This design comes from an exercise in tuning for small area, a short achievable clock period and few clock cycles per item on the open sky130 flow, not from production work. RTL that was checked went through simulation tests only; none was proved equivalent to the original. The series may have gaps, and a smaller design here may also do less where the tests do not look. No functional check of the RTL was part of runs 3 to 8.

## design/flow/constraint.sdc

```tcl
create_clock -name core_clock -period 6.0 [get_ports {ACLK}]
set_input_delay 1.2000 -clock core_clock [delete_from_list [all_inputs] [get_ports {ACLK}]]
set_output_delay 1.2000 -clock core_clock [all_outputs]
set_load 0.01 [all_outputs]
```

## design/flow/design.v

```verilog
module perceptron_sigmoid (
    input  [7:0] idx,
    output [7:0] val
);
    reg [7:0] sigmoid_lookup_table [255:0];
    initial $readmemh("perceptron_sigmoid.mem", sigmoid_lookup_table);
    assign val = sigmoid_lookup_table[idx];
endmodule
module mlp_s1 (
    input  [31:0] xn,      
    input  [31:0] wn,      
    input  [8:0]  bias,    
    output [51:0] r
);
    wire p0_0_0 = ~(xn[0] | wn[0]);
    wire p0_0_1 = ~(xn[0] | wn[1]);
    wire p0_0_2 = ~(xn[0] | wn[2]);
    wire p0_0_3 = ~(xn[0] | wn[3]);
    wire p0_0_4 = ~(xn[0] | wn[4]);
    wire p0_0_5 = ~(xn[0] | wn[5]);
    wire p0_0_6 = ~(xn[0] | wn[6]);
    wire p0_0_7 = ~(xn[0] | wn[7]);
    wire p0_1_0 = ~(xn[1] | wn[0]);
    wire p0_1_1 = ~(xn[1] | wn[1]);
    wire p0_1_2 = ~(xn[1] | wn[2]);
    wire p0_1_3 = ~(xn[1] | wn[3]);
    wire p0_1_4 = ~(xn[1] | wn[4]);
    wire p0_1_5 = ~(xn[1] | wn[5]);
    wire p0_1_6 = ~(xn[1] | wn[6]);
    wire p0_1_7 = ~(xn[1] | wn[7]);
    wire p0_2_0 = ~(xn[2] | wn[0]);
    wire p0_2_1 = ~(xn[2] | wn[1]);
    wire p0_2_2 = ~(xn[2] | wn[2]);
    wire p0_2_3 = ~(xn[2] | wn[3]);
    wire p0_2_4 = ~(xn[2] | wn[4]);
    wire p0_2_5 = ~(xn[2] | wn[5]);
    wire p0_2_6 = ~(xn[2] | wn[6]);
    wire p0_2_7 = ~(xn[2] | wn[7]);
    wire p0_3_0 = ~(xn[3] | wn[0]);
    wire p0_3_1 = ~(xn[3] | wn[1]);
    wire p0_3_2 = ~(xn[3] | wn[2]);
    wire p0_3_3 = ~(xn[3] | wn[3]);
    wire p0_3_4 = ~(xn[3] | wn[4]);
    wire p0_3_5 = ~(xn[3] | wn[5]);
    wire p0_3_6 = ~(xn[3] | wn[6]);
    wire p0_3_7 = ~(xn[3] | wn[7]);
    wire p0_4_0 = ~(xn[4] | wn[0]);
    wire p0_4_1 = ~(xn[4] | wn[1]);
    wire p0_4_2 = ~(xn[4] | wn[2]);
    wire p0_4_3 = ~(xn[4] | wn[3]);
    wire p0_4_4 = ~(xn[4] | wn[4]);
    wire p0_4_5 = ~(xn[4] | wn[5]);
    wire p0_4_6 = ~(xn[4] | wn[6]);
    wire p0_4_7 = ~(xn[4] | wn[7]);
    wire p0_5_0 = ~(xn[5] | wn[0]);
    wire p0_5_1 = ~(xn[5] | wn[1]);
    wire p0_5_2 = ~(xn[5] | wn[2]);
    wire p0_5_3 = ~(xn[5] | wn[3]);
    wire p0_5_4 = ~(xn[5] | wn[4]);
    wire p0_5_5 = ~(xn[5] | wn[5]);
    wire p0_5_6 = ~(xn[5] | wn[6]);
    wire p0_5_7 = ~(xn[5] | wn[7]);
    wire p0_6_0 = ~(xn[6] | wn[0]);
    wire p0_6_1 = ~(xn[6] | wn[1]);
    wire p0_6_2 = ~(xn[6] | wn[2]);
    wire p0_6_3 = ~(xn[6] | wn[3]);
    wire p0_6_4 = ~(xn[6] | wn[4]);
    wire p0_6_5 = ~(xn[6] | wn[5]);
    wire p0_6_6 = ~(xn[6] | wn[6]);
    wire p0_6_7 = ~(xn[6] | wn[7]);
    wire p0_7_0 = ~(xn[7] | wn[0]);
    wire p0_7_1 = ~(xn[7] | wn[1]);
    wire p0_7_2 = ~(xn[7] | wn[2]);
    wire p0_7_3 = ~(xn[7] | wn[3]);
    wire p0_7_4 = ~(xn[7] | wn[4]);
    wire p0_7_5 = ~(xn[7] | wn[5]);
    wire p0_7_6 = ~(xn[7] | wn[6]);
    wire p0_7_7 = ~(xn[7] | wn[7]);
    wire p1_0_0 = ~(xn[8] | wn[8]);
    wire p1_0_1 = ~(xn[8] | wn[9]);
    wire p1_0_2 = ~(xn[8] | wn[10]);
    wire p1_0_3 = ~(xn[8] | wn[11]);
    wire p1_0_4 = ~(xn[8] | wn[12]);
    wire p1_0_5 = ~(xn[8] | wn[13]);
    wire p1_0_6 = ~(xn[8] | wn[14]);
    wire p1_0_7 = ~(xn[8] | wn[15]);
    wire p1_1_0 = ~(xn[9] | wn[8]);
    wire p1_1_1 = ~(xn[9] | wn[9]);
    wire p1_1_2 = ~(xn[9] | wn[10]);
    wire p1_1_3 = ~(xn[9] | wn[11]);
    wire p1_1_4 = ~(xn[9] | wn[12]);
    wire p1_1_5 = ~(xn[9] | wn[13]);
    wire p1_1_6 = ~(xn[9] | wn[14]);
    wire p1_1_7 = ~(xn[9] | wn[15]);
    wire p1_2_0 = ~(xn[10] | wn[8]);
    wire p1_2_1 = ~(xn[10] | wn[9]);
    wire p1_2_2 = ~(xn[10] | wn[10]);
    wire p1_2_3 = ~(xn[10] | wn[11]);
    wire p1_2_4 = ~(xn[10] | wn[12]);
    wire p1_2_5 = ~(xn[10] | wn[13]);
    wire p1_2_6 = ~(xn[10] | wn[14]);
    wire p1_2_7 = ~(xn[10] | wn[15]);
    wire p1_3_0 = ~(xn[11] | wn[8]);
    wire p1_3_1 = ~(xn[11] | wn[9]);
    wire p1_3_2 = ~(xn[11] | wn[10]);
    wire p1_3_3 = ~(xn[11] | wn[11]);
    wire p1_3_4 = ~(xn[11] | wn[12]);
    wire p1_3_5 = ~(xn[11] | wn[13]);
    wire p1_3_6 = ~(xn[11] | wn[14]);
    wire p1_3_7 = ~(xn[11] | wn[15]);
    wire p1_4_0 = ~(xn[12] | wn[8]);
    wire p1_4_1 = ~(xn[12] | wn[9]);
    wire p1_4_2 = ~(xn[12] | wn[10]);
    wire p1_4_3 = ~(xn[12] | wn[11]);
    wire p1_4_4 = ~(xn[12] | wn[12]);
    wire p1_4_5 = ~(xn[12] | wn[13]);
    wire p1_4_6 = ~(xn[12] | wn[14]);
    wire p1_4_7 = ~(xn[12] | wn[15]);
    wire p1_5_0 = ~(xn[13] | wn[8]);
    wire p1_5_1 = ~(xn[13] | wn[9]);
    wire p1_5_2 = ~(xn[13] | wn[10]);
    wire p1_5_3 = ~(xn[13] | wn[11]);
    wire p1_5_4 = ~(xn[13] | wn[12]);
    wire p1_5_5 = ~(xn[13] | wn[13]);
    wire p1_5_6 = ~(xn[13] | wn[14]);
    wire p1_5_7 = ~(xn[13] | wn[15]);
    wire p1_6_0 = ~(xn[14] | wn[8]);
    wire p1_6_1 = ~(xn[14] | wn[9]);
    wire p1_6_2 = ~(xn[14] | wn[10]);
    wire p1_6_3 = ~(xn[14] | wn[11]);
    wire p1_6_4 = ~(xn[14] | wn[12]);
    wire p1_6_5 = ~(xn[14] | wn[13]);
    wire p1_6_6 = ~(xn[14] | wn[14]);
    wire p1_6_7 = ~(xn[14] | wn[15]);
    wire p1_7_0 = ~(xn[15] | wn[8]);
    wire p1_7_1 = ~(xn[15] | wn[9]);
    wire p1_7_2 = ~(xn[15] | wn[10]);
    wire p1_7_3 = ~(xn[15] | wn[11]);
    wire p1_7_4 = ~(xn[15] | wn[12]);
    wire p1_7_5 = ~(xn[15] | wn[13]);
    wire p1_7_6 = ~(xn[15] | wn[14]);
    wire p1_7_7 = ~(xn[15] | wn[15]);
    wire p2_0_0 = ~(xn[16] | wn[16]);
    wire p2_0_1 = ~(xn[16] | wn[17]);
    wire p2_0_2 = ~(xn[16] | wn[18]);
    wire p2_0_3 = ~(xn[16] | wn[19]);
    wire p2_0_4 = ~(xn[16] | wn[20]);
    wire p2_0_5 = ~(xn[16] | wn[21]);
    wire p2_0_6 = ~(xn[16] | wn[22]);
    wire p2_0_7 = ~(xn[16] | wn[23]);
    wire p2_1_0 = ~(xn[17] | wn[16]);
    wire p2_1_1 = ~(xn[17] | wn[17]);
    wire p2_1_2 = ~(xn[17] | wn[18]);
    wire p2_1_3 = ~(xn[17] | wn[19]);
    wire p2_1_4 = ~(xn[17] | wn[20]);
    wire p2_1_5 = ~(xn[17] | wn[21]);
    wire p2_1_6 = ~(xn[17] | wn[22]);
    wire p2_1_7 = ~(xn[17] | wn[23]);
    wire p2_2_0 = ~(xn[18] | wn[16]);
    wire p2_2_1 = ~(xn[18] | wn[17]);
    wire p2_2_2 = ~(xn[18] | wn[18]);
    wire p2_2_3 = ~(xn[18] | wn[19]);
    wire p2_2_4 = ~(xn[18] | wn[20]);
    wire p2_2_5 = ~(xn[18] | wn[21]);
    wire p2_2_6 = ~(xn[18] | wn[22]);
    wire p2_2_7 = ~(xn[18] | wn[23]);
    wire p2_3_0 = ~(xn[19] | wn[16]);
    wire p2_3_1 = ~(xn[19] | wn[17]);
    wire p2_3_2 = ~(xn[19] | wn[18]);
    wire p2_3_3 = ~(xn[19] | wn[19]);
    wire p2_3_4 = ~(xn[19] | wn[20]);
    wire p2_3_5 = ~(xn[19] | wn[21]);
    wire p2_3_6 = ~(xn[19] | wn[22]);
    wire p2_3_7 = ~(xn[19] | wn[23]);
    wire p2_4_0 = ~(xn[20] | wn[16]);
    wire p2_4_1 = ~(xn[20] | wn[17]);
    wire p2_4_2 = ~(xn[20] | wn[18]);
    wire p2_4_3 = ~(xn[20] | wn[19]);
    wire p2_4_4 = ~(xn[20] | wn[20]);
    wire p2_4_5 = ~(xn[20] | wn[21]);
    wire p2_4_6 = ~(xn[20] | wn[22]);
    wire p2_4_7 = ~(xn[20] | wn[23]);
    wire p2_5_0 = ~(xn[21] | wn[16]);
    wire p2_5_1 = ~(xn[21] | wn[17]);
    wire p2_5_2 = ~(xn[21] | wn[18]);
    wire p2_5_3 = ~(xn[21] | wn[19]);
    wire p2_5_4 = ~(xn[21] | wn[20]);
    wire p2_5_5 = ~(xn[21] | wn[21]);
    wire p2_5_6 = ~(xn[21] | wn[22]);
    wire p2_5_7 = ~(xn[21] | wn[23]);
    wire p2_6_0 = ~(xn[22] | wn[16]);
    wire p2_6_1 = ~(xn[22] | wn[17]);
    wire p2_6_2 = ~(xn[22] | wn[18]);
    wire p2_6_3 = ~(xn[22] | wn[19]);
    wire p2_6_4 = ~(xn[22] | wn[20]);
    wire p2_6_5 = ~(xn[22] | wn[21]);
    wire p2_6_6 = ~(xn[22] | wn[22]);
    wire p2_6_7 = ~(xn[22] | wn[23]);
    wire p2_7_0 = ~(xn[23] | wn[16]);
    wire p2_7_1 = ~(xn[23] | wn[17]);
    wire p2_7_2 = ~(xn[23] | wn[18]);
    wire p2_7_3 = ~(xn[23] | wn[19]);
    wire p2_7_4 = ~(xn[23] | wn[20]);
    wire p2_7_5 = ~(xn[23] | wn[21]);
    wire p2_7_6 = ~(xn[23] | wn[22]);
    wire p2_7_7 = ~(xn[23] | wn[23]);
    wire p3_0_0 = ~(xn[24] | wn[24]);
    wire p3_0_1 = ~(xn[24] | wn[25]);
    wire p3_0_2 = ~(xn[24] | wn[26]);
    wire p3_0_3 = ~(xn[24] | wn[27]);
    wire p3_0_4 = ~(xn[24] | wn[28]);
    wire p3_0_5 = ~(xn[24] | wn[29]);
    wire p3_0_6 = ~(xn[24] | wn[30]);
    wire p3_0_7 = ~(xn[24] | wn[31]);
    wire p3_1_0 = ~(xn[25] | wn[24]);
    wire p3_1_1 = ~(xn[25] | wn[25]);
    wire p3_1_2 = ~(xn[25] | wn[26]);
    wire p3_1_3 = ~(xn[25] | wn[27]);
    wire p3_1_4 = ~(xn[25] | wn[28]);
    wire p3_1_5 = ~(xn[25] | wn[29]);
    wire p3_1_6 = ~(xn[25] | wn[30]);
    wire p3_1_7 = ~(xn[25] | wn[31]);
    wire p3_2_0 = ~(xn[26] | wn[24]);
    wire p3_2_1 = ~(xn[26] | wn[25]);
    wire p3_2_2 = ~(xn[26] | wn[26]);
    wire p3_2_3 = ~(xn[26] | wn[27]);
    wire p3_2_4 = ~(xn[26] | wn[28]);
    wire p3_2_5 = ~(xn[26] | wn[29]);
    wire p3_2_6 = ~(xn[26] | wn[30]);
    wire p3_2_7 = ~(xn[26] | wn[31]);
    wire p3_3_0 = ~(xn[27] | wn[24]);
    wire p3_3_1 = ~(xn[27] | wn[25]);
    wire p3_3_2 = ~(xn[27] | wn[26]);
    wire p3_3_3 = ~(xn[27] | wn[27]);
    wire p3_3_4 = ~(xn[27] | wn[28]);
    wire p3_3_5 = ~(xn[27] | wn[29]);
    wire p3_3_6 = ~(xn[27] | wn[30]);
    wire p3_3_7 = ~(xn[27] | wn[31]);
    wire p3_4_0 = ~(xn[28] | wn[24]);
    wire p3_4_1 = ~(xn[28] | wn[25]);
    wire p3_4_2 = ~(xn[28] | wn[26]);
    wire p3_4_3 = ~(xn[28] | wn[27]);
    wire p3_4_4 = ~(xn[28] | wn[28]);
    wire p3_4_5 = ~(xn[28] | wn[29]);
    wire p3_4_6 = ~(xn[28] | wn[30]);
    wire p3_4_7 = ~(xn[28] | wn[31]);
    wire p3_5_0 = ~(xn[29] | wn[24]);
    wire p3_5_1 = ~(xn[29] | wn[25]);
    wire p3_5_2 = ~(xn[29] | wn[26]);
    wire p3_5_3 = ~(xn[29] | wn[27]);
    wire p3_5_4 = ~(xn[29] | wn[28]);
    wire p3_5_5 = ~(xn[29] | wn[29]);
    wire p3_5_6 = ~(xn[29] | wn[30]);
    wire p3_5_7 = ~(xn[29] | wn[31]);
    wire p3_6_0 = ~(xn[30] | wn[24]);
    wire p3_6_1 = ~(xn[30] | wn[25]);
    wire p3_6_2 = ~(xn[30] | wn[26]);
    wire p3_6_3 = ~(xn[30] | wn[27]);
    wire p3_6_4 = ~(xn[30] | wn[28]);
    wire p3_6_5 = ~(xn[30] | wn[29]);
    wire p3_6_6 = ~(xn[30] | wn[30]);
    wire p3_6_7 = ~(xn[30] | wn[31]);
    wire p3_7_0 = ~(xn[31] | wn[24]);
    wire p3_7_1 = ~(xn[31] | wn[25]);
    wire p3_7_2 = ~(xn[31] | wn[26]);
    wire p3_7_3 = ~(xn[31] | wn[27]);
    wire p3_7_4 = ~(xn[31] | wn[28]);
    wire p3_7_5 = ~(xn[31] | wn[29]);
    wire p3_7_6 = ~(xn[31] | wn[30]);
    wire p3_7_7 = ~(xn[31] | wn[31]);
    wire s1_1, s1_2;
    mlp_fa s1_1_u (.a(p0_0_0), .b(p1_0_0), .c(p2_0_0), .s(s1_1), .co(s1_2));
    wire s1_3, s1_4;
    mlp_fa s1_3_u (.a(p3_0_0), .b(bias[0]), .c(s1_1), .s(s1_3), .co(s1_4));
    wire s1_5, s1_6;
    mlp_fa s1_5_u (.a(p0_0_1), .b(p0_1_0), .c(p1_0_1), .s(s1_5), .co(s1_6));
    wire s1_7, s1_8;
    mlp_fa s1_7_u (.a(p1_1_0), .b(p2_0_1), .c(p2_1_0), .s(s1_7), .co(s1_8));
    wire s1_9, s1_10;
    mlp_fa s1_9_u (.a(p3_0_1), .b(p3_1_0), .c(bias[1]), .s(s1_9), .co(s1_10));
    wire s1_11, s1_12;
    mlp_fa s1_11_u (.a(s1_2), .b(s1_5), .c(s1_7), .s(s1_11), .co(s1_12));
    wire s1_13, s1_14;
    mlp_fa s1_13_u (.a(s1_9), .b(s1_4), .c(s1_11), .s(s1_13), .co(s1_14));
    wire s1_15, s1_16;
    mlp_fa s1_15_u (.a(p0_0_2), .b(p0_1_1), .c(p0_2_0), .s(s1_15), .co(s1_16));
    wire s1_17, s1_18;
    mlp_fa s1_17_u (.a(p1_0_2), .b(p1_1_1), .c(p1_2_0), .s(s1_17), .co(s1_18));
    wire s1_19, s1_20;
    mlp_fa s1_19_u (.a(p2_0_2), .b(p2_1_1), .c(p2_2_0), .s(s1_19), .co(s1_20));
    wire s1_21, s1_22;
    mlp_fa s1_21_u (.a(p3_0_2), .b(p3_1_1), .c(p3_2_0), .s(s1_21), .co(s1_22));
    wire s1_23, s1_24;
    mlp_fa s1_23_u (.a(bias[2]), .b(s1_6), .c(s1_8), .s(s1_23), .co(s1_24));
    wire s1_25, s1_26;
    mlp_fa s1_25_u (.a(s1_10), .b(s1_15), .c(s1_17), .s(s1_25), .co(s1_26));
    wire s1_27, s1_28;
    mlp_fa s1_27_u (.a(s1_19), .b(s1_21), .c(s1_23), .s(s1_27), .co(s1_28));
    wire s1_29, s1_30;
    mlp_fa s1_29_u (.a(s1_12), .b(s1_25), .c(s1_14), .s(s1_29), .co(s1_30));
    wire s1_31, s1_32;
    mlp_fa s1_31_u (.a(p0_0_3), .b(p0_1_2), .c(p0_2_1), .s(s1_31), .co(s1_32));
    wire s1_33, s1_34;
    mlp_fa s1_33_u (.a(p0_3_0), .b(p1_0_3), .c(p1_1_2), .s(s1_33), .co(s1_34));
    wire s1_35, s1_36;
    mlp_fa s1_35_u (.a(p1_2_1), .b(p1_3_0), .c(p2_0_3), .s(s1_35), .co(s1_36));
    wire s1_37, s1_38;
    mlp_fa s1_37_u (.a(p2_1_2), .b(p2_2_1), .c(p2_3_0), .s(s1_37), .co(s1_38));
    wire s1_39, s1_40;
    mlp_fa s1_39_u (.a(p3_0_3), .b(p3_1_2), .c(p3_2_1), .s(s1_39), .co(s1_40));
    wire s1_41, s1_42;
    mlp_fa s1_41_u (.a(p3_3_0), .b(bias[3]), .c(s1_16), .s(s1_41), .co(s1_42));
    wire s1_43, s1_44;
    mlp_fa s1_43_u (.a(s1_18), .b(s1_20), .c(s1_22), .s(s1_43), .co(s1_44));
    wire s1_45, s1_46;
    mlp_fa s1_45_u (.a(s1_31), .b(s1_33), .c(s1_35), .s(s1_45), .co(s1_46));
    wire s1_47, s1_48;
    mlp_fa s1_47_u (.a(s1_37), .b(s1_39), .c(s1_24), .s(s1_47), .co(s1_48));
    wire s1_49, s1_50;
    mlp_fa s1_49_u (.a(s1_41), .b(s1_43), .c(s1_26), .s(s1_49), .co(s1_50));
    wire s1_51, s1_52;
    mlp_fa s1_51_u (.a(s1_45), .b(s1_47), .c(s1_28), .s(s1_51), .co(s1_52));
    wire s1_53, s1_54;
    mlp_fa s1_53_u (.a(s1_49), .b(s1_30), .c(s1_51), .s(s1_53), .co(s1_54));
    wire s1_55, s1_56;
    mlp_fa s1_55_u (.a(p0_0_4), .b(p0_1_3), .c(p0_2_2), .s(s1_55), .co(s1_56));
    wire s1_57, s1_58;
    mlp_fa s1_57_u (.a(p0_3_1), .b(p0_4_0), .c(p1_0_4), .s(s1_57), .co(s1_58));
    wire s1_59, s1_60;
    mlp_fa s1_59_u (.a(p1_1_3), .b(p1_2_2), .c(p1_3_1), .s(s1_59), .co(s1_60));
    wire s1_61, s1_62;
    mlp_fa s1_61_u (.a(p1_4_0), .b(p2_0_4), .c(p2_1_3), .s(s1_61), .co(s1_62));
    wire s1_63, s1_64;
    mlp_fa s1_63_u (.a(p2_2_2), .b(p2_3_1), .c(p2_4_0), .s(s1_63), .co(s1_64));
    wire s1_65, s1_66;
    mlp_fa s1_65_u (.a(p3_0_4), .b(p3_1_3), .c(p3_2_2), .s(s1_65), .co(s1_66));
    wire s1_67, s1_68;
    mlp_fa s1_67_u (.a(p3_3_1), .b(p3_4_0), .c(bias[4]), .s(s1_67), .co(s1_68));
    wire s1_69, s1_70;
    mlp_fa s1_69_u (.a(s1_32), .b(s1_34), .c(s1_36), .s(s1_69), .co(s1_70));
    wire s1_71, s1_72;
    mlp_fa s1_71_u (.a(s1_38), .b(s1_40), .c(s1_55), .s(s1_71), .co(s1_72));
    wire s1_73, s1_74;
    mlp_fa s1_73_u (.a(s1_57), .b(s1_59), .c(s1_61), .s(s1_73), .co(s1_74));
    wire s1_75, s1_76;
    mlp_fa s1_75_u (.a(s1_63), .b(s1_65), .c(s1_67), .s(s1_75), .co(s1_76));
    wire s1_77, s1_78;
    mlp_fa s1_77_u (.a(s1_42), .b(s1_44), .c(s1_69), .s(s1_77), .co(s1_78));
    wire s1_79, s1_80;
    mlp_fa s1_79_u (.a(s1_46), .b(s1_71), .c(s1_73), .s(s1_79), .co(s1_80));
    wire s1_81, s1_82;
    mlp_fa s1_81_u (.a(s1_75), .b(s1_48), .c(s1_50), .s(s1_81), .co(s1_82));
    wire s1_83, s1_84;
    mlp_fa s1_83_u (.a(s1_77), .b(s1_79), .c(s1_52), .s(s1_83), .co(s1_84));
    wire s1_85, s1_86;
    mlp_fa s1_85_u (.a(p0_0_5), .b(p0_1_4), .c(p0_2_3), .s(s1_85), .co(s1_86));
    wire s1_87, s1_88;
    mlp_fa s1_87_u (.a(p0_3_2), .b(p0_4_1), .c(p0_5_0), .s(s1_87), .co(s1_88));
    wire s1_89, s1_90;
    mlp_fa s1_89_u (.a(p1_0_5), .b(p1_1_4), .c(p1_2_3), .s(s1_89), .co(s1_90));
    wire s1_91, s1_92;
    mlp_fa s1_91_u (.a(p1_3_2), .b(p1_4_1), .c(p1_5_0), .s(s1_91), .co(s1_92));
    wire s1_93, s1_94;
    mlp_fa s1_93_u (.a(p2_0_5), .b(p2_1_4), .c(p2_2_3), .s(s1_93), .co(s1_94));
    wire s1_95, s1_96;
    mlp_fa s1_95_u (.a(p2_3_2), .b(p2_4_1), .c(p2_5_0), .s(s1_95), .co(s1_96));
    wire s1_97, s1_98;
    mlp_fa s1_97_u (.a(p3_0_5), .b(p3_1_4), .c(p3_2_3), .s(s1_97), .co(s1_98));
    wire s1_99, s1_100;
    mlp_fa s1_99_u (.a(p3_3_2), .b(p3_4_1), .c(p3_5_0), .s(s1_99), .co(s1_100));
    wire s1_101, s1_102;
    mlp_fa s1_101_u (.a(bias[5]), .b(s1_56), .c(s1_58), .s(s1_101), .co(s1_102));
    wire s1_103, s1_104;
    mlp_fa s1_103_u (.a(s1_60), .b(s1_62), .c(s1_64), .s(s1_103), .co(s1_104));
    wire s1_105, s1_106;
    mlp_fa s1_105_u (.a(s1_66), .b(s1_68), .c(s1_85), .s(s1_105), .co(s1_106));
    wire s1_107, s1_108;
    mlp_fa s1_107_u (.a(s1_87), .b(s1_89), .c(s1_91), .s(s1_107), .co(s1_108));
    wire s1_109, s1_110;
    mlp_fa s1_109_u (.a(s1_93), .b(s1_95), .c(s1_97), .s(s1_109), .co(s1_110));
    wire s1_111, s1_112;
    mlp_fa s1_111_u (.a(s1_99), .b(s1_70), .c(s1_101), .s(s1_111), .co(s1_112));
    wire s1_113, s1_114;
    mlp_fa s1_113_u (.a(s1_103), .b(s1_72), .c(s1_74), .s(s1_113), .co(s1_114));
    wire s1_115, s1_116;
    mlp_fa s1_115_u (.a(s1_76), .b(s1_105), .c(s1_107), .s(s1_115), .co(s1_116));
    wire s1_117, s1_118;
    mlp_fa s1_117_u (.a(s1_109), .b(s1_78), .c(s1_80), .s(s1_117), .co(s1_118));
    wire s1_119, s1_120;
    mlp_fa s1_119_u (.a(s1_111), .b(s1_113), .c(s1_115), .s(s1_119), .co(s1_120));
    wire s1_121, s1_122;
    mlp_fa s1_121_u (.a(p0_0_6), .b(p0_1_5), .c(p0_2_4), .s(s1_121), .co(s1_122));
    wire s1_123, s1_124;
    mlp_fa s1_123_u (.a(p0_3_3), .b(p0_4_2), .c(p0_5_1), .s(s1_123), .co(s1_124));
    wire s1_125, s1_126;
    mlp_fa s1_125_u (.a(p0_6_0), .b(p1_0_6), .c(p1_1_5), .s(s1_125), .co(s1_126));
    wire s1_127, s1_128;
    mlp_fa s1_127_u (.a(p1_2_4), .b(p1_3_3), .c(p1_4_2), .s(s1_127), .co(s1_128));
    wire s1_129, s1_130;
    mlp_fa s1_129_u (.a(p1_5_1), .b(p1_6_0), .c(p2_0_6), .s(s1_129), .co(s1_130));
    wire s1_131, s1_132;
    mlp_fa s1_131_u (.a(p2_1_5), .b(p2_2_4), .c(p2_3_3), .s(s1_131), .co(s1_132));
    wire s1_133, s1_134;
    mlp_fa s1_133_u (.a(p2_4_2), .b(p2_5_1), .c(p2_6_0), .s(s1_133), .co(s1_134));
    wire s1_135, s1_136;
    mlp_fa s1_135_u (.a(p3_0_6), .b(p3_1_5), .c(p3_2_4), .s(s1_135), .co(s1_136));
    wire s1_137, s1_138;
    mlp_fa s1_137_u (.a(p3_3_3), .b(p3_4_2), .c(p3_5_1), .s(s1_137), .co(s1_138));
    wire s1_139, s1_140;
    mlp_fa s1_139_u (.a(p3_6_0), .b(bias[6]), .c(s1_86), .s(s1_139), .co(s1_140));
    wire s1_141, s1_142;
    mlp_fa s1_141_u (.a(s1_88), .b(s1_90), .c(s1_92), .s(s1_141), .co(s1_142));
    wire s1_143, s1_144;
    mlp_fa s1_143_u (.a(s1_94), .b(s1_96), .c(s1_98), .s(s1_143), .co(s1_144));
    wire s1_145, s1_146;
    mlp_fa s1_145_u (.a(s1_100), .b(s1_121), .c(s1_123), .s(s1_145), .co(s1_146));
    wire s1_147, s1_148;
    mlp_fa s1_147_u (.a(s1_125), .b(s1_127), .c(s1_129), .s(s1_147), .co(s1_148));
    wire s1_149, s1_150;
    mlp_fa s1_149_u (.a(s1_131), .b(s1_133), .c(s1_135), .s(s1_149), .co(s1_150));
    wire s1_151, s1_152;
    mlp_fa s1_151_u (.a(s1_137), .b(s1_102), .c(s1_104), .s(s1_151), .co(s1_152));
    wire s1_153, s1_154;
    mlp_fa s1_153_u (.a(s1_139), .b(s1_141), .c(s1_143), .s(s1_153), .co(s1_154));
    wire s1_155, s1_156;
    mlp_fa s1_155_u (.a(s1_106), .b(s1_108), .c(s1_110), .s(s1_155), .co(s1_156));
    wire s1_157, s1_158;
    mlp_fa s1_157_u (.a(s1_145), .b(s1_147), .c(s1_149), .s(s1_157), .co(s1_158));
    wire s1_159, s1_160;
    mlp_fa s1_159_u (.a(s1_151), .b(s1_112), .c(s1_114), .s(s1_159), .co(s1_160));
    wire s1_161, s1_162;
    mlp_fa s1_161_u (.a(s1_116), .b(s1_153), .c(s1_155), .s(s1_161), .co(s1_162));
    wire s1_163, s1_164;
    mlp_fa s1_163_u (.a(s1_157), .b(s1_118), .c(s1_159), .s(s1_163), .co(s1_164));
    wire s1_165, s1_166;
    mlp_fa s1_165_u (.a(p0_0_7), .b(p0_1_6), .c(p0_2_5), .s(s1_165), .co(s1_166));
    wire s1_167, s1_168;
    mlp_fa s1_167_u (.a(p0_3_4), .b(p0_4_3), .c(p0_5_2), .s(s1_167), .co(s1_168));
    wire s1_169, s1_170;
    mlp_fa s1_169_u (.a(p0_6_1), .b(p0_7_0), .c(p1_0_7), .s(s1_169), .co(s1_170));
    wire s1_171, s1_172;
    mlp_fa s1_171_u (.a(p1_1_6), .b(p1_2_5), .c(p1_3_4), .s(s1_171), .co(s1_172));
    wire s1_173, s1_174;
    mlp_fa s1_173_u (.a(p1_4_3), .b(p1_5_2), .c(p1_6_1), .s(s1_173), .co(s1_174));
    wire s1_175, s1_176;
    mlp_fa s1_175_u (.a(p1_7_0), .b(p2_0_7), .c(p2_1_6), .s(s1_175), .co(s1_176));
    wire s1_177, s1_178;
    mlp_fa s1_177_u (.a(p2_2_5), .b(p2_3_4), .c(p2_4_3), .s(s1_177), .co(s1_178));
    wire s1_179, s1_180;
    mlp_fa s1_179_u (.a(p2_5_2), .b(p2_6_1), .c(p2_7_0), .s(s1_179), .co(s1_180));
    wire s1_181, s1_182;
    mlp_fa s1_181_u (.a(p3_0_7), .b(p3_1_6), .c(p3_2_5), .s(s1_181), .co(s1_182));
    wire s1_183, s1_184;
    mlp_fa s1_183_u (.a(p3_3_4), .b(p3_4_3), .c(p3_5_2), .s(s1_183), .co(s1_184));
    wire s1_185, s1_186;
    mlp_fa s1_185_u (.a(p3_6_1), .b(p3_7_0), .c(bias[7]), .s(s1_185), .co(s1_186));
    wire s1_187, s1_188;
    mlp_fa s1_187_u (.a(s1_122), .b(s1_124), .c(s1_126), .s(s1_187), .co(s1_188));
    wire s1_189, s1_190;
    mlp_fa s1_189_u (.a(s1_128), .b(s1_130), .c(s1_132), .s(s1_189), .co(s1_190));
    wire s1_191, s1_192;
    mlp_fa s1_191_u (.a(s1_134), .b(s1_136), .c(s1_138), .s(s1_191), .co(s1_192));
    wire s1_193, s1_194;
    mlp_fa s1_193_u (.a(s1_165), .b(s1_167), .c(s1_169), .s(s1_193), .co(s1_194));
    wire s1_195, s1_196;
    mlp_fa s1_195_u (.a(s1_171), .b(s1_173), .c(s1_175), .s(s1_195), .co(s1_196));
    wire s1_197, s1_198;
    mlp_fa s1_197_u (.a(s1_177), .b(s1_179), .c(s1_181), .s(s1_197), .co(s1_198));
    wire s1_199, s1_200;
    mlp_fa s1_199_u (.a(s1_183), .b(s1_185), .c(s1_140), .s(s1_199), .co(s1_200));
    wire s1_201, s1_202;
    mlp_fa s1_201_u (.a(s1_142), .b(s1_144), .c(s1_187), .s(s1_201), .co(s1_202));
    wire s1_203, s1_204;
    mlp_fa s1_203_u (.a(s1_189), .b(s1_191), .c(s1_146), .s(s1_203), .co(s1_204));
    wire s1_205, s1_206;
    mlp_fa s1_205_u (.a(s1_148), .b(s1_150), .c(s1_193), .s(s1_205), .co(s1_206));
    wire s1_207, s1_208;
    mlp_fa s1_207_u (.a(s1_195), .b(s1_197), .c(s1_152), .s(s1_207), .co(s1_208));
    wire s1_209, s1_210;
    mlp_fa s1_209_u (.a(s1_199), .b(s1_154), .c(s1_156), .s(s1_209), .co(s1_210));
    wire s1_211, s1_212;
    mlp_fa s1_211_u (.a(s1_158), .b(s1_201), .c(s1_203), .s(s1_211), .co(s1_212));
    wire s1_213, s1_214;
    mlp_fa s1_213_u (.a(s1_205), .b(s1_160), .c(s1_207), .s(s1_213), .co(s1_214));
    wire s1_215, s1_216;
    mlp_fa s1_215_u (.a(p0_1_7), .b(p0_2_6), .c(p0_3_5), .s(s1_215), .co(s1_216));
    wire s1_217, s1_218;
    mlp_fa s1_217_u (.a(p0_4_4), .b(p0_5_3), .c(p0_6_2), .s(s1_217), .co(s1_218));
    wire s1_219, s1_220;
    mlp_fa s1_219_u (.a(p0_7_1), .b(p1_1_7), .c(p1_2_6), .s(s1_219), .co(s1_220));
    wire s1_221, s1_222;
    mlp_fa s1_221_u (.a(p1_3_5), .b(p1_4_4), .c(p1_5_3), .s(s1_221), .co(s1_222));
    wire s1_223, s1_224;
    mlp_fa s1_223_u (.a(p1_6_2), .b(p1_7_1), .c(p2_1_7), .s(s1_223), .co(s1_224));
    wire s1_225, s1_226;
    mlp_fa s1_225_u (.a(p2_2_6), .b(p2_3_5), .c(p2_4_4), .s(s1_225), .co(s1_226));
    wire s1_227, s1_228;
    mlp_fa s1_227_u (.a(p2_5_3), .b(p2_6_2), .c(p2_7_1), .s(s1_227), .co(s1_228));
    wire s1_229, s1_230;
    mlp_fa s1_229_u (.a(p3_1_7), .b(p3_2_6), .c(p3_3_5), .s(s1_229), .co(s1_230));
    wire s1_231, s1_232;
    mlp_fa s1_231_u (.a(p3_4_4), .b(p3_5_3), .c(p3_6_2), .s(s1_231), .co(s1_232));
    wire s1_233, s1_234;
    mlp_fa s1_233_u (.a(p3_7_1), .b(bias[8]), .c(s1_166), .s(s1_233), .co(s1_234));
    wire s1_235, s1_236;
    mlp_fa s1_235_u (.a(s1_168), .b(s1_170), .c(s1_172), .s(s1_235), .co(s1_236));
    wire s1_237, s1_238;
    mlp_fa s1_237_u (.a(s1_174), .b(s1_176), .c(s1_178), .s(s1_237), .co(s1_238));
    wire s1_239, s1_240;
    mlp_fa s1_239_u (.a(s1_180), .b(s1_182), .c(s1_184), .s(s1_239), .co(s1_240));
    wire s1_241, s1_242;
    mlp_fa s1_241_u (.a(s1_186), .b(s1_215), .c(s1_217), .s(s1_241), .co(s1_242));
    wire s1_243, s1_244;
    mlp_fa s1_243_u (.a(s1_219), .b(s1_221), .c(s1_223), .s(s1_243), .co(s1_244));
    wire s1_245, s1_246;
    mlp_fa s1_245_u (.a(s1_225), .b(s1_227), .c(s1_229), .s(s1_245), .co(s1_246));
    wire s1_247, s1_248;
    mlp_fa s1_247_u (.a(s1_231), .b(s1_188), .c(s1_190), .s(s1_247), .co(s1_248));
    wire s1_249, s1_250;
    mlp_fa s1_249_u (.a(s1_192), .b(s1_233), .c(s1_235), .s(s1_249), .co(s1_250));
    wire s1_251, s1_252;
    mlp_fa s1_251_u (.a(s1_237), .b(s1_239), .c(s1_194), .s(s1_251), .co(s1_252));
    wire s1_253, s1_254;
    mlp_fa s1_253_u (.a(s1_196), .b(s1_198), .c(s1_241), .s(s1_253), .co(s1_254));
    wire s1_255, s1_256;
    mlp_fa s1_255_u (.a(s1_243), .b(s1_245), .c(s1_200), .s(s1_255), .co(s1_256));
    wire s1_257, s1_258;
    mlp_fa s1_257_u (.a(s1_247), .b(s1_202), .c(s1_204), .s(s1_257), .co(s1_258));
    wire s1_259, s1_260;
    mlp_fa s1_259_u (.a(s1_206), .b(s1_249), .c(s1_251), .s(s1_259), .co(s1_260));
    wire s1_261, s1_262;
    mlp_fa s1_261_u (.a(s1_253), .b(s1_208), .c(s1_210), .s(s1_261), .co(s1_262));
    wire s1_263, s1_264;
    mlp_fa s1_263_u (.a(s1_255), .b(s1_212), .c(s1_257), .s(s1_263), .co(s1_264));
    wire s1_265, s1_266;
    mlp_fa s1_265_u (.a(p0_2_7), .b(p0_3_6), .c(p0_4_5), .s(s1_265), .co(s1_266));
    wire s1_267, s1_268;
    mlp_fa s1_267_u (.a(p0_5_4), .b(p0_6_3), .c(p0_7_2), .s(s1_267), .co(s1_268));
    wire s1_269, s1_270;
    mlp_fa s1_269_u (.a(p1_2_7), .b(p1_3_6), .c(p1_4_5), .s(s1_269), .co(s1_270));
    wire s1_271, s1_272;
    mlp_fa s1_271_u (.a(p1_5_4), .b(p1_6_3), .c(p1_7_2), .s(s1_271), .co(s1_272));
    wire s1_273, s1_274;
    mlp_fa s1_273_u (.a(p2_2_7), .b(p2_3_6), .c(p2_4_5), .s(s1_273), .co(s1_274));
    wire s1_275, s1_276;
    mlp_fa s1_275_u (.a(p2_5_4), .b(p2_6_3), .c(p2_7_2), .s(s1_275), .co(s1_276));
    wire s1_277, s1_278;
    mlp_fa s1_277_u (.a(p3_2_7), .b(p3_3_6), .c(p3_4_5), .s(s1_277), .co(s1_278));
    wire s1_279, s1_280;
    mlp_fa s1_279_u (.a(p3_5_4), .b(p3_6_3), .c(p3_7_2), .s(s1_279), .co(s1_280));
    wire s1_281, s1_282;
    mlp_fa s1_281_u (.a(s1_216), .b(s1_218), .c(s1_220), .s(s1_281), .co(s1_282));
    wire s1_283, s1_284;
    mlp_fa s1_283_u (.a(s1_222), .b(s1_224), .c(s1_226), .s(s1_283), .co(s1_284));
    wire s1_285, s1_286;
    mlp_fa s1_285_u (.a(s1_228), .b(s1_230), .c(s1_232), .s(s1_285), .co(s1_286));
    wire s1_287, s1_288;
    mlp_fa s1_287_u (.a(s1_265), .b(s1_267), .c(s1_269), .s(s1_287), .co(s1_288));
    wire s1_289, s1_290;
    mlp_fa s1_289_u (.a(s1_271), .b(s1_273), .c(s1_275), .s(s1_289), .co(s1_290));
    wire s1_291, s1_292;
    mlp_fa s1_291_u (.a(s1_277), .b(s1_279), .c(s1_234), .s(s1_291), .co(s1_292));
    wire s1_293, s1_294;
    mlp_fa s1_293_u (.a(s1_236), .b(s1_238), .c(s1_240), .s(s1_293), .co(s1_294));
    wire s1_295, s1_296;
    mlp_fa s1_295_u (.a(s1_281), .b(s1_283), .c(s1_285), .s(s1_295), .co(s1_296));
    wire s1_297, s1_298;
    mlp_fa s1_297_u (.a(s1_242), .b(s1_244), .c(s1_246), .s(s1_297), .co(s1_298));
    wire s1_299, s1_300;
    mlp_fa s1_299_u (.a(s1_287), .b(s1_289), .c(s1_248), .s(s1_299), .co(s1_300));
    wire s1_301, s1_302;
    mlp_fa s1_301_u (.a(s1_291), .b(s1_293), .c(s1_250), .s(s1_301), .co(s1_302));
    wire s1_303, s1_304;
    mlp_fa s1_303_u (.a(s1_252), .b(s1_254), .c(s1_295), .s(s1_303), .co(s1_304));
    wire s1_305, s1_306;
    mlp_fa s1_305_u (.a(s1_297), .b(s1_256), .c(s1_258), .s(s1_305), .co(s1_306));
    wire s1_307, s1_308;
    mlp_fa s1_307_u (.a(s1_299), .b(s1_260), .c(s1_301), .s(s1_307), .co(s1_308));
    wire s1_309, s1_310;
    mlp_fa s1_309_u (.a(p0_3_7), .b(p0_4_6), .c(p0_5_5), .s(s1_309), .co(s1_310));
    wire s1_311, s1_312;
    mlp_fa s1_311_u (.a(p0_6_4), .b(p0_7_3), .c(p1_3_7), .s(s1_311), .co(s1_312));
    wire s1_313, s1_314;
    mlp_fa s1_313_u (.a(p1_4_6), .b(p1_5_5), .c(p1_6_4), .s(s1_313), .co(s1_314));
    wire s1_315, s1_316;
    mlp_fa s1_315_u (.a(p1_7_3), .b(p2_3_7), .c(p2_4_6), .s(s1_315), .co(s1_316));
    wire s1_317, s1_318;
    mlp_fa s1_317_u (.a(p2_5_5), .b(p2_6_4), .c(p2_7_3), .s(s1_317), .co(s1_318));
    wire s1_319, s1_320;
    mlp_fa s1_319_u (.a(p3_3_7), .b(p3_4_6), .c(p3_5_5), .s(s1_319), .co(s1_320));
    wire s1_321, s1_322;
    mlp_fa s1_321_u (.a(p3_6_4), .b(p3_7_3), .c(s1_266), .s(s1_321), .co(s1_322));
    wire s1_323, s1_324;
    mlp_fa s1_323_u (.a(s1_268), .b(s1_270), .c(s1_272), .s(s1_323), .co(s1_324));
    wire s1_325, s1_326;
    mlp_fa s1_325_u (.a(s1_274), .b(s1_276), .c(s1_278), .s(s1_325), .co(s1_326));
    wire s1_327, s1_328;
    mlp_fa s1_327_u (.a(s1_280), .b(s1_309), .c(s1_311), .s(s1_327), .co(s1_328));
    wire s1_329, s1_330;
    mlp_fa s1_329_u (.a(s1_313), .b(s1_315), .c(s1_317), .s(s1_329), .co(s1_330));
    wire s1_331, s1_332;
    mlp_fa s1_331_u (.a(s1_319), .b(s1_282), .c(s1_284), .s(s1_331), .co(s1_332));
    wire s1_333, s1_334;
    mlp_fa s1_333_u (.a(s1_286), .b(s1_321), .c(s1_323), .s(s1_333), .co(s1_334));
    wire s1_335, s1_336;
    mlp_fa s1_335_u (.a(s1_325), .b(s1_288), .c(s1_290), .s(s1_335), .co(s1_336));
    wire s1_337, s1_338;
    mlp_fa s1_337_u (.a(s1_327), .b(s1_329), .c(s1_292), .s(s1_337), .co(s1_338));
    wire s1_339, s1_340;
    mlp_fa s1_339_u (.a(s1_294), .b(s1_331), .c(s1_296), .s(s1_339), .co(s1_340));
    wire s1_341, s1_342;
    mlp_fa s1_341_u (.a(s1_298), .b(s1_333), .c(s1_335), .s(s1_341), .co(s1_342));
    wire s1_343, s1_344;
    mlp_fa s1_343_u (.a(s1_300), .b(s1_302), .c(s1_337), .s(s1_343), .co(s1_344));
    wire s1_345, s1_346;
    mlp_fa s1_345_u (.a(p0_4_7), .b(p0_5_6), .c(p0_6_5), .s(s1_345), .co(s1_346));
    wire s1_347, s1_348;
    mlp_fa s1_347_u (.a(p0_7_4), .b(p1_4_7), .c(p1_5_6), .s(s1_347), .co(s1_348));
    wire s1_349, s1_350;
    mlp_fa s1_349_u (.a(p1_6_5), .b(p1_7_4), .c(p2_4_7), .s(s1_349), .co(s1_350));
    wire s1_351, s1_352;
    mlp_fa s1_351_u (.a(p2_5_6), .b(p2_6_5), .c(p2_7_4), .s(s1_351), .co(s1_352));
    wire s1_353, s1_354;
    mlp_fa s1_353_u (.a(p3_4_7), .b(p3_5_6), .c(p3_6_5), .s(s1_353), .co(s1_354));
    wire s1_355, s1_356;
    mlp_fa s1_355_u (.a(p3_7_4), .b(s1_310), .c(s1_312), .s(s1_355), .co(s1_356));
    wire s1_357, s1_358;
    mlp_fa s1_357_u (.a(s1_314), .b(s1_316), .c(s1_318), .s(s1_357), .co(s1_358));
    wire s1_359, s1_360;
    mlp_fa s1_359_u (.a(s1_320), .b(s1_345), .c(s1_347), .s(s1_359), .co(s1_360));
    wire s1_361, s1_362;
    mlp_fa s1_361_u (.a(s1_349), .b(s1_351), .c(s1_353), .s(s1_361), .co(s1_362));
    wire s1_363, s1_364;
    mlp_fa s1_363_u (.a(s1_322), .b(s1_324), .c(s1_326), .s(s1_363), .co(s1_364));
    wire s1_365, s1_366;
    mlp_fa s1_365_u (.a(s1_355), .b(s1_357), .c(s1_328), .s(s1_365), .co(s1_366));
    wire s1_367, s1_368;
    mlp_fa s1_367_u (.a(s1_330), .b(s1_359), .c(s1_361), .s(s1_367), .co(s1_368));
    wire s1_369, s1_370;
    mlp_fa s1_369_u (.a(s1_332), .b(s1_363), .c(s1_334), .s(s1_369), .co(s1_370));
    wire s1_371, s1_372;
    mlp_fa s1_371_u (.a(s1_336), .b(s1_365), .c(s1_367), .s(s1_371), .co(s1_372));
    wire s1_373, s1_374;
    mlp_fa s1_373_u (.a(s1_338), .b(s1_340), .c(s1_342), .s(s1_373), .co(s1_374));
    wire s1_375, s1_376;
    mlp_fa s1_375_u (.a(p0_5_7), .b(p0_6_6), .c(p0_7_5), .s(s1_375), .co(s1_376));
    wire s1_377, s1_378;
    mlp_fa s1_377_u (.a(p1_5_7), .b(p1_6_6), .c(p1_7_5), .s(s1_377), .co(s1_378));
    wire s1_379, s1_380;
    mlp_fa s1_379_u (.a(p2_5_7), .b(p2_6_6), .c(p2_7_5), .s(s1_379), .co(s1_380));
    wire s1_381, s1_382;
    mlp_fa s1_381_u (.a(p3_5_7), .b(p3_6_6), .c(p3_7_5), .s(s1_381), .co(s1_382));
    wire s1_383, s1_384;
    mlp_fa s1_383_u (.a(s1_346), .b(s1_348), .c(s1_350), .s(s1_383), .co(s1_384));
    wire s1_385, s1_386;
    mlp_fa s1_385_u (.a(s1_352), .b(s1_354), .c(s1_375), .s(s1_385), .co(s1_386));
    wire s1_387, s1_388;
    mlp_fa s1_387_u (.a(s1_377), .b(s1_379), .c(s1_381), .s(s1_387), .co(s1_388));
    wire s1_389, s1_390;
    mlp_fa s1_389_u (.a(s1_356), .b(s1_358), .c(s1_383), .s(s1_389), .co(s1_390));
    wire s1_391, s1_392;
    mlp_fa s1_391_u (.a(s1_360), .b(s1_362), .c(s1_385), .s(s1_391), .co(s1_392));
    wire s1_393, s1_394;
    mlp_fa s1_393_u (.a(s1_387), .b(s1_364), .c(s1_366), .s(s1_393), .co(s1_394));
    wire s1_395, s1_396;
    mlp_fa s1_395_u (.a(s1_368), .b(s1_389), .c(s1_391), .s(s1_395), .co(s1_396));
    wire s1_397, s1_398;
    mlp_fa s1_397_u (.a(p0_6_7), .b(p0_7_6), .c(p1_6_7), .s(s1_397), .co(s1_398));
    wire s1_399, s1_400;
    mlp_fa s1_399_u (.a(p1_7_6), .b(p2_6_7), .c(p2_7_6), .s(s1_399), .co(s1_400));
    wire s1_401, s1_402;
    mlp_fa s1_401_u (.a(p3_6_7), .b(p3_7_6), .c(s1_376), .s(s1_401), .co(s1_402));
    wire s1_403, s1_404;
    mlp_fa s1_403_u (.a(s1_378), .b(s1_380), .c(s1_382), .s(s1_403), .co(s1_404));
    wire s1_405, s1_406;
    mlp_fa s1_405_u (.a(s1_397), .b(s1_399), .c(s1_384), .s(s1_405), .co(s1_406));
    wire s1_407, s1_408;
    mlp_fa s1_407_u (.a(s1_401), .b(s1_403), .c(s1_386), .s(s1_407), .co(s1_408));
    wire s1_409, s1_410;
    mlp_fa s1_409_u (.a(s1_388), .b(s1_405), .c(s1_390), .s(s1_409), .co(s1_410));
    wire s1_411, s1_412;
    mlp_fa s1_411_u (.a(s1_392), .b(s1_407), .c(s1_394), .s(s1_411), .co(s1_412));
    wire s1_413, s1_414;
    mlp_fa s1_413_u (.a(p0_7_7), .b(p1_7_7), .c(p2_7_7), .s(s1_413), .co(s1_414));
    wire s1_415, s1_416;
    mlp_fa s1_415_u (.a(p3_7_7), .b(s1_398), .c(s1_400), .s(s1_415), .co(s1_416));
    wire s1_417, s1_418;
    mlp_fa s1_417_u (.a(s1_413), .b(s1_402), .c(s1_404), .s(s1_417), .co(s1_418));
    wire s1_419, s1_420;
    mlp_fa s1_419_u (.a(s1_415), .b(s1_406), .c(s1_417), .s(s1_419), .co(s1_420));
    wire s1_421, s1_422;
    mlp_fa s1_421_u (.a(s1_408), .b(s1_410), .c(s1_419), .s(s1_421), .co(s1_422));
    wire s1_423 = s1_414 ^ s1_416 ^ s1_418;
    assign r = {s1_422, s1_423, s1_420, s1_421, s1_412, s1_411, s1_396, s1_409, s1_374, s1_395, s1_372, s1_393, s1_370, s1_373, s1_344, s1_371, s1_369, s1_343, s1_308, s1_306, s1_341, s1_339, s1_304, s1_307, s1_305, s1_264, s1_262, s1_303, s1_263, s1_261, s1_214, s1_259, s1_213, s1_164, s1_211, s1_209, s1_162, s1_163, s1_161, s1_120, s1_84, s1_119, s1_117, s1_82, s1_83, s1_54, s1_81, s1_53, s1_29, s1_27, s1_13, s1_3};
endmodule
module mlp_s2 (
    input  [51:0] r,
    input  [15:0] acc,
    output [15:0] y
);
    wire s2_1 = r[29] ^ r[30];
    wire s2_2 = r[29] & r[30];
    wire s2_3 = r[8] ^ r[9];
    wire s2_4 = r[8] & r[9];
    wire s2_5 = r[12] ^ r[13];
    wire s2_6 = r[12] & r[13];
    wire s2_7, s2_8;
    mlp_fa s2_7_u (.a(r[15]), .b(r[16]), .c(r[17]), .s(s2_7), .co(s2_8));
    wire s2_9 = r[18] ^ r[19];
    wire s2_10 = r[18] & r[19];
    wire s2_11, s2_12;
    mlp_fa s2_11_u (.a(r[20]), .b(r[21]), .c(r[22]), .s(s2_11), .co(s2_12));
    wire s2_13 = r[23] ^ acc[8];
    wire s2_14 = r[23] & acc[8];
    wire s2_15, s2_16;
    mlp_fa s2_15_u (.a(r[24]), .b(r[25]), .c(r[26]), .s(s2_15), .co(s2_16));
    wire s2_17, s2_18;
    mlp_fa s2_17_u (.a(r[27]), .b(r[28]), .c(acc[9]), .s(s2_17), .co(s2_18));
    wire s2_19, s2_20;
    mlp_fa s2_19_u (.a(r[31]), .b(r[32]), .c(r[33]), .s(s2_19), .co(s2_20));
    wire s2_21, s2_22;
    mlp_fa s2_21_u (.a(r[34]), .b(acc[10]), .c(s2_1), .s(s2_21), .co(s2_22));
    wire s2_23, s2_24;
    mlp_fa s2_23_u (.a(r[35]), .b(r[36]), .c(r[37]), .s(s2_23), .co(s2_24));
    wire s2_25, s2_26;
    mlp_fa s2_25_u (.a(r[38]), .b(acc[11]), .c(s2_2), .s(s2_25), .co(s2_26));
    wire s2_27, s2_28;
    mlp_fa s2_27_u (.a(r[39]), .b(r[40]), .c(r[41]), .s(s2_27), .co(s2_28));
    wire s2_29, s2_30;
    mlp_fa s2_29_u (.a(r[42]), .b(r[43]), .c(acc[12]), .s(s2_29), .co(s2_30));
    wire s2_31, s2_32;
    mlp_fa s2_31_u (.a(r[44]), .b(r[45]), .c(r[46]), .s(s2_31), .co(s2_32));
    wire s2_33 = r[5] ^ r[6];
    wire s2_34 = r[5] & r[6];
    wire s2_35, s2_36;
    mlp_fa s2_35_u (.a(r[10]), .b(r[11]), .c(acc[5]), .s(s2_35), .co(s2_36));
    wire s2_37, s2_38;
    mlp_fa s2_37_u (.a(r[14]), .b(acc[6]), .c(s2_4), .s(s2_37), .co(s2_38));
    wire s2_39, s2_40;
    mlp_fa s2_39_u (.a(acc[7]), .b(s2_6), .c(s2_9), .s(s2_39), .co(s2_40));
    wire s2_41, s2_42;
    mlp_fa s2_41_u (.a(s2_10), .b(s2_13), .c(s2_8), .s(s2_41), .co(s2_42));
    wire s2_43, s2_44;
    mlp_fa s2_43_u (.a(s2_14), .b(s2_12), .c(s2_15), .s(s2_43), .co(s2_44));
    wire s2_45, s2_46;
    mlp_fa s2_45_u (.a(s2_16), .b(s2_18), .c(s2_19), .s(s2_45), .co(s2_46));
    wire s2_47, s2_48;
    mlp_fa s2_47_u (.a(s2_20), .b(s2_23), .c(s2_22), .s(s2_47), .co(s2_48));
    wire s2_49, s2_50;
    mlp_fa s2_49_u (.a(s2_24), .b(s2_27), .c(s2_29), .s(s2_49), .co(s2_50));
    wire s2_51, s2_52;
    mlp_fa s2_51_u (.a(acc[13]), .b(s2_28), .c(s2_30), .s(s2_51), .co(s2_52));
    wire s2_53, s2_54;
    mlp_fa s2_53_u (.a(r[47]), .b(r[48]), .c(acc[14]), .s(s2_53), .co(s2_54));
    wire s2_55 = r[49] ^ r[50] ^ r[51];
    wire s2_56 = r[2] ^ r[3];
    wire s2_57 = r[2] & r[3];
    wire s2_58 = r[4] ^ acc[3];
    wire s2_59 = r[4] & acc[3];
    wire s2_60, s2_61;
    mlp_fa s2_60_u (.a(r[7]), .b(acc[4]), .c(s2_33), .s(s2_60), .co(s2_61));
    wire s2_62, s2_63;
    mlp_fa s2_62_u (.a(s2_34), .b(s2_3), .c(s2_35), .s(s2_62), .co(s2_63));
    wire s2_64, s2_65;
    mlp_fa s2_64_u (.a(s2_5), .b(s2_36), .c(s2_37), .s(s2_64), .co(s2_65));
    wire s2_66, s2_67;
    mlp_fa s2_66_u (.a(s2_7), .b(s2_38), .c(s2_39), .s(s2_66), .co(s2_67));
    wire s2_68, s2_69;
    mlp_fa s2_68_u (.a(s2_11), .b(s2_40), .c(s2_41), .s(s2_68), .co(s2_69));
    wire s2_70, s2_71;
    mlp_fa s2_70_u (.a(s2_17), .b(s2_42), .c(s2_43), .s(s2_70), .co(s2_71));
    wire s2_72, s2_73;
    mlp_fa s2_72_u (.a(s2_21), .b(s2_44), .c(s2_45), .s(s2_72), .co(s2_73));
    wire s2_74, s2_75;
    mlp_fa s2_74_u (.a(s2_25), .b(s2_46), .c(s2_47), .s(s2_74), .co(s2_75));
    wire s2_76, s2_77;
    mlp_fa s2_76_u (.a(s2_26), .b(s2_49), .c(s2_48), .s(s2_76), .co(s2_77));
    wire s2_78, s2_79;
    mlp_fa s2_78_u (.a(s2_31), .b(s2_51), .c(s2_50), .s(s2_78), .co(s2_79));
    wire s2_80, s2_81;
    mlp_fa s2_80_u (.a(s2_32), .b(s2_53), .c(s2_52), .s(s2_80), .co(s2_81));
    wire s2_82 = acc[15] ^ s2_54 ^ s2_55;
    wire [15:0] ra = {s2_81, s2_79, s2_77, s2_75, s2_73, s2_71, s2_69, s2_67, s2_65, s2_63, s2_61, s2_59, s2_57, s2_56, r[1], r[0]};
    wire [15:0] rb = {s2_82, s2_80, s2_78, s2_76, s2_74, s2_72, s2_70, s2_68, s2_66, s2_64, s2_62, s2_60, s2_58, acc[2], acc[1], acc[0]};
    assign y = ra + rb;
endmodule
module mlp_l2 (
    input  [7:0]  h,
    input  [7:0]  c,
    input  [15:0] bs,
    input  [15:0] bc,
    output [15:0] ys,
    output [15:0] yc
);
    wire q_0_0 = h[0] & c[0];
    wire q_0_1 = h[0] & c[1];
    wire q_0_2 = h[0] & c[2];
    wire q_0_3 = h[0] & c[3];
    wire q_0_4 = h[0] & c[4];
    wire q_0_5 = h[0] & c[5];
    wire q_0_6 = h[0] & c[6];
    wire q_0_7 = h[0] & c[7];
    wire q_1_0 = h[1] & c[0];
    wire q_1_1 = h[1] & c[1];
    wire q_1_2 = h[1] & c[2];
    wire q_1_3 = h[1] & c[3];
    wire q_1_4 = h[1] & c[4];
    wire q_1_5 = h[1] & c[5];
    wire q_1_6 = h[1] & c[6];
    wire q_1_7 = h[1] & c[7];
    wire q_2_0 = h[2] & c[0];
    wire q_2_1 = h[2] & c[1];
    wire q_2_2 = h[2] & c[2];
    wire q_2_3 = h[2] & c[3];
    wire q_2_4 = h[2] & c[4];
    wire q_2_5 = h[2] & c[5];
    wire q_2_6 = h[2] & c[6];
    wire q_2_7 = h[2] & c[7];
    wire q_3_0 = h[3] & c[0];
    wire q_3_1 = h[3] & c[1];
    wire q_3_2 = h[3] & c[2];
    wire q_3_3 = h[3] & c[3];
    wire q_3_4 = h[3] & c[4];
    wire q_3_5 = h[3] & c[5];
    wire q_3_6 = h[3] & c[6];
    wire q_3_7 = h[3] & c[7];
    wire q_4_0 = h[4] & c[0];
    wire q_4_1 = h[4] & c[1];
    wire q_4_2 = h[4] & c[2];
    wire q_4_3 = h[4] & c[3];
    wire q_4_4 = h[4] & c[4];
    wire q_4_5 = h[4] & c[5];
    wire q_4_6 = h[4] & c[6];
    wire q_4_7 = h[4] & c[7];
    wire q_5_0 = h[5] & c[0];
    wire q_5_1 = h[5] & c[1];
    wire q_5_2 = h[5] & c[2];
    wire q_5_3 = h[5] & c[3];
    wire q_5_4 = h[5] & c[4];
    wire q_5_5 = h[5] & c[5];
    wire q_5_6 = h[5] & c[6];
    wire q_5_7 = h[5] & c[7];
    wire q_6_0 = h[6] & c[0];
    wire q_6_1 = h[6] & c[1];
    wire q_6_2 = h[6] & c[2];
    wire q_6_3 = h[6] & c[3];
    wire q_6_4 = h[6] & c[4];
    wire q_6_5 = h[6] & c[5];
    wire q_6_6 = h[6] & c[6];
    wire q_6_7 = h[6] & c[7];
    wire q_7_0 = h[7] & c[0];
    wire q_7_1 = h[7] & c[1];
    wire q_7_2 = h[7] & c[2];
    wire q_7_3 = h[7] & c[3];
    wire q_7_4 = h[7] & c[4];
    wire q_7_5 = h[7] & c[5];
    wire q_7_6 = h[7] & c[6];
    wire q_7_7 = h[7] & c[7];
    wire l2_1 = q_0_7 ^ q_1_6;
    wire l2_2 = q_0_7 & q_1_6;
    wire l2_3 = q_1_7 ^ q_2_6;
    wire l2_4 = q_1_7 & q_2_6;
    wire l2_5 = q_0_4 ^ q_1_3;
    wire l2_6 = q_0_4 & q_1_3;
    wire l2_7, l2_8;
    mlp_fa l2_7_u (.a(q_0_5), .b(q_1_4), .c(q_2_3), .s(l2_7), .co(l2_8));
    wire l2_9 = q_3_2 ^ q_4_1;
    wire l2_10 = q_3_2 & q_4_1;
    wire l2_11, l2_12;
    mlp_fa l2_11_u (.a(q_0_6), .b(q_1_5), .c(q_2_4), .s(l2_11), .co(l2_12));
    wire l2_13, l2_14;
    mlp_fa l2_13_u (.a(q_3_3), .b(q_4_2), .c(q_5_1), .s(l2_13), .co(l2_14));
    wire l2_15 = q_6_0 ^ bs[6];
    wire l2_16 = q_6_0 & bs[6];
    wire l2_17, l2_18;
    mlp_fa l2_17_u (.a(q_2_5), .b(q_3_4), .c(q_4_3), .s(l2_17), .co(l2_18));
    wire l2_19, l2_20;
    mlp_fa l2_19_u (.a(q_5_2), .b(q_6_1), .c(q_7_0), .s(l2_19), .co(l2_20));
    wire l2_21, l2_22;
    mlp_fa l2_21_u (.a(bs[7]), .b(bc[7]), .c(l2_1), .s(l2_21), .co(l2_22));
    wire l2_23, l2_24;
    mlp_fa l2_23_u (.a(q_3_5), .b(q_4_4), .c(q_5_3), .s(l2_23), .co(l2_24));
    wire l2_25, l2_26;
    mlp_fa l2_25_u (.a(q_6_2), .b(q_7_1), .c(bs[8]), .s(l2_25), .co(l2_26));
    wire l2_27, l2_28;
    mlp_fa l2_27_u (.a(bc[8]), .b(l2_2), .c(l2_3), .s(l2_27), .co(l2_28));
    wire l2_29, l2_30;
    mlp_fa l2_29_u (.a(q_2_7), .b(q_3_6), .c(q_4_5), .s(l2_29), .co(l2_30));
    wire l2_31, l2_32;
    mlp_fa l2_31_u (.a(q_5_4), .b(q_6_3), .c(q_7_2), .s(l2_31), .co(l2_32));
    wire l2_33, l2_34;
    mlp_fa l2_33_u (.a(bs[9]), .b(bc[9]), .c(l2_4), .s(l2_33), .co(l2_34));
    wire l2_35, l2_36;
    mlp_fa l2_35_u (.a(q_3_7), .b(q_4_6), .c(q_5_5), .s(l2_35), .co(l2_36));
    wire l2_37, l2_38;
    mlp_fa l2_37_u (.a(q_6_4), .b(q_7_3), .c(bs[10]), .s(l2_37), .co(l2_38));
    wire l2_39, l2_40;
    mlp_fa l2_39_u (.a(q_4_7), .b(q_5_6), .c(q_6_5), .s(l2_39), .co(l2_40));
    wire l2_41 = q_0_2 ^ q_1_1;
    wire l2_42 = q_0_2 & q_1_1;
    wire l2_43, l2_44;
    mlp_fa l2_43_u (.a(q_0_3), .b(q_1_2), .c(q_2_1), .s(l2_43), .co(l2_44));
    wire l2_45 = q_3_0 ^ bs[3];
    wire l2_46 = q_3_0 & bs[3];
    wire l2_47, l2_48;
    mlp_fa l2_47_u (.a(q_2_2), .b(q_3_1), .c(q_4_0), .s(l2_47), .co(l2_48));
    wire l2_49, l2_50;
    mlp_fa l2_49_u (.a(bs[4]), .b(bc[4]), .c(l2_5), .s(l2_49), .co(l2_50));
    wire l2_51, l2_52;
    mlp_fa l2_51_u (.a(q_5_0), .b(bs[5]), .c(bc[5]), .s(l2_51), .co(l2_52));
    wire l2_53, l2_54;
    mlp_fa l2_53_u (.a(l2_6), .b(l2_9), .c(l2_7), .s(l2_53), .co(l2_54));
    wire l2_55, l2_56;
    mlp_fa l2_55_u (.a(bc[6]), .b(l2_10), .c(l2_8), .s(l2_55), .co(l2_56));
    wire l2_57, l2_58;
    mlp_fa l2_57_u (.a(l2_11), .b(l2_13), .c(l2_15), .s(l2_57), .co(l2_58));
    wire l2_59, l2_60;
    mlp_fa l2_59_u (.a(l2_16), .b(l2_12), .c(l2_14), .s(l2_59), .co(l2_60));
    wire l2_61, l2_62;
    mlp_fa l2_61_u (.a(l2_17), .b(l2_19), .c(l2_21), .s(l2_61), .co(l2_62));
    wire l2_63, l2_64;
    mlp_fa l2_63_u (.a(l2_18), .b(l2_20), .c(l2_23), .s(l2_63), .co(l2_64));
    wire l2_65, l2_66;
    mlp_fa l2_65_u (.a(l2_25), .b(l2_22), .c(l2_27), .s(l2_65), .co(l2_66));
    wire l2_67, l2_68;
    mlp_fa l2_67_u (.a(l2_24), .b(l2_29), .c(l2_31), .s(l2_67), .co(l2_68));
    wire l2_69, l2_70;
    mlp_fa l2_69_u (.a(l2_26), .b(l2_28), .c(l2_33), .s(l2_69), .co(l2_70));
    wire l2_71, l2_72;
    mlp_fa l2_71_u (.a(bc[10]), .b(l2_30), .c(l2_32), .s(l2_71), .co(l2_72));
    wire l2_73, l2_74;
    mlp_fa l2_73_u (.a(l2_35), .b(l2_37), .c(l2_34), .s(l2_73), .co(l2_74));
    wire l2_75, l2_76;
    mlp_fa l2_75_u (.a(q_7_4), .b(bs[11]), .c(bc[11]), .s(l2_75), .co(l2_76));
    wire l2_77, l2_78;
    mlp_fa l2_77_u (.a(l2_36), .b(l2_39), .c(l2_38), .s(l2_77), .co(l2_78));
    wire l2_79, l2_80;
    mlp_fa l2_79_u (.a(q_5_7), .b(q_6_6), .c(q_7_5), .s(l2_79), .co(l2_80));
    wire l2_81, l2_82;
    mlp_fa l2_81_u (.a(bs[12]), .b(bc[12]), .c(l2_40), .s(l2_81), .co(l2_82));
    wire l2_83, l2_84;
    mlp_fa l2_83_u (.a(q_6_7), .b(q_7_6), .c(bs[13]), .s(l2_83), .co(l2_84));
    wire l2_85 = q_0_1 ^ q_1_0;
    wire l2_86 = q_0_1 & q_1_0;
    wire l2_87, l2_88;
    mlp_fa l2_87_u (.a(q_2_0), .b(bs[2]), .c(bc[2]), .s(l2_87), .co(l2_88));
    wire l2_89, l2_90;
    mlp_fa l2_89_u (.a(bc[3]), .b(l2_42), .c(l2_43), .s(l2_89), .co(l2_90));
    wire l2_91, l2_92;
    mlp_fa l2_91_u (.a(l2_46), .b(l2_44), .c(l2_47), .s(l2_91), .co(l2_92));
    wire l2_93, l2_94;
    mlp_fa l2_93_u (.a(l2_48), .b(l2_51), .c(l2_50), .s(l2_93), .co(l2_94));
    wire l2_95, l2_96;
    mlp_fa l2_95_u (.a(l2_52), .b(l2_54), .c(l2_55), .s(l2_95), .co(l2_96));
    wire l2_97, l2_98;
    mlp_fa l2_97_u (.a(l2_56), .b(l2_58), .c(l2_59), .s(l2_97), .co(l2_98));
    wire l2_99, l2_100;
    mlp_fa l2_99_u (.a(l2_60), .b(l2_63), .c(l2_62), .s(l2_99), .co(l2_100));
    wire l2_101, l2_102;
    mlp_fa l2_101_u (.a(l2_64), .b(l2_67), .c(l2_69), .s(l2_101), .co(l2_102));
    wire l2_103, l2_104;
    mlp_fa l2_103_u (.a(l2_68), .b(l2_71), .c(l2_70), .s(l2_103), .co(l2_104));
    wire l2_105, l2_106;
    mlp_fa l2_105_u (.a(l2_75), .b(l2_72), .c(l2_77), .s(l2_105), .co(l2_106));
    wire l2_107, l2_108;
    mlp_fa l2_107_u (.a(l2_79), .b(l2_76), .c(l2_81), .s(l2_107), .co(l2_108));
    wire l2_109, l2_110;
    mlp_fa l2_109_u (.a(bc[13]), .b(l2_80), .c(l2_83), .s(l2_109), .co(l2_110));
    wire l2_111, l2_112;
    mlp_fa l2_111_u (.a(q_7_7), .b(bs[14]), .c(bc[14]), .s(l2_111), .co(l2_112));
    wire l2_113 = q_0_0 ^ bs[0];
    wire l2_114 = q_0_0 & bs[0];
    wire l2_115, l2_116;
    mlp_fa l2_115_u (.a(bs[1]), .b(bc[1]), .c(l2_85), .s(l2_115), .co(l2_116));
    wire l2_117, l2_118;
    mlp_fa l2_117_u (.a(l2_86), .b(l2_41), .c(l2_87), .s(l2_117), .co(l2_118));
    wire l2_119, l2_120;
    mlp_fa l2_119_u (.a(l2_45), .b(l2_88), .c(l2_89), .s(l2_119), .co(l2_120));
    wire l2_121, l2_122;
    mlp_fa l2_121_u (.a(l2_49), .b(l2_90), .c(l2_91), .s(l2_121), .co(l2_122));
    wire l2_123, l2_124;
    mlp_fa l2_123_u (.a(l2_92), .b(l2_53), .c(l2_93), .s(l2_123), .co(l2_124));
    wire l2_125, l2_126;
    mlp_fa l2_125_u (.a(l2_57), .b(l2_94), .c(l2_95), .s(l2_125), .co(l2_126));
    wire l2_127, l2_128;
    mlp_fa l2_127_u (.a(l2_61), .b(l2_96), .c(l2_97), .s(l2_127), .co(l2_128));
    wire l2_129, l2_130;
    mlp_fa l2_129_u (.a(l2_65), .b(l2_98), .c(l2_99), .s(l2_129), .co(l2_130));
    wire l2_131, l2_132;
    mlp_fa l2_131_u (.a(l2_66), .b(l2_100), .c(l2_101), .s(l2_131), .co(l2_132));
    wire l2_133, l2_134;
    mlp_fa l2_133_u (.a(l2_73), .b(l2_102), .c(l2_103), .s(l2_133), .co(l2_134));
    wire l2_135, l2_136;
    mlp_fa l2_135_u (.a(l2_74), .b(l2_105), .c(l2_104), .s(l2_135), .co(l2_136));
    wire l2_137, l2_138;
    mlp_fa l2_137_u (.a(l2_78), .b(l2_107), .c(l2_106), .s(l2_137), .co(l2_138));
    wire l2_139, l2_140;
    mlp_fa l2_139_u (.a(l2_82), .b(l2_109), .c(l2_108), .s(l2_139), .co(l2_140));
    wire l2_141, l2_142;
    mlp_fa l2_141_u (.a(l2_84), .b(l2_111), .c(l2_110), .s(l2_141), .co(l2_142));
    wire l2_143 = bs[15] ^ bc[15] ^ l2_112;
    assign ys = {l2_142, l2_140, l2_138, l2_136, l2_134, l2_132, l2_130, l2_128, l2_126, l2_124, l2_122, l2_120, l2_118, l2_116, l2_114, l2_113};
    assign yc = {l2_143, l2_141, l2_139, l2_137, l2_135, l2_133, l2_131, l2_129, l2_127, l2_125, l2_123, l2_121, l2_119, l2_117, l2_115, bc[0]};
endmodule
module mlp_neuron (
    input         clk,
    input  [31:0] xn,      
    input  [31:0] wn,      
    input  [7:0]  bias,
    input         ph0,     
    input         v1,      
    input         p1,      
    input         clr,     
    output [7:0]  s
);
    reg  [51:0] r1;
    wire [51:0] r1_d;
    reg  [15:0] acc;
    wire [15:0] sum;
    wire [8:0]  brow = {bias[7], ~bias[7], bias[6:0]} & {9{ph0}};
    mlp_s1 s1 (.xn(xn), .wn(wn), .bias(brow), .r(r1_d));
    mlp_s2 s2 (.r(r1), .acc(acc), .y(sum));
    always @(posedge clk) begin
        r1 <= r1_d;
        if (clr) acc <= 16'd0;
        else if (v1) acc <= sum & {16{~p1}};
    end
    assign s = sum[15:8];
endmodule
module mlp_fa (
    input  a,
    input  b,
    input  c,
    output s,
    output co
);
    assign s  = a ^ b ^ c;
    assign co = (a & b) | (a & c) | (b & c);
endmodule
module MLP_RTL_IP_v1_0 (
    ACLK,
    ARESETN,
    S_AXIS_TREADY,
    S_AXIS_TDATA,
    S_AXIS_TLAST,
    S_AXIS_TVALID,
    M_AXIS_TVALID,
    M_AXIS_TDATA,
    M_AXIS_TLAST,
    M_AXIS_TREADY
);
    input         ACLK;
    input         ARESETN;
    output        S_AXIS_TREADY;
    input  [31:0] S_AXIS_TDATA;
    input         S_AXIS_TLAST;
    input         S_AXIS_TVALID;
    output        M_AXIS_TVALID;
    output [31:0] M_AXIS_TDATA;
    output        M_AXIS_TLAST;
    input         M_AXIS_TREADY;
    reg       par;       
    reg       run;       
    reg [2:0] wcnt;      
    reg       word1;     
    reg [2:0] cnt;       
    reg       ov;        
    wire take = ov & M_AXIS_TREADY;
    reg  rdy;
    always @(*) begin
        if (!run) begin
            case (wcnt)
                3'd1, 3'd3: rdy = par;
                default:    rdy = ~par;
            endcase
        end else if (word1) begin
            rdy = ~par & ~cnt[2];
        end else begin
            rdy = par;
        end
    end
    assign S_AXIS_TREADY = rdy;
    wire acc_in = S_AXIS_TVALID & rdy;
    wire ld     = acc_in & ~run;
    wire [31:0] dn = ~S_AXIS_TDATA;
    reg [23:0] ra1, rb1, ra2, rb2;    
    reg [7:0]  a13, a23;              
    reg [7:0]  b1, b2, b3;
    reg [7:0]  rac, rbc;              
    always @(posedge ACLK) begin
        ra1 <= rb1;
        rb1 <= (ld & (wcnt == 3'd0 | wcnt == 3'd1)) ? dn[31:8] : ra1;
        ra2 <= rb2;
        rb2 <= (ld & (wcnt == 3'd2 | wcnt == 3'd3)) ? dn[31:8] : ra2;
        if (ld & wcnt == 3'd4) begin
            rac <= S_AXIS_TDATA[23:16];
            rbc <= S_AXIS_TDATA[15:8];
        end else begin
            rac <= rbc;
            rbc <= rac;
        end
        if (ld & wcnt == 3'd0) b1  <= S_AXIS_TDATA[7:0];
        if (ld & wcnt == 3'd1) a13 <= dn[7:0];
        if (ld & wcnt == 3'd2) b2  <= S_AXIS_TDATA[7:0];
        if (ld & wcnt == 3'd3) a23 <= dn[7:0];
        if (ld & wcnt == 3'd4) b3  <= S_AXIS_TDATA[7:0];
    end
    reg [31:0] xr;
    reg        xv, xp;
    always @(posedge ACLK) begin
        xr[23:0]  <= dn[23:0];
        xr[31:24] <= dn[31:24] | {8{~par}};    
    end
    reg v1, p1, vs;
    wire [7:0] s1, s2;
    mlp_neuron n1 (.clk(ACLK), .xn(xr), .wn({a13, ra1}), .bias(b1), .ph0(~xp),
                   .v1(v1), .p1(p1), .clr(~run), .s(s1));
    mlp_neuron n2 (.clk(ACLK), .xn(xr), .wn({a23, ra2}), .bias(b2), .ph0(~xp),
                   .v1(v1), .p1(p1), .clr(~run), .s(s2));
    reg  [7:0] sa, sb;   
    reg  [7:0] h;
    reg        vh1, vh2, vq;
    wire [7:0] g;
    always @(posedge ACLK) begin
        sa <= (v1 & p1) ? s1 : sb;
        sb <= s2;
    end
    perceptron_sigmoid sig (.idx(sa), .val(g));
    always @(posedge ACLK) h <= g;
    reg  [15:0] ls, lc;
    wire [15:0] ls_d, lc_d;
    wire [15:0] b3row = {7'd0, b3[7], ~b3[7], b3[6:0]};
    mlp_l2 l2u (.h(h), .c(rac), .bs(vh2 ? ls : b3row), .bc(lc & {16{vh2}}),
                .ys(ls_d), .yc(lc_d));
    always @(posedge ACLK) begin
        ls <= ls_d;
        lc <= lc_d;
    end
    wire [15:0] l2sum = ls + lc;
    reg [7:0] q0, q1, q2, q3;
    reg [3:0] wp, rp;    
    wire push = vq;
    always @(posedge ACLK) begin
        if (push & wp[0]) q0 <= l2sum[15:8];
        if (push & wp[1]) q1 <= l2sum[15:8];
        if (push & wp[2]) q2 <= l2sum[15:8];
        if (push & wp[3]) q3 <= l2sum[15:8];
    end
    wire [7:0] yo = ({8{rp[0]}} & q0) | ({8{rp[1]}} & q1) |
                    ({8{rp[2]}} & q2) | ({8{rp[3]}} & q3);
    reg [2:0] qn;        
    assign M_AXIS_TVALID = ov;
    assign M_AXIS_TLAST  = ov;
    assign M_AXIS_TDATA  = {24'd0, yo};
    wire [2:0] qn_next = qn + {2'd0, push} - {2'd0, take};
    always @(posedge ACLK) begin
        if (!ARESETN) begin
            par   <= 1'b0;
            run   <= 1'b0;
            wcnt  <= 3'd0;
            word1 <= 1'b0;
            cnt   <= 3'd0;
            ov    <= 1'b0;
            xv    <= 1'b0;
            xp    <= 1'b0;
            v1    <= 1'b0;
            p1    <= 1'b0;
            vs    <= 1'b0;
            vh1   <= 1'b0;
            vh2   <= 1'b0;
            vq    <= 1'b0;
            wp    <= 4'b0001;
            rp    <= 4'b0001;
            qn    <= 3'd0;
        end else begin
            par <= ~par;
            if (ld) begin
                wcnt <= wcnt + 3'd1;
                if (wcnt == 3'd4) run <= 1'b1;
            end
            if (acc_in & run) word1 <= ~word1;
            xv  <= acc_in & run;
            xp  <= word1;
            v1  <= xv;
            p1  <= xp;
            vs  <= v1 & p1;
            vh1 <= vs;
            vh2 <= vh1;
            vq  <= vh2;
            cnt <= cnt + {2'd0, acc_in & run & word1} - {2'd0, take};
            if (push) wp <= {wp[2:0], wp[3]};
            if (take) rp <= {rp[2:0], rp[3]};
            qn  <= qn_next;
            ov  <= qn_next != 3'd0;
        end
    end
endmodule
```

## design/flow/perceptron_sigmoid.mem

```
0c
0c
0c
0c
0d
0d
0d
0e
0e
0e
0f
0f
0f
10
10
10
11
11
12
12
12
13
13
14
14
15
15
15
16
16
17
17
18
18
19
1a
1a
1b
1b
1c
1c
1d
1e
1e
1f
20
20
21
22
22
23
24
24
25
26
27
27
28
29
2a
2b
2c
2c
2d
2e
2f
30
31
32
33
34
35
36
37
38
39
3a
3b
3c
3d
3e
3f
40
42
43
44
45
46
48
49
4a
4b
4c
4e
4f
50
52
53
54
56
57
58
5a
5b
5c
5e
5f
61
62
63
65
66
68
69
6b
6c
6e
6f
71
72
74
75
77
78
7a
7b
7d
7e
80
81
82
84
85
87
88
8a
8b
8d
8e
90
91
93
94
96
97
99
9a
9c
9d
9e
a0
a1
a3
a4
a5
a7
a8
a9
ab
ac
ad
af
b0
b1
b3
b4
b5
b6
b7
b9
ba
bb
bc
bd
bf
c0
c1
c2
c3
c4
c5
c6
c7
c8
c9
ca
cb
cc
cd
ce
cf
d0
d1
d2
d3
d3
d4
d5
d6
d7
d8
d8
d9
da
db
db
dc
dd
dd
de
df
df
e0
e1
e1
e2
e3
e3
e4
e4
e5
e5
e6
e7
e7
e8
e8
e9
e9
ea
ea
ea
eb
eb
ec
ec
ed
ed
ed
ee
ee
ef
ef
ef
f0
f0
f0
f1
f1
f1
f2
f2
f2
f3
f3
f3
```

## design/flow/config.mk

```make
export PLATFORM = sky130hd
export DESIGN_NAME = MLP_RTL_IP_v1_0
export DESIGN_NICKNAME = MLP_RTL_IP_v1_0
export VERILOG_FILES = /design/flow/design.v
export SDC_FILE = /design/flow/constraint.sdc
export NUM_CORES = 4
export LEC_CHECK = 0
export CAP_MARGIN = 20
export CORE_MARGIN = 2
export CORE_UTILIZATION = 40
export SETUP_SLACK_MARGIN = 2.5
export SLEW_MARGIN = 20
export SYNTH_HIERARCHICAL = 1
export SYNTH_MINIMUM_KEEP_SIZE = 0
```

## design/flow/run.sh

```bash
#!/bin/bash
# synth_recipe.tcl (not shown) runs the flow's synth.tcl, then flattens the netlist and writes it again
# the make line also repeats each setting of config.mk as NAME=value (left out here)
make -C /OpenROAD-flow-scripts/flow DESIGN_CONFIG=/design/flow/config.mk WORK_HOME=/design/flow/orfs CLKGATE_MAP_FILE= SYNTH_SCRIPT=/design/flow/synth_recipe.tcl finish
```

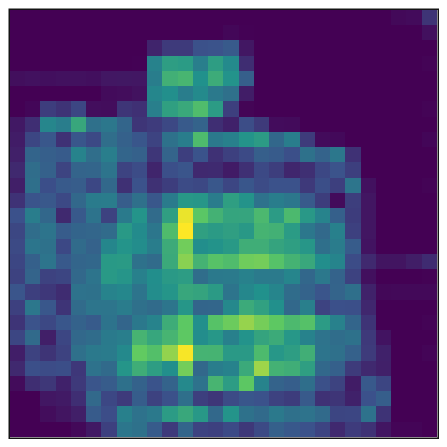
Figure 1: run 1, wiring heat map.
Scale: 1.5 px per µm. 28 x 28 tiles, from dark purple (low) to yellow (high), scaled to the fullest tile. Values are wire area over tile area, all layers added.
15% of the tiles are over half the peak. 29% of the tiles are nearly empty. The emptiest ninth of the die: upper right. The fullest tile reaches 0.68. The mean over all tiles is 0.17.

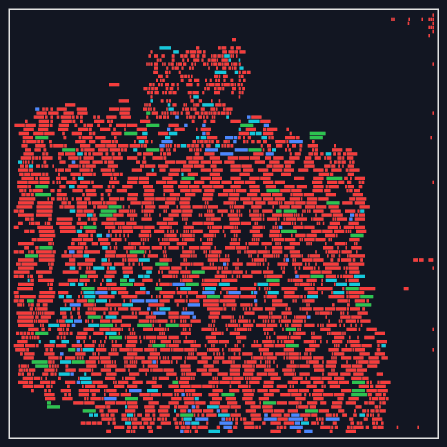
Figure 2: run 1, cell sizes after repair.
Scale: 1.5 px per µm.
Cyan marks x2, cells 110, share 4.1%. Blue marks x3 and x4, cells 71, share 2.6%. Green marks x6 and larger, cells 68, share 2.5%. Red marks x1 and smaller, cells 2,436, share 91%.

==> summary.txt, run 1 <==
Floorplanning
  – Die width: 285 µm
  – # Taps: 1,050
  – Ports: 72
  – Initial Util: 40.2%
  – Die area: 0.0812 mm²
  – Core area: 0.0786 mm²
  – Row cnt: 103

GRT
  – Vias in the first global route: 21,900
  – M3 GR Usage: 4.48%
  – Met1 GRT Util: 27.5%
  – Initial antenna violation count: 1
  – Remaining Overflow, GRT: 0
  – Gr usage total: 20.5%
  – Most used routing layer: met2
  – Global-route wire length before repair: 129 mm
  – Met2 usage: 32.6%
  – Largest net degree at the start of global routing: 67

Yosys
  – Synth top area cells: fa_1 35%, dfxtp_1 23%, edfxtp_1 6.8%
  – Yosys Warn Count: 9
  – Most used DFF post-synth: dfxtp_1
  – Compound-gate portion of the synthesized area: 6.37%
  – Post-synth EDFFs: 72
  – Cell area after synthesis: 0.0316 mm²
  – Post-synthesis mux area share: 1.75%
  – Largest family of logic cells by synthesized area: adder cells
  – Adder-Cell Fraction of Synth Area: 38.7%
  – Unique masters post-synth: 82
  – Post-synthesis simple-gate area fraction: 14.0%
  – Post-Synth XOR/XNOR Area: 1.58%
  – Seq cells post-synth: 437
  – Post-synthesis async set-or-reset flop share: 0%
  – Synth top area share: 35.0%
  – Synth Area per Inst: 11.1 µm²
  – Syn Inst Count: 2,852
  – Sequential fraction of the synthesis area: 30.0%

Cells and area
  – Layout clock area frac: 4.98%
  – Seq/total area: 28.5%
  – Multi-input combinational area share: 59.8%
  – Multi-In Gates: 2,031
  – Multi-input combinational cell area: 0.0200 mm²
  – Fin nets: 3,328
  – Diode count: 1
  – Area delta synth->final: 6.15%
  – Reg area: 0.00955 mm²
  – Post-Layout Cell Count: 3,736
  – Ratio of cells with drive above 1 in the final layout: 9.27%
  – Core Util, Final: 42.6%
  – Fillers: 7,335
  – Largest registers: n1.r1 (52), n2.r1 (52), xr (32)
  – Top class by area: multi-input gates
  – # clk buffers: 60
  – Non-clock buffers: 78
  – Commonest non-fill, non-tap cell in the layout: fa_1
  – Inverters: 51
  – NonClk Buf Share: 2.21%

Clocking
  – Worst-case clock buffer depth: 3
  – Clk root buf: clkbuf_16
  – TritonCTS sink count: 437
  – # H-tree levels: 2
  – CTS tree: built
  – Worst-Skew Late Latency: 0.63 ns
  – Total CTS buffers: 47
  – Post-CTS Hold Buffers: 0
  – Clock-pin slew on the worst setup and hold paths: 0.06 ns

Critical path
  – Cell breakdown of the critical path: ha_1 > fa_1 > fa_1 > ha_1 > o211a_1 > a21boi_1 > xnor2_1 > nand3b_1 > a21oi_1
  – Crit path capture type: register
  – Crit path kind: register to register
  – Cell count of the worst reg-to-reg path: 9
  – Startpoint Class: register
  – R2r endpoint: n2.acc[8]$_SDFFE_PP0P_
  – Critical Path End: n2.acc[8]$_SDFFE_PP0P_
  – Worst EP required: 6.55 ns
  – Largest fanout on the critical path: 5
  – Data arrival, critical path: 4.04 ns
  – Crit path max-delay cell type: xnor2_1
  – R2r setup slk: 2.51 ns
  – CP delay by family, top: adder cells

Route
  – Vias: 19,900
  – Vias per cell: 5.34
  – Met3 Wirelength: 7.01 mm
  – DRT iter0 DRCs: 1,605
  – M1 wire length: 33.4 mm
  – Final wirelength: 81.2 mm
  – Met2 WL: 37.5 mm
  – Top Metal Used: met4
  – Drt first pass iters: 5
  – Avg WL per Cell: 21.7 µm

Timing
  – Setup Viol. Count Final: 0
  – Relative slew slack: 33.0%
  – Max-slew violation count: 0
  – Hold WS: 0.311 ns
  – Final worst path period share: 58.2%
  – Hold Vio Cnt, Final: 0
  – Crit path time final: 3.49 ns
  – RSZ-0062 raised after global routing: yes
  – Final Skew: 0.0818 ns
  – Final setup TNS: 0 ns
  – Fmax: 287 MHz
  – Slew @ Worst Pin: 1.01 ns

Min path
  – Worst hold path type: register to register

Placed design
  – Port bufs: 46
  – Post-Place Cells: 3,627
  – RD Place Congestion: 0.901
  – DP Wirelength: 61.8 mm

Outcome
  – Run status: finished clean

Job
  – Maximum Capacitance Violations: 0
Testbench counts for the RTL of run 1, summed over its fixed seeds: cycles 2,144, items 1,024.
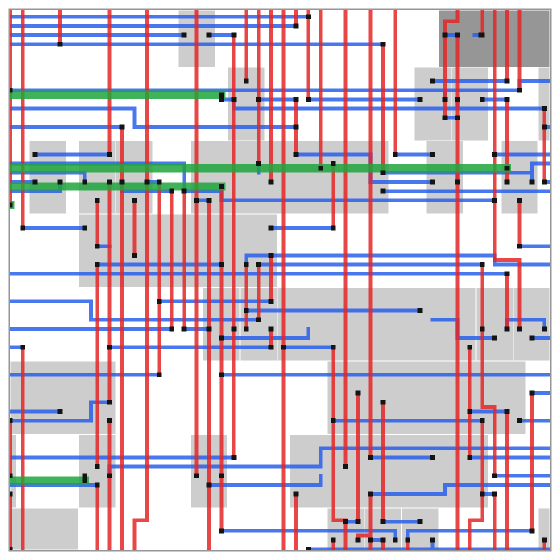
Figure 3: run 1, a small window of the routed layout.
Region (204, 61) to (224, 81) µm. Cells in gray, sequential cells in the stronger gray; small squares are vias.
Green marks M3. Red marks M2. Blue marks M1.
25 logic cells have their middle in the window. Sequential cells in the window: 1. Most frequent: nor2_1 (18), fa_1 (6), dfxtp_1 (1). Netlist names of flops here include `rb2` (1).

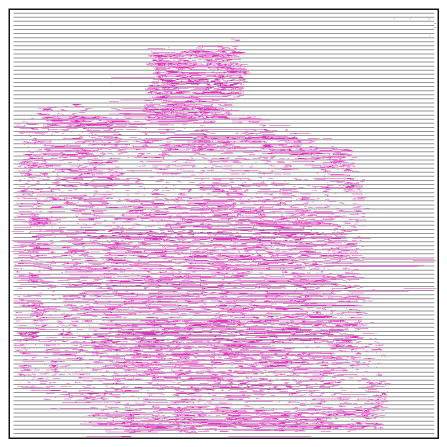
Figure 4: run 1, met1 routing.
Scale: 1.5 px per µm. Supply wires on this layer in gray.
2,968 nets have wire on it. The layer holds 41% of the routed length. The longest straight run is 75.0 µm. The wires run mostly horizontal. The layer carries 33.4 mm of wire.

[run 1: through the flow]
stage / setup slack (ns) / instance area, µm²
floorplan: 2.67 / 31700
global placement: 2.24 / 31300
detailed placement: 2.24 / 31400
CTS: 2.48 / 33200
global route: 2.37 / 33500
finish: 2.51 / 33500
[run 1: what timing repair did]
action / CTS / global route
resized for setup: 53 / 50
endpoints found under the setup margin: 50 / 25
buffers inserted: 3 / 15
gates cloned: 0 / 1
pin swaps: 1 / 15
[run 1: modules after synthesis, one instance, submodules excluded]
| module | cells | cell area (µm²) | flip-flops and latches |
|---|---|---|---|
| mlp_s1 | 373 | 1700 | 0 |
| mlp_neuron | 131 | 1770 | 68 |
| perceptron_sigmoid | 269 | 1770 | 0 |
| MLP_RTL_IP_v1_0 | 715 | 9400 | 301 |
| mlp_fa | 1 | 20.0 | 0 |
| mlp_l2 | 106 | 777 | 0 |
| mlp_s2 | 103 | 873 | 0 |
[run 1: cells in the mapped netlist, types with 19 or more instances]
library cell	count
fa_1	552
nor2_1	546
dfxtp_1	365
buf_4	166
and2_1	124
clkbuf_2	108
nand2_1	107
ha_1	93
a21oi_1	81
edfxtp_1	72
o21ai_0	70
inv_1	49
buf_2	43
nand2b_1	43
nand3b_1	36
mux2_2	35
clkbuf_1	29
xnor2_1	27
nand3_1	24
xor2_1	22
a21o_1	21
nor2b_1	19
[run 1: cells by family (layout without fill, tap and decap cells)]
| kind of cell | count (synthesis) | after routing |
|---|---|---|
| XOR/XNOR | 52 | 52 |
| multiplexers | 47 | 47 |
| flip-flops | 437 | 437 |
| AO/OA/AOI/OAI | 304 | 304 |
| AND/OR/NAND/NOR | 959 | 959 |
| other | 1 | 25 |
| adder cells (fa/ha/maj) | 645 | 645 |
| buffers and inverters | 407 | 217 |
[run 1: worst min-delay path by stage]
stage	slack, ns	from	cells after the start	end
2_1_floorplan	0.31	rb1[0]$_DFF_P_	0	ra1[0]$_DFF_P_
5_1_grt	0.31	rb1[12]$_DFF_P_	0	ra1[12]$_DFF_P_
3_3_place_gp	0.31	rb2[2]$_DFF_P_	0	ra2[2]$_DFF_P_
3_5_place_dp	0.31	rb2[13]$_DFF_P_	0	ra2[13]$_DFF_P_
6_report	0.31	rb1[5]$_DFF_P_	0	ra1[5]$_DFF_P_
4_1_cts	0.30	rb1[5]$_DFF_P_	0	ra1[5]$_DFF_P_
==> run 2: changes to the inputs <==
--- a/design/flow/config.mk
+++ b/design/flow/config.mk
@@ -10,3 +10,2 @@
 export CORE_UTILIZATION = 40
-export SETUP_SLACK_MARGIN = 2.5
 export SLEW_MARGIN = 20
==> run 2 against run 1 <==
Effect of this change:
- sequential share of layout area increased by 0.16 points
- worst setup slack got worse by 0.55 ns
- clock-buffer cell count unchanged
- critical path depth decreased by 4
- non-clock buffer count down 18
==> summary.txt, run 2 <==
Outcome
  – Run status: finished clean

Route
  – DRT iter0 DRCs: 1,673 (+4.2%)
  – Avg WL per Cell: 21.7 µm (-0.26%)
  – Drt first pass iters: 5 (unchanged)
  – Vias: 19,900 (-0.44%)
  – Final wirelength: 80.5 mm (-0.77%)
  – Vias per cell: 5.34 (about the same)

Critical path
  – Startpoint Class: register
  – Crit path capture type: output pin
  – Worst EP required: 4.80 ns (-1.75 ns)
  – Crit path max-delay cell type: inv_1
  – Crit path kind: register to output pin
  – Cell breakdown of the critical path: inv_1 > buf_4 > nand3_1 > a21boi_0 > clkdlybuf4s50_1
  – Largest fanout on the critical path: 18 (+13)

Cells and area
  – Area delta synth->final: 4.70%
  – Multi-input combinational cell area: 0.0198 mm² (-1.2%)
  – Ratio of cells with drive above 1 in the final layout: 5.89% (-3.4 points)
  – Largest registers: n1.r1 (52), n2.r1 (52), xr (32)
  – Fin nets: 3,309 (-0.57%)
  – Reg area: 0.00947 mm² (-0.80%)
  – Final instance area: 0.0331 mm² (-1.4%)
  – Post-Layout Cell Count: 3,717 (-0.51%)
  – Commonest non-fill, non-tap cell in the layout: fa_1
  – Fillers: 7,394 (+0.80%)

Timing
  – Hold Vio Cnt, Final: 0 (unchanged)
  – Relative slew slack: 23.3% (-9.7 points)
  – Crit path time final: 4.04 ns (+0.554 ns)
  – Fmax: 247 MHz (-14%)
  – Final Skew: 0.0848 ns (+0.00295 ns)
  – Max-slew violation count: 0 (unchanged)
  – Setup Viol. Count Final: 0 (unchanged)
  – Final setup TNS: 0 ns (unchanged)
  – Slew @ Worst Pin: 1.15 ns (+0.144 ns)
  – RSZ-0062 raised after global routing: no
  – Final worst path period share: 67.4% (+9.2 points)

Placed design
  – Port bufs: 46 (unchanged)
  – Post-Place Cells: 3,627 (unchanged)
  – Placed inst area: 0.0314 mm² (unchanged)
  – RD Place Congestion: 0.901 (unchanged)
  – DP Wirelength: 61.8 mm (unchanged)

Clocking
  – Total CTS buffers: 47 (unchanged)
  – Post-cts gate resize count: 0 (-100%)
  – Post-CTS Hold Buffers: 0 (unchanged)
  – Post-CTS Setup Bufs: 0 (-3)
  – # H-tree levels: 2 (unchanged)
  – TritonCTS sink count: 437 (unchanged)
  – Worst-Skew Late Latency: 0.64 ns (about the same)
  – CTS tree: built
  – Clk root buf: clkbuf_16
  – Clock-pin slew on the worst setup and hold paths: 0.06 ns (about the same)

GRT
  – Global-route wire length before repair: 128 mm (-0.34%)
  – Vias in the first global route: 21,800 (-0.32%)
  – Initial antenna violation count: 1 (unchanged)
  – Gr usage total: 20.5% (-0.068 points)
  – Remaining Overflow, GRT: 0 (unchanged)
  – Largest net degree at the start of global routing: 67 (unchanged)

Yosys
  – Post-synth top cells: 552 x fa_1, 546 x nor2_1, 365 x dfxtp_1, 166 x buf_4, 124 x and2_1
  – Synth top area share: 35.0% (unchanged)
  – Sequential fraction of the synthesis area: 30.0% (unchanged)
  – Most used DFF post-synth: dfxtp_1
  – Syn Inst Count: 2,852 (unchanged)
  – Synth top area cells: fa_1 35%, dfxtp_1 23%, edfxtp_1 6.8%
  – Cell area after synthesis: 0.0316 mm² (unchanged)
  – Post-synthesis async set-or-reset flop share: 0% (unchanged)
  – Yosys Warn Count: 9 (unchanged)
  – Synth Area per Inst: 11.1 µm² (unchanged)
  – Seq cells post-synth: 437 (unchanged)
  – Unique masters post-synth: 82 (unchanged)
  – Post-synth EDFFs: 72 (unchanged)
  – Most frequent cell after synthesis: fa_1

Min path
  – Worst hold path type: register to register

Floorplanning
  – Core area: 0.0786 mm² (unchanged)
  – Row cnt: 103 (unchanged)
  – Ports: 72 (unchanged)
  – Die area: 0.0812 mm² (unchanged)
  – Initial Util: 40.2% (unchanged)
  – Die width: 285 µm (unchanged)

Job
  – Maximum Capacitance Violations: 0 (unchanged)
-- run 2: cell types whose count changed in the layout (fill, tap and decap cells not counted), moves of 3 or more --
cell / delta
dfxtp_2: -28
xor2_2: -4
dfxtp_1: +39
and3_1: +4
fa_1: +3
buf_4: -17
dfxtp_4: -11
a21oi_2: -3
ha_4: -7
a21oi_1: +4
ha_1: +9
xor2_1: +5
fa_2: -3
and3_4: -3
-- run 2: final timing paths --
path                     from                end  slack [ns]  depth (start not counted)
max          run$_SDFFE_PN0P_      S_AXIS_TREADY        1.96                          5
min            rb1[5]$_DFF_P_     ra1[5]$_DFF_P_        0.31                          0
max reg2reg    xr[20]$_DFF_P_  n1.r1[28]$_DFF_P_        2.12                          7
min reg2reg    rb1[5]$_DFF_P_     ra1[5]$_DFF_P_        0.31                          0
-- run 2: kinds of logic after synthesis --
family	synth area share, %
AOI/OAI and AO/OA	6.37
xor gates and xnor gates	1.58
adders and majority gates	38.7
buffers and inverters	7.60
DFF	30.0
muxes	1.75
other	0.0119
and+or+nand+nor	14.0
-- run 2: cell type report --
cell class	count	share of cell area, %
flip-flops and latches	437	28.6
inverters	50	0.568
well taps	1050	3.97
multi-input cells	2031	59.9
diodes	1	0.00757
clock buffers	60	3.89
clock inverters	28	1.15
repair buffers	60	1.83
-- run 2: critical path: cells and delay by family (launching register included) --
family	cells	cell delay (ns)
AO/OA/AOI/OAI	1	0.14
buffers and inverters	3	1.60
flip-flops	1	0.35
AND/OR/NAND/NOR	1	0.12
-- run 2: metrics by stage --
step,hold WS (ns),utilization (%),setup WS [ns]
2_1_floorplan,0.310,-,2.67
3_3_place_gp,0.310,39.9,2.24
3_5_place_dp,0.312,39.9,2.24
4_1_cts,0.299,42.0,1.92
5_1_grt,0.305,42.1,1.78
6_report,0.311,42.1,1.96
-- run 2: layer usage --
metal  part of all wire [%]  vias to the layer above  global-route usage (%)
li1                       -                     8529                       -
met1                     41                    10200                    27.5
met2                     46                      988                    32.5
met3                    9.4                      155                    4.49
met4                    3.9                        0                    7.85
met5                      0                        -                       0
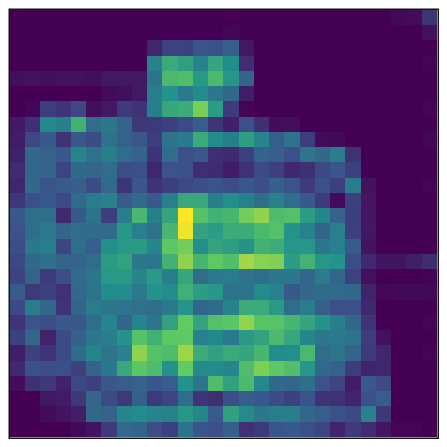
Figure 5: run 2, wiring heat map.
Scale: 1.5 px per µm. 28 x 28 tiles, from dark purple (low) to yellow (high), scaled to the fullest tile. Values are wire area over tile area, all layers added.
The emptiest ninth of the die: upper right. 29% of the tiles are nearly empty. The fullest tile reaches 0.66. The mean over all tiles is 0.17.

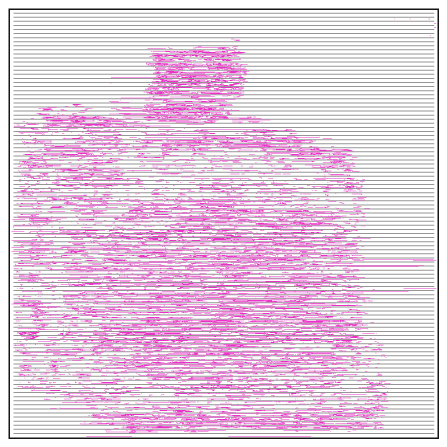
Figure 6: run 2, met1 routing.
Scale: 1.5 px per µm. Supply wires on this layer in gray.
The layer holds 41% of the routed length. The wires run mostly horizontal. 2,952 nets have wire on it. The longest straight run is 75.0 µm.

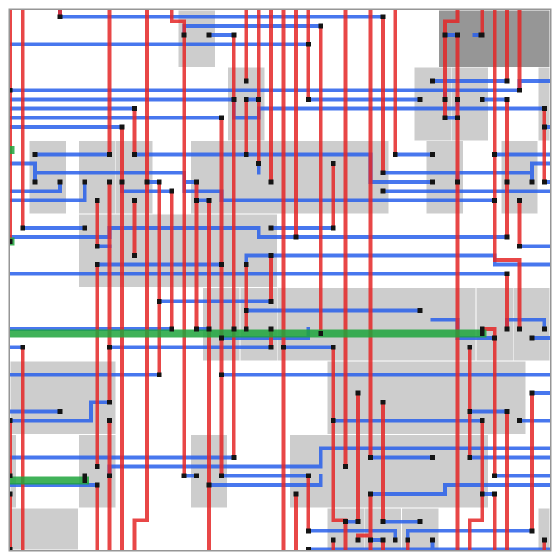
Figure 7: run 2, a small window of the routed layout.
Region (204, 61) to (224, 81) µm. Cells in gray, sequential cells in the stronger gray; small squares are vias.
Blue marks M1. Green marks M3. Red marks M2.
Netlist names of flops here include `rb2` (1). Sequential cells in the window: 1. Most frequent: nor2_1 (18), fa_1 (6), dfxtp_1 (1). 25 logic cells have their middle in the window.

==> run 3: changes to the inputs <==
--- a/design/flow/design.v
+++ b/design/flow/design.v
@@ -1068,19 +1068,25 @@
     wire take = ov & M_AXIS_TREADY;
-    reg  rdy;
+    reg  rdy;            
+    assign S_AXIS_TREADY = rdy;
+    wire acc_in = S_AXIS_TVALID & rdy;
+    wire [31:0] dn = ~S_AXIS_TDATA;
+    wire       par_n   = ~par;
+    wire       run_n   = run | (acc_in & ~run & wcnt == 3'd4);
+    wire [2:0] wcnt_n  = wcnt + {2'd0, acc_in & ~run};
+    wire       word1_n = word1 ^ (acc_in & run);
+    wire [2:0] cnt_n   = cnt + {2'd0, acc_in & run & word1} - {2'd0, take};
+    reg        rdy_n;
     always @(*) begin
-        if (!run) begin
-            case (wcnt)
-                3'd1, 3'd3: rdy = par;
-                default:    rdy = ~par;
+        if (!run_n) begin
+            case (wcnt_n)
+                3'd1, 3'd3: rdy_n = par_n;
+                default:    rdy_n = ~par_n;
             endcase
-        end else if (word1) begin
-            rdy = ~par & ~cnt[2];
+        end else if (word1_n) begin
+            rdy_n = ~par_n & ~cnt_n[2];
         end else begin
-            rdy = par;
+            rdy_n = par_n;
         end
     end
-    assign S_AXIS_TREADY = rdy;
-    wire acc_in = S_AXIS_TVALID & rdy;
-    wire ld     = acc_in & ~run;
-    wire [31:0] dn = ~S_AXIS_TDATA;
+    wire ldw = ~run & rdy;
     reg [23:0] ra1, rb1, ra2, rb2;    
@@ -1091,6 +1097,6 @@
         ra1 <= rb1;
-        rb1 <= (ld & (wcnt == 3'd0 | wcnt == 3'd1)) ? dn[31:8] : ra1;
+        rb1 <= (ldw & (wcnt == 3'd0 | wcnt == 3'd1)) ? dn[31:8] : ra1;
         ra2 <= rb2;
-        rb2 <= (ld & (wcnt == 3'd2 | wcnt == 3'd3)) ? dn[31:8] : ra2;
-        if (ld & wcnt == 3'd4) begin
+        rb2 <= (ldw & (wcnt == 3'd2 | wcnt == 3'd3)) ? dn[31:8] : ra2;
+        if (ldw & wcnt == 3'd4) begin
             rac <= S_AXIS_TDATA[23:16];
@@ -1101,7 +1107,7 @@
         end
-        if (ld & wcnt == 3'd0) b1  <= S_AXIS_TDATA[7:0];
-        if (ld & wcnt == 3'd1) a13 <= dn[7:0];
-        if (ld & wcnt == 3'd2) b2  <= S_AXIS_TDATA[7:0];
-        if (ld & wcnt == 3'd3) a23 <= dn[7:0];
-        if (ld & wcnt == 3'd4) b3  <= S_AXIS_TDATA[7:0];
+        if (ldw & wcnt == 3'd0) b1  <= S_AXIS_TDATA[7:0];
+        if (ldw & wcnt == 3'd1) a13 <= dn[7:0];
+        if (ldw & wcnt == 3'd2) b2  <= S_AXIS_TDATA[7:0];
+        if (ldw & wcnt == 3'd3) a23 <= dn[7:0];
+        if (ldw & wcnt == 3'd4) b3  <= S_AXIS_TDATA[7:0];
     end
@@ -1139,14 +1145,18 @@
     wire [15:0] l2sum = ls + lc;
-    reg [7:0] q0, q1, q2, q3;
-    reg [3:0] wp, rp;    
-    wire push = vq;
-    always @(posedge ACLK) begin
-        if (push & wp[0]) q0 <= l2sum[15:8];
-        if (push & wp[1]) q1 <= l2sum[15:8];
-        if (push & wp[2]) q2 <= l2sum[15:8];
-        if (push & wp[3]) q3 <= l2sum[15:8];
-    end
-    wire [7:0] yo = ({8{rp[0]}} & q0) | ({8{rp[1]}} & q1) |
-                    ({8{rp[2]}} & q2) | ({8{rp[3]}} & q3);
-    reg [2:0] qn;        
+    reg  [7:0] yo;
+    reg  [7:0] q0, q1, q2;
+    reg  [2:0] wp, rp;   
+    reg  [1:0] fc;       
+    wire [7:0] y    = l2sum[15:8];
+    wire       push = vq;
+    wire       adv  = take | ~ov;               
+    wire       pop  = adv & (fc != 2'd0);
+    wire       qwr  = push & ~(adv & fc == 2'd0);
+    wire [7:0] qh   = ({8{rp[0]}} & q0) | ({8{rp[1]}} & q1) | ({8{rp[2]}} & q2);
+    always @(posedge ACLK) begin
+        if (qwr & wp[0]) q0 <= y;
+        if (qwr & wp[1]) q1 <= y;
+        if (qwr & wp[2]) q2 <= y;
+        if (adv) yo <= (fc != 2'd0) ? qh : y;
+    end
     assign M_AXIS_TVALID = ov;
@@ -1154,3 +1164,2 @@
     assign M_AXIS_TDATA  = {24'd0, yo};
-    wire [2:0] qn_next = qn + {2'd0, push} - {2'd0, take};
     always @(posedge ACLK) begin
@@ -1162,2 +1171,3 @@
             cnt   <= 3'd0;
+            rdy   <= 1'b1;
             ov    <= 1'b0;
@@ -1171,12 +1181,12 @@
             vq    <= 1'b0;
-            wp    <= 4'b0001;
-            rp    <= 4'b0001;
-            qn    <= 3'd0;
+            wp    <= 3'b001;
+            rp    <= 3'b001;
+            fc    <= 2'd0;
         end else begin
-            par <= ~par;
-            if (ld) begin
-                wcnt <= wcnt + 3'd1;
-                if (wcnt == 3'd4) run <= 1'b1;
-            end
-            if (acc_in & run) word1 <= ~word1;
+            par   <= par_n;
+            run   <= run_n;
+            wcnt  <= wcnt_n;
+            word1 <= word1_n;
+            cnt   <= cnt_n;
+            rdy   <= rdy_n;
             xv  <= acc_in & run;
@@ -1189,7 +1199,6 @@
             vq  <= vh2;
-            cnt <= cnt + {2'd0, acc_in & run & word1} - {2'd0, take};
-            if (push) wp <= {wp[2:0], wp[3]};
-            if (take) rp <= {rp[2:0], rp[3]};
-            qn  <= qn_next;
-            ov  <= qn_next != 3'd0;
+            if (qwr) wp <= {wp[1:0], wp[2]};
+            if (pop) rp <= {rp[1:0], rp[2]};
+            fc <= fc + {1'b0, qwr} - {1'b0, pop};
+            if (adv) ov <= push | (fc != 2'd0);
         end
--- a/design/flow/config.mk
+++ b/design/flow/config.mk
@@ -10,2 +10,3 @@
 export CORE_UTILIZATION = 40
+export SETUP_SLACK_MARGIN = 2.5
 export SLEW_MARGIN = 20
==> run 3 against run 2 <==
Effect of this change:
- non-clock buffer count is 15 higher
- synthesized cell count is 2.3% higher
- first-iteration DRC count is 15% higher
- synthesized area is 0.60% higher
- critical path depth is 5 higher
- worst setup slack better by 0.55 ns
- largest cell class unchanged
==> summary.txt, run 3 <==
Outcome
  – Run status: finished clean

GRT
  – Vias in the first global route: 21,900 (+0.32%)
  – Most used routing layer: met2
  – Initial antenna violation count: 4 (+3)
  – Met1 GRT Util: 27.2% (-0.26 points)
  – Gr usage total: 20.1% (-0.32 points)
  – Met2 usage: 31.5% (-0.97 points)
  – Largest net degree at the start of global routing: 66 (-1.5%)
  – Remaining Overflow, GRT: 0 (unchanged)
  – Global-route wire length before repair: 127 mm (-1.1%)

Placed design
  – DP Wirelength: 61.4 mm (-0.57%)
  – RD Place Congestion: 0.897 (-0.52%)
  – DP Worst Slack: 2.14 ns (-0.0997 ns)

Floorplanning
  – Row cnt: 103 (unchanged)
  – Initial Util: 40.3% (+0.11 points)
  – Die area: 0.0817 mm² (+0.59%)
  – Ports: 72 (unchanged)
  – Core area: 0.0789 mm² (+0.33%)
  – Die width: 286 µm (+0.29%)

Clocking
  – # H-tree levels: 2 (unchanged)
  – Post-cts gate resize count: 57 (+57)
  – TritonCTS sink count: 435 (-0.46%)
  – Post-CTS Hold Buffers: 0 (unchanged)
  – Worst-Skew Late Latency: 0.59 ns (-0.05 ns)
  – Clk root buf: clkbuf_16
  – CTS tree: built
  – Clock-pin slew on the worst setup and hold paths: 0.07 ns (about the same)
  – Post-CTS Setup Bufs: 4 (+4)
  – Total CTS buffers: 46 (-2.1%)

Critical path
  – Largest fanout on the critical path: 5 (-13)
  – Buf/Inv on CP: 0 (-3)
  – R2r endpoint: n2.acc[15]$_SDFFE_PP0P_
  – Startpoint Class: register
  – Crit path max-delay cell type: fa_1
  – CP delay by family, top: adder cells
  – Worst EP required: 6.53 ns (+1.73 ns)
  – Crit path capture type: register
  – Reg2reg start: n2.r1[31]$_DFF_P_

Min path
  – Min-Delay Endpoint: ra2[16]$_DFF_P_
  – Worst hold path depth: 0 (unchanged)
  – Worst hold path type: register to register

Timing
  – Final Skew: 0.0261 ns (-0.0586 ns)
  – Slew @ Worst Pin: 0.797 ns (-0.352 ns)
  – Min setup slack post-route: 2.51 ns (+0.555 ns)
  – Final setup TNS: 0 ns (unchanged)
  – Relative slew slack: 46.8% (+24 points)
  – Crit path time final: 3.49 ns (-0.555 ns)
  – Hold WS: 0.325 ns (+0.0143 ns)
  – Setup Viol. Count Final: 0 (unchanged)
  – Hold Vio Cnt, Final: 0 (unchanged)
  – Final worst path period share: 58.2% (-9.2 points)
  – RSZ-0062 raised after global routing: yes

Yosys
  – Synth Area per Inst: 10.9 µm² (-1.7%)
  – Cell area after synthesis: 0.0318 mm² (+0.60%)
  – Post-synthesis async set-or-reset flop share: 0% (unchanged)
  – Most frequent cell after synthesis: nor2_1
  – Most used DFF post-synth: dfxtp_1
  – Synth top area share: 34.7% (-0.27 points)
  – Yosys Warn Count: 9 (unchanged)
  – Post-synth top cells: 570 x nor2_1, 551 x fa_1, 363 x dfxtp_1, 164 x buf_4, 129 x nand2_1
  – Synth top area cells: fa_1 35%, dfxtp_1 23%, edfxtp_1 6.8%
  – Seq cells post-synth: 435 (-0.46%)
  – Sequential fraction of the synthesis area: 29.7% (-0.30 points)
  – Post-synth EDFFs: 72 (unchanged)

Cells and area
  – Ratio of cells with drive above 1 in the final layout: 8.50% (+2.6 points)
  – Commonest non-fill, non-tap cell in the layout: nor2_1
  – Fin nets: 3,381 (+2.2%)
  – Area delta synth->final: 5.58%
  – Diode count: 0 (-1)
  – Largest registers: n1.r1 (52), n2.r1 (52), xr (32)

Route
  – Final wirelength: 80.5 mm (about the same)
  – Met3 Wirelength: 7.05 mm (-6.4%)
  – DRT iter0 DRCs: 1,925 (+15%)
  – Top Metal Used: met4
  – Vias: 20,400 (+2.7%)
  – M1 wire length: 33.0 mm (+0.58%)
  – Drt first pass iters: 6 (+1)
  – Met2 WL: 37.0 mm (-0.10%)

Job
  – Maximum Capacitance Violations: 0 (unchanged)
[run 3: layout make-up]
class                      count  area (µm²)
fill                        7462       45300
multi-input combinational   2091       20300
sequential                   435        9480
clock buffer                  62        1350
tap                         1050        1310
timing repair buffer          75         678
clock inverter                24         246
inverter                      53         199
[run 3: how the worst max path moves through the flow]
| stage | cells after the start | from | slack [ns] | endpoint |
|---|---|---|---|---|
| 5_1_grt | 12 | n2.r1[29]$_DFF_P_ | 2.37 | n2.acc[15]$_SDFFE_PP0P_ |
| 3_3_place_gp | 12 | S_AXIS_TVALID | 2.08 | rdy$_SDFF_PN1_ |
| 6_report | 10 | n2.r1[31]$_DFF_P_ | 2.51 | n2.acc[15]$_SDFFE_PP0P_ |
| 2_1_floorplan | 12 | n1.r1[29]$_DFF_P_ | 2.67 | sa[6]$_DFF_P_ |
| 4_1_cts | 10 | n2.r1[24]$_DFF_P_ | 2.50 | n2.acc[15]$_SDFFE_PP0P_ |
| 3_5_place_dp | 12 | S_AXIS_TVALID | 2.14 | rdy$_SDFF_PN1_ |
[run 3: per-module statistics from Yosys, one instance, submodules excluded]
module / cell area (µm²) / cells / copies in the design / flops+latches
mlp_neuron: 1770 / 131 / 2 / 68
mlp_fa: 20.0 / 1 / 548 / 0
MLP_RTL_IP_v1_0: 9590 / 782 / 1 / 299
mlp_s1: 1700 / 373 / 2 / 0
mlp_s2: 873 / 103 / 2 / 0
perceptron_sigmoid: 1770 / 269 / 1 / 0
mlp_l2: 777 / 106 / 1 / 0
[run 3: per-stage QoR]
step / area, µm² / utilization, % / cells
detailed placement: 31500 / 40.0 / 3688
global placement: 31500 / 40.0 / 3688
finish: 33500 / 42.5 / 3790
floorplan: 31900 / - / 2942
global route: 33500 / 42.5 / 3790
CTS: 33300 / 42.2 / 3778
[run 3: kinds of logic (layout without fill, tap and decap cells)]
kind of cell             Yosys count  after routing  synth area share (%)
XOR/XNOR                          52             52                  1.58
AO/OA/AOI/OAI                    330            330                  6.98
adder cells (fa/ha/maj)          642            642                  38.3
multiplexers                      34             34                  1.26
flip-flops                       435            435                  29.7
buffers and inverters            416            214                  7.59
AND/OR/NAND/NOR                 1009           1009                  14.6
other                              1             24                0.0118
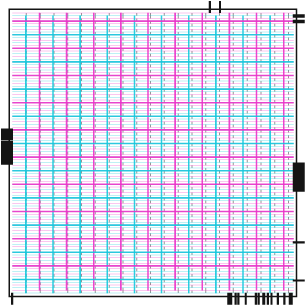
Figure 8: run 3, PDN straps and rails.
Scale: 1 px per µm. Pins as bars on the die edge. Tap cells in gray.
Cyan marks VSS. Magenta marks VDD.
72 signal pins sit on the boundary. 104 met1 rails follow the rows. 1,050 tap cells. 20 straps on met4.

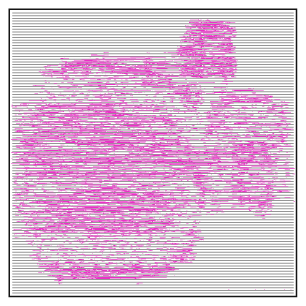
Figure 9: run 3, met1 routing.
Scale: 1 px per µm. Supply wires on this layer in gray.
2,969 nets have wire on it. The layer holds 41% of the routed length. The wires run mostly horizontal.

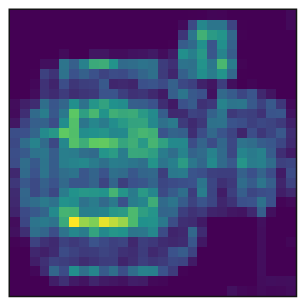
Figure 10: run 3, wiring heat map.
Scale: 1 px per µm. 29 x 29 tiles, from dark purple (low) to yellow (high), scaled to the fullest tile. Values are wire area over tile area, all layers added.
9.4% of the tiles are over half the peak. 28% of the tiles are nearly empty. The emptiest ninth of the die: lower right. The mean over all tiles is 0.16. The fullest tile reaches 0.77.

==> run 4: changes to the inputs <==
--- a/design/flow/config.mk
+++ b/design/flow/config.mk
@@ -10,3 +10,3 @@
 export CORE_UTILIZATION = 40
-export SETUP_SLACK_MARGIN = 2.5
+export SETUP_SLACK_MARGIN = 3.0
 export SLEW_MARGIN = 20
==> run 4 against run 3 <==
Effect of this change:
- still clean on timing, DRC and antenna
- worst hold slack worse by 0.0014 ns
- fmax grew 0.40%
- via count grew 4.5%
- clock-buffer cell count is the same
- highest routed layer is now met5
==> summary.txt, run 4 <==
Outcome
  – Run status: finished clean

Floorplanning
  – Core area: 0.0789 mm² (unchanged)
  – Die area: 0.0817 mm² (unchanged)
  – Die height: 286 µm
  – Die width: 286 µm (unchanged)
  – Initial Util: 40.3% (unchanged)
  – Ports: 72 (unchanged)
  – Row cnt: 103 (unchanged)

Min path
  – Hold Startpoint: rb2[4]$_DFF_P_
  – Worst hold path depth: 0 (unchanged)
  – Min-Delay Endpoint: ra2[4]$_DFF_P_
  – Worst hold path type: register to register

Clocking
  – Clock-pin slew on the worst setup and hold paths: 0.06 ns (about the same)
  – Worst-case clock buffer depth: 3
  – Total CTS buffers: 46 (unchanged)
  – Clk root buf: clkbuf_16
  – TritonCTS sink count: 435 (unchanged)
  – Post-CTS Hold Buffers: 0 (unchanged)
  – Post-CTS Setup Bufs: 147 (+143)
  – CTS tree: built
  – Post-cts gate resize count: 324 (+470%)
  – # H-tree levels: 2 (unchanged)
  – Worst-Skew Late Latency: 0.61 ns (+0.02 ns)

Timing
  – Fmax: 288 MHz
  – Relative slew slack: 28.0% (-19 points)
  – Slew @ Worst Pin: 1.08 ns (+0.280 ns)
  – Final setup TNS: 0 ns (unchanged)
  – Setup Viol. Count Final: 0 (unchanged)
  – Max-slew violation count: 0
  – Final worst path period share: 57.9% (-0.23 points)
  – Crit path time final: 3.48 ns (-0.0137 ns)
  – RSZ-0062 raised after global routing: yes
  – Final Skew: 0.0364 ns (+0.0102 ns)
  – Hold Vio Cnt, Final: 0 (unchanged)

Yosys
  – Syn Inst Count: 2,919
  – Most frequent cell after synthesis: nor2_1
  – Synth top area share: 34.7% (unchanged)
  – Most used DFF post-synth: dfxtp_1
  – Post-synth top cells: 570 x nor2_1, 551 x fa_1, 363 x dfxtp_1, 164 x buf_4, 129 x nand2_1
  – Synth top area cells: fa_1 35%, dfxtp_1 23%, edfxtp_1 6.8%
  – Post-synthesis async set-or-reset flop share: 0% (unchanged)
  – Synth Area per Inst: 10.9 µm² (unchanged)
  – Sequential fraction of the synthesis area: 29.7% (unchanged)
  – Synth area leader: fa_1
  – Unique masters post-synth: 88
  – Seq cells post-synth: 435 (unchanged)
  – Post-synth EDFFs: 72 (unchanged)
  – Yosys Warn Count: 9 (unchanged)
  – Cell area after synthesis: 0.0318 mm² (unchanged)

Placed design
  – Post-Place Cells: 3,685 (-0.081%)
  – DP Wirelength: 61.1 mm (-0.52%)
  – Port bufs: 46
  – RD Place Congestion: 0.904 (+0.86%)

Critical path
  – Buf/Inv on CP: 1 (+1)
  – R2r endpoint: sa[5]$_DFF_P_
  – Crit path kind: register to register
  – Largest fanout on the critical path: 4 (-1)
  – Crit-path most repeated cell: fa_1
  – CP startpoint: n1.r1[24]$_DFF_P_
  – Cell depth of the worst setup path: 10 (unchanged)
  – Worst EP required: 6.45 ns (-0.08 ns)
  – Data arrival, critical path: 3.92 ns
  – Critical Path End: sa[5]$_DFF_P_
  – Cell count of the worst reg-to-reg path: 10
  – CP delay by family, top: adder cells
  – Cell breakdown of the critical path: fa_1 > fa_1 > fa_1 > ha_4 > and3_4 > o2111ai_4 > buf_4 > a21boi_1 > o211ai_1 > mux2_4
  – Startpoint Class: register
  – Crit path capture type: register
  – Crit-path max cell delay: 0.55 ns
  – Reg2reg start: n1.r1[24]$_DFF_P_
  – R2r setup slk: 2.52 ns
  – Crit path max-delay cell type: fa_1

Cells and area
  – Commonest non-fill, non-tap cell in the layout: nor2_1
  – Fin nets: 3,533 (+4.5%)
  – Most frequent cells in the layout: 469 x nor2_1, 370 x fa_1, 267 x dfxtp_1
  – Post-Layout Cell Count: 3,940 (+4.0%)
  – Ratio of cells with drive above 1 in the final layout: 26.3% (+18 points)
  – Fillers: 6,988 (-6.4%)
  – Largest registers: n1.r1 (52), n2.r1 (52), xr (32)
  – Diode count: 0 (unchanged)
  – Area delta synth->final: 16.2%

Route
  – Drt first pass iters: 5 (-1)
  – Routed Antenna Nets: 0
  – Avg WL per Cell: 22.5 µm
  – DRC violations left: 0
  – Final wirelength: 88.6 mm (+10%)
  – Vias: 21,300 (+4.5%)
  – Vias per cell: 5.41
  – DRT iter0 DRCs: 2,199 (+14%)

GRT
  – Global-route wire length before repair: 136 mm (+7.3%)
  – Met2 usage: 34.1% (+2.6 points)
  – Remaining Overflow, GRT: 0 (unchanged)
  – M3 GR Usage: 6.24%
  – Most used routing layer: met2
  – Initial antenna violation count: 5 (+1)
  – Vias in the first global route: 23,100 (+5.4%)
  – Gr usage total: 21.9% (+1.8 points)
  – Met1 GRT Util: 28.2% (+1.0 points)
  – Largest net degree at the start of global routing: 66 (unchanged)

Job
  – Maximum Capacitance Violations: 0 (unchanged)
run 4: cell count changes in the layout (fill, tap and decap cells not counted), moves of 12 or more:
cell     previous run  this run
buf_12              0        68
buf_4              29        80
buf_6               0        24
dfxtp_1           328       267
dfxtp_2            33        21
dfxtp_4             2        75
fa_1              547       370
fa_2                4       181
nor2_1            570       469
nor2_2              1        90
nor2_4              0        12
run 4: cells by family after synthesis:
kind of cell / synth area share, %
multiplexers: 1.26
flip-flops: 29.7
buffers and inverters: 7.59
adder cells (fa/ha/maj): 38.3
other: 0.0118
AND/OR/NAND/NOR: 14.6
AO/OA/AOI/OAI: 6.98
XOR/XNOR: 1.58
run 4: layout make-up:
class                      instances  area [µm²]  share of cell area (%)
sequential                       435        9740                    26.4
tap                             1050        1310                    3.56
clock inverter                    22         208                   0.563
timing repair buffer             227        2820                    7.64
inverter                          53         203                   0.549
multi-input combinational       2091       21300                    57.7
clock buffer                      62        1350                    3.64
run 4: Yosys stat by module (local to each module, per instance):
module / cells inside / cell area (µm²) / flip-flops and latches / copies in the design
mlp_s1: 373 / 1700 / 0 / 2
mlp_fa: 1 / 20.0 / 0 / 548
mlp_l2: 106 / 777 / 0 / 1
mlp_s2: 103 / 873 / 0 / 2
perceptron_sigmoid: 269 / 1770 / 0 / 1
mlp_neuron: 131 / 1770 / 68 / 2
MLP_RTL_IP_v1_0: 782 / 9590 / 299 / 1
run 4: through the flow:
| stage | area (µm²) | setup WS [ns] | hold WS (ns) | utilization, % |
|---|---|---|---|---|
| after floorplan | 32700 | 2.73 | 0.310 | - |
| after global placement | 31800 | 2.25 | 0.310 | 40.3 |
| after detailed placement | 31800 | 2.27 | 0.312 | 40.3 |
| after CTS | 36000 | 2.59 | 0.321 | 45.7 |
| after global routing | 36900 | 2.43 | 0.325 | 46.8 |
| final | 36900 | 2.52 | 0.324 | 46.8 |
run 4: routing by layer:
metal  vias up  part of all wire, %
li1       9103                    -
met3       220                   10
met5         -                0.023
met2      1127                   46
met4         4                  5.2
met1     10900                   39
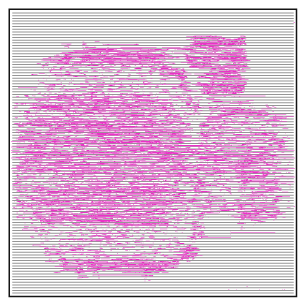
Figure 11: run 4, met1 routing.
Scale: 1 px per µm. Supply wires on this layer in gray.
The wires run mostly horizontal. 3,109 nets have wire on it. The longest straight run is 114 µm. The layer carries 34.5 mm of wire.

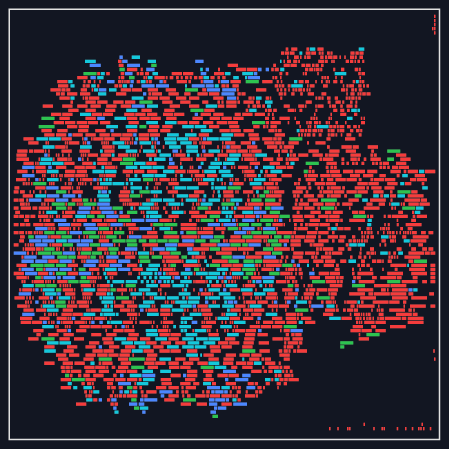
Figure 12: run 4, cell sizes after repair.
Scale: 1.5 px per µm.
Red marks x1 and smaller, cells 2,130, share 74%. Cyan marks x2, cells 380, share 13%. Green marks x6 and larger, cells 163, share 5.6%. Blue marks x3 and x4, cells 217, share 7.5%.

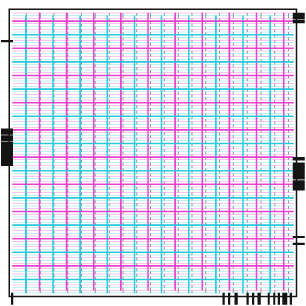
Figure 13: run 4, PDN straps and rails.
Scale: 1 px per µm. Pins as bars on the die edge. Tap cells in gray.
Cyan marks VSS. Magenta marks VDD.
The core has 103 rows. 104 met1 rails follow the rows. 72 signal pins sit on the boundary.

==> run 5: too many edits to list; what changed since run 4 <==
design/flow/design.v: 1206 -> 1212 lines; modules unchanged: 2
  mlp_s1: edited, 687 -> 663 lines
  mlp_s2: edited, 91 -> 147 lines
  mlp_l2: edited, 218 -> 186 lines
  mlp_neuron: edited, 25 -> 25 lines
  MLP_RTL_IP_v1_0: edited, 167 -> 173 lines
==> module mlp_l2 as of run 5 <==
module mlp_l2 (
    input  [7:0]  h,
    input  [7:0]  c,
    input  [15:0] base,
    output [15:0] ys,
    output [15:0] yc
);
    wire q_0_0 = h[0] & c[0];
    wire q_0_1 = h[0] & c[1];
    wire q_0_2 = h[0] & c[2];
    wire q_0_3 = h[0] & c[3];
    wire q_0_4 = h[0] & c[4];
    wire q_0_5 = h[0] & c[5];
    wire q_0_6 = h[0] & c[6];
    wire q_0_7 = h[0] & c[7];
    wire q_1_0 = h[1] & c[0];
    wire q_1_1 = h[1] & c[1];
    wire q_1_2 = h[1] & c[2];
    wire q_1_3 = h[1] & c[3];
    wire q_1_4 = h[1] & c[4];
    wire q_1_5 = h[1] & c[5];
    wire q_1_6 = h[1] & c[6];
    wire q_1_7 = h[1] & c[7];
    wire q_2_0 = h[2] & c[0];
    wire q_2_1 = h[2] & c[1];
    wire q_2_2 = h[2] & c[2];
    wire q_2_3 = h[2] & c[3];
    wire q_2_4 = h[2] & c[4];
    wire q_2_5 = h[2] & c[5];
    wire q_2_6 = h[2] & c[6];
    wire q_2_7 = h[2] & c[7];
    wire q_3_0 = h[3] & c[0];
    wire q_3_1 = h[3] & c[1];
    wire q_3_2 = h[3] & c[2];
    wire q_3_3 = h[3] & c[3];
    wire q_3_4 = h[3] & c[4];
    wire q_3_5 = h[3] & c[5];
    wire q_3_6 = h[3] & c[6];
    wire q_3_7 = h[3] & c[7];
    wire q_4_0 = h[4] & c[0];
    wire q_4_1 = h[4] & c[1];
    wire q_4_2 = h[4] & c[2];
    wire q_4_3 = h[4] & c[3];
    wire q_4_4 = h[4] & c[4];
    wire q_4_5 = h[4] & c[5];
    wire q_4_6 = h[4] & c[6];
    wire q_4_7 = h[4] & c[7];
    wire q_5_0 = h[5] & c[0];
    wire q_5_1 = h[5] & c[1];
    wire q_5_2 = h[5] & c[2];
    wire q_5_3 = h[5] & c[3];
    wire q_5_4 = h[5] & c[4];
    wire q_5_5 = h[5] & c[5];
    wire q_5_6 = h[5] & c[6];
    wire q_5_7 = h[5] & c[7];
    wire q_6_0 = h[6] & c[0];
    wire q_6_1 = h[6] & c[1];
    wire q_6_2 = h[6] & c[2];
    wire q_6_3 = h[6] & c[3];
    wire q_6_4 = h[6] & c[4];
    wire q_6_5 = h[6] & c[5];
    wire q_6_6 = h[6] & c[6];
    wire q_6_7 = h[6] & c[7];
    wire q_7_0 = h[7] & c[0];
    wire q_7_1 = h[7] & c[1];
    wire q_7_2 = h[7] & c[2];
    wire q_7_3 = h[7] & c[3];
    wire q_7_4 = h[7] & c[4];
    wire q_7_5 = h[7] & c[5];
    wire q_7_6 = h[7] & c[6];
    wire q_7_7 = h[7] & c[7];
    wire l2_1 = q_0_5 ^ q_1_4;
    wire l2_2 = q_0_5 & q_1_4;
    wire l2_3, l2_4;
    mlp_fa l2_3_u (.a(q_0_6), .b(q_1_5), .c(q_2_4), .s(l2_3), .co(l2_4));
    wire l2_5 = q_3_3 ^ q_4_2;
    wire l2_6 = q_3_3 & q_4_2;
    wire l2_7, l2_8;
    mlp_fa l2_7_u (.a(q_0_7), .b(q_1_6), .c(q_2_5), .s(l2_7), .co(l2_8));
    wire l2_9, l2_10;
    mlp_fa l2_9_u (.a(q_3_4), .b(q_4_3), .c(q_5_2), .s(l2_9), .co(l2_10));
    wire l2_11 = q_6_1 ^ q_7_0;
    wire l2_12 = q_6_1 & q_7_0;
    wire l2_13, l2_14;
    mlp_fa l2_13_u (.a(q_1_7), .b(q_2_6), .c(q_3_5), .s(l2_13), .co(l2_14));
    wire l2_15, l2_16;
    mlp_fa l2_15_u (.a(q_4_4), .b(q_5_3), .c(q_6_2), .s(l2_15), .co(l2_16));
    wire l2_17 = q_7_1 ^ base[8];
    wire l2_18 = q_7_1 & base[8];
    wire l2_19, l2_20;
    mlp_fa l2_19_u (.a(q_2_7), .b(q_3_6), .c(q_4_5), .s(l2_19), .co(l2_20));
    wire l2_21, l2_22;
    mlp_fa l2_21_u (.a(q_5_4), .b(q_6_3), .c(q_7_2), .s(l2_21), .co(l2_22));
    wire l2_23, l2_24;
    mlp_fa l2_23_u (.a(q_3_7), .b(q_4_6), .c(q_5_5), .s(l2_23), .co(l2_24));
    wire l2_25 = q_0_3 ^ q_1_2;
    wire l2_26 = q_0_3 & q_1_2;
    wire l2_27, l2_28;
    mlp_fa l2_27_u (.a(q_0_4), .b(q_1_3), .c(q_2_2), .s(l2_27), .co(l2_28));
    wire l2_29 = q_3_1 ^ q_4_0;
    wire l2_30 = q_3_1 & q_4_0;
    wire l2_31, l2_32;
    mlp_fa l2_31_u (.a(q_2_3), .b(q_3_2), .c(q_4_1), .s(l2_31), .co(l2_32));
    wire l2_33, l2_34;
    mlp_fa l2_33_u (.a(q_5_0), .b(base[5]), .c(l2_1), .s(l2_33), .co(l2_34));
    wire l2_35, l2_36;
    mlp_fa l2_35_u (.a(q_5_1), .b(q_6_0), .c(base[6]), .s(l2_35), .co(l2_36));
    wire l2_37, l2_38;
    mlp_fa l2_37_u (.a(l2_2), .b(l2_5), .c(l2_3), .s(l2_37), .co(l2_38));
    wire l2_39, l2_40;
    mlp_fa l2_39_u (.a(base[7]), .b(l2_6), .c(l2_11), .s(l2_39), .co(l2_40));
    wire l2_41, l2_42;
    mlp_fa l2_41_u (.a(l2_4), .b(l2_7), .c(l2_9), .s(l2_41), .co(l2_42));
    wire l2_43, l2_44;
    mlp_fa l2_43_u (.a(l2_12), .b(l2_17), .c(l2_8), .s(l2_43), .co(l2_44));
    wire l2_45, l2_46;
    mlp_fa l2_45_u (.a(l2_10), .b(l2_13), .c(l2_15), .s(l2_45), .co(l2_46));
    wire l2_47, l2_48;
    mlp_fa l2_47_u (.a(base[9]), .b(l2_18), .c(l2_14), .s(l2_47), .co(l2_48));
    wire l2_49, l2_50;
    mlp_fa l2_49_u (.a(l2_16), .b(l2_19), .c(l2_21), .s(l2_49), .co(l2_50));
    wire l2_51, l2_52;
    mlp_fa l2_51_u (.a(q_6_4), .b(q_7_3), .c(base[10]), .s(l2_51), .co(l2_52));
    wire l2_53, l2_54;
    mlp_fa l2_53_u (.a(l2_20), .b(l2_22), .c(l2_23), .s(l2_53), .co(l2_54));
    wire l2_55, l2_56;
    mlp_fa l2_55_u (.a(q_4_7), .b(q_5_6), .c(q_6_5), .s(l2_55), .co(l2_56));
    wire l2_57, l2_58;
    mlp_fa l2_57_u (.a(q_7_4), .b(base[11]), .c(l2_24), .s(l2_57), .co(l2_58));
    wire l2_59, l2_60;
    mlp_fa l2_59_u (.a(q_5_7), .b(q_6_6), .c(q_7_5), .s(l2_59), .co(l2_60));
    wire l2_61 = q_0_2 ^ q_1_1;
    wire l2_62 = q_0_2 & q_1_1;
    wire l2_63, l2_64;
    mlp_fa l2_63_u (.a(q_2_1), .b(q_3_0), .c(base[3]), .s(l2_63), .co(l2_64));
    wire l2_65, l2_66;
    mlp_fa l2_65_u (.a(base[4]), .b(l2_26), .c(l2_29), .s(l2_65), .co(l2_66));
    wire l2_67, l2_68;
    mlp_fa l2_67_u (.a(l2_30), .b(l2_28), .c(l2_31), .s(l2_67), .co(l2_68));
    wire l2_69, l2_70;
    mlp_fa l2_69_u (.a(l2_32), .b(l2_35), .c(l2_34), .s(l2_69), .co(l2_70));
    wire l2_71, l2_72;
    mlp_fa l2_71_u (.a(l2_36), .b(l2_39), .c(l2_38), .s(l2_71), .co(l2_72));
    wire l2_73, l2_74;
    mlp_fa l2_73_u (.a(l2_40), .b(l2_42), .c(l2_43), .s(l2_73), .co(l2_74));
    wire l2_75, l2_76;
    mlp_fa l2_75_u (.a(l2_44), .b(l2_46), .c(l2_47), .s(l2_75), .co(l2_76));
    wire l2_77, l2_78;
    mlp_fa l2_77_u (.a(l2_51), .b(l2_48), .c(l2_50), .s(l2_77), .co(l2_78));
    wire l2_79, l2_80;
    mlp_fa l2_79_u (.a(l2_55), .b(l2_52), .c(l2_54), .s(l2_79), .co(l2_80));
    wire l2_81, l2_82;
    mlp_fa l2_81_u (.a(base[12]), .b(l2_56), .c(l2_59), .s(l2_81), .co(l2_82));
    wire l2_83, l2_84;
    mlp_fa l2_83_u (.a(q_6_7), .b(q_7_6), .c(base[13]), .s(l2_83), .co(l2_84));
    wire l2_85 = q_0_1 ^ q_1_0;
    wire l2_86 = q_0_1 & q_1_0;
    wire l2_87, l2_88;
    mlp_fa l2_87_u (.a(q_2_0), .b(base[2]), .c(l2_61), .s(l2_87), .co(l2_88));
    wire l2_89, l2_90;
    mlp_fa l2_89_u (.a(l2_62), .b(l2_25), .c(l2_63), .s(l2_89), .co(l2_90));
    wire l2_91, l2_92;
    mlp_fa l2_91_u (.a(l2_27), .b(l2_64), .c(l2_65), .s(l2_91), .co(l2_92));
    wire l2_93, l2_94;
    mlp_fa l2_93_u (.a(l2_66), .b(l2_33), .c(l2_67), .s(l2_93), .co(l2_94));
    wire l2_95, l2_96;
    mlp_fa l2_95_u (.a(l2_68), .b(l2_37), .c(l2_69), .s(l2_95), .co(l2_96));
    wire l2_97, l2_98;
    mlp_fa l2_97_u (.a(l2_41), .b(l2_70), .c(l2_71), .s(l2_97), .co(l2_98));
    wire l2_99, l2_100;
    mlp_fa l2_99_u (.a(l2_45), .b(l2_72), .c(l2_73), .s(l2_99), .co(l2_100));
    wire l2_101, l2_102;
    mlp_fa l2_101_u (.a(l2_49), .b(l2_74), .c(l2_75), .s(l2_101), .co(l2_102));
    wire l2_103, l2_104;
    mlp_fa l2_103_u (.a(l2_53), .b(l2_76), .c(l2_77), .s(l2_103), .co(l2_104));
    wire l2_105, l2_106;
    mlp_fa l2_105_u (.a(l2_57), .b(l2_78), .c(l2_79), .s(l2_105), .co(l2_106));
    wire l2_107, l2_108;
    mlp_fa l2_107_u (.a(l2_58), .b(l2_81), .c(l2_80), .s(l2_107), .co(l2_108));
    wire l2_109, l2_110;
    mlp_fa l2_109_u (.a(l2_60), .b(l2_83), .c(l2_82), .s(l2_109), .co(l2_110));
    wire l2_111, l2_112;
    mlp_fa l2_111_u (.a(q_7_7), .b(base[14]), .c(l2_84), .s(l2_111), .co(l2_112));
    assign ys = {l2_112, l2_110, l2_108, l2_106, l2_104, l2_102, l2_100, l2_98, l2_96, l2_94, l2_92, l2_90, l2_88, l2_86, l2_85, q_0_0};
    assign yc = {base[15], l2_111, l2_109, l2_107, l2_105, l2_103, l2_101, l2_99, l2_97, l2_95, l2_93, l2_91, l2_89, l2_87, base[1], base[0]};
endmodule
==> module MLP_RTL_IP_v1_0 as of run 5 <==
module MLP_RTL_IP_v1_0 (
    ACLK,
    ARESETN,
    S_AXIS_TREADY,
    S_AXIS_TDATA,
    S_AXIS_TLAST,
    S_AXIS_TVALID,
    M_AXIS_TVALID,
    M_AXIS_TDATA,
    M_AXIS_TLAST,
    M_AXIS_TREADY
);
    input         ACLK;
    input         ARESETN;
    output        S_AXIS_TREADY;
    input  [31:0] S_AXIS_TDATA;
    input         S_AXIS_TLAST;
    input         S_AXIS_TVALID;
    output        M_AXIS_TVALID;
    output [31:0] M_AXIS_TDATA;
    output        M_AXIS_TLAST;
    input         M_AXIS_TREADY;
    reg       par;       
    reg       run;       
    reg [2:0] wcnt;      
    reg       word1;     
    reg [2:0] cnt;       
    reg       ov;        
    wire take = ov & M_AXIS_TREADY;
    reg  rdy;            
    assign S_AXIS_TREADY = rdy;
    wire acc_in = S_AXIS_TVALID & rdy;
    wire [31:0] dn = ~S_AXIS_TDATA;
    wire       par_n   = ~par;
    wire       run_n   = run | (acc_in & ~run & wcnt == 3'd4);
    wire [2:0] wcnt_n  = wcnt + {2'd0, acc_in & ~run};
    wire       word1_n = word1 ^ (acc_in & run);
    wire [2:0] cnt_n   = cnt + {2'd0, acc_in & run & word1} - {2'd0, take};
    reg        rdy_n;
    always @(*) begin
        if (!run_n) begin
            case (wcnt_n)
                3'd1, 3'd3: rdy_n = par_n;
                default:    rdy_n = ~par_n;
            endcase
        end else if (word1_n) begin
            rdy_n = ~par_n & (cnt_n < 3'd5);
        end else begin
            rdy_n = par_n;
        end
    end
    wire ldw = ~run & rdy;
    reg [23:0] ra1, rb1, ra2, rb2;    
    reg [7:0]  a13, a23;              
    reg [7:0]  b1, b2, b3;
    reg [7:0]  rac, rbc;              
    always @(posedge ACLK) begin
        ra1 <= rb1;
        rb1 <= (ldw & (wcnt == 3'd0 | wcnt == 3'd1)) ? dn[31:8] : ra1;
        ra2 <= rb2;
        rb2 <= (ldw & (wcnt == 3'd2 | wcnt == 3'd3)) ? dn[31:8] : ra2;
        if (ldw & wcnt == 3'd4) begin
            rac <= S_AXIS_TDATA[15:8];
            rbc <= S_AXIS_TDATA[23:16];
        end else begin
            rac <= rbc;
            rbc <= rac;
        end
        if (ldw & wcnt == 3'd0) b1  <= S_AXIS_TDATA[7:0];
        if (ldw & wcnt == 3'd1) a13 <= dn[7:0];
        if (ldw & wcnt == 3'd2) b2  <= S_AXIS_TDATA[7:0];
        if (ldw & wcnt == 3'd3) a23 <= dn[7:0];
        if (ldw & wcnt == 3'd4) b3  <= S_AXIS_TDATA[7:0];
    end
    reg [31:0] xr;
    reg        xv, xp;
    always @(posedge ACLK) begin
        xr[23:0]  <= dn[23:0];
        xr[31:24] <= dn[31:24] | {8{~par}};    
    end
    reg v1, p1, vs, vc;
    wire [15:0] as1, ac1, as2, ac2;
    mlp_neuron n1 (.clk(ACLK), .xn(xr), .wn({a13, ra1}), .bias(b1), .ph0(~xp),
                   .v1(v1), .p1(p1), .as(as1), .ac(ac1));
    mlp_neuron n2 (.clk(ACLK), .xn(xr), .wn({a23, ra2}), .bias(b2), .ph0(~xp),
                   .v1(v1), .p1(p1), .as(as2), .ac(ac2));
    wire [15:0] s1 = as1 + ac1;
    wire [15:0] s2 = as2 + ac2;
    reg  [7:0] sa, sb;   
    reg  [7:0] h;
    reg        vh1, vh2, vq;
    wire [7:0] g;
    always @(posedge ACLK) begin
        sa <= vs ? s1[15:8] : sb;
        sb <= s2[15:8];
    end
    perceptron_sigmoid sig (.idx(sa), .val(g));
    always @(posedge ACLK) h <= g;
    reg  [15:0] ls, lc, pc;
    wire [15:0] ls_d, lc_d;
    wire [15:0] b3row = {7'd0, b3[7], ~b3[7], b3[6:0]};
    mlp_l2 l2u (.h(h), .c(rac), .base(vh2 ? ls : b3row), .ys(ls_d), .yc(lc_d));
    always @(posedge ACLK) begin
        ls <= ls_d;
        lc <= lc_d;
        pc <= lc;
    end
    wire [15:0] l2sum = ls + lc + pc;
    reg  [7:0] yo;
    reg  [7:0] q0, q1, q2, q3;
    reg  [3:0] wp, rp;   
    reg  [2:0] fc;       
    wire [7:0] y    = l2sum[15:8];
    wire       push = vq;
    wire       adv  = take | ~ov;               
    wire       pop  = adv & (fc != 3'd0);
    wire       qwr  = push & ~(adv & fc == 3'd0);
    wire [7:0] qh   = ({8{rp[0]}} & q0) | ({8{rp[1]}} & q1) |
                      ({8{rp[2]}} & q2) | ({8{rp[3]}} & q3);
    always @(posedge ACLK) begin
        if (qwr & wp[0]) q0 <= y;
        if (qwr & wp[1]) q1 <= y;
        if (qwr & wp[2]) q2 <= y;
        if (qwr & wp[3]) q3 <= y;
        if (adv) yo <= (fc != 3'd0) ? qh : y;
    end
    assign M_AXIS_TVALID = ov;
    assign M_AXIS_TLAST  = ov;
    assign M_AXIS_TDATA  = {24'd0, yo};
    always @(posedge ACLK) begin
        if (!ARESETN) begin
            par   <= 1'b0;
            run   <= 1'b0;
            wcnt  <= 3'd0;
            word1 <= 1'b0;
            cnt   <= 3'd0;
            rdy   <= 1'b1;
            ov    <= 1'b0;
            xv    <= 1'b0;
            xp    <= 1'b0;
            v1    <= 1'b0;
            p1    <= 1'b0;
            vs    <= 1'b0;
            vc    <= 1'b0;
            vh1   <= 1'b0;
            vh2   <= 1'b0;
            vq    <= 1'b0;
            wp    <= 4'b0001;
            rp    <= 4'b0001;
            fc    <= 3'd0;
        end else begin
            par   <= par_n;
            run   <= run_n;
            wcnt  <= wcnt_n;
            word1 <= word1_n;
            cnt   <= cnt_n;
            rdy   <= rdy_n;
            xv  <= acc_in & run;
            xp  <= word1;
            v1  <= xv;
            p1  <= xp;
            vs  <= v1 & p1;
            vc  <= vs;
            vh1 <= vc;
            vh2 <= vh1;
            vq  <= vh2;
            if (qwr) wp <= {wp[2:0], wp[3]};
            if (pop) rp <= {rp[2:0], rp[3]};
            fc <= fc + {2'd0, qwr} - {2'd0, pop};
            if (adv) ov <= push | (fc != 3'd0);
        end
    end
endmodule
==> module mlp_neuron as of run 5 <==
module mlp_neuron (
    input         clk,
    input  [31:0] xn,      
    input  [31:0] wn,      
    input  [7:0]  bias,
    input         ph0,     
    input         v1,      
    input         p1,      
    output reg [15:0] as,
    output reg [15:0] ac
);
    reg  [63:0] r1;
    wire [63:0] r1_d;
    wire [15:0] ys, yc;
    wire [8:0]  brow = {bias[7], ~bias[7], bias[6:0]} & {9{ph0}};
    mlp_s1 s1 (.xn(xn), .wn(wn), .bias(brow), .r(r1_d));
    mlp_s2 s2 (.r(r1), .as(as & {16{p1}}), .ac(ac & {16{p1}}), .ys(ys), .yc(yc));
    always @(posedge clk) begin
        r1 <= r1_d;
        if (v1) begin
            as <= ys;
            ac <= yc;
        end
    end
endmodule
--- a/design/flow/config.mk
+++ b/design/flow/config.mk
@@ -9,5 +9,5 @@
 export CORE_MARGIN = 2
 export CORE_UTILIZATION = 40
-export SETUP_SLACK_MARGIN = 3.0
+export SETUP_SLACK_MARGIN = 2.8
 export SLEW_MARGIN = 20
 export SYNTH_HIERARCHICAL = 1
==> run 5 against run 4 <==
Effect of this change:
- still clean on timing, DRC and antenna
- non-clock buffer count fell by 169
- via count is 4.3% lower
- register-to-register slack gained 0.40 ns
- worst setup slack better by 0.40 ns
- cell count decreased by 2.0%
- wire length fell by 2.5%
- sequential share of layout area is 6.7 points higher
==> summary.txt, run 5 <==
Clocking
  – Total CTS buffers: 54 (+17%)
  – CTS tree: built
  – Clk root buf: clkbuf_16
  – Worst-case clock buffer depth: 3 (unchanged)
  – Clock-pin slew on the worst setup and hold paths: 0.06 ns (about the same)

Critical path
  – Cell breakdown of the critical path: inv_1 > and2_1 > fa_1 > fa_1 > fa_1 > fa_1
  – Crit path max-delay cell type: fa_1
  – CP delay by family, top: adder cells
  – Critical Path End: n1.r1[13]$_DFF_P_
  – Crit-path most repeated cell: fa_1
  – Data arrival, critical path: 3.55 ns (-0.37 ns)
  – Buf/Inv on CP: 1 (unchanged)
  – Cell depth of the worst setup path: 6 (-4)
  – Worst EP required: 6.47 ns (+0.02 ns)
  – R2r endpoint: n1.r1[13]$_DFF_P_
  – Crit path kind: register to register
  – Crit path capture type: register
  – R2r setup slk: 2.92 ns (+0.40 ns)
  – Cell count of the worst reg-to-reg path: 6 (-4)
  – Reg2reg start: xp$_SDFF_PN0_

Route
  – M1 wire length: 36.1 mm (+4.6%)
  – Routed Antenna Nets: 0 (unchanged)
  – DRC violations left: 0 (unchanged)
  – Met2 WL: 38.9 mm (-4.3%)
  – Vias per cell: 5.28 (-2.4%)
  – Vias: 20,400 (-4.3%)
  – DRT iter0 DRCs: 1,735 (-21%)
  – Top Metal Used: met5
  – Met3 Wirelength: 7.76 mm (-12%)

Yosys
  – Synth area leader: fa_1
  – Synth top area share: 33.4% (-1.4 points)
  – Syn Inst Count: 2,985 (+2.3%)
  – Sequential fraction of the synthesis area: 34.1% (+4.4 points)
  – Seq cells post-synth: 519 (+19%)
  – Unique masters post-synth: 78 (-11%)
  – Synth Area per Inst: 11.6 µm² (+6.8%)
  – Most frequent cell after synthesis: fa_1
  – Cell area after synthesis: 0.0347 mm² (+9.2%)
  – Synth top area cells: fa_1 33%, dfxtp_1 22%, edfxtp_1 12%
  – Yosys Warn Count: 9 (unchanged)
  – Post-synth EDFFs: 144 (+100%)
  – Post-synth top cells: 578 x fa_1, 560 x nor2_1, 375 x dfxtp_1, 250 x buf_4, 144 x edfxtp_1
  – Post-synthesis async set-or-reset flop share: 0% (unchanged)

Floorplanning
  – Ports: 72 (unchanged)
  – Die width: 298 µm (+4.4%)
  – Die height: 298 µm (+4.4%)
  – Initial Util: 40.5% (+0.26 points)
  – Die area: 0.0891 mm² (+9.0%)
  – Row cnt: 107 (+3.9%)

Timing
  – Final Skew: 0.0381 ns (+0.00179 ns)
  – Setup Viol. Count Final: 0 (unchanged)
  – Final worst path period share: 51.3% (-6.6 points)
  – Max-slew violation count: 0 (unchanged)
  – Crit path time final: 3.08 ns (-0.397 ns)
  – RSZ-0062 raised after global routing: no
  – Final setup TNS: 0 ns (unchanged)
  – Relative slew slack: 34.8% (+6.7 points)
  – Fmax: 325 MHz (+13%)

GRT
  – Initial antenna violation count: 5 (unchanged)
  – Met1 GRT Util: 26.8% (-1.4 points)
  – Met2 usage: 30.4% (-3.7 points)
  – Global-route wire length before repair: 135 mm (-0.77%)
  – Most used routing layer: met2
  – M3 GR Usage: 4.57% (-1.7 points)
  – Vias in the first global route: 22,500 (-2.6%)
  – Largest net degree at the start of global routing: 61 (-7.6%)
  – Gr usage total: 19.6% (-2.3 points)

Cells and area
  – Most frequent cells in the layout: 578 x fa_1, 560 x nor2_1, 340 x dfxtp_1
  – Fin nets: 3,376 (-4.4%)
  – Commonest non-fill, non-tap cell in the layout: fa_1
  – Area delta synth->final: 3.41%
  – Largest registers: n1.r1 (64), n2.r1 (64), xr (32)
  – Ratio of cells with drive above 1 in the final layout: 9.46% (-17 points)
  – Diode count: 0 (unchanged)
  – Fillers: 7,902 (+13%)

Outcome
  – Run status: finished clean

Placed design
  – Port bufs: 46 (unchanged)
  – RD Place Congestion: 0.927 (+2.5%)

Min path
  – Worst hold path type: register to register
  – Hold Startpoint: rb1[15]$_DFF_P_
[run 5: layout make-up]
cell class | instances | area (µm²) | area share, %
clock inverters | 25 | 226 | 0.631
clock buffers | 76 | 1630 | 4.56
multi-input cells | 1975 | 19900 | 55.5
flip-flops and latches | 519 | 11900 | 33.1
inverters | 65 | 248 | 0.691
repair buffers | 58 | 553 | 1.54
well taps | 1144 | 1430 | 3.99
[run 5: worst reg2reg max path: stages, from the launching register on]
cell     delay, ns
dfxtp_1       0.33
inv_1         0.47
and2_1        0.25
fa_1          0.47
fa_1          0.41
fa_1          0.54
fa_1          0.45
[run 5: worst min path at each step]
stage	depth (start not counted)	end	slack, ns
floorplan	0	ra1[0]$_DFF_P_	0.31
global placement	0	ra1[4]$_DFF_P_	0.31
detailed placement	0	ra1[9]$_DFF_P_	0.31
CTS	0	ra1[15]$_DFF_P_	0.31
global route	0	ra2[17]$_DFF_P_	0.32
finish	0	ra1[15]$_DFF_P_	0.31
[run 5: kinds of logic (layout without fill, tap and decap cells)]
family	after synthesis	after routing	synth area share, %
adder cells (fa/ha/maj)	666	666	36.5
AO/OA/AOI/OAI	261	261	4.99
AND/OR/NAND/NOR	935	935	12.4
XOR/XNOR	38	38	1.20
multiplexers	51	51	1.90
flip-flops	519	519	34.1
other	1	24	0.0108
buffers and inverters	514	224	8.85
[run 5: stage by stage]
| step | hold WS, ns | cell area (µm²) | std cells | utilization (%) | setup WS [ns] |
|---|---|---|---|---|---|
| 2_1_floorplan | 0.310 | 34800 | 3008 | - | 2.84 |
| 3_3_place_gp | 0.310 | 33900 | 3760 | 39.7 | 2.12 |
| 3_5_place_dp | 0.312 | 33900 | 3760 | 39.7 | 2.12 |
| 4_1_cts | 0.314 | 35800 | 3862 | 41.9 | 2.80 |
| 5_1_grt | 0.325 | 35900 | 3862 | 41.9 | 2.84 |
| 6_report | 0.310 | 35900 | 3862 | 41.9 | 2.92 |
[run 5: repair_timing]
| action | CTS | global route |
|---|---|---|
| gates resized for setup | 30 | 15 |
| pin swaps | 1 | 1 |
| hold buffers | 0 | 0 |
| buffers inserted | 1 | 0 |
| endpoints found under the setup margin | 70 | 25 |
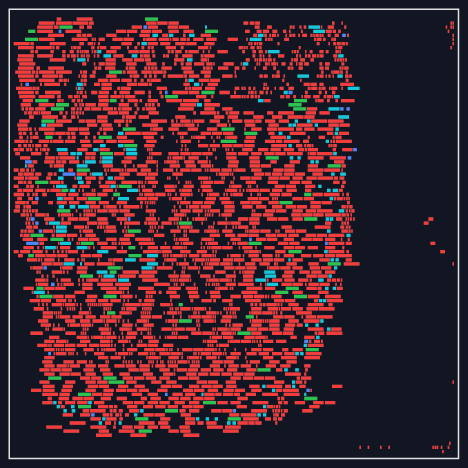
Figure 14: run 5, cell sizes after repair.
Scale: 1.5 px per µm.
Red marks x1 and smaller, cells 2,461, share 91%. Blue marks x3 and x4, cells 28, share 1.0%. Green marks x6 and larger, cells 74, share 2.7%. Cyan marks x2, cells 155, share 5.7%.

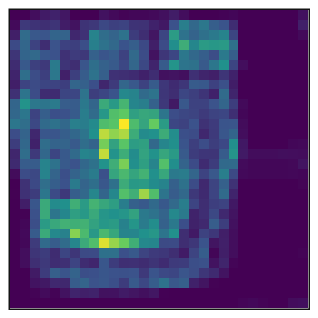
Figure 15: run 5, wiring heat map.
Scale: 1 px per µm. 30 x 30 tiles, from dark purple (low) to yellow (high), scaled to the fullest tile. Values are wire area over tile area, all layers added.
The densest ninth of the die: center. The emptiest ninth of the die: lower right. The fullest tile reaches 0.77. The mean over all tiles is 0.16. 11% of the tiles are over half the peak.

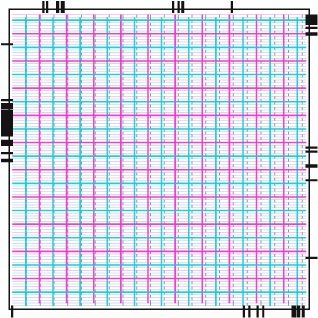
Figure 16: run 5, PDN straps and rails.
Scale: 1 px per µm. Pins as bars on the die edge. Tap cells in gray.
Magenta marks VDD. Cyan marks VSS.
21 straps on met4. 108 met1 rails follow the rows. 21 straps on met5.

==> run 6: changes to the inputs <==
--- a/design/flow/config.mk
+++ b/design/flow/config.mk
@@ -10,3 +10,3 @@
 export CORE_UTILIZATION = 40
-export SETUP_SLACK_MARGIN = 2.8
+export SETUP_SLACK_MARGIN = 3.2
 export SLEW_MARGIN = 20
==> run 6 against run 5 <==
Effect of this change:
- first-iteration DRC count up 18%
- worst setup slack improved by 0.25 ns
- wire length increased by 3.3%
- sequential cell count stayed put
- die area unchanged
- clock skew fell by 0.0093 ns
- critical path type unchanged
- critical path depth unchanged
- synthesized cell count unchanged
- critical endpoint unchanged
- highest routed layer unchanged
- synthesized area did not move
==> summary.txt, run 6 <==
Outcome
  – Run status: finished clean

Critical path
  – Crit path capture type: register
  – Critical Path End: n1.r1[13]$_DFF_P_
  – Crit path kind: register to register
  – CP startpoint: xr[10]$_DFF_P_
  – R2r setup slk: 3.17 ns (+0.25 ns)
  – Cell count of the worst reg-to-reg path: 6 (unchanged)
  – R2r endpoint: n1.r1[13]$_DFF_P_
  – Worst EP required: 6.46 ns (about the same)
  – Reg2reg start: xr[10]$_DFF_P_
  – Largest fanout on the critical path: 7
  – Data arrival, critical path: 3.29 ns (-0.26 ns)
  – Startpoint Class: register

Floorplanning
  – Die height: 298 µm (unchanged)
  – Row cnt: 107 (unchanged)
  – Initial Util: 40.5% (unchanged)
  – Core area: 0.0855 mm²
  – Die width: 298 µm (unchanged)
  – Ports: 72 (unchanged)
  – Die area: 0.0891 mm² (unchanged)

GRT
  – Global-route wire length before repair: 134 mm (-0.35%)
  – Vias in the first global route: 22,400 (-0.39%)
  – Largest net degree at the start of global routing: 63 (+3.3%)
  – Gr usage total: 19.8% (+0.13 points)
  – Remaining Overflow, GRT: 0
  – Initial antenna violation count: 4 (-1)

Route
  – Drt first pass iters: 7
  – Vias per cell: 5.29 (+0.24%)
  – Routed Antenna Nets: 0 (unchanged)
  – Final wirelength: 89.2 mm
  – DRT iter0 DRCs: 2,044 (+18%)
  – Vias: 21,000 (+3.0%)
  – Avg WL per Cell: 22.5 µm
  – DRC violations left: 0 (unchanged)

Yosys
  – Seq cells post-synth: 519 (unchanged)
  – Post-synth EDFFs: 144 (unchanged)
  – Most used DFF post-synth: dfxtp_1
  – Most frequent cell after synthesis: fa_1
  – Post-synthesis async set-or-reset flop share: 0% (unchanged)
  – Synth Area per Inst: 11.6 µm² (unchanged)
  – Synth top area cells: fa_1 33%, dfxtp_1 22%, edfxtp_1 12%
  – Cell area after synthesis: 0.0347 mm² (unchanged)
  – Post-synth top cells: 578 x fa_1, 560 x nor2_1, 375 x dfxtp_1, 250 x buf_4, 144 x edfxtp_1
  – Synth top area share: 33.4% (unchanged)
  – Synth area leader: fa_1
  – Yosys Warn Count: 9 (unchanged)
  – Sequential fraction of the synthesis area: 34.1% (unchanged)
  – Unique masters post-synth: 78 (unchanged)
  – Syn Inst Count: 2,985 (unchanged)

Cells and area
  – Area delta synth->final: 8.64%
  – Fin nets: 3,483 (+3.2%)
  – Final instance area: 0.0377 mm² (+5.1%)
  – Largest registers: n1.r1 (64), n2.r1 (64), xr (32)
  – Fillers: 7,757 (-1.8%)
  – Ratio of cells with drive above 1 in the final layout: 17.9% (+8.5 points)
  – Most frequent cells in the layout: 541 x nor2_1, 541 x fa_1, 284 x dfxtp_1
  – Post-Layout Cell Count: 3,970 (+2.8%)
  – Core Util, Final: 44.0% (+2.1 points)

Clocking
  – # H-tree levels: 2
  – Worst-case clock buffer depth: 3 (unchanged)
  – TritonCTS sink count: 519
  – Clock-pin slew on the worst setup and hold paths: 0.07 ns (about the same)
  – CTS tree: built
  – Worst-Skew Late Latency: 0.61 ns
  – Total CTS buffers: 51 (-5.6%)
  – Clk root buf: clkbuf_16

Timing
  – Final worst path period share: 47.2% (-4.1 points)
  – Final setup TNS: 0 ns (unchanged)
  – Slew @ Worst Pin: 0.991 ns
  – Max-slew violation count: 0 (unchanged)
  – Crit path time final: 2.83 ns (-0.247 ns)
  – Fmax: 353 MHz (+8.7%)
  – RSZ-0062 raised after global routing: yes
  – Hold WS: 0.321 ns (+0.0116 ns)
  – Relative slew slack: 33.8% (-0.97 points)
  – Final Skew: 0.0289 ns (-0.00927 ns)
  – Min setup slack post-route: 3.17 ns (+0.247 ns)
  – Setup Viol. Count Final: 0 (unchanged)
  – Hold Vio Cnt, Final: 0

Placed design
  – DP Wirelength: 65.1 mm
  – RD Place Congestion: 0.906 (-2.2%)
  – DP Worst Slack: 2.32 ns (+0.192 ns)
  – Post-Place Cells: 3,759 (-0.027%)
  – Placed inst area: 0.0340 mm² (+0.13%)
  – Port bufs: 46 (unchanged)

Min path
  – Hold Startpoint: rb2[5]$_DFF_P_
  – Worst hold path type: register to register

Job
  – Maximum Capacitance Violations: 0
run 6: cell counts after synthesis:
No cell type changed its count.
run 6: area by class of cell:
| type | count | area, µm² | area share [%] |
|---|---|---|---|
| antenna | 3 | 7.51 | 0.0199 |
| clock buffer | 67 | 1470 | 3.90 |
| clock inverter | 29 | 302 | 0.800 |
| inverter | 65 | 250 | 0.664 |
| multi-input combinational | 1975 | 20300 | 53.8 |
| sequential | 519 | 12100 | 32.0 |
| tap | 1144 | 1430 | 3.80 |
| timing repair buffer | 167 | 1870 | 4.95 |
| timing repair inverter | 1 | 7.51 | 0.0199 |
run 6: logic make-up after synthesis:
family | count (synthesis) | synth area share [%]
AO/OA/AOI/OAI | 261 | 4.99
XOR/XNOR | 38 | 1.20
adder cells (fa/ha/maj) | 666 | 36.5
buffers and inverters | 514 | 8.85
flip-flops | 519 | 34.1
multiplexers | 51 | 1.90
other | 1 | 0.0108
AND/OR/NAND/NOR | 935 | 12.4
run 6: repair_timing:
item	CTS	global route
pin swaps	15	28
setup buffers	63	48
hold buffers	0	0
resized for setup	154	100
cloned	1	0
setup endpoints to repair	191	89
run 6: worst max-delay path, cell delays in order (launching register included):
cell      delay [ns]
dfxtp_4         0.39
clkbuf_8        0.20
nor2_1          0.08
fa_1            0.52
fa_2            0.46
fa_1            0.58
fa_1            0.45
run 6: per-layer routing:
layer	up-vias	share of wire, %	global-route usage (%)
met5	-	0.026	0
met4	4	4.2	6.76
met3	246	9.8	4.58
met2	1125	45	31.2
met1	10700	41	26.9
li1	8920	-	-
run 6: worst min path at each step:
| stage | end | slack, ns | cells after the start |
|---|---|---|---|
| floorplan | ra1[0]$_DFF_P_ | 0.31 | 0 |
| global placement | ra1[7]$_DFF_P_ | 0.31 | 0 |
| detailed placement | ra1[21]$_DFF_P_ | 0.31 | 0 |
| CTS | ra1[2]$_DFF_P_ | 0.32 | 0 |
| global route | ra1[2]$_DFF_P_ | 0.32 | 0 |
| finish | ra2[5]$_DFF_P_ | 0.32 | 0 |
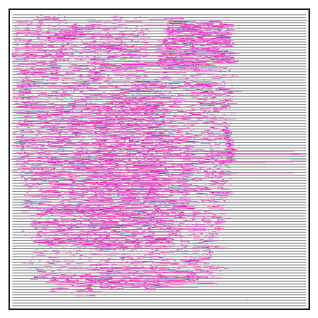
Figure 17: run 6, met1 routing.
Scale: 1 px per µm. Supply wires on this layer in gray.
The longest straight run is 86.9 µm. The wires run mostly horizontal. 3,124 nets have wire on it. The layer holds 41% of the routed length. The layer carries 36.3 mm of wire.

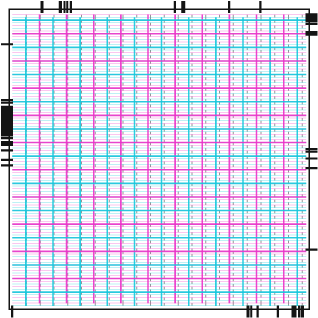
Figure 18: run 6, PDN straps and rails.
Scale: 1 px per µm. Pins as bars on the die edge. Tap cells in gray.
Magenta marks VDD. Cyan marks VSS.
The core has 107 rows. 21 straps on met5. 108 met1 rails follow the rows. 72 signal pins sit on the boundary.

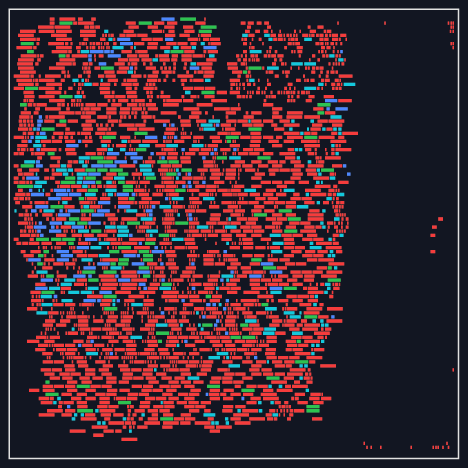
Figure 19: run 6, cell sizes after repair.
Scale: 1.5 px per µm.
Red marks x1 and smaller, cells 2,317, share 82%. Cyan marks x2, cells 233, share 8.3%. Green marks x6 and larger, cells 120, share 4.3%. Blue marks x3 and x4, cells 153, share 5.4%.

==> run 7: changes to the inputs <==
--- a/design/flow/config.mk
+++ b/design/flow/config.mk
@@ -10,3 +10,3 @@
 export CORE_UTILIZATION = 40
-export SETUP_SLACK_MARGIN = 3.2
+export SETUP_SLACK_MARGIN = 3.6
 export SLEW_MARGIN = 20
==> run 7 against run 6 <==
Effect of this change:
- still clean on timing, DRC and antenna
- clock-buffer cell count up 6
- non-clock buffer count is 132 higher
- first-iteration DRC count down 17%
- clock skew is 0.026 ns higher
- final area is 13% higher
- die area unchanged
- critical path depth did not move
- cell count up 3.5%
==> summary.txt, run 7 <==
Floorplanning
  – Die width: 298 µm (unchanged)
  – Die height: 298 µm (unchanged)
  – Initial Util: 40.5% (unchanged)
  – Die area: 0.0891 mm² (unchanged)
  – Row cnt: 107 (unchanged)
  – Ports: 72 (unchanged)

Placed design
  – Placed inst area: 0.0361 mm² (+6.4%)
  – DP Wirelength: 63.8 mm (-1.9%)
  – DP Worst Slack: 2.25 ns (-0.0678 ns)
  – RD Place Congestion: 0.893 (-1.5%)
  – Port bufs: 46 (unchanged)

Timing
  – Final worst path period share: 46.5% (-0.70 points)
  – Final Skew: 0.0546 ns (+0.0257 ns)
  – Hold WS: 0.323 ns (+0.00180 ns)
  – RSZ-0062 raised after global routing: yes
  – Relative slew slack: 30.9% (-2.9 points)
  – Setup Viol. Count Final: 0 (unchanged)
  – Crit path time final: 2.79 ns (-0.0423 ns)
  – Min setup slack post-route: 3.21 ns (+0.0423 ns)
  – Slew @ Worst Pin: 1.04 ns (+0.0453 ns)
  – Max-slew violation count: 0 (unchanged)
  – Hold Vio Cnt, Final: 0 (unchanged)
  – Final setup TNS: 0 ns (unchanged)

Critical path
  – Worst EP required: 6.56 ns (+0.10 ns)
  – R2r setup slk: 3.21 ns (+0.04 ns)
  – Startpoint Class: register
  – Crit path capture type: register
  – Crit-path most repeated cell: fa_2
  – Cell count of the worst reg-to-reg path: 6 (unchanged)
  – Largest fanout on the critical path: 3 (-4)
  – R2r endpoint: n2.r1[49]$_DFF_P_
  – Data arrival, critical path: 3.35 ns (+0.06 ns)
  – Cell depth of the worst setup path: 6 (unchanged)
  – CP delay by family, top: adder cells
  – Crit path kind: register to register
  – Buf/Inv on CP: 1 (unchanged)
  – Reg2reg start: a23[5]$_DFFE_PP_
  – Crit path max-delay cell type: fa_2
  – Crit-path max cell delay: 0.55 ns (-0.03 ns)

Yosys
  – Most frequent cell after synthesis: fa_1
  – Synth top area share: 33.4% (unchanged)
  – Post-synth top cells: 578 x fa_1, 560 x nor2_1, 375 x dfxtp_1, 250 x buf_4, 144 x edfxtp_1
  – Cell area after synthesis: 0.0347 mm² (unchanged)
  – Yosys Warn Count: 9 (unchanged)
  – Most used DFF post-synth: dfxtp_1
  – Post-synth EDFFs: 144 (unchanged)
  – Synth top area cells: fa_1 33%, dfxtp_1 22%, edfxtp_1 12%
  – Synth Area per Inst: 11.6 µm² (unchanged)
  – Syn Inst Count: 2,985 (unchanged)
  – Seq cells post-synth: 519 (unchanged)
  – Sequential fraction of the synthesis area: 34.1% (unchanged)
  – Synth area leader: fa_1
  – Post-synthesis async set-or-reset flop share: 0% (unchanged)

GRT
  – Met2 usage: 32.4% (+1.2 points)
  – Initial antenna violation count: 14 (+10)
  – Global-route wire length before repair: 143 mm (+6.1%)
  – Gr usage total: 21.0% (+1.2 points)
  – Largest net degree at the start of global routing: 66 (+4.8%)
  – Most used routing layer: met2
  – Remaining Overflow, GRT: 0 (unchanged)
  – Vias in the first global route: 23,800 (+6.3%)
  – M3 GR Usage: 4.26% (-0.32 points)

Clocking
  – Worst-case clock buffer depth: 3 (unchanged)
  – Worst-Skew Late Latency: 0.63 ns (+0.02 ns)
  – TritonCTS sink count: 519 (unchanged)
  – # H-tree levels: 2 (unchanged)
  – Clk root buf: clkbuf_16
  – CTS tree: built
  – Clock-pin slew on the worst setup and hold paths: 0.06 ns (about the same)

Min path
  – Min-Delay Endpoint: ra1[5]$_DFF_P_
  – Worst hold path type: register to register
  – Worst hold path depth: 0 (unchanged)
  – Hold Startpoint: rb1[5]$_DFF_P_

Route
  – Drt first pass iters: 7 (unchanged)
  – DRT iter0 DRCs: 1,705 (-17%)
  – Avg WL per Cell: 22.8 µm (+1.6%)
  – DRC violations left: 0 (unchanged)
  – Routed Antenna Nets: 0 (unchanged)
  – Vias: 21,700 (+3.3%)
  – Vias per cell: 5.28 (-0.22%)

Cells and area
  – Post-Layout Cell Count: 4,109 (+3.5%)
  – Area delta synth->final: 22.4%
  – Fillers: 7,156 (-7.7%)
  – Fin nets: 3,618 (+3.9%)
  – Final instance area: 0.0425 mm² (+13%)
  – Ratio of cells with drive above 1 in the final layout: 46.0% (+28 points)
  – Most frequent cells in the layout: 388 x fa_2, 263 x dfxtp_1, 258 x nor2_1

Outcome
  – Run status: finished clean

Job
  – Maximum Capacitance Violations: 0 (unchanged)
[run 7: how the worst max path moves through the flow]
stage | startpoint | to | slack, ns
2_1_floorplan | S_AXIS_TVALID | rdy$_SDFF_PN1_ | 2.97
3_3_place_gp | S_AXIS_TVALID | rdy$_SDFF_PN1_ | 2.25
3_5_place_dp | S_AXIS_TVALID | rdy$_SDFF_PN1_ | 2.25
4_1_cts | a23[6]$_DFFE_PP_ | n2.r1[49]$_DFF_P_ | 3.25
5_1_grt | a13[5]$_DFFE_PP_ | n1.r1[49]$_DFF_P_ | 3.16
6_report | a23[5]$_DFFE_PP_ | n2.r1[49]$_DFF_P_ | 3.21
[run 7: logic make-up after synthesis]
| group | share of synthesized area, % |
|---|---|
| mux | 1.90 |
| simple gates | 12.4 |
| xor+xnor | 1.20 |
| flops | 34.1 |
| fa+ha+maj | 36.5 |
| other cells | 0.0108 |
| compound gates | 4.99 |
| buf+inv | 8.85 |
[run 7: timing repair]
item / CTS / global route
resized for setup: 452 / 173
hold buffers: 0 / 0
gates cloned: 4 / 2
endpoints found under the setup margin: 249 / 211
pin swaps: 174 / 136
buffers inserted: 192 / 42
[run 7: layout make-up]
| class | count | area [µm²] | area share (%) |
|---|---|---|---|
| well taps | 1144 | 1430 | 3.37 |
| clock inverters | 31 | 239 | 0.563 |
| inverters | 65 | 272 | 0.639 |
| clock buffers | 73 | 1530 | 3.60 |
| flip-flops and latches | 519 | 12200 | 28.8 |
| diodes | 3 | 7.51 | 0.0177 |
| multi-input cells | 1975 | 23100 | 54.4 |
| repair buffers | 299 | 3650 | 8.60 |
[run 7: Yosys stat by module (local to each module, per instance)]
module	cell area, µm²	times used
mlp_fa	20.0	562
mlp_l2	741	1
perceptron_sigmoid	1830	1
mlp_s2	415	2
mlp_neuron	2550	2
MLP_RTL_IP_v1_0	11400	1
mlp_s1	1790	2
[run 7: stage by stage]
stage	util (%)
3_3_place_gp	42.2
3_5_place_dp	42.2
6_report	49.6
2_1_floorplan	-
5_1_grt	49.6
4_1_cts	48.4
[run 7: layer usage]
layer,wire [µm],vias up
li1,-,9231
met1,39100,11300
met2,43000,984
met3,7780,205
met4,3970,8
met5,56,-
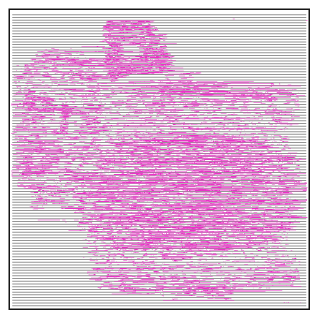
Figure 20: run 7, met1 routing.
Scale: 1 px per µm. Supply wires on this layer in gray.
The wires run mostly horizontal. The layer carries 39.1 mm of wire. The layer holds 42% of the routed length.

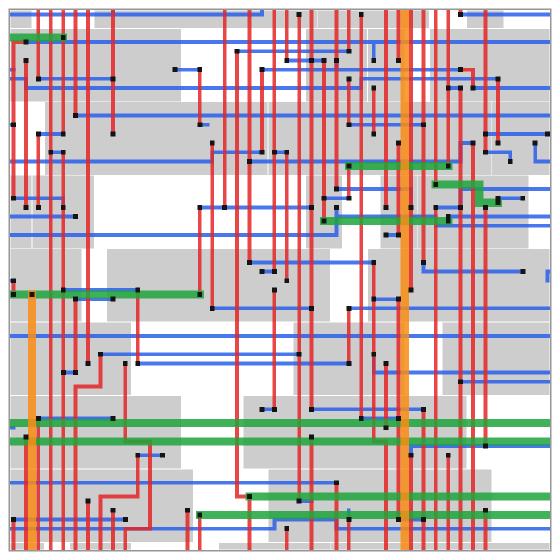
Figure 21: run 7, a small window of the routed layout.
Region (214, 65) to (234, 85) µm. Cells in gray, sequential cells in the stronger gray; small squares are vias.
Red marks M2. Green marks M3. Orange marks M4. Blue marks M1.
Most frequent: fa_2 (11), nor2_4 (3), nor2_1 (3). 20 logic cells have their middle in the window. Sequential cells in the window: 0.

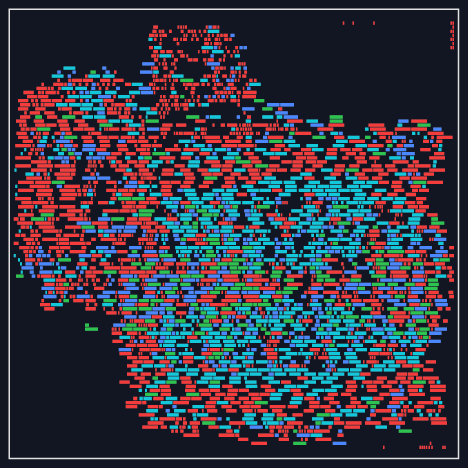
Figure 22: run 7, cell sizes after repair.
Scale: 1.5 px per µm.
Cyan marks x2, cells 680, share 23%. Blue marks x3 and x4, cells 464, share 16%. Green marks x6 and larger, cells 220, share 7.4%. Red marks x1 and smaller, cells 1,598, share 54%.

==> run 8: changes to the inputs <==
--- a/design/flow/config.mk
+++ b/design/flow/config.mk
@@ -10,3 +10,3 @@
 export CORE_UTILIZATION = 40
-export SETUP_SLACK_MARGIN = 3.6
+export SETUP_SLACK_MARGIN = 3.4
 export SLEW_MARGIN = 20
==> run 8 against run 7 <==
Effect of this change:
- worst hold slack worse by 0.0083 ns
- still clean on timing, DRC and antenna
- synthesized area is the same
- via count grew 0.12%
==> summary.txt, run 8 <==
GRT
  – Met1 GRT Util: 28.7%
  – M3 GR Usage: 5.98% (+1.7 points)
  – Vias in the first global route: 23,700 (-0.42%)
  – Global-route wire length before repair: 143 mm (about the same)
  – Remaining Overflow, GRT: 0 (unchanged)
  – Largest net degree at the start of global routing: 66 (unchanged)
  – Initial antenna violation count: 1 (-13)
  – Gr usage total: 21.1% (+0.14 points)
  – Most used routing layer: met2
  – Met2 usage: 32.0% (-0.46 points)

Yosys
  – Unique masters post-synth: 78
  – Sequential fraction of the synthesis area: 34.1% (unchanged)
  – Synth top area cells: fa_1 33%, dfxtp_1 22%, edfxtp_1 12%
  – Post-synth top cells: 578 x fa_1, 560 x nor2_1, 375 x dfxtp_1, 250 x buf_4, 144 x edfxtp_1
  – Cell area after synthesis: 0.0347 mm² (unchanged)
  – Seq cells post-synth: 519 (unchanged)
  – Yosys Warn Count: 9 (unchanged)
  – Synth area leader: fa_1
  – Synth top area share: 33.4% (unchanged)
  – Post-synth EDFFs: 144 (unchanged)
  – Synth Area per Inst: 11.6 µm² (unchanged)
  – Most used DFF post-synth: dfxtp_1
  – Syn Inst Count: 2,985 (unchanged)
  – Most frequent cell after synthesis: fa_1
  – Post-synthesis async set-or-reset flop share: 0% (unchanged)

Clocking
  – Post-CTS Hold Buffers: 0 (unchanged)
  – Worst-case clock buffer depth: 3 (unchanged)
  – CTS tree: built
  – Clock-pin slew on the worst setup and hold paths: 0.06 ns (about the same)
  – TritonCTS sink count: 519 (unchanged)
  – Total CTS buffers: 55
  – Clk root buf: clkbuf_16
  – Worst-Skew Late Latency: 0.65 ns (+0.02 ns)
  – # H-tree levels: 2 (unchanged)

Floorplanning
  – Initial Util: 40.5% (unchanged)
  – Die width: 298 µm (unchanged)
  – Die height: 298 µm (unchanged)
  – Row cnt: 107 (unchanged)
  – Ports: 72 (unchanged)
  – Core area: 0.0855 mm²
  – Die area: 0.0891 mm² (unchanged)

Cells and area
  – Commonest non-fill, non-tap cell in the layout: nor2_1
  – Fin nets: 3,611 (-0.19%)
  – Most frequent cells in the layout: 344 x nor2_1, 297 x fa_1, 281 x fa_2
  – Ratio of cells with drive above 1 in the final layout: 38.4% (-7.6 points)
  – Final instance area: 0.0415 mm² (-2.3%)
  – Area delta synth->final: 19.6%
  – Largest registers: n1.r1 (64), n2.r1 (64), xr (32)
  – Post-Layout Cell Count: 4,100 (-0.22%)

Route
  – Avg WL per Cell: 23.2 µm (+1.6%)
  – DRC violations left: 0 (unchanged)
  – Drt first pass iters: 6 (-1)
  – Met3 Wirelength: 9.94 mm (+28%)
  – Met2 WL: 42.6 mm (-0.79%)
  – Routed Antenna Nets: 0 (unchanged)
  – Vias: 21,700 (+0.12%)
  – M1 wire length: 38.3 mm (-2.1%)
  – Final wirelength: 95.2 mm
  – Vias per cell: 5.30 (+0.34%)
  – DRT iter0 DRCs: 2,121 (+24%)
  – Top Metal Used: met4

Placed design
  – DP Worst Slack: 2.32 ns (+0.0764 ns)
  – RD Place Congestion: 0.874 (-2.1%)
  – DP Wirelength: 62.9 mm (-1.5%)
  – Placed inst area: 0.0347 mm² (-4.1%)
  – Post-Place Cells: 3,758
  – Port bufs: 46 (unchanged)

Timing
  – Relative slew slack: 29.4% (-1.5 points)
  – Final setup TNS: 0 ns (unchanged)
  – Fmax: 354 MHz
  – Final Skew: 0.0711 ns (+0.0165 ns)
  – Max-slew violation count: 0 (unchanged)
  – RSZ-0062 raised after global routing: yes
  – Final worst path period share: 47.1% (+0.61 points)
  – Slew @ Worst Pin: 1.05 ns (+0.0180 ns)
  – Min setup slack post-route: 3.17 ns (-0.0366 ns)
  – Setup Viol. Count Final: 0 (unchanged)
  – Hold Vio Cnt, Final: 0 (unchanged)
  – Crit path time final: 2.83 ns (+0.0366 ns)

Critical path
  – Data arrival, critical path: 3.36 ns (about the same)
  – Startpoint Class: register
  – Crit path capture type: register
  – Crit path kind: register to register
  – Largest fanout on the critical path: 7 (+4)
  – Worst EP required: 6.53 ns (-0.03 ns)

Min path
  – Worst hold path type: register to register

Outcome
  – Run status: finished clean

Job
  – Maximum Capacitance Violations: 0 (unchanged)
## run 8: timing repair
action / CTS / global route
gates resized for setup: 449 / 271
setup endpoints to repair: 234 / 161
setup buffers: 192 / 38
pin swaps: 141 / 168
gates cloned: 3 / 4
## run 8: logic make-up (layout without fill, tap and decap cells)
group | count (synthesis) | count (layout) | share of synthesized area (%)
and+or+nand+nor | 935 | 935 | 12.4
muxes | 51 | 51 | 1.90
AOI/OAI and AO/OA | 261 | 261 | 4.99
adders and majority gates | 666 | 666 | 36.5
other | 1 | 25 | 0.0108
buffers and inverters | 514 | 461 | 8.85
DFF | 519 | 519 | 34.1
xor gates and xnor gates | 38 | 38 | 1.20
## run 8: path summary, 6_finish.rpt
check        slack (ns)                end  cells past startpoint            from
max reg2reg        3.17  n1.r1[13]$_DFF_P_                      7   xp$_SDFF_PN0_
min                0.31     ra1[7]$_DFF_P_                      0  rb1[7]$_DFF_P_
min reg2reg        0.31     ra1[7]$_DFF_P_                      0  rb1[7]$_DFF_P_
max                3.17  n1.r1[13]$_DFF_P_                      7   xp$_SDFF_PN0_
## run 8: final cells by class
| cell class | count | area (µm²) |
|---|---|---|
| sequential | 519 | 12200 |
| fill | 7244 | 44100 |
| timing repair buffer | 292 | 3610 |
| clock inverter | 35 | 537 |
| inverter | 65 | 260 |
| multi-input combinational | 1975 | 22000 |
| tap | 1144 | 1430 |
| clock buffer | 69 | 1480 |
| antenna | 1 | 2.50 |
## run 8: modules after synthesis (local to each module, per instance), a selection
module	flops+latches	area (µm²)
MLP_RTL_IP_v1_0	327	11400
mlp_fa	0	20.0
mlp_l2	0	741
mlp_neuron	96	2550
mlp_s1	0	1790
mlp_s2	0	415
## run 8: per-stage QoR
step           utilization, %  hold WS [ns]
6_report                 48.5         0.315
4_1_cts                  46.9         0.310
3_5_place_dp             40.5         0.312
5_1_grt                  48.5         0.317
3_3_place_gp             40.5         0.310
2_1_floorplan               -         0.310
## run 8: critical path, cell delays in order, from the launching register on
cell and delay, ns:
dfxtp_4 0.38, clkinvlp_4 0.12, buf_12 0.16, and2_4 0.14
fa_2 0.36, fa_2 0.55, fa_2 0.45, fa_2 0.53
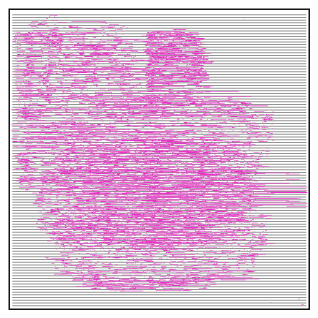
Figure 23: run 8, met1 routing.
Scale: 1 px per µm. Supply wires on this layer in gray.
The wires run mostly horizontal. 3,206 nets have wire on it. The longest straight run is 101 µm. The layer carries 38.3 mm of wire.

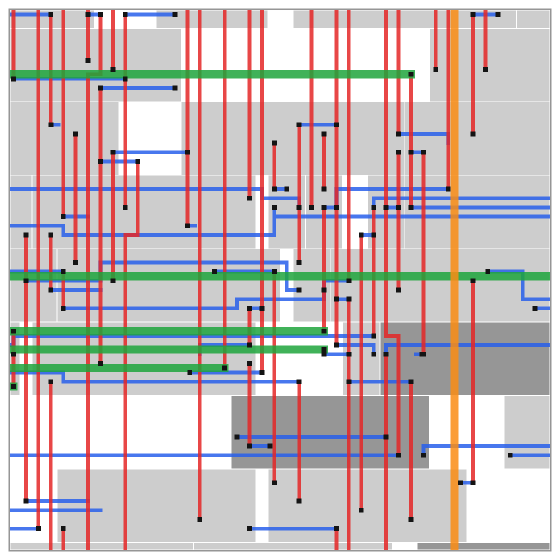
Figure 24: run 8, a small window of the routed layout.
Region (214, 65) to (234, 85) µm. Cells in gray, sequential cells in the stronger gray; small squares are vias.
Red marks M2. Blue marks M1. Orange marks M4. Green marks M3.
19 logic cells have their middle in the window. Netlist names of flops here include `n2.r1` (2). Most frequent: fa_2 (7), nor2_1 (5), fa_1 (3). Sequential cells in the window: 2.

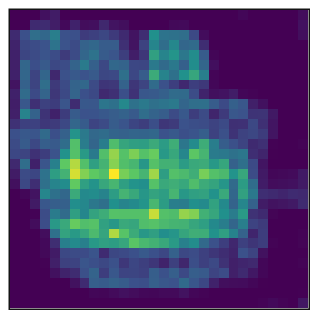
Figure 25: run 8, wiring heat map.
Scale: 1 px per µm. 30 x 30 tiles, from dark purple (low) to yellow (high), scaled to the fullest tile. Values are wire area over tile area, all layers added.
17% of the tiles are over half the peak. 28% of the tiles are nearly empty. The densest ninth of the die: center. The emptiest ninth of the die: upper right. The fullest tile reaches 0.75.

==> run 9: changes to the inputs <==
--- a/design/flow/design.v
+++ b/design/flow/design.v
@@ -1010,4 +1010,3 @@
     input         ph0,     
-    input         v1,      
-    input         p1,      
+    input         keep,    
     output reg [15:0] as,
@@ -1020,9 +1019,7 @@
     mlp_s1 s1 (.xn(xn), .wn(wn), .bias(brow), .r(r1_d));
-    mlp_s2 s2 (.r(r1), .as(as & {16{p1}}), .ac(ac & {16{p1}}), .ys(ys), .yc(yc));
+    mlp_s2 s2 (.r(r1), .as(as & {16{keep}}), .ac(ac & {16{keep}}), .ys(ys), .yc(yc));
     always @(posedge clk) begin
         r1 <= r1_d;
-        if (v1) begin
-            as <= ys;
-            ac <= yc;
-        end
+        as <= ys;
+        ac <= yc;
     end
@@ -1077,15 +1074,25 @@
     wire [2:0] cnt_n   = cnt + {2'd0, acc_in & run & word1} - {2'd0, take};
-    reg        rdy_n;
-    always @(*) begin
-        if (!run_n) begin
-            case (wcnt_n)
-                3'd1, 3'd3: rdy_n = par_n;
-                default:    rdy_n = ~par_n;
-            endcase
-        end else if (word1_n) begin
-            rdy_n = ~par_n & (cnt_n < 3'd5);
-        end else begin
-            rdy_n = par_n;
+    function rdy_of;
+        input       run_x;
+        input [2:0] wcnt_x;
+        input       word1_x;
+        input [2:0] cnt_x;
+        begin
+            if (!run_x)
+                rdy_of = (wcnt_x == 3'd1 || wcnt_x == 3'd3) ? par_n : ~par_n;
+            else if (word1_x)
+                rdy_of = ~par_n & (cnt_x < 3'd5);
+            else
+                rdy_of = par_n;
         end
-    end
+    endfunction
+    wire       run_a   = run | (wcnt == 3'd4);
+    wire [2:0] wcnt_a  = wcnt + {2'd0, ~run};
+    wire       word1_a = word1 ^ run;
+    wire [2:0] cnt_a   = cnt + {2'd0, run & word1};
+    wire r00 = rdy_of(run,   wcnt,   word1,   cnt);
+    wire r01 = rdy_of(run,   wcnt,   word1,   cnt - 3'd1);
+    wire r10 = rdy_of(run_a, wcnt_a, word1_a, cnt_a);
+    wire r11 = rdy_of(run_a, wcnt_a, word1_a, cnt_a - 3'd1);
+    wire rdy_n = acc_in ? (take ? r11 : r10) : (take ? r01 : r00);
     wire ldw = ~run & rdy;
@@ -1116,11 +1123,11 @@
     always @(posedge ACLK) begin
-        xr[23:0]  <= dn[23:0];
-        xr[31:24] <= dn[31:24] | {8{~par}};    
+        xr[23:0]  <= dn[23:0]  | {24{~(acc_in & run)}};
+        xr[31:24] <= dn[31:24] | {8{~(acc_in & run & par)}};
     end
-    reg v1, p1, vs, vc;
+    reg v1, p1, k1, vs, vc;
     wire [15:0] as1, ac1, as2, ac2;
-    mlp_neuron n1 (.clk(ACLK), .xn(xr), .wn({a13, ra1}), .bias(b1), .ph0(~xp),
-                   .v1(v1), .p1(p1), .as(as1), .ac(ac1));
-    mlp_neuron n2 (.clk(ACLK), .xn(xr), .wn({a23, ra2}), .bias(b2), .ph0(~xp),
-                   .v1(v1), .p1(p1), .as(as2), .ac(ac2));
+    mlp_neuron n1 (.clk(ACLK), .xn(xr), .wn({a13, ra1}), .bias(b1), .ph0(xv & ~xp),
+                   .keep(k1), .as(as1), .ac(ac1));
+    mlp_neuron n2 (.clk(ACLK), .xn(xr), .wn({a23, ra2}), .bias(b2), .ph0(xv & ~xp),
+                   .keep(k1), .as(as2), .ac(ac2));
     wire [15:0] s1 = as1 + ac1;
@@ -1181,2 +1188,3 @@
             p1    <= 1'b0;
+            k1    <= 1'b0;
             vs    <= 1'b0;
@@ -1200,2 +1208,3 @@
             p1  <= xp;
+            k1  <= xp | ~xv;
             vs  <= v1 & p1;
--- a/design/flow/config.mk
+++ b/design/flow/config.mk
@@ -9,4 +9,4 @@
 export CORE_MARGIN = 2
-export CORE_UTILIZATION = 40
-export SETUP_SLACK_MARGIN = 3.4
+export CORE_UTILIZATION = 60
+export SETUP_SLACK_MARGIN = 3.2
 export SLEW_MARGIN = 20
==> run 9 against run 8 <==
Effect of this change:
- synthesized area shrank 1.7%
- clock-buffer cell count increased by 6
- global-route usage grew 8.8 points
- utilization grew 17 points
- clock skew fell by 0.025 ns
- highest routed layer is now met5
==> summary.txt, run 9 <==
Critical path
  – Largest fanout on the critical path: 4 (-3)
  – Data arrival, critical path: 3.39 ns (+0.03 ns)
  – Crit path max-delay cell type: fa_1
  – Crit-path max cell delay: 0.54 ns (about the same)
  – Worst EP required: 6.48 ns (-0.05 ns)
  – Cell breakdown of the critical path: nor2b_4 > buf_6 > buf_6 > and2_4 > fa_2 > fa_2 > fa_1 > fa_1
  – Crit path kind: register to register
  – Crit path capture type: register
  – Buf/Inv on CP: 2 (unchanged)
  – Startpoint Class: register
  – CP delay by family, top: adder cells

Timing
  – Hold WS: 0.316 ns (+0.00132 ns)
  – Crit path time final: 2.90 ns (+0.0778 ns)
  – Min setup slack post-route: 3.10 ns (-0.0778 ns)
  – Final Skew: 0.0462 ns (-0.0249 ns)
  – RSZ-0062 raised after global routing: yes
  – Setup Viol. Count Final: 0 (unchanged)
  – Slew @ Worst Pin: 0.855 ns (-0.199 ns)
  – Max-slew violation count: 0 (unchanged)
  – Final setup TNS: 0 ns (unchanged)
  – Hold Vio Cnt, Final: 0 (unchanged)
  – Fmax: 344 MHz (-2.7%)
  – Final worst path period share: 48.4% (+1.3 points)
  – Relative slew slack: 42.9% (+13 points)

Clocking
  – Post-CTS Hold Buffers: 0 (unchanged)
  – Clk root buf: clkbuf_16
  – Total CTS buffers: 54 (-1.8%)
  – Worst-Skew Late Latency: 0.64 ns (about the same)
  – Clock-pin slew on the worst setup and hold paths: 0.06 ns (about the same)
  – TritonCTS sink count: 520 (+0.19%)
  – # H-tree levels: 2 (unchanged)
  – Worst-case clock buffer depth: 3 (unchanged)
  – CTS tree: built

GRT
  – Met1 GRT Util: 39.2% (+11 points)
  – Remaining Overflow, GRT: 0 (unchanged)
  – M3 GR Usage: 5.94% (-0.038 points)
  – Vias in the first global route: 22,500 (-5.2%)
  – Met2 usage: 48.5% (+17 points)
  – Global-route wire length before repair: 132 mm (-7.2%)
  – Most used routing layer: met2
  – Gr usage total: 30.0% (+8.8 points)
  – Initial antenna violation count: 6 (+5)
  – Largest net degree at the start of global routing: 70 (+6.1%)

Cells and area
  – Ratio of cells with drive above 1 in the final layout: 18.7% (-20 points)
  – Core Util, Final: 65.9% (+17 points)
  – Final instance area: 0.0371 mm² (-11%)
  – Diode count: 0 (-1)
  – Post-Layout Cell Count: 3,643 (-11%)
  – Fillers: 4,296 (-41%)
  – Area delta synth->final: 8.86%
  – Fin nets: 3,553 (-1.6%)
  – Most frequent cells in the layout: 530 x fa_1, 529 x nor2_1, 350 x dfxtp_1
  – Largest registers: n1.r1 (64), n2.r1 (64), xr (32)
  – Commonest non-fill, non-tap cell in the layout: fa_1

Route
  – DRT iter0 DRCs: 1,748 (-18%)
  – Drt first pass iters: 7 (+1)
  – Avg WL per Cell: 24.3 µm (+4.7%)
  – Routed Antenna Nets: 0 (unchanged)
  – DRC violations left: 0 (unchanged)
  – Final wirelength: 88.6 mm (-6.9%)
  – Vias per cell: 5.77 (+8.9%)
  – Vias: 21,000 (-3.2%)

Placed design
  – DP Wirelength: 63.0 mm (+0.13%)
  – RD Place Congestion: 0.942 (+7.7%)
  – Placed inst area: 0.0329 mm² (-5.2%)
  – DP Worst Slack: 2.04 ns (-0.285 ns)
  – Post-Place Cells: 3,421 (-9.0%)
  – Port bufs: 46 (unchanged)

Floorplanning
  – Die width: 242 µm (-19%)
  – Core area: 0.0563 mm² (-34%)
  – Row cnt: 87 (-19%)
  – Die height: 242 µm (-19%)
  – Die area: 0.0587 mm² (-34%)
  – Initial Util: 60.6% (+20 points)
  – Ports: 72 (unchanged)

Yosys
  – Most used DFF post-synth: dfxtp_1
  – Post-synth EDFFs: 80 (-44%)
  – Post-synth top cells: 578 x fa_1, 564 x nor2_1, 440 x dfxtp_1, 255 x buf_4, 166 x nand2_1
  – Synth area leader: fa_1
  – Syn Inst Count: 3,032 (+1.6%)
  – Cell area after synthesis: 0.0341 mm² (-1.7%)
  – Synth Area per Inst: 11.2 µm² (-3.3%)
  – Sequential fraction of the synthesis area: 32.9% (-1.2 points)
  – Seq cells post-synth: 520 (+0.19%)
  – Synth top area share: 34.0% (+0.59 points)
  – Unique masters post-synth: 78 (unchanged)
  – Yosys Warn Count: 9 (unchanged)
  – Post-synthesis async set-or-reset flop share: 0% (unchanged)
  – Most frequent cell after synthesis: fa_1
  – Synth top area cells: fa_1 34%, dfxtp_1 26%, edfxtp_1 7.0%

Outcome
  – Run status: finished clean

Job
  – Maximum Capacitance Violations: 0 (unchanged)

Min path
  – Worst hold path type: register to register
Testbench counts for the RTL of run 9, summed over its fixed seeds: cycles 2,152, items 1,024.
[run 9: kinds of logic (layout without fill, tap and decap cells)]
kind of cell	after synthesis	after routing	share of synthesized area [%]
AOI/OAI and AO/OA	268	268	5.08
and+or+nand+nor	1009	1010	13.4
buffers and inverters	487	318	8.76
muxes	25	25	0.859
other	1	24	0.0110
xor gates and xnor gates	47	47	1.46
DFF	520	520	32.9
adders and majority gates	675	675	37.5
[run 9: final cells by class]
class	instances	area, µm²	share of cell area (%)
clock inverters	27	362	0.975
well taps	756	946	2.55
multi-input cells	2049	20500	55.3
flip-flops and latches	520	11500	30.9
clock buffers	75	1600	4.32
repair inverters	1	5.00	0.0135
repair buffers	174	2020	5.45
inverters	41	159	0.428
[run 9: worst paths after layout]
path,from,to,slack [ns],depth (start not counted)
worst min register to register,rb1[18]$_DFF_P_,ra1[18]$_DFF_P_,0.32,0
worst max-delay path,xv$_SDFF_PN0_,n1.r1[13]$_DFF_P_,3.10,8
worst max register to register,xv$_SDFF_PN0_,n1.r1[13]$_DFF_P_,3.10,8
worst min-delay path,rb1[18]$_DFF_P_,ra1[18]$_DFF_P_,0.32,0
[run 9: repair_timing]
| action | 4_1_cts | 5_1_grt |
|---|---|---|
| setup endpoints to repair | 176 | 103 |
| resized for setup | 147 | 151 |
| pin swaps | 11 | 64 |
| cloned | 1 | 1 |
| buffers inserted | 44 | 74 |
[run 9: worst reg2reg max path, cell delays in order, from the launching register on]
cell	delay (ns)
dfxtp_2	0.32
nor2b_4	0.27
buf_6	0.15
buf_6	0.10
and2_4	0.14
fa_2	0.43
fa_2	0.37
fa_1	0.54
fa_1	0.44
[run 9: Yosys stat by module, one instance, submodules excluded]
module / flops+latches / cells inside
perceptron_sigmoid: 0 / 281
mlp_neuron: 96 / 140
mlp_fa: 0 / 1
mlp_l2: 0 / 104
mlp_s1: 0 / 385
MLP_RTL_IP_v1_0: 328 / 945
mlp_s2: 0 / 45
[run 9: metal layers]
metal | part of all wire [%] | vias up
met5 | 0.030 | -
met4 | 6.0 | 4
met3 | 9.0 | 313
met2 | 47 | 1055
met1 | 38 | 10700
li1 | - | 8981
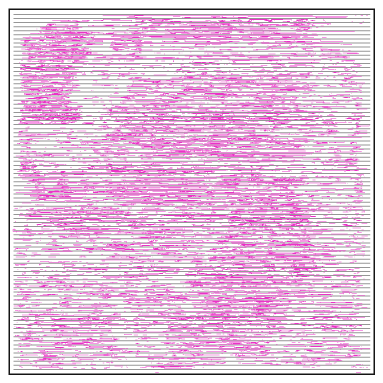
Figure 26: run 9, met1 routing.
Scale: 1.5 px per µm. Supply wires on this layer in gray.
3,174 nets have wire on it. The layer carries 34.0 mm of wire.

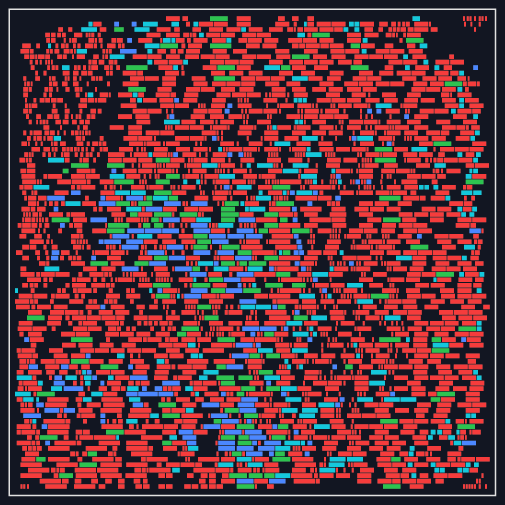
Figure 27: run 9, cell sizes after repair.
Scale: 2 px per µm.
Blue marks x3 and x4, cells 168, share 5.8%. Red marks x1 and smaller, cells 2,348, share 81%. Green marks x6 and larger, cells 138, share 4.8%. Cyan marks x2, cells 233, share 8.1%.

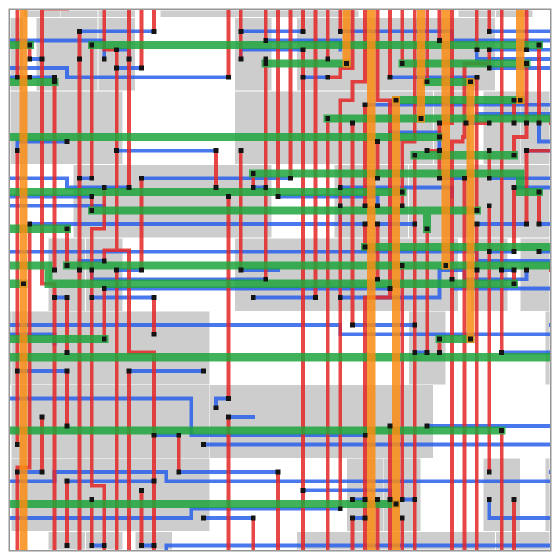
Figure 28: run 9, a small window of the routed layout.
Region (172, 51) to (192, 71) µm. Cells in gray, sequential cells in the stronger gray; small squares are vias.
Red marks M2. Orange marks M4. Blue marks M1. Green marks M3.
26 logic cells have their middle in the window. Sequential cells in the window: 0. Most frequent: nor2_1 (15), fa_1 (8), fa_2 (2).

==> run 10: changes to the inputs <==
--- a/design/flow/config.mk
+++ b/design/flow/config.mk
@@ -9,3 +9,3 @@
 export CORE_MARGIN = 2
-export CORE_UTILIZATION = 60
+export CORE_UTILIZATION = 40
 export SETUP_SLACK_MARGIN = 3.2
==> run 10 against run 9 <==
Effect of this change:
- global-route usage fell by 11 points
- synthesized cell count is the same
- register-to-register slack better by 0.04 ns
- sequential share of layout area about the same
- still clean
- synthesized area unchanged
- cell count grew 9.6%
- worst setup slack improved by 0.036 ns
- non-clock buffer count is 41 lower
- wire length shrank 6.9%
==> summary.txt, run 10 <==
Route
  – Drt first pass iters: 5 (-2)
  – Final wirelength: 82.5 mm (-6.9%)
  – Top Metal Used: met5
  – M1 wire length: 34.4 mm (+1.1%)
  – DRC violations left: 0 (unchanged)
  – Routed Antenna Nets: 0 (unchanged)
  – DRT iter0 DRCs: 1,795 (+2.7%)
  – Vias: 20,100 (-4.2%)
  – Met3 Wirelength: 7.30 mm (-8.2%)
  – Avg WL per Cell: 20.7 µm (-15%)
  – Vias per cell: 5.05 (-13%)
  – Met2 WL: 36.8 mm (-11%)

Cells and area
  – Fin nets: 3,513 (-1.1%)
  – Most frequent cells in the layout: 559 x fa_1, 553 x nor2_1, 355 x dfxtp_1
  – Diode count: 0 (unchanged)
  – Commonest non-fill, non-tap cell in the layout: fa_1
  – Largest registers: n1.r1 (64), n2.r1 (64), xr (32)
  – Fillers: 7,783 (+81%)
  – Ratio of cells with drive above 1 in the final layout: 15.2% (-3.5 points)
  – Area delta synth->final: 8.29%
  – Post-Layout Cell Count: 3,992 (+9.6%)

Critical path
  – Crit path max-delay cell type: fa_1
  – Crit path capture type: register
  – Crit path kind: register to register
  – R2r setup slk: 3.13 ns (+0.04 ns)
  – Crit-path max cell delay: 0.54 ns (about the same)
  – Reg2reg start: ls[2]$_DFF_P_
  – Startpoint Class: register
  – Worst EP required: 6.37 ns (-0.11 ns)
  – R2r endpoint: yo[6]$_DFFE_PP_
  – Cell count of the worst reg-to-reg path: 9 (+1)
  – CP delay by family, top: adder cells
  – Buf/Inv on CP: 0 (-2)
  – Data arrival, critical path: 3.24 ns (-0.15 ns)
  – Largest fanout on the critical path: 5 (+1)

Floorplanning
  – Die area: 0.0876 mm² (+49%)
  – Initial Util: 40.2% (-20 points)
  – Die height: 296 µm (+22%)
  – Die width: 296 µm (+22%)
  – Row cnt: 107 (+23%)
  – Core area: 0.0847 mm² (+51%)
  – Ports: 72 (unchanged)

Clocking
  – CTS tree: built
  – Worst-case clock buffer depth: 3 (unchanged)
  – TritonCTS sink count: 520 (unchanged)
  – Clk root buf: clkbuf_16
  – Total CTS buffers: 56 (+3.7%)
  – # H-tree levels: 2 (unchanged)
  – Worst-Skew Late Latency: 0.64 ns (about the same)
  – Clock-pin slew on the worst setup and hold paths: 0.06 ns (about the same)

Timing
  – RSZ-0062 raised after global routing: yes
  – Slew @ Worst Pin: 1.12 ns (+0.261 ns)
  – Final Skew: 0.0433 ns (-0.00291 ns)
  – Final setup TNS: 0 ns (unchanged)
  – Final worst path period share: 47.8% (-0.60 points)
  – Max-slew violation count: 0 (unchanged)
  – Crit path time final: 2.87 ns (-0.0363 ns)
  – Fmax: 349 MHz (+1.3%)
  – Relative slew slack: 25.3% (-18 points)

GRT
  – Initial antenna violation count: 4 (-2)
  – Largest net degree at the start of global routing: 70 (unchanged)
  – M3 GR Usage: 4.08% (-1.9 points)
  – Most used routing layer: met2
  – Global-route wire length before repair: 127 mm (-4.0%)
  – Met2 usage: 29.4% (-19 points)
  – Met1 GRT Util: 26.5% (-13 points)
  – Remaining Overflow, GRT: 0 (unchanged)
  – Vias in the first global route: 21,300 (-5.4%)
  – Gr usage total: 19.3% (-11 points)

Yosys
  – Sequential fraction of the synthesis area: 32.9% (unchanged)
  – Post-Synth XOR/XNOR Area: 1.46% (unchanged)
  – Post-synth top cells: 578 x fa_1, 564 x nor2_1, 440 x dfxtp_1, 255 x buf_4, 166 x nand2_1
  – Largest family of logic cells by synthesized area: adder cells
  – Most frequent cell after synthesis: fa_1
  – Synth top area cells: fa_1 34%, dfxtp_1 26%, edfxtp_1 7.0%
  – Synth area leader: fa_1
  – Cell area after synthesis: 0.0341 mm² (unchanged)
  – Seq cells post-synth: 520 (unchanged)
  – Post-synthesis mux area share: 0.859% (unchanged)
  – Compound-gate portion of the synthesized area: 5.08% (unchanged)
  – Synth top area share: 34.0% (unchanged)
  – Unique masters post-synth: 78 (unchanged)
  – Adder-Cell Fraction of Synth Area: 37.5% (unchanged)
  – Post-synthesis simple-gate area fraction: 13.4% (unchanged)
  – Most used DFF post-synth: dfxtp_1
  – Syn Inst Count: 3,032 (unchanged)
  – Post-synthesis async set-or-reset flop share: 0% (unchanged)
  – Yosys Warn Count: 9 (unchanged)

Outcome
  – Run status: finished clean

Placed design
  – Port bufs: 46 (unchanged)
  – Post-Place Cells: 3,808 (+11%)
  – DP Wirelength: 59.7 mm (-5.3%)
  – RD Place Congestion: 0.899 (-4.5%)

Min path
  – Min-Delay Endpoint: ra1[9]$_DFF_P_
  – Worst hold path depth: 0 (unchanged)
  – Hold Startpoint: rb1[9]$_DFF_P_
  – Worst hold path type: register to register

Job
  – Maximum Capacitance Violations: 0 (unchanged)
## run 10: how the worst max path moves through the flow
stage / from / to / slack, ns / cells after the start
6_report: ls[2]$_DFF_P_ / yo[6]$_DFFE_PP_ / 3.13 / 9
5_1_grt: pc[8]$_DFF_P_ / yo[6]$_DFFE_PP_ / 3.06 / 9
4_1_cts: pc[4]$_DFF_P_ / yo[6]$_DFFE_PP_ / 3.06 / 9
3_5_place_dp: S_AXIS_TVALID / cnt[2]$_SDFF_PN0_ / 2.20 / 13
3_3_place_gp: S_AXIS_TVALID / cnt[2]$_SDFF_PN0_ / 2.23 / 13
2_1_floorplan: S_AXIS_TVALID / cnt[2]$_SDFF_PN0_ / 3.07 / 12
## run 10: through the flow
stage	utilization (%)	hold slack, ns	area [µm²]	setup slack, ns
global route	43.6	0.314	36900	3.06
CTS	42.6	0.297	36100	3.06
floorplan	-	0.310	34200	3.07
detailed placement	39.4	0.312	33400	2.20
global placement	39.4	0.310	33400	2.23
finish	43.6	0.296	36900	3.13
## run 10: Yosys stat by module, one instance, submodules excluded
module / area [µm²] / flip-flops and latches
MLP_RTL_IP_v1_0: 11500 / 328
mlp_neuron: 2230 / 96
mlp_s1: 1790 / 0
perceptron_sigmoid: 1760 / 0
mlp_l2: 741 / 0
mlp_s2: 415 / 0
mlp_fa: 20.0 / 0
## run 10: worst reg2reg max path, delay by kind of cell (launching register included)
family,cells,cell delay [ns]
AO/OA/AOI/OAI,4,0.76
XOR/XNOR,1,0.20
adder cells (fa/ha/maj),2,0.81
flip-flops,1,0.33
AND/OR/NAND/NOR,2,0.54
## run 10: area by class of cell
cell class	count	area [µm²]	share of cell area, %
Timing Repair inverter	1	5.00	0.0136
Clock buffer	73	1660	4.51
Timing Repair Buffer	133	1470	3.98
Multi-Input combinational cell	2048	20300	55.0
Clock inverter	32	472	1.28
Tap cell	1144	1430	3.88
Inverter	41	159	0.431
Sequential cell	520	11400	30.9
## run 10: repair_timing
item	in CTS	in global routing
cloned	1	1
hold buffers	0	0
setup buffers	24	53
gates resized for setup	139	59
endpoints found under the setup margin	163	95
pin swaps	15	25
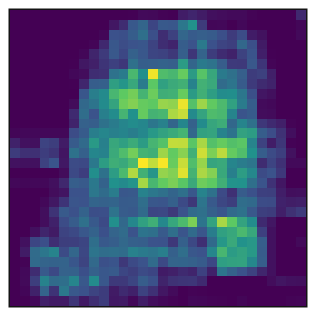
Figure 29: run 10, wiring heat map.
Scale: 1 px per µm. 30 x 30 tiles, from dark purple (low) to yellow (high), scaled to the fullest tile. Values are wire area over tile area, all layers added.
The densest ninth of the die: center. The emptiest ninth of the die: upper left. 17% of the tiles are over half the peak.

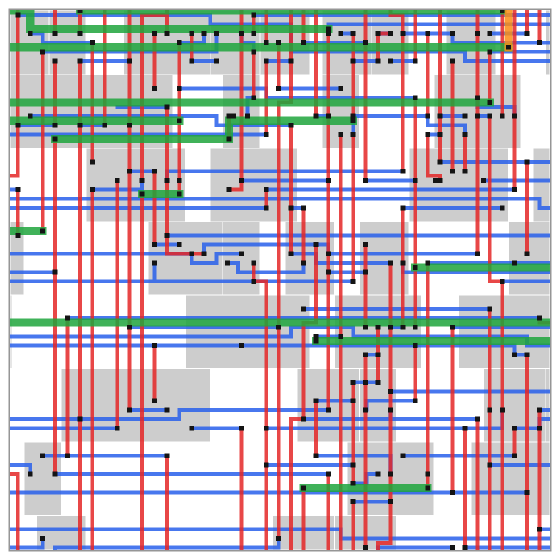
Figure 30: run 10, a small window of the routed layout.
Region (212, 64) to (232, 84) µm. Cells in gray, sequential cells in the stronger gray; small squares are vias.
Green marks M3. Red marks M2. Orange marks M4. Blue marks M1.
Most frequent: o21ai_0 (4). Sequential cells in the window: 0. 29 logic cells have their middle in the window.

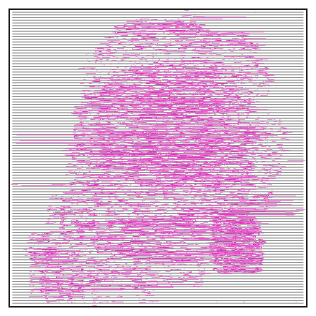
Figure 31: run 10, met1 routing.
Scale: 1 px per µm. Supply wires on this layer in gray.
The wires run mostly horizontal. The layer holds 42% of the routed length.

==> run 11: changes to the inputs <==
--- a/design/flow/config.mk
+++ b/design/flow/config.mk
@@ -10,2 +10,3 @@
 export CORE_UTILIZATION = 40
+export CTS_BUF_LIST = sky130_fd_sc_hd__clkbuf_4 sky130_fd_sc_hd__clkbuf_8
 export SETUP_SLACK_MARGIN = 3.2
==> run 11 against run 10 <==
Effect of this change:
- register-to-register slack worse by 0.05 ns
- largest cell class unchanged
- clock skew is 0.015 ns higher
- critical path depth is 1 higher
- non-clock buffer count is 4 higher
- sequential cell count stayed put
- worst setup slack worse by 0.053 ns
- global-route usage is 0.18 points higher
- fmax is 1.8% lower
- wire length is 0.77% higher
- still clean on timing, DRC and antenna
==> summary.txt, run 11 <==
Floorplanning
  – Ports: 72 (unchanged)
  – Die area: 0.0876 mm² (unchanged)
  – Initial Util: 40.2% (unchanged)
  – Row cnt: 107 (unchanged)
  – Core area: 0.0847 mm² (unchanged)
  – Die height: 296 µm (unchanged)
  – Die width: 296 µm (unchanged)

Critical path
  – Crit path max-delay cell type: fa_1
  – R2r endpoint: yo[6]$_DFFE_PP_
  – Cell breakdown of the critical path: fa_1 > ha_2 > nand2b_1 > a211oi_2 > o31ai_4 > buf_4 > a21oi_2 > or3_4 > xor2_4 > o21a_1
  – Data arrival, critical path: 3.38 ns (+0.14 ns)
  – Reg2reg start: ls[2]$_DFF_P_
  – R2r setup slk: 3.08 ns (-0.05 ns)
  – Buf/Inv on CP: 1 (+1)
  – Critical Path End: yo[6]$_DFFE_PP_
  – Startpoint Class: register
  – Largest fanout on the critical path: 5 (unchanged)
  – Worst EP required: 6.46 ns (+0.09 ns)
  – Crit path capture type: register
  – Cell count of the worst reg-to-reg path: 10 (+1)
  – Crit-path max cell delay: 0.54 ns (about the same)
  – Crit path kind: register to register
  – Cell depth of the worst setup path: 10 (+1)
  – CP delay by family, top: adder cells
  – CP startpoint: ls[2]$_DFF_P_

Yosys
  – Synth Area per Inst: 11.2 µm²
  – Adder-Cell Fraction of Synth Area: 37.5% (unchanged)
  – Post-Synth XOR/XNOR Area: 1.46% (unchanged)
  – Post-synthesis mux area share: 0.859% (unchanged)
  – Synth area leader: fa_1
  – Unique masters post-synth: 78 (unchanged)
  – Yosys Warn Count: 9 (unchanged)
  – Largest family of logic cells by synthesized area: adder cells
  – Cell area after synthesis: 0.0341 mm² (unchanged)
  – Post-synth top cells: 578 x fa_1, 564 x nor2_1, 440 x dfxtp_1, 255 x buf_4, 166 x nand2_1
  – Seq cells post-synth: 520 (unchanged)
  – Most frequent cell after synthesis: fa_1
  – Synth top area cells: fa_1 34%, dfxtp_1 26%, edfxtp_1 7.0%
  – Synth top area share: 34.0% (unchanged)
  – Sequential fraction of the synthesis area: 32.9% (unchanged)
  – Most used DFF post-synth: dfxtp_1
  – Post-synthesis simple-gate area fraction: 13.4% (unchanged)
  – Post-synthesis async set-or-reset flop share: 0% (unchanged)
  – Syn Inst Count: 3,032 (unchanged)
  – Post-synth EDFFs: 80
  – Compound-gate portion of the synthesized area: 5.08% (unchanged)

Route
  – Drt first pass iters: 5 (unchanged)
  – M1 wire length: 34.5 mm (+0.25%)
  – Met3 Wirelength: 7.67 mm (+5.1%)
  – DRT iter0 DRCs: 1,614 (-10%)
  – Final wirelength: 83.1 mm (+0.77%)
  – DRC violations left: 0 (unchanged)
  – Routed Antenna Nets: 0 (unchanged)
  – Avg WL per Cell: 20.5 µm (-0.85%)
  – Top Metal Used: met5
  – Met2 WL: 37.3 mm (+1.5%)
  – Vias: 20,300 (+0.61%)
  – Vias per cell: 5.00 (-1.0%)

Clocking
  – TritonCTS sink count: 520 (unchanged)
  – Post-CTS Hold Buffers: 0 (unchanged)
  – Clk root buf: clkbuf_8
  – Clock-pin slew on the worst setup and hold paths: 0.07 ns (about the same)
  – CTS tree: built
  – Worst-case clock buffer depth: 3 (unchanged)
  – Worst-Skew Late Latency: 0.71 ns (+0.07 ns)
  – Total CTS buffers: 88 (+57%)
  – # H-tree levels: 3 (+1)

Timing
  – Hold Vio Cnt, Final: 0
  – Final Skew: 0.0583 ns (+0.0150 ns)
  – Setup Viol. Count Final: 0
  – Fmax: 342 MHz (-1.8%)
  – Final worst path period share: 48.7% (+0.88 points)
  – Slew @ Worst Pin: 1.15 ns (+0.0334 ns)
  – RSZ-0062 raised after global routing: yes
  – Min setup slack post-route: 3.08 ns (-0.0529 ns)
  – Relative slew slack: 23.1% (-2.2 points)
  – Final setup TNS: 0 ns (unchanged)
  – Crit path time final: 2.92 ns (+0.0529 ns)
  – Max-slew violation count: 0 (unchanged)

GRT
  – Global-route wire length before repair: 128 mm (+0.54%)
  – Remaining Overflow, GRT: 0 (unchanged)
  – Vias in the first global route: 21,500 (+1.3%)
  – Largest net degree at the start of global routing: 70 (unchanged)
  – Gr usage total: 19.4% (+0.18 points)
  – Initial antenna violation count: 4 (unchanged)

Placed design
  – DP Wirelength: 59.7 mm (unchanged)
  – RD Place Congestion: 0.899 (unchanged)
  – Port bufs: 46 (unchanged)
  – DP Worst Slack: 2.20 ns (unchanged)

Min path
  – Worst hold path type: register to register

Cells and area
  – Area delta synth->final: 8.17%
  – Most frequent cells in the layout: 552 x fa_1, 550 x nor2_1, 350 x dfxtp_1
  – Fillers: 7,806 (+0.30%)
  – Largest registers: n1.r1 (64), n2.r1 (64), xr (32)
  – Commonest non-fill, non-tap cell in the layout: fa_1
  – Fin nets: 3,549 (+1.0%)
  – Reg area: 0.0114 mm² (about the same)
  – Ratio of cells with drive above 1 in the final layout: 17.8% (+2.6 points)
  – Multi-input combinational cell area: 0.0203 mm² (+0.11%)

Job
  – Maximum Capacitance Violations: 0 (unchanged)

Outcome
  – Run status: finished clean
run 11: cell counts after synthesis:
No cell type changed its count.
run 11: cells by family after synthesis:
group,Yosys count
AOI/OAI and AO/OA,268
xor gates and xnor gates,47
adders and majority gates,675
buffers and inverters,487
DFF,520
muxes,25
other,1
and+or+nand+nor,1009
run 11: worst min-delay path by stage:
stage | startpoint | end | slack (ns) | cells after the start
3_3_place_gp | rb1[12]$_DFF_P_ | ra1[12]$_DFF_P_ | 0.31 | 0
4_1_cts | rb1[14]$_DFF_P_ | ra1[14]$_DFF_P_ | 0.31 | 0
3_5_place_dp | rb2[15]$_DFF_P_ | ra2[15]$_DFF_P_ | 0.31 | 0
2_1_floorplan | rb1[0]$_DFF_P_ | ra1[0]$_DFF_P_ | 0.31 | 0
5_1_grt | rb1[18]$_DFF_P_ | ra1[18]$_DFF_P_ | 0.33 | 0
6_report | rb2[19]$_DFF_P_ | ra2[19]$_DFF_P_ | 0.32 | 0
run 11: routing by layer:
metal | GRT usage, % | up-vias
li1 | - | 8991
met1 | 26.3 | 10300
met4 | 7.53 | 6
met3 | 4.83 | 171
met5 | 0 | -
met2 | 30.1 | 847
run 11: per-stage QoR:
stage	instances	hold slack, ns	util [%]	instance area, µm²
global placement	3808	0.310	39.4	33400
floorplan	3055	0.310	-	34200
detailed placement	3808	0.312	39.4	33400
global route	4056	0.328	43.5	36900
CTS	3995	0.312	42.5	36000
finish	4057	0.319	43.5	36900
run 11: final cells by class:
type / count / share of cell area (%)
inverter: 41 / 0.431
clock inverter: 39 / 1.20
tap: 1144 / 3.88
timing repair inverter: 1 / 0.0136
sequential: 520 / 31.0
antenna: 2 / 0.0136
timing repair buffer: 137 / 3.99
multi-input combinational: 2048 / 55.1
clock buffer: 125 / 4.38
run 11: what timing repair did:
| item | CTS | global route |
|---|---|---|
| gates cloned | 1 | 1 |
| resized for setup | 147 | 78 |
| pin swaps | 11 | 18 |
| setup buffers | 22 | 59 |
| endpoints found under the setup margin | 173 | 93 |
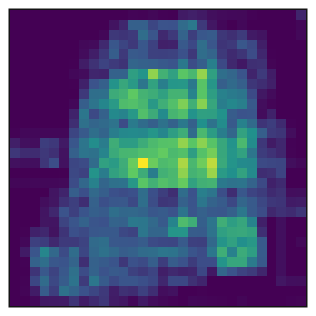
Figure 32: run 11, wiring heat map.
Scale: 1 px per µm. 30 x 30 tiles, from dark purple (low) to yellow (high), scaled to the fullest tile. Values are wire area over tile area, all layers added.
The densest ninth of the die: center. The mean over all tiles is 0.16. The emptiest ninth of the die: upper left. 26% of the tiles are nearly empty. The fullest tile reaches 0.69.

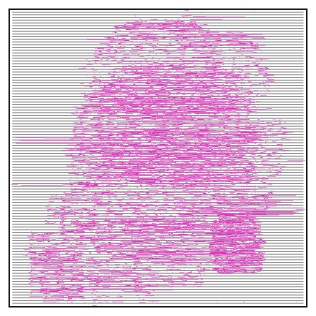
Figure 33: run 11, met1 routing.
Scale: 1 px per µm. Supply wires on this layer in gray.
The layer holds 42% of the routed length. 3,123 nets have wire on it. The longest straight run is 89.0 µm.

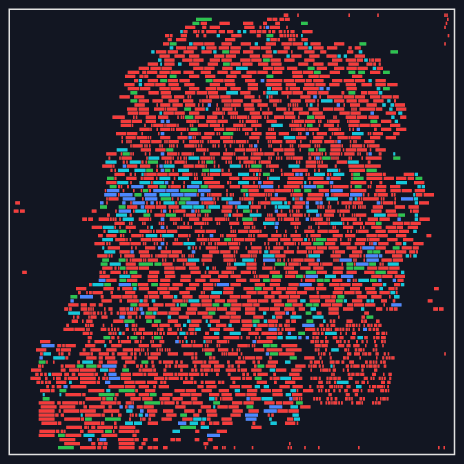
Figure 34: run 11, cell sizes after repair.
Scale: 1.5 px per µm.
Cyan marks x2, cells 225, share 7.7%. Blue marks x3 and x4, cells 137, share 4.7%. Green marks x6 and larger, cells 155, share 5.3%. Red marks x1 and smaller, cells 2,394, share 82%.

==> run 12: changes to the inputs <==
--- a/design/flow/config.mk
+++ b/design/flow/config.mk
@@ -10,3 +10,5 @@
 export CORE_UTILIZATION = 40
-export CTS_BUF_LIST = sky130_fd_sc_hd__clkbuf_4 sky130_fd_sc_hd__clkbuf_8
+export CTS_BUF_LIST = sky130_fd_sc_hd__clkbuf_8 sky130_fd_sc_hd__clkbuf_16
+export CTS_CLUSTER_DIAMETER = 60
+export CTS_CLUSTER_SIZE = 20
 export SETUP_SLACK_MARGIN = 3.2
==> run 12 against run 11 <==
Effect of this change:
- still clean on timing, DRC and antenna
- global-route usage fell by 0.31 points
- via count shrank 1.1%
- final area is 1.1% lower
- sequential cell count unchanged
- utilization is 0.49 points lower
- synthesized area is the same
- cell count fell by 2.0%
- clock skew shrank 0.027 ns
- first-iteration DRC count shrank 5.0%
- critical path type unchanged
- critical endpoint is now n1.r1[24]$_DFF_P_
- highest routed layer unchanged
==> summary.txt, run 12 <==
Timing
  – Max-slew violation count: 0 (unchanged)
  – Min setup slack post-route: 3.13 ns (+0.0526 ns)
  – Setup Viol. Count Final: 0 (unchanged)
  – RSZ-0062 raised after global routing: yes
  – Hold WS: 0.321 ns (+0.00157 ns)
  – Fmax: 349 MHz (+1.8%)
  – Slew @ Worst Pin: 1.15 ns (-0.00262 ns)
  – Hold Vio Cnt, Final: 0 (unchanged)
  – Final worst path period share: 47.8% (-0.88 points)
  – Relative slew slack: 23.3% (+0.18 points)
  – Final setup TNS: 0 ns (unchanged)
  – Crit path time final: 2.87 ns (-0.0526 ns)
  – Final Skew: 0.0315 ns (-0.0269 ns)

Clocking
  – CTS tree: built
  – Post-CTS Hold Buffers: 0 (unchanged)
  – Clk root buf: clkbuf_16
  – # H-tree levels: 2 (-1)
  – Clock-pin slew on the worst setup and hold paths: 0.08 ns (about the same)
  – TritonCTS sink count: 520 (unchanged)
  – Total CTS buffers: 45 (-49%)
  – Worst-case clock buffer depth: 3 (unchanged)
  – Worst-Skew Late Latency: 0.61 ns (-0.10 ns)

Floorplanning
  – Core area: 0.0847 mm² (unchanged)
  – Die area: 0.0876 mm² (unchanged)
  – Row cnt: 107 (unchanged)
  – Die height: 296 µm (unchanged)
  – Ports: 72 (unchanged)
  – Die width: 296 µm (unchanged)
  – Initial Util: 40.2% (unchanged)

GRT
  – Remaining Overflow, GRT: 0 (unchanged)
  – Most used routing layer: met2
  – Met2 usage: 29.5% (-0.60 points)
  – M3 GR Usage: 3.75% (-1.1 points)
  – Largest net degree at the start of global routing: 70 (unchanged)
  – Gr usage total: 19.1% (-0.31 points)
  – Initial antenna violation count: 6 (+2)
  – Met1 GRT Util: 26.5% (+0.24 points)
  – Vias in the first global route: 21,200 (-1.7%)
  – Global-route wire length before repair: 126 mm (-1.1%)

Cells and area
  – Most frequent cells in the layout: 554 x fa_1, 546 x nor2_1, 349 x dfxtp_1
  – Core Util, Final: 43.0% (-0.49 points)
  – Fin nets: 3,506 (-1.2%)
  – Post-Layout Cell Count: 3,974 (-2.0%)
  – Area delta synth->final: 6.96%
  – Largest registers: n1.r1 (64), n2.r1 (64), xr (32)
  – Commonest non-fill, non-tap cell in the layout: fa_1
  – Diode count: 0 (-2)
  – Ratio of cells with drive above 1 in the final layout: 15.4% (-2.4 points)
  – Fillers: 7,835 (+0.37%)

Critical path
  – CP delay by family, top: adder cells
  – Buf/Inv on CP: 1 (unchanged)
  – Cell breakdown of the critical path: buf_4 > nor2_2 > fa_1 > fa_1 > fa_2 > fa_1
  – Data arrival, critical path: 3.34 ns (-0.04 ns)
  – Crit-path most repeated cell: fa_1
  – Startpoint Class: register
  – Crit path capture type: register
  – Crit path kind: register to register
  – Crit path max-delay cell type: edfxtp_1
  – Largest fanout on the critical path: 8 (+3)
  – Crit-path max cell delay: 0.64 ns (+0.10 ns)
  – Worst EP required: 6.48 ns (+0.02 ns)
  – R2r setup slk: 3.13 ns (+0.05 ns)
  – Cell depth of the worst setup path: 6 (-4)
  – Cell count of the worst reg-to-reg path: 6 (-4)

Route
  – Routed Antenna Nets: 0 (unchanged)
  – Avg WL per Cell: 20.6 µm (+0.43%)
  – DRC violations left: 0 (unchanged)
  – Vias: 20,000 (-1.1%)
  – DRT iter0 DRCs: 1,533 (-5.0%)
  – Final wirelength: 81.8 mm (-1.6%)
  – Vias per cell: 5.04 (+0.96%)
  – Drt first pass iters: 5 (unchanged)

Yosys
  – Most frequent cell after synthesis: fa_1
  – Sequential fraction of the synthesis area: 32.9% (unchanged)
  – Synth top area share: 34.0% (unchanged)
  – Synth area leader: fa_1
  – Post-synth top cells: 578 x fa_1, 564 x nor2_1, 440 x dfxtp_1, 255 x buf_4, 166 x nand2_1
  – Post-synthesis async set-or-reset flop share: 0% (unchanged)
  – Cell area after synthesis: 0.0341 mm² (unchanged)
  – Yosys Warn Count: 9 (unchanged)
  – Most used DFF post-synth: dfxtp_1
  – Unique masters post-synth: 78 (unchanged)
  – Syn Inst Count: 3,032 (unchanged)
  – Synth Area per Inst: 11.2 µm² (unchanged)
  – Post-synth EDFFs: 80 (unchanged)
  – Synth top area cells: fa_1 34%, dfxtp_1 26%, edfxtp_1 7.0%
  – Seq cells post-synth: 520 (unchanged)

Min path
  – Worst hold path type: register to register
  – Worst hold path depth: 0 (unchanged)

Placed design
  – RD Place Congestion: 0.899 (unchanged)
  – DP Worst Slack: 2.20 ns (unchanged)
  – Port bufs: 46 (unchanged)
  – DP Wirelength: 59.7 mm (unchanged)
  – Post-Place Cells: 3,808 (unchanged)

Job
  – Maximum Capacitance Violations: 0 (unchanged)

Outcome
  – Run status: finished clean
-- run 12: cell count changes in the layout (fill, tap and decap cells not counted), sizes merged, moves of 7 or more --
cell           previous run  this run
dlygate4sd2              11         2
bufinv                    7         0
clkbuf                  127        49
clkdlybuf4s50            34        44
inv                      44        59
clkinv                   24        13
-- run 12: logic make-up after synthesis --
group / share of synthesized area (%)
AOI/OAI and AO/OA: 5.08
xor gates and xnor gates: 1.46
adders and majority gates: 37.5
buffers and inverters: 8.76
DFF: 32.9
muxes: 0.859
other: 0.0110
and+or+nand+nor: 13.4
-- run 12: final timing paths --
| check | startpoint | to |
|---|---|---|
| max | a13[1]$_DFFE_PP_ | n1.r1[24]$_DFF_P_ |
| min | rb2[15]$_DFF_P_ | ra2[15]$_DFF_P_ |
| max reg2reg | a13[1]$_DFFE_PP_ | n1.r1[24]$_DFF_P_ |
| min reg2reg | rb2[15]$_DFF_P_ | ra2[15]$_DFF_P_ |
-- run 12: metrics by stage --
stage	area, µm²
final	36500
after global routing	36500
after CTS	35500
after detailed placement	33400
after global placement	33400
after floorplan	34200
-- run 12: modules after synthesis (local to each module, per instance) --
module	cells inside	flops+latches
MLP_RTL_IP_v1_0	945	328
mlp_fa	1	0
mlp_l2	104	0
mlp_neuron	140	96
mlp_s1	385	0
mlp_s2	45	0
perceptron_sigmoid	281	0
-- run 12: repair_timing --
| item | CTS | global route |
|---|---|---|
| setup endpoints to repair | 164 | 106 |
| endpoints found under the hold margin | 0 | 0 |
| gates cloned | 1 | 0 |
| gates resized for setup | 142 | 81 |
| buffers inserted | 22 | 60 |
| pin swaps | 14 | 25 |
-- run 12: final cells by class --
type,instances,area (µm²),area share (%)
clock buffer,48,1170,3.20
clock inverter,35,415,1.14
inverter,41,159,0.436
multi-input combinational,2048,20400,55.9
sequential,520,11400,31.3
tap,1144,1430,3.93
timing repair buffer,138,1500,4.10
-- run 12: metal layers --
metal	vias to the layer above	share of wire, %
met5	-	0.082
met4	10	4.9
met3	159	8.6
met2	832	45
met1	10200	42
li1	8883	-
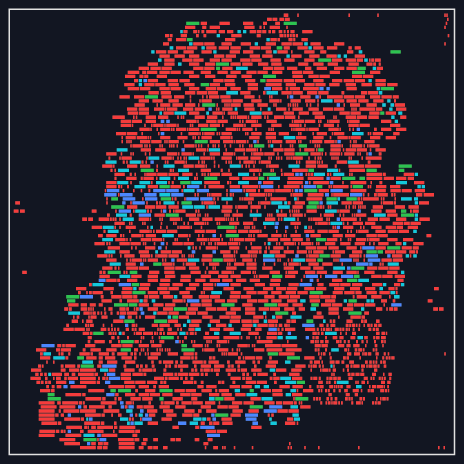
Figure 35: run 12, cell sizes after repair.
Scale: 1.5 px per µm.
Blue marks x3 and x4, cells 127, share 4.5%. Red marks x1 and smaller, cells 2,394, share 85%. Cyan marks x2, cells 203, share 7.2%. Green marks x6 and larger, cells 106, share 3.7%.

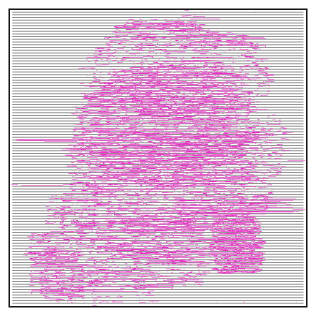
Figure 36: run 12, met1 routing.
Scale: 1 px per µm. Supply wires on this layer in gray.
The layer holds 42% of the routed length. The layer carries 34.3 mm of wire.

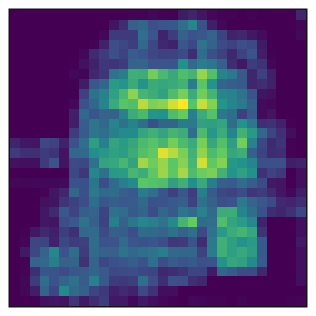
Figure 37: run 12, wiring heat map.
Scale: 1 px per µm. 30 x 30 tiles, from dark purple (low) to yellow (high), scaled to the fullest tile. Values are wire area over tile area, all layers added.
The densest ninth of the die: center. The emptiest ninth of the die: upper left. The mean over all tiles is 0.16. 27% of the tiles are nearly empty.

==> run 13: changes to the inputs <==
--- a/design/flow/config.mk
+++ b/design/flow/config.mk
@@ -7,2 +7,3 @@
 export LEC_CHECK = 0
+export ABC_CLOCK_PERIOD_IN_PS = 2900
 export CAP_MARGIN = 20
@@ -10,5 +11,5 @@
 export CORE_UTILIZATION = 40
-export CTS_BUF_LIST = sky130_fd_sc_hd__clkbuf_8 sky130_fd_sc_hd__clkbuf_16
-export CTS_CLUSTER_DIAMETER = 60
-export CTS_CLUSTER_SIZE = 20
+export CTS_BUF_LIST = sky130_fd_sc_hd__clkbuf_16
+export CTS_CLUSTER_DIAMETER = 80
+export CTS_CLUSTER_SIZE = 30
 export SETUP_SLACK_MARGIN = 3.2
==> run 13 against run 12 <==
Effect of this change:
- still clean
- via count is 0.34% lower
- fmax decreased by 0.58%
- worst hold slack gained 0.0077 ns
- worst setup slack got worse by 0.017 ns
- global-route usage is 0.20 points lower
- critical path type unchanged
==> summary.txt, run 13 <==
Cells and area
  – Largest registers: n1.r1 (64), n2.r1 (64), xr (32)
  – Multi-input combinational cell area: 0.0204 mm² (+0.38%)
  – Most frequent cells in the layout: 550 x fa_1, 542 x nor2_1, 348 x dfxtp_1
  – Ratio of cells with drive above 1 in the final layout: 15.4% (+0.025 points)
  – Commonest non-fill, non-tap cell in the layout: fa_1
  – Fillers: 7,836 (+0.013%)
  – Core Util, Final: 42.7% (-0.30 points)
  – Final instance area: 0.0362 mm² (-0.70%)
  – Post-Layout Cell Count: 3,964 (-0.25%)
  – Fin nets: 3,511 (+0.14%)
  – Area delta synth->final: 6.21%
  – Reg area: 0.0114 mm² (about the same)

Critical path
  – Crit path kind: register to register
  – Startpoint Class: register
  – Crit path capture type: register
  – Crit path max-delay cell type: fa_1
  – Largest fanout on the critical path: 4 (-4)
  – Cell breakdown of the critical path: fa_1 > ha_2 > a211oi_2 > a211oi_4 > o31ai_4 > a21oi_2 > or3_4 > xor2_4 > o21a_1
  – Data arrival, critical path: 3.25 ns (-0.09 ns)
  – Crit-path max cell delay: 0.47 ns (-0.17 ns)
  – Worst EP required: 6.37 ns (-0.11 ns)

Yosys
  – Yosys Warn Count: 9 (unchanged)
  – Synth area leader: fa_1
  – Synth top area share: 34.0% (unchanged)
  – Synth Area per Inst: 11.2 µm² (unchanged)
  – Post-synthesis async set-or-reset flop share: 0% (unchanged)
  – Post-synth EDFFs: 80 (unchanged)
  – Most frequent cell after synthesis: fa_1
  – Unique masters post-synth: 78 (unchanged)
  – Post-synth top cells: 578 x fa_1, 564 x nor2_1, 440 x dfxtp_1, 255 x buf_4, 166 x nand2_1
  – Sequential fraction of the synthesis area: 32.9% (unchanged)
  – Cell area after synthesis: 0.0341 mm² (unchanged)
  – Seq cells post-synth: 520 (unchanged)
  – Most used DFF post-synth: dfxtp_1
  – Synth top area cells: fa_1 34%, dfxtp_1 26%, edfxtp_1 7.0%
  – Syn Inst Count: 3,032 (unchanged)

Clocking
  – CTS tree: built
  – Worst-Skew Late Latency: 0.61 ns (about the same)
  – Clk root buf: clkbuf_16
  – # H-tree levels: 1 (-1)
  – Worst-case clock buffer depth: 3 (unchanged)
  – TritonCTS sink count: 520 (unchanged)
  – Total CTS buffers: 27 (-40%)
  – Clock-pin slew on the worst setup and hold paths: 0.11 ns (+0.03 ns)
  – Post-CTS Hold Buffers: 0 (unchanged)

Placed design
  – Port bufs: 46 (unchanged)
  – RD Place Congestion: 0.899 (unchanged)
  – Placed inst area: 0.0334 mm² (unchanged)
  – DP Wirelength: 59.7 mm (unchanged)
  – Post-Place Cells: 3,808 (unchanged)
  – DP Worst Slack: 2.20 ns (unchanged)

GRT
  – Most used routing layer: met2
  – Met1 GRT Util: 26.5% (-0.038 points)
  – Global-route wire length before repair: 125 mm (-0.69%)
  – Remaining Overflow, GRT: 0 (unchanged)
  – M3 GR Usage: 3.34% (-0.41 points)
  – Largest net degree at the start of global routing: 70 (unchanged)
  – Met2 usage: 29.4% (-0.17 points)
  – Gr usage total: 18.9% (-0.20 points)
  – Vias in the first global route: 21,000 (-0.94%)
  – Initial antenna violation count: 5 (-1)

Timing
  – Relative slew slack: 22.2% (-1.1 points)
  – Slew @ Worst Pin: 1.16 ns (+0.0166 ns)
  – Setup Viol. Count Final: 0 (unchanged)
  – Final Skew: 0.0306 ns (-0.000825 ns)
  – RSZ-0062 raised after global routing: yes
  – Crit path time final: 2.88 ns (+0.0169 ns)
  – Min setup slack post-route: 3.12 ns (-0.0169 ns)
  – Hold WS: 0.328 ns (+0.00770 ns)
  – Max-slew violation count: 0 (unchanged)
  – Hold Vio Cnt, Final: 0 (unchanged)
  – Final setup TNS: 0 ns (unchanged)
  – Fmax: 347 MHz (-0.58%)
  – Final worst path period share: 48.1% (+0.28 points)

Floorplanning
  – Die height: 296 µm (unchanged)
  – Die width: 296 µm (unchanged)
  – Row cnt: 107 (unchanged)
  – Die area: 0.0876 mm² (unchanged)
  – Initial Util: 40.2% (unchanged)
  – Ports: 72 (unchanged)
  – Core area: 0.0847 mm² (unchanged)

Route
  – Drt first pass iters: 7 (+2)
  – Avg WL per Cell: 20.8 µm (+0.98%)
  – Vias: 20,000 (-0.34%)
  – DRC violations left: 0 (unchanged)
  – Vias per cell: 5.04 (about the same)
  – DRT iter0 DRCs: 1,784 (+16%)
  – Final wirelength: 82.4 mm (+0.73%)
  – Routed Antenna Nets: 0 (unchanged)

Min path
  – Worst hold path type: register to register

Outcome
  – Run status: finished clean

Job
  – Maximum Capacitance Violations: 0 (unchanged)
[run 13: logic make-up after synthesis]
group | synth area share (%)
simple gates | 13.4
fa+ha+maj | 37.5
flops | 32.9
buf+inv | 8.76
compound gates | 5.08
xor+xnor | 1.46
mux | 0.859
other cells | 0.0110
[run 13: per-module statistics from Yosys (local to each module, per instance)]
module	cells	area (µm²)	flops+latches
MLP_RTL_IP_v1_0	945	11500	328
mlp_fa	1	20.0	0
mlp_l2	104	741	0
mlp_neuron	140	2230	96
mlp_s1	385	1790	0
mlp_s2	45	415	0
perceptron_sigmoid	281	1760	0
[run 13: what timing repair did]
action                     CTS  global route
setup buffers               23            82
cloned                       1             0
setup endpoints to repair  167           108
pin swaps                   14            33
resized for setup          146            92
[run 13: final cells by class]
class	count	area share, %
inverters	41	0.439
repair buffers	161	4.96
flip-flops and latches	520	31.5
well taps	1144	3.95
clock inverters	21	0.674
diodes	1	0.00691
clock buffers	28	1.94
multi-input cells	2048	56.5
[run 13: critical path, delay by kind of cell, from the launching register on]
| kind | cells | cell delay [ns] |
|---|---|---|
| AOI/OAI and AO/OA | 5 | 0.96 |
| adders and majority gates | 2 | 0.68 |
| and+or+nand+nor | 1 | 0.44 |
| DFF | 1 | 0.35 |
| xor gates and xnor gates | 1 | 0.19 |
[run 13: path summary, 6_finish.rpt]
check,startpoint,to,slack [ns],cells past startpoint
worst max-delay path,ls[2]$_DFF_P_,yo[6]$_DFFE_PP_,3.12,9
worst min-delay path,rb1[18]$_DFF_P_,ra1[18]$_DFF_P_,0.33,0
worst max register to register,ls[2]$_DFF_P_,yo[6]$_DFFE_PP_,3.12,9
worst min register to register,rb1[18]$_DFF_P_,ra1[18]$_DFF_P_,0.33,0
[run 13: routing by layer]
metal	up-vias	wire, µm
met5	-	40
met4	6	3750
met3	136	6850
met2	815	36800
met1	10100	34900
li1	8871	-
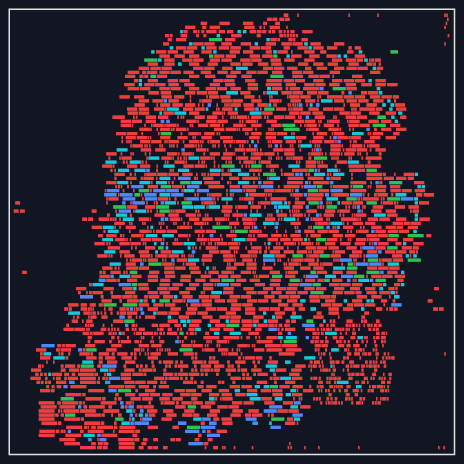
Figure 38: run 13, cell sizes after repair.
Scale: 1.5 px per µm.
Blue marks x3 and x4, cells 144, share 5.1%. Red marks x1 and smaller, cells 2,384, share 85%. Cyan marks x2, cells 208, share 7.4%. Green marks x6 and larger, cells 83, share 2.9%.

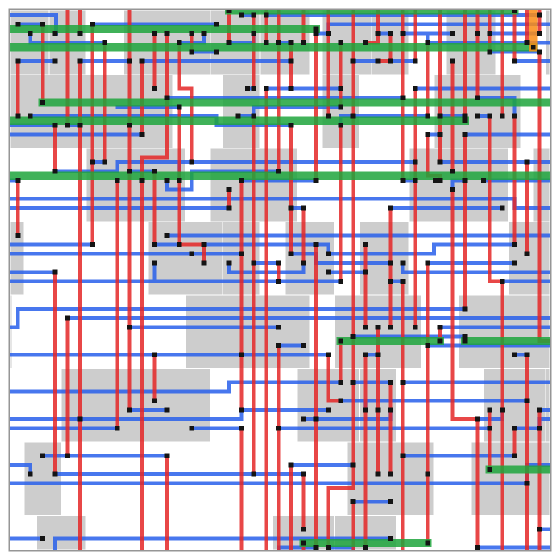
Figure 39: run 13, a small window of the routed layout.
Region (212, 64) to (232, 84) µm. Cells in gray, sequential cells in the stronger gray; small squares are vias.
Red marks M2. Orange marks M4. Green marks M3. Blue marks M1.
Sequential cells in the window: 0. 29 logic cells have their middle in the window. Most frequent: o21ai_0 (4).

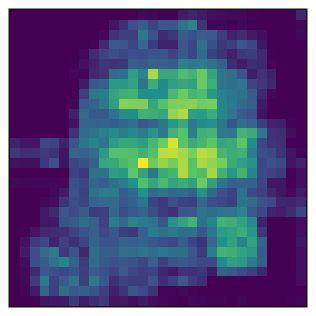
Figure 40: run 13, wiring heat map.
Scale: 1 px per µm. 30 x 30 tiles, from dark purple (low) to yellow (high), scaled to the fullest tile. Values are wire area over tile area, all layers added.
The densest ninth of the die: center. 27% of the tiles are nearly empty. The fullest tile reaches 0.65. 16% of the tiles are over half the peak. The mean over all tiles is 0.16.

==> run 14: changes to the inputs <==
--- a/design/flow/config.mk
+++ b/design/flow/config.mk
@@ -7,6 +7,5 @@
 export LEC_CHECK = 0
-export ABC_CLOCK_PERIOD_IN_PS = 2900
 export CAP_MARGIN = 20
 export CORE_MARGIN = 2
-export CORE_UTILIZATION = 40
+export CORE_UTILIZATION = 50
 export CTS_BUF_LIST = sky130_fd_sc_hd__clkbuf_16
==> run 14 against run 13 <==
Effect of this change:
- still clean
- via count increased by 3.9%
- sequential share of layout area rose by 0.23 points
- synthesized cell count unchanged
- clock-buffer cell count stayed put
- non-clock buffer count grew 12
- critical path depth stayed put
==> summary.txt, run 14 <==
Yosys
  – Synth top area share: 34.0% (unchanged)
  – Sequential fraction of the synthesis area: 32.9% (unchanged)
  – Largest family of logic cells by synthesized area: adder cells
  – Most frequent cell after synthesis: fa_1
  – Synth Area per Inst: 11.2 µm² (unchanged)
  – Post-synthesis simple-gate area fraction: 13.4% (unchanged)
  – Post-synth EDFFs: 80 (unchanged)
  – Cell area after synthesis: 0.0341 mm² (unchanged)
  – Synth top area cells: fa_1 34%, dfxtp_1 26%, edfxtp_1 7.0%
  – Syn Inst Count: 3,032 (unchanged)
  – Post-synth top cells: 578 x fa_1, 564 x nor2_1, 440 x dfxtp_1, 255 x buf_4, 166 x nand2_1

Cells and area
  – Area delta synth->final: 5.72%
  – Commonest non-fill, non-tap cell in the layout: fa_1
  – Core Util, Final: 53.6% (+11 points)
  – Ratio of cells with drive above 1 in the final layout: 16.4% (+0.94 points)
  – Largest registers: n1.r1 (64), n2.r1 (64), xr (32)

Timing
  – Max-slew violation count: 0 (unchanged)
  – Crit path time final: 2.96 ns (+0.0780 ns)
  – Final Skew: 0.0459 ns (+0.0153 ns)
  – Setup Viol. Count Final: 0 (unchanged)
  – Final worst path period share: 49.4% (+1.3 points)
  – Fmax: 338 MHz (-2.6%)

Clocking
  – # H-tree levels: 1 (unchanged)
  – Total CTS buffers: 28 (+3.7%)
  – CTS tree: built
  – Worst-case clock buffer depth: 3 (unchanged)
  – Clock-pin slew on the worst setup and hold paths: 0.11 ns (about the same)
  – Clk root buf: clkbuf_16

Critical path
  – Reg2reg start: ls[8]$_DFF_P_
  – Crit path kind: register to register
  – R2r endpoint: yo[6]$_DFFE_PP_
  – Largest fanout on the critical path: 5 (+1)
  – Crit path max-delay cell type: fa_1
  – Cell count of the worst reg-to-reg path: 9 (unchanged)
  – Crit-path max cell delay: 0.47 ns (about the same)
  – R2r setup slk: 3.04 ns (-0.08 ns)
  – Worst EP required: 6.41 ns (+0.04 ns)
  – CP delay by family, top: adder cells

Min path
  – Hold Startpoint: rb2[10]$_DFF_P_

GRT
  – Largest net degree at the start of global routing: 70 (unchanged)
  – Gr usage total: 24.2% (+5.3 points)
  – M3 GR Usage: 4.55% (+1.2 points)
  – Met1 GRT Util: 31.7% (+5.2 points)
  – Remaining Overflow, GRT: 0 (unchanged)
  – Vias in the first global route: 22,100 (+5.4%)
  – Global-route wire length before repair: 129 mm (+3.2%)
  – Met2 usage: 39.3% (+9.9 points)
  – Initial antenna violation count: 3 (-2)
  – Most used routing layer: met2

Floorplanning
  – Row cnt: 95 (-11%)
  – Initial Util: 50.7% (+10 points)
  – Core area: 0.0673 mm² (-21%)
  – Die height: 265 µm (-10%)
  – Die width: 265 µm (-10%)

Outcome
  – Run status: finished clean

Route
  – Vias per cell: 5.60 (+11%)
  – Met3 Wirelength: 7.76 mm (+13%)
  – Met2 WL: 40.6 mm (+10%)
  – Routed Antenna Nets: 0 (unchanged)
  – DRC violations left: 0 (unchanged)
  – Drt first pass iters: 5 (-2)

Placed design
  – RD Place Congestion: 0.893 (-0.71%)
  – Port bufs: 46 (unchanged)
  – DP Wirelength: 61.1 mm (+2.4%)

Job
  – Maximum Capacitance Violations: 0 (unchanged)
## run 14: cell count changes in the layout (fill, tap and decap cells not counted), sizes merged
cell	before	now
buf	111	126
clkdlybuf4s50	44	39
dlygate4sd2	1	4
bufbuf	1	0
clkbuf	31	30
clkinv	9	10
diode	1	2
dlymetal6s2s	1	2
inv	51	52
nor2	565	566
## run 14: per-stage QoR
stage | hold WS (ns) | area [µm²] | cells | setup slack, ns
floorplan | 0.310 | 34200 | 3055 | 3.07
global placement | 0.310 | 33000 | 3535 | 2.07
detailed placement | 0.312 | 33000 | 3535 | 2.07
CTS | 0.315 | 34800 | 3622 | 3.07
global route | 0.304 | 36000 | 3707 | 2.96
finish | 0.316 | 36000 | 3709 | 3.04
## run 14: per-module statistics from Yosys, one instance, submodules excluded
module | flops+latches | cells inside | cell area, µm² | copies in the design
MLP_RTL_IP_v1_0 | 328 | 945 | 11500 | 1
mlp_neuron | 96 | 140 | 2230 | 2
mlp_s1 | 0 | 385 | 1790 | 2
perceptron_sigmoid | 0 | 281 | 1760 | 1
mlp_l2 | 0 | 104 | 741 | 1
mlp_s2 | 0 | 45 | 415 | 2
mlp_fa | 0 | 1 | 20.0 | 562
## run 14: repair_timing
item | CTS | global route
endpoints found under the hold margin | 0 | 0
cloned | 1 | 0
pin swaps | 11 | 30
buffers inserted | 35 | 85
hold buffers | 0 | 0
setup endpoints to repair | 187 | 94
gates resized for setup | 153 | 96
## run 14: worst max path at each step
stage	endpoint	from	slack [ns]	depth (start not counted)
4_1_cts	yo[6]$_DFFE_PP_	pc[4]$_DFF_P_	3.07	10
2_1_floorplan	cnt[2]$_SDFF_PN0_	S_AXIS_TVALID	3.07	12
3_3_place_gp	cnt[2]$_SDFF_PN0_	S_AXIS_TVALID	2.07	12
6_report	yo[6]$_DFFE_PP_	ls[8]$_DFF_P_	3.04	9
5_1_grt	yo[6]$_DFFE_PP_	ls[8]$_DFF_P_	2.96	9
3_5_place_dp	cnt[2]$_SDFF_PN0_	S_AXIS_TVALID	2.07	12
## run 14: cell type report
type | count | area [µm²]
sequential | 520 | 11400
clock buffer | 28 | 701
fill | 5736 | 31200
tap | 873 | 1090
timing repair buffer | 173 | 1920
clock inverter | 23 | 333
antenna | 2 | 5.00
inverter | 41 | 159
multi-input combinational | 2049 | 20400
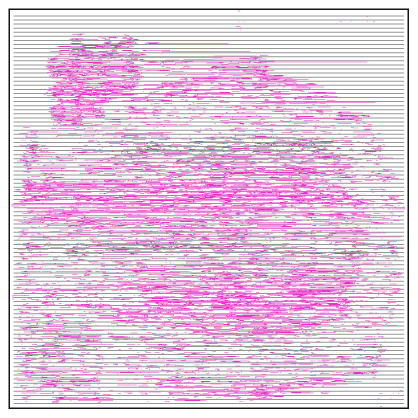
Figure 41: run 14, met1 routing.
Scale: 1.5 px per µm. Supply wires on this layer in gray.
The longest straight run is 126 µm. The layer holds 38% of the routed length. The layer carries 32.4 mm of wire. 3,160 nets have wire on it. The wires run mostly horizontal.

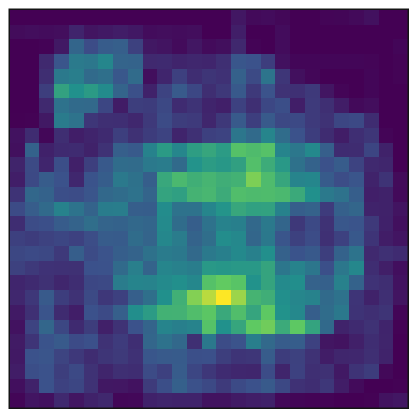
Figure 42: run 14, wiring heat map.
Scale: 1.5 px per µm. 27 x 27 tiles, from dark purple (low) to yellow (high), scaled to the fullest tile. Values are wire area over tile area, all layers added.
The mean over all tiles is 0.21. The densest ninth of the die: center. The fullest tile reaches 0.89. The emptiest ninth of the die: upper right. 10% of the tiles are over half the peak.

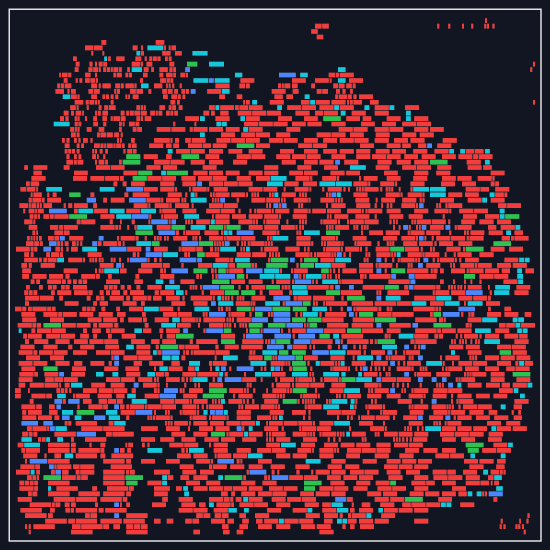
Figure 43: run 14, cell sizes after repair.
Scale: 2 px per µm.
Blue marks x3 and x4, cells 144, share 5.1%. Red marks x1 and smaller, cells 2,370, share 84%. Green marks x6 and larger, cells 93, share 3.3%. Cyan marks x2, cells 227, share 8.0%.

==> run 15: changes to the inputs <==
--- a/design/flow/config.mk
+++ b/design/flow/config.mk
@@ -9,3 +9,3 @@
 export CORE_MARGIN = 2
-export CORE_UTILIZATION = 50
+export CORE_UTILIZATION = 40
 export CTS_BUF_LIST = sky130_fd_sc_hd__clkbuf_16
@@ -13,3 +13,3 @@
 export CTS_CLUSTER_SIZE = 30
-export SETUP_SLACK_MARGIN = 3.2
+export SETUP_SLACK_MARGIN = 3.0
 export SLEW_MARGIN = 20
==> run 15 against run 14 <==
Effect of this change:
- clock skew is 0.015 ns lower
- final area is 3.4% lower
- die area is 25% higher
- worst hold slack better by 0.011 ns
- clock-buffer cell count is 4 higher
- wire length is 8.7% lower
- still clean
==> summary.txt, run 15 <==
Outcome
  – Run status: finished clean

Yosys
  – Post-synth EDFFs: 80 (unchanged)
  – Synth top area share: 34.0% (unchanged)
  – Post-synthesis async set-or-reset flop share: 0%
  – Synth top area cells: fa_1 34%, dfxtp_1 26%, edfxtp_1 7.0%
  – Post-synth top cells: 578 x fa_1, 564 x nor2_1, 440 x dfxtp_1, 255 x buf_4, 166 x nand2_1
  – Yosys Warn Count: 9
  – Cell area after synthesis: 0.0341 mm² (unchanged)
  – Syn Inst Count: 3,032 (unchanged)
  – Synth area leader: fa_1
  – Unique masters post-synth: 78
  – Sequential fraction of the synthesis area: 32.9% (unchanged)
  – Most used DFF post-synth: dfxtp_1
  – Most frequent cell after synthesis: fa_1
  – Seq cells post-synth: 520
  – Synth Area per Inst: 11.2 µm² (unchanged)

Route
  – Avg WL per Cell: 20.2 µm
  – Drt first pass iters: 5 (unchanged)
  – Routed Antenna Nets: 0 (unchanged)
  – Vias per cell: 5.05 (-9.8%)
  – DRC violations left: 0 (unchanged)
  – DRT iter0 DRCs: 1,626
  – Vias: 19,600
  – Final wirelength: 78.3 mm

Critical path
  – Crit path kind: register to register
  – Crit-path max cell delay: 0.57 ns (+0.10 ns)
  – Worst EP required: 6.38 ns (-0.03 ns)
  – Largest fanout on the critical path: 5 (unchanged)
  – CP delay by family, top: compound AO/OA/AOI/OAI gates
  – Crit path max-delay cell type: fa_1
  – Buf/Inv on CP: 0
  – Cell breakdown of the critical path: fa_1 > ha_4 > a211oi_2 > nor2_2 > o31ai_4 > a21oi_2 > or3_4 > xor2_4 > o21a_1
  – Data arrival, critical path: 3.37 ns
  – Crit path capture type: register
  – Cell count of the worst reg-to-reg path: 9 (unchanged)
  – Cell depth of the worst setup path: 9 (unchanged)
  – Startpoint Class: register

Cells and area
  – Post-Layout Cell Count: 3,871 (+4.4%)
  – Area delta synth->final: 2.15%
  – Ratio of cells with drive above 1 in the final layout: 8.37% (-8.0 points)
  – Commonest non-fill, non-tap cell in the layout: fa_1
  – Fin nets: 3,414
  – Most frequent cells in the layout: 577 x fa_1, 562 x nor2_1, 400 x dfxtp_1
  – Largest registers: n1.r1 (64), n2.r1 (64), xr (32)

GRT
  – Initial antenna violation count: 2 (-1)
  – Remaining Overflow, GRT: 0 (unchanged)
  – Vias in the first global route: 20,700 (-6.4%)
  – Largest net degree at the start of global routing: 70 (unchanged)
  – Global-route wire length before repair: 124 mm (-4.0%)
  – Gr usage total: 18.6% (-5.5 points)

Timing
  – Hold Vio Cnt, Final: 0
  – Final Skew: 0.0304 ns (-0.0155 ns)
  – Slew @ Worst Pin: 1.08 ns
  – Max-slew violation count: 0 (unchanged)
  – Min setup slack post-route: 3.01 ns (-0.0315 ns)
  – Relative slew slack: 27.5%
  – Setup Viol. Count Final: 0 (unchanged)
  – Fmax: 334 MHz (-1.1%)
  – Final worst path period share: 49.9% (+0.53 points)
  – Final setup TNS: 0 ns
  – RSZ-0062 raised after global routing: yes
  – Crit path time final: 2.99 ns (+0.0315 ns)
  – Hold WS: 0.328 ns (+0.0112 ns)

Floorplanning
  – Die area: 0.0876 mm²
  – Core area: 0.0847 mm² (+26%)
  – Row cnt: 107 (+13%)
  – Initial Util: 40.2% (-10 points)
  – Ports: 72
  – Die width: 296 µm (+12%)
  – Die height: 296 µm (+12%)

Placed design
  – DP Wirelength: 59.3 mm (-2.9%)
  – Post-Place Cells: 3,809 (+7.8%)
  – Port bufs: 46 (unchanged)
  – RD Place Congestion: 0.880 (-1.5%)
  – DP Worst Slack: 2.14 ns (+0.0722 ns)

Min path
  – Worst hold path type: register to register
  – Worst hold path depth: 0

Clocking
  – Worst-case clock buffer depth: 3 (unchanged)
  – Clk root buf: clkbuf_16
  – # H-tree levels: 1 (unchanged)
  – Worst-Skew Late Latency: 0.62 ns
  – Clock-pin slew on the worst setup and hold paths: 0.11 ns (about the same)
  – TritonCTS sink count: 520
  – CTS tree: built
  – Total CTS buffers: 28 (unchanged)

Job
  – Maximum Capacitance Violations: 0 (unchanged)
[run 15: cell counts after synthesis]
No cell type changed its count.
[run 15: layer usage]
metal,GRT usage [%],vias to the layer above,routed length (µm)
met5,0,-,23
li1,-,8673,-
met1,26.6,10000,34300
met3,3.34,97,5480
met2,29.0,733,35800
met4,5.60,4,2730
[run 15: final timing paths]
check	from	endpoint	slack, ns
worst max-delay path	pc[4]$_DFF_P_	yo[6]$_DFFE_PP_	3.01
worst min-delay path	rb2[14]$_DFF_P_	ra2[14]$_DFF_P_	0.33
worst max register to register	pc[4]$_DFF_P_	yo[6]$_DFFE_PP_	3.01
worst min register to register	rb2[14]$_DFF_P_	ra2[14]$_DFF_P_	0.33
[run 15: repair_timing]
action                                  in CTS  in global routing
buffers inserted                             3                  3
gates cloned                                 1                  0
hold buffers                                 0                  0
pin swaps                                    1                 15
endpoints found under the setup margin     115                 47
resized for setup                           39                 44
[run 15: stage by stage]
step	utilization [%]	cell area [µm²]
floorplan	-	34200
global placement	39.3	33300
detailed placement	39.3	33300
CTS	40.8	34600
global route	41.1	34800
finish	41.1	34800
[run 15: cells by family (layout without fill, tap and decap cells)]
group	after synthesis	in the layout	synth area share, %
buffers and inverters	487	156	8.76
muxes	25	25	0.859
and+or+nand+nor	1009	1009	13.4
DFF	520	520	32.9
xor gates and xnor gates	47	47	1.46
adders and majority gates	675	675	37.5
other	1	27	0.0110
AOI/OAI and AO/OA	268	268	5.08
[run 15: cell type report]
type                       count  area (µm²)
sequential                   520       11300
multi-input combinational   2048       20200
timing repair buffer          63         669
clock inverter                20         298
clock buffer                  32         801
inverter                      41         158
tap                         1144        1430
antenna                        3        7.51
fill                        7968       49900
[run 15: per-module statistics from Yosys, one instance, submodules excluded]
module              cells  copies in the design
MLP_RTL_IP_v1_0       945                     1
mlp_s1                385                     2
mlp_fa                  1                   562
perceptron_sigmoid    281                     1
mlp_l2                104                     1
mlp_neuron            140                     2
mlp_s2                 45                     2
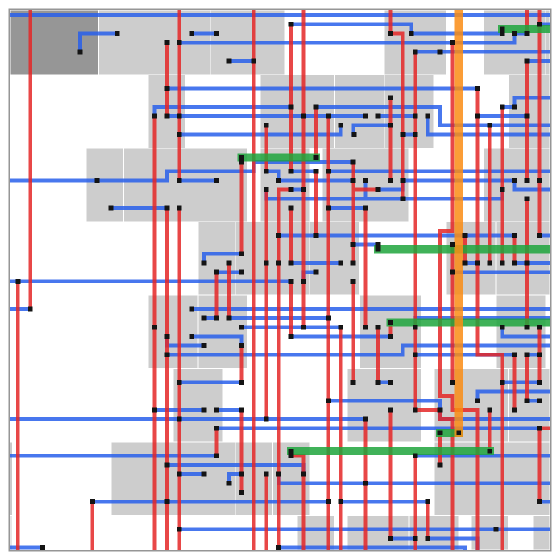
Figure 44: run 15, a small window of the routed layout.
Region (212, 64) to (232, 84) µm. Cells in gray, sequential cells in the stronger gray; small squares are vias.
Red marks M2. Green marks M3. Orange marks M4. Blue marks M1.
Most frequent: a21oi_1 (5), nor2_1 (3), o21ai_0 (3). 29 logic cells have their middle in the window. Sequential cells in the window: 0.

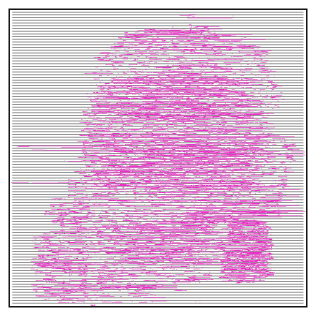
Figure 45: run 15, met1 routing.
Scale: 1 px per µm. Supply wires on this layer in gray.
The longest straight run is 99.4 µm. The layer carries 34.3 mm of wire. The wires run mostly horizontal.

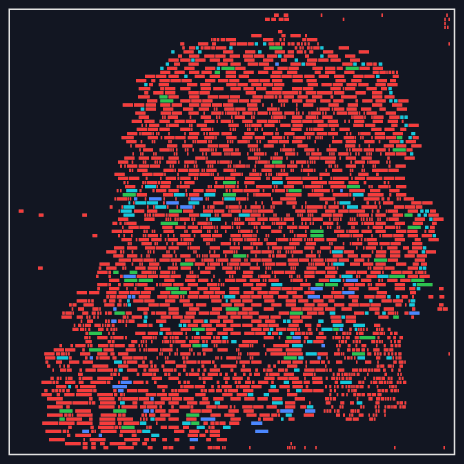
Figure 46: run 15, cell sizes after repair.
Scale: 1.5 px per µm.
Green marks x6 and larger, cells 53, share 1.9%. Blue marks x3 and x4, cells 36, share 1.3%. Cyan marks x2, cells 139, share 5.1%. Red marks x1 and smaller, cells 2,496, share 92%.


==> screenshots <==
A small window of the routed layout.
image #1
Region (212, 64) to (232, 84) µm. Cells in gray, sequential cells in the stronger gray; small squares are vias.
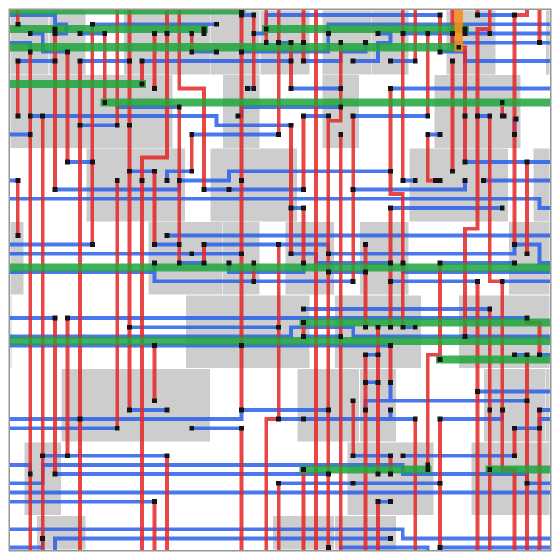
image #2
Region (189, 56) to (209, 76) µm. Cells in gray, sequential cells in the stronger gray; small squares are vias.
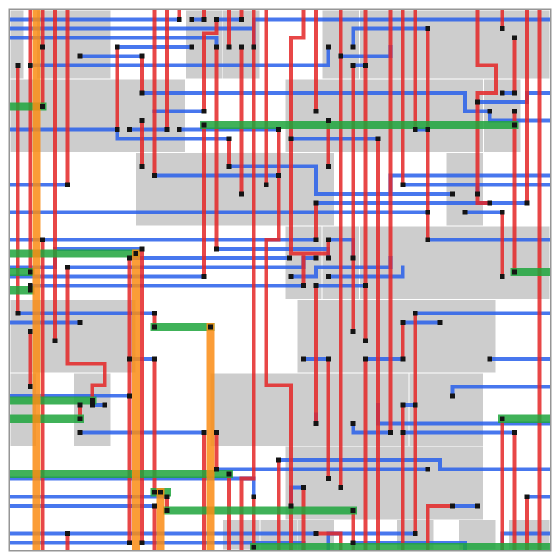
run 12: image #1
run 14: image #2

Key to image #2:
Orange marks M4. Red marks M2. Blue marks M1. Green marks M3.
Most frequent: fa_1 (9), nor2_1 (8), buf_4 (2). Sequential cells in the window: 0. 19 logic cells have their middle in the window.

[separate check: timing with driven ports]
The flow's constraints put no driver on any port. The routed layouts listed below were extracted and timed again, unchanged, in two steps.
Step 1, drivers: a clkbuf_16 drives ACLK and a buf_2 each remaining input, both assumed.
Step 2 moves the port delays by t, midway between the first and last clock arrival at a register: inputs arrive t later, outputs are due t later. That takes back most of the time a late clock gives input paths.
Slacks: no drivers / after step 1 / after step 2; pairs: no drivers / after step 1.
run	shift t [ns]	setup WS [ns]	hold WS [ns]	latest minus earliest clock arrival (ns)	pins driven straight from the clock port
run 1	0.656	2.510 / 2.510 / 2.221	0.311 / 0.311 / 0.311	0.082 / 0.082	1
run 2	0.656	1.956 / 1.894 / 2.124	0.311 / 0.311 / 0.311	0.085 / 0.085	1
run 3	0.643	2.510 / 2.510 / 2.112	0.325 / 0.325 / 0.325	0.029 / 0.030	1
run 4	0.645	2.524 / 2.524 / 2.485	0.324 / 0.324 / 0.324	0.036 / 0.037	1
run 5	0.677	2.921 / 2.921 / 2.347	0.310 / 0.310 / 0.310	0.039 / 0.040	1
run 6	0.661	3.168 / 3.168 / 2.691	0.321 / 0.321 / 0.321	0.031 / 0.030	1
run 7	0.672	3.211 / 3.211 / 2.765	0.323 / 0.323 / 0.323	0.055 / 0.055	1
run 8	0.682	3.174 / 3.174 / 2.743	0.315 / 0.315 / 0.315	0.073 / 0.074	1
run 9	0.681	3.096 / 3.096 / 2.723	0.316 / 0.316 / 0.316	0.047 / 0.048	1
run 10	0.689	3.133 / 3.133 / 2.647	0.296 / 0.296 / 0.296	0.044 / 0.044	1
run 11	0.748	3.080 / 3.080 / 2.587	0.319 / 0.319 / 0.319	0.059 / 0.059	1
run 12	0.663	3.132 / 3.132 / 2.665	0.321 / 0.321 / 0.321	0.031 / 0.031	1
run 13	0.661	3.115 / 3.115 / 2.671	0.328 / 0.328 / 0.328	0.033 / 0.033	1
run 14	0.695	3.037 / 3.037 / 2.644	0.316 / 0.316 / 0.316	0.048 / 0.047	1
run 15	0.672	3.006 / 3.006 / 2.512	0.328 / 0.328 / 0.328	0.035 / 0.036	1
After both steps setup and hold are still met in every run listed. For run 5, which loses most, drivers alone change the setup slack by 0.000 ns; drivers and shift together by -0.574 ns.
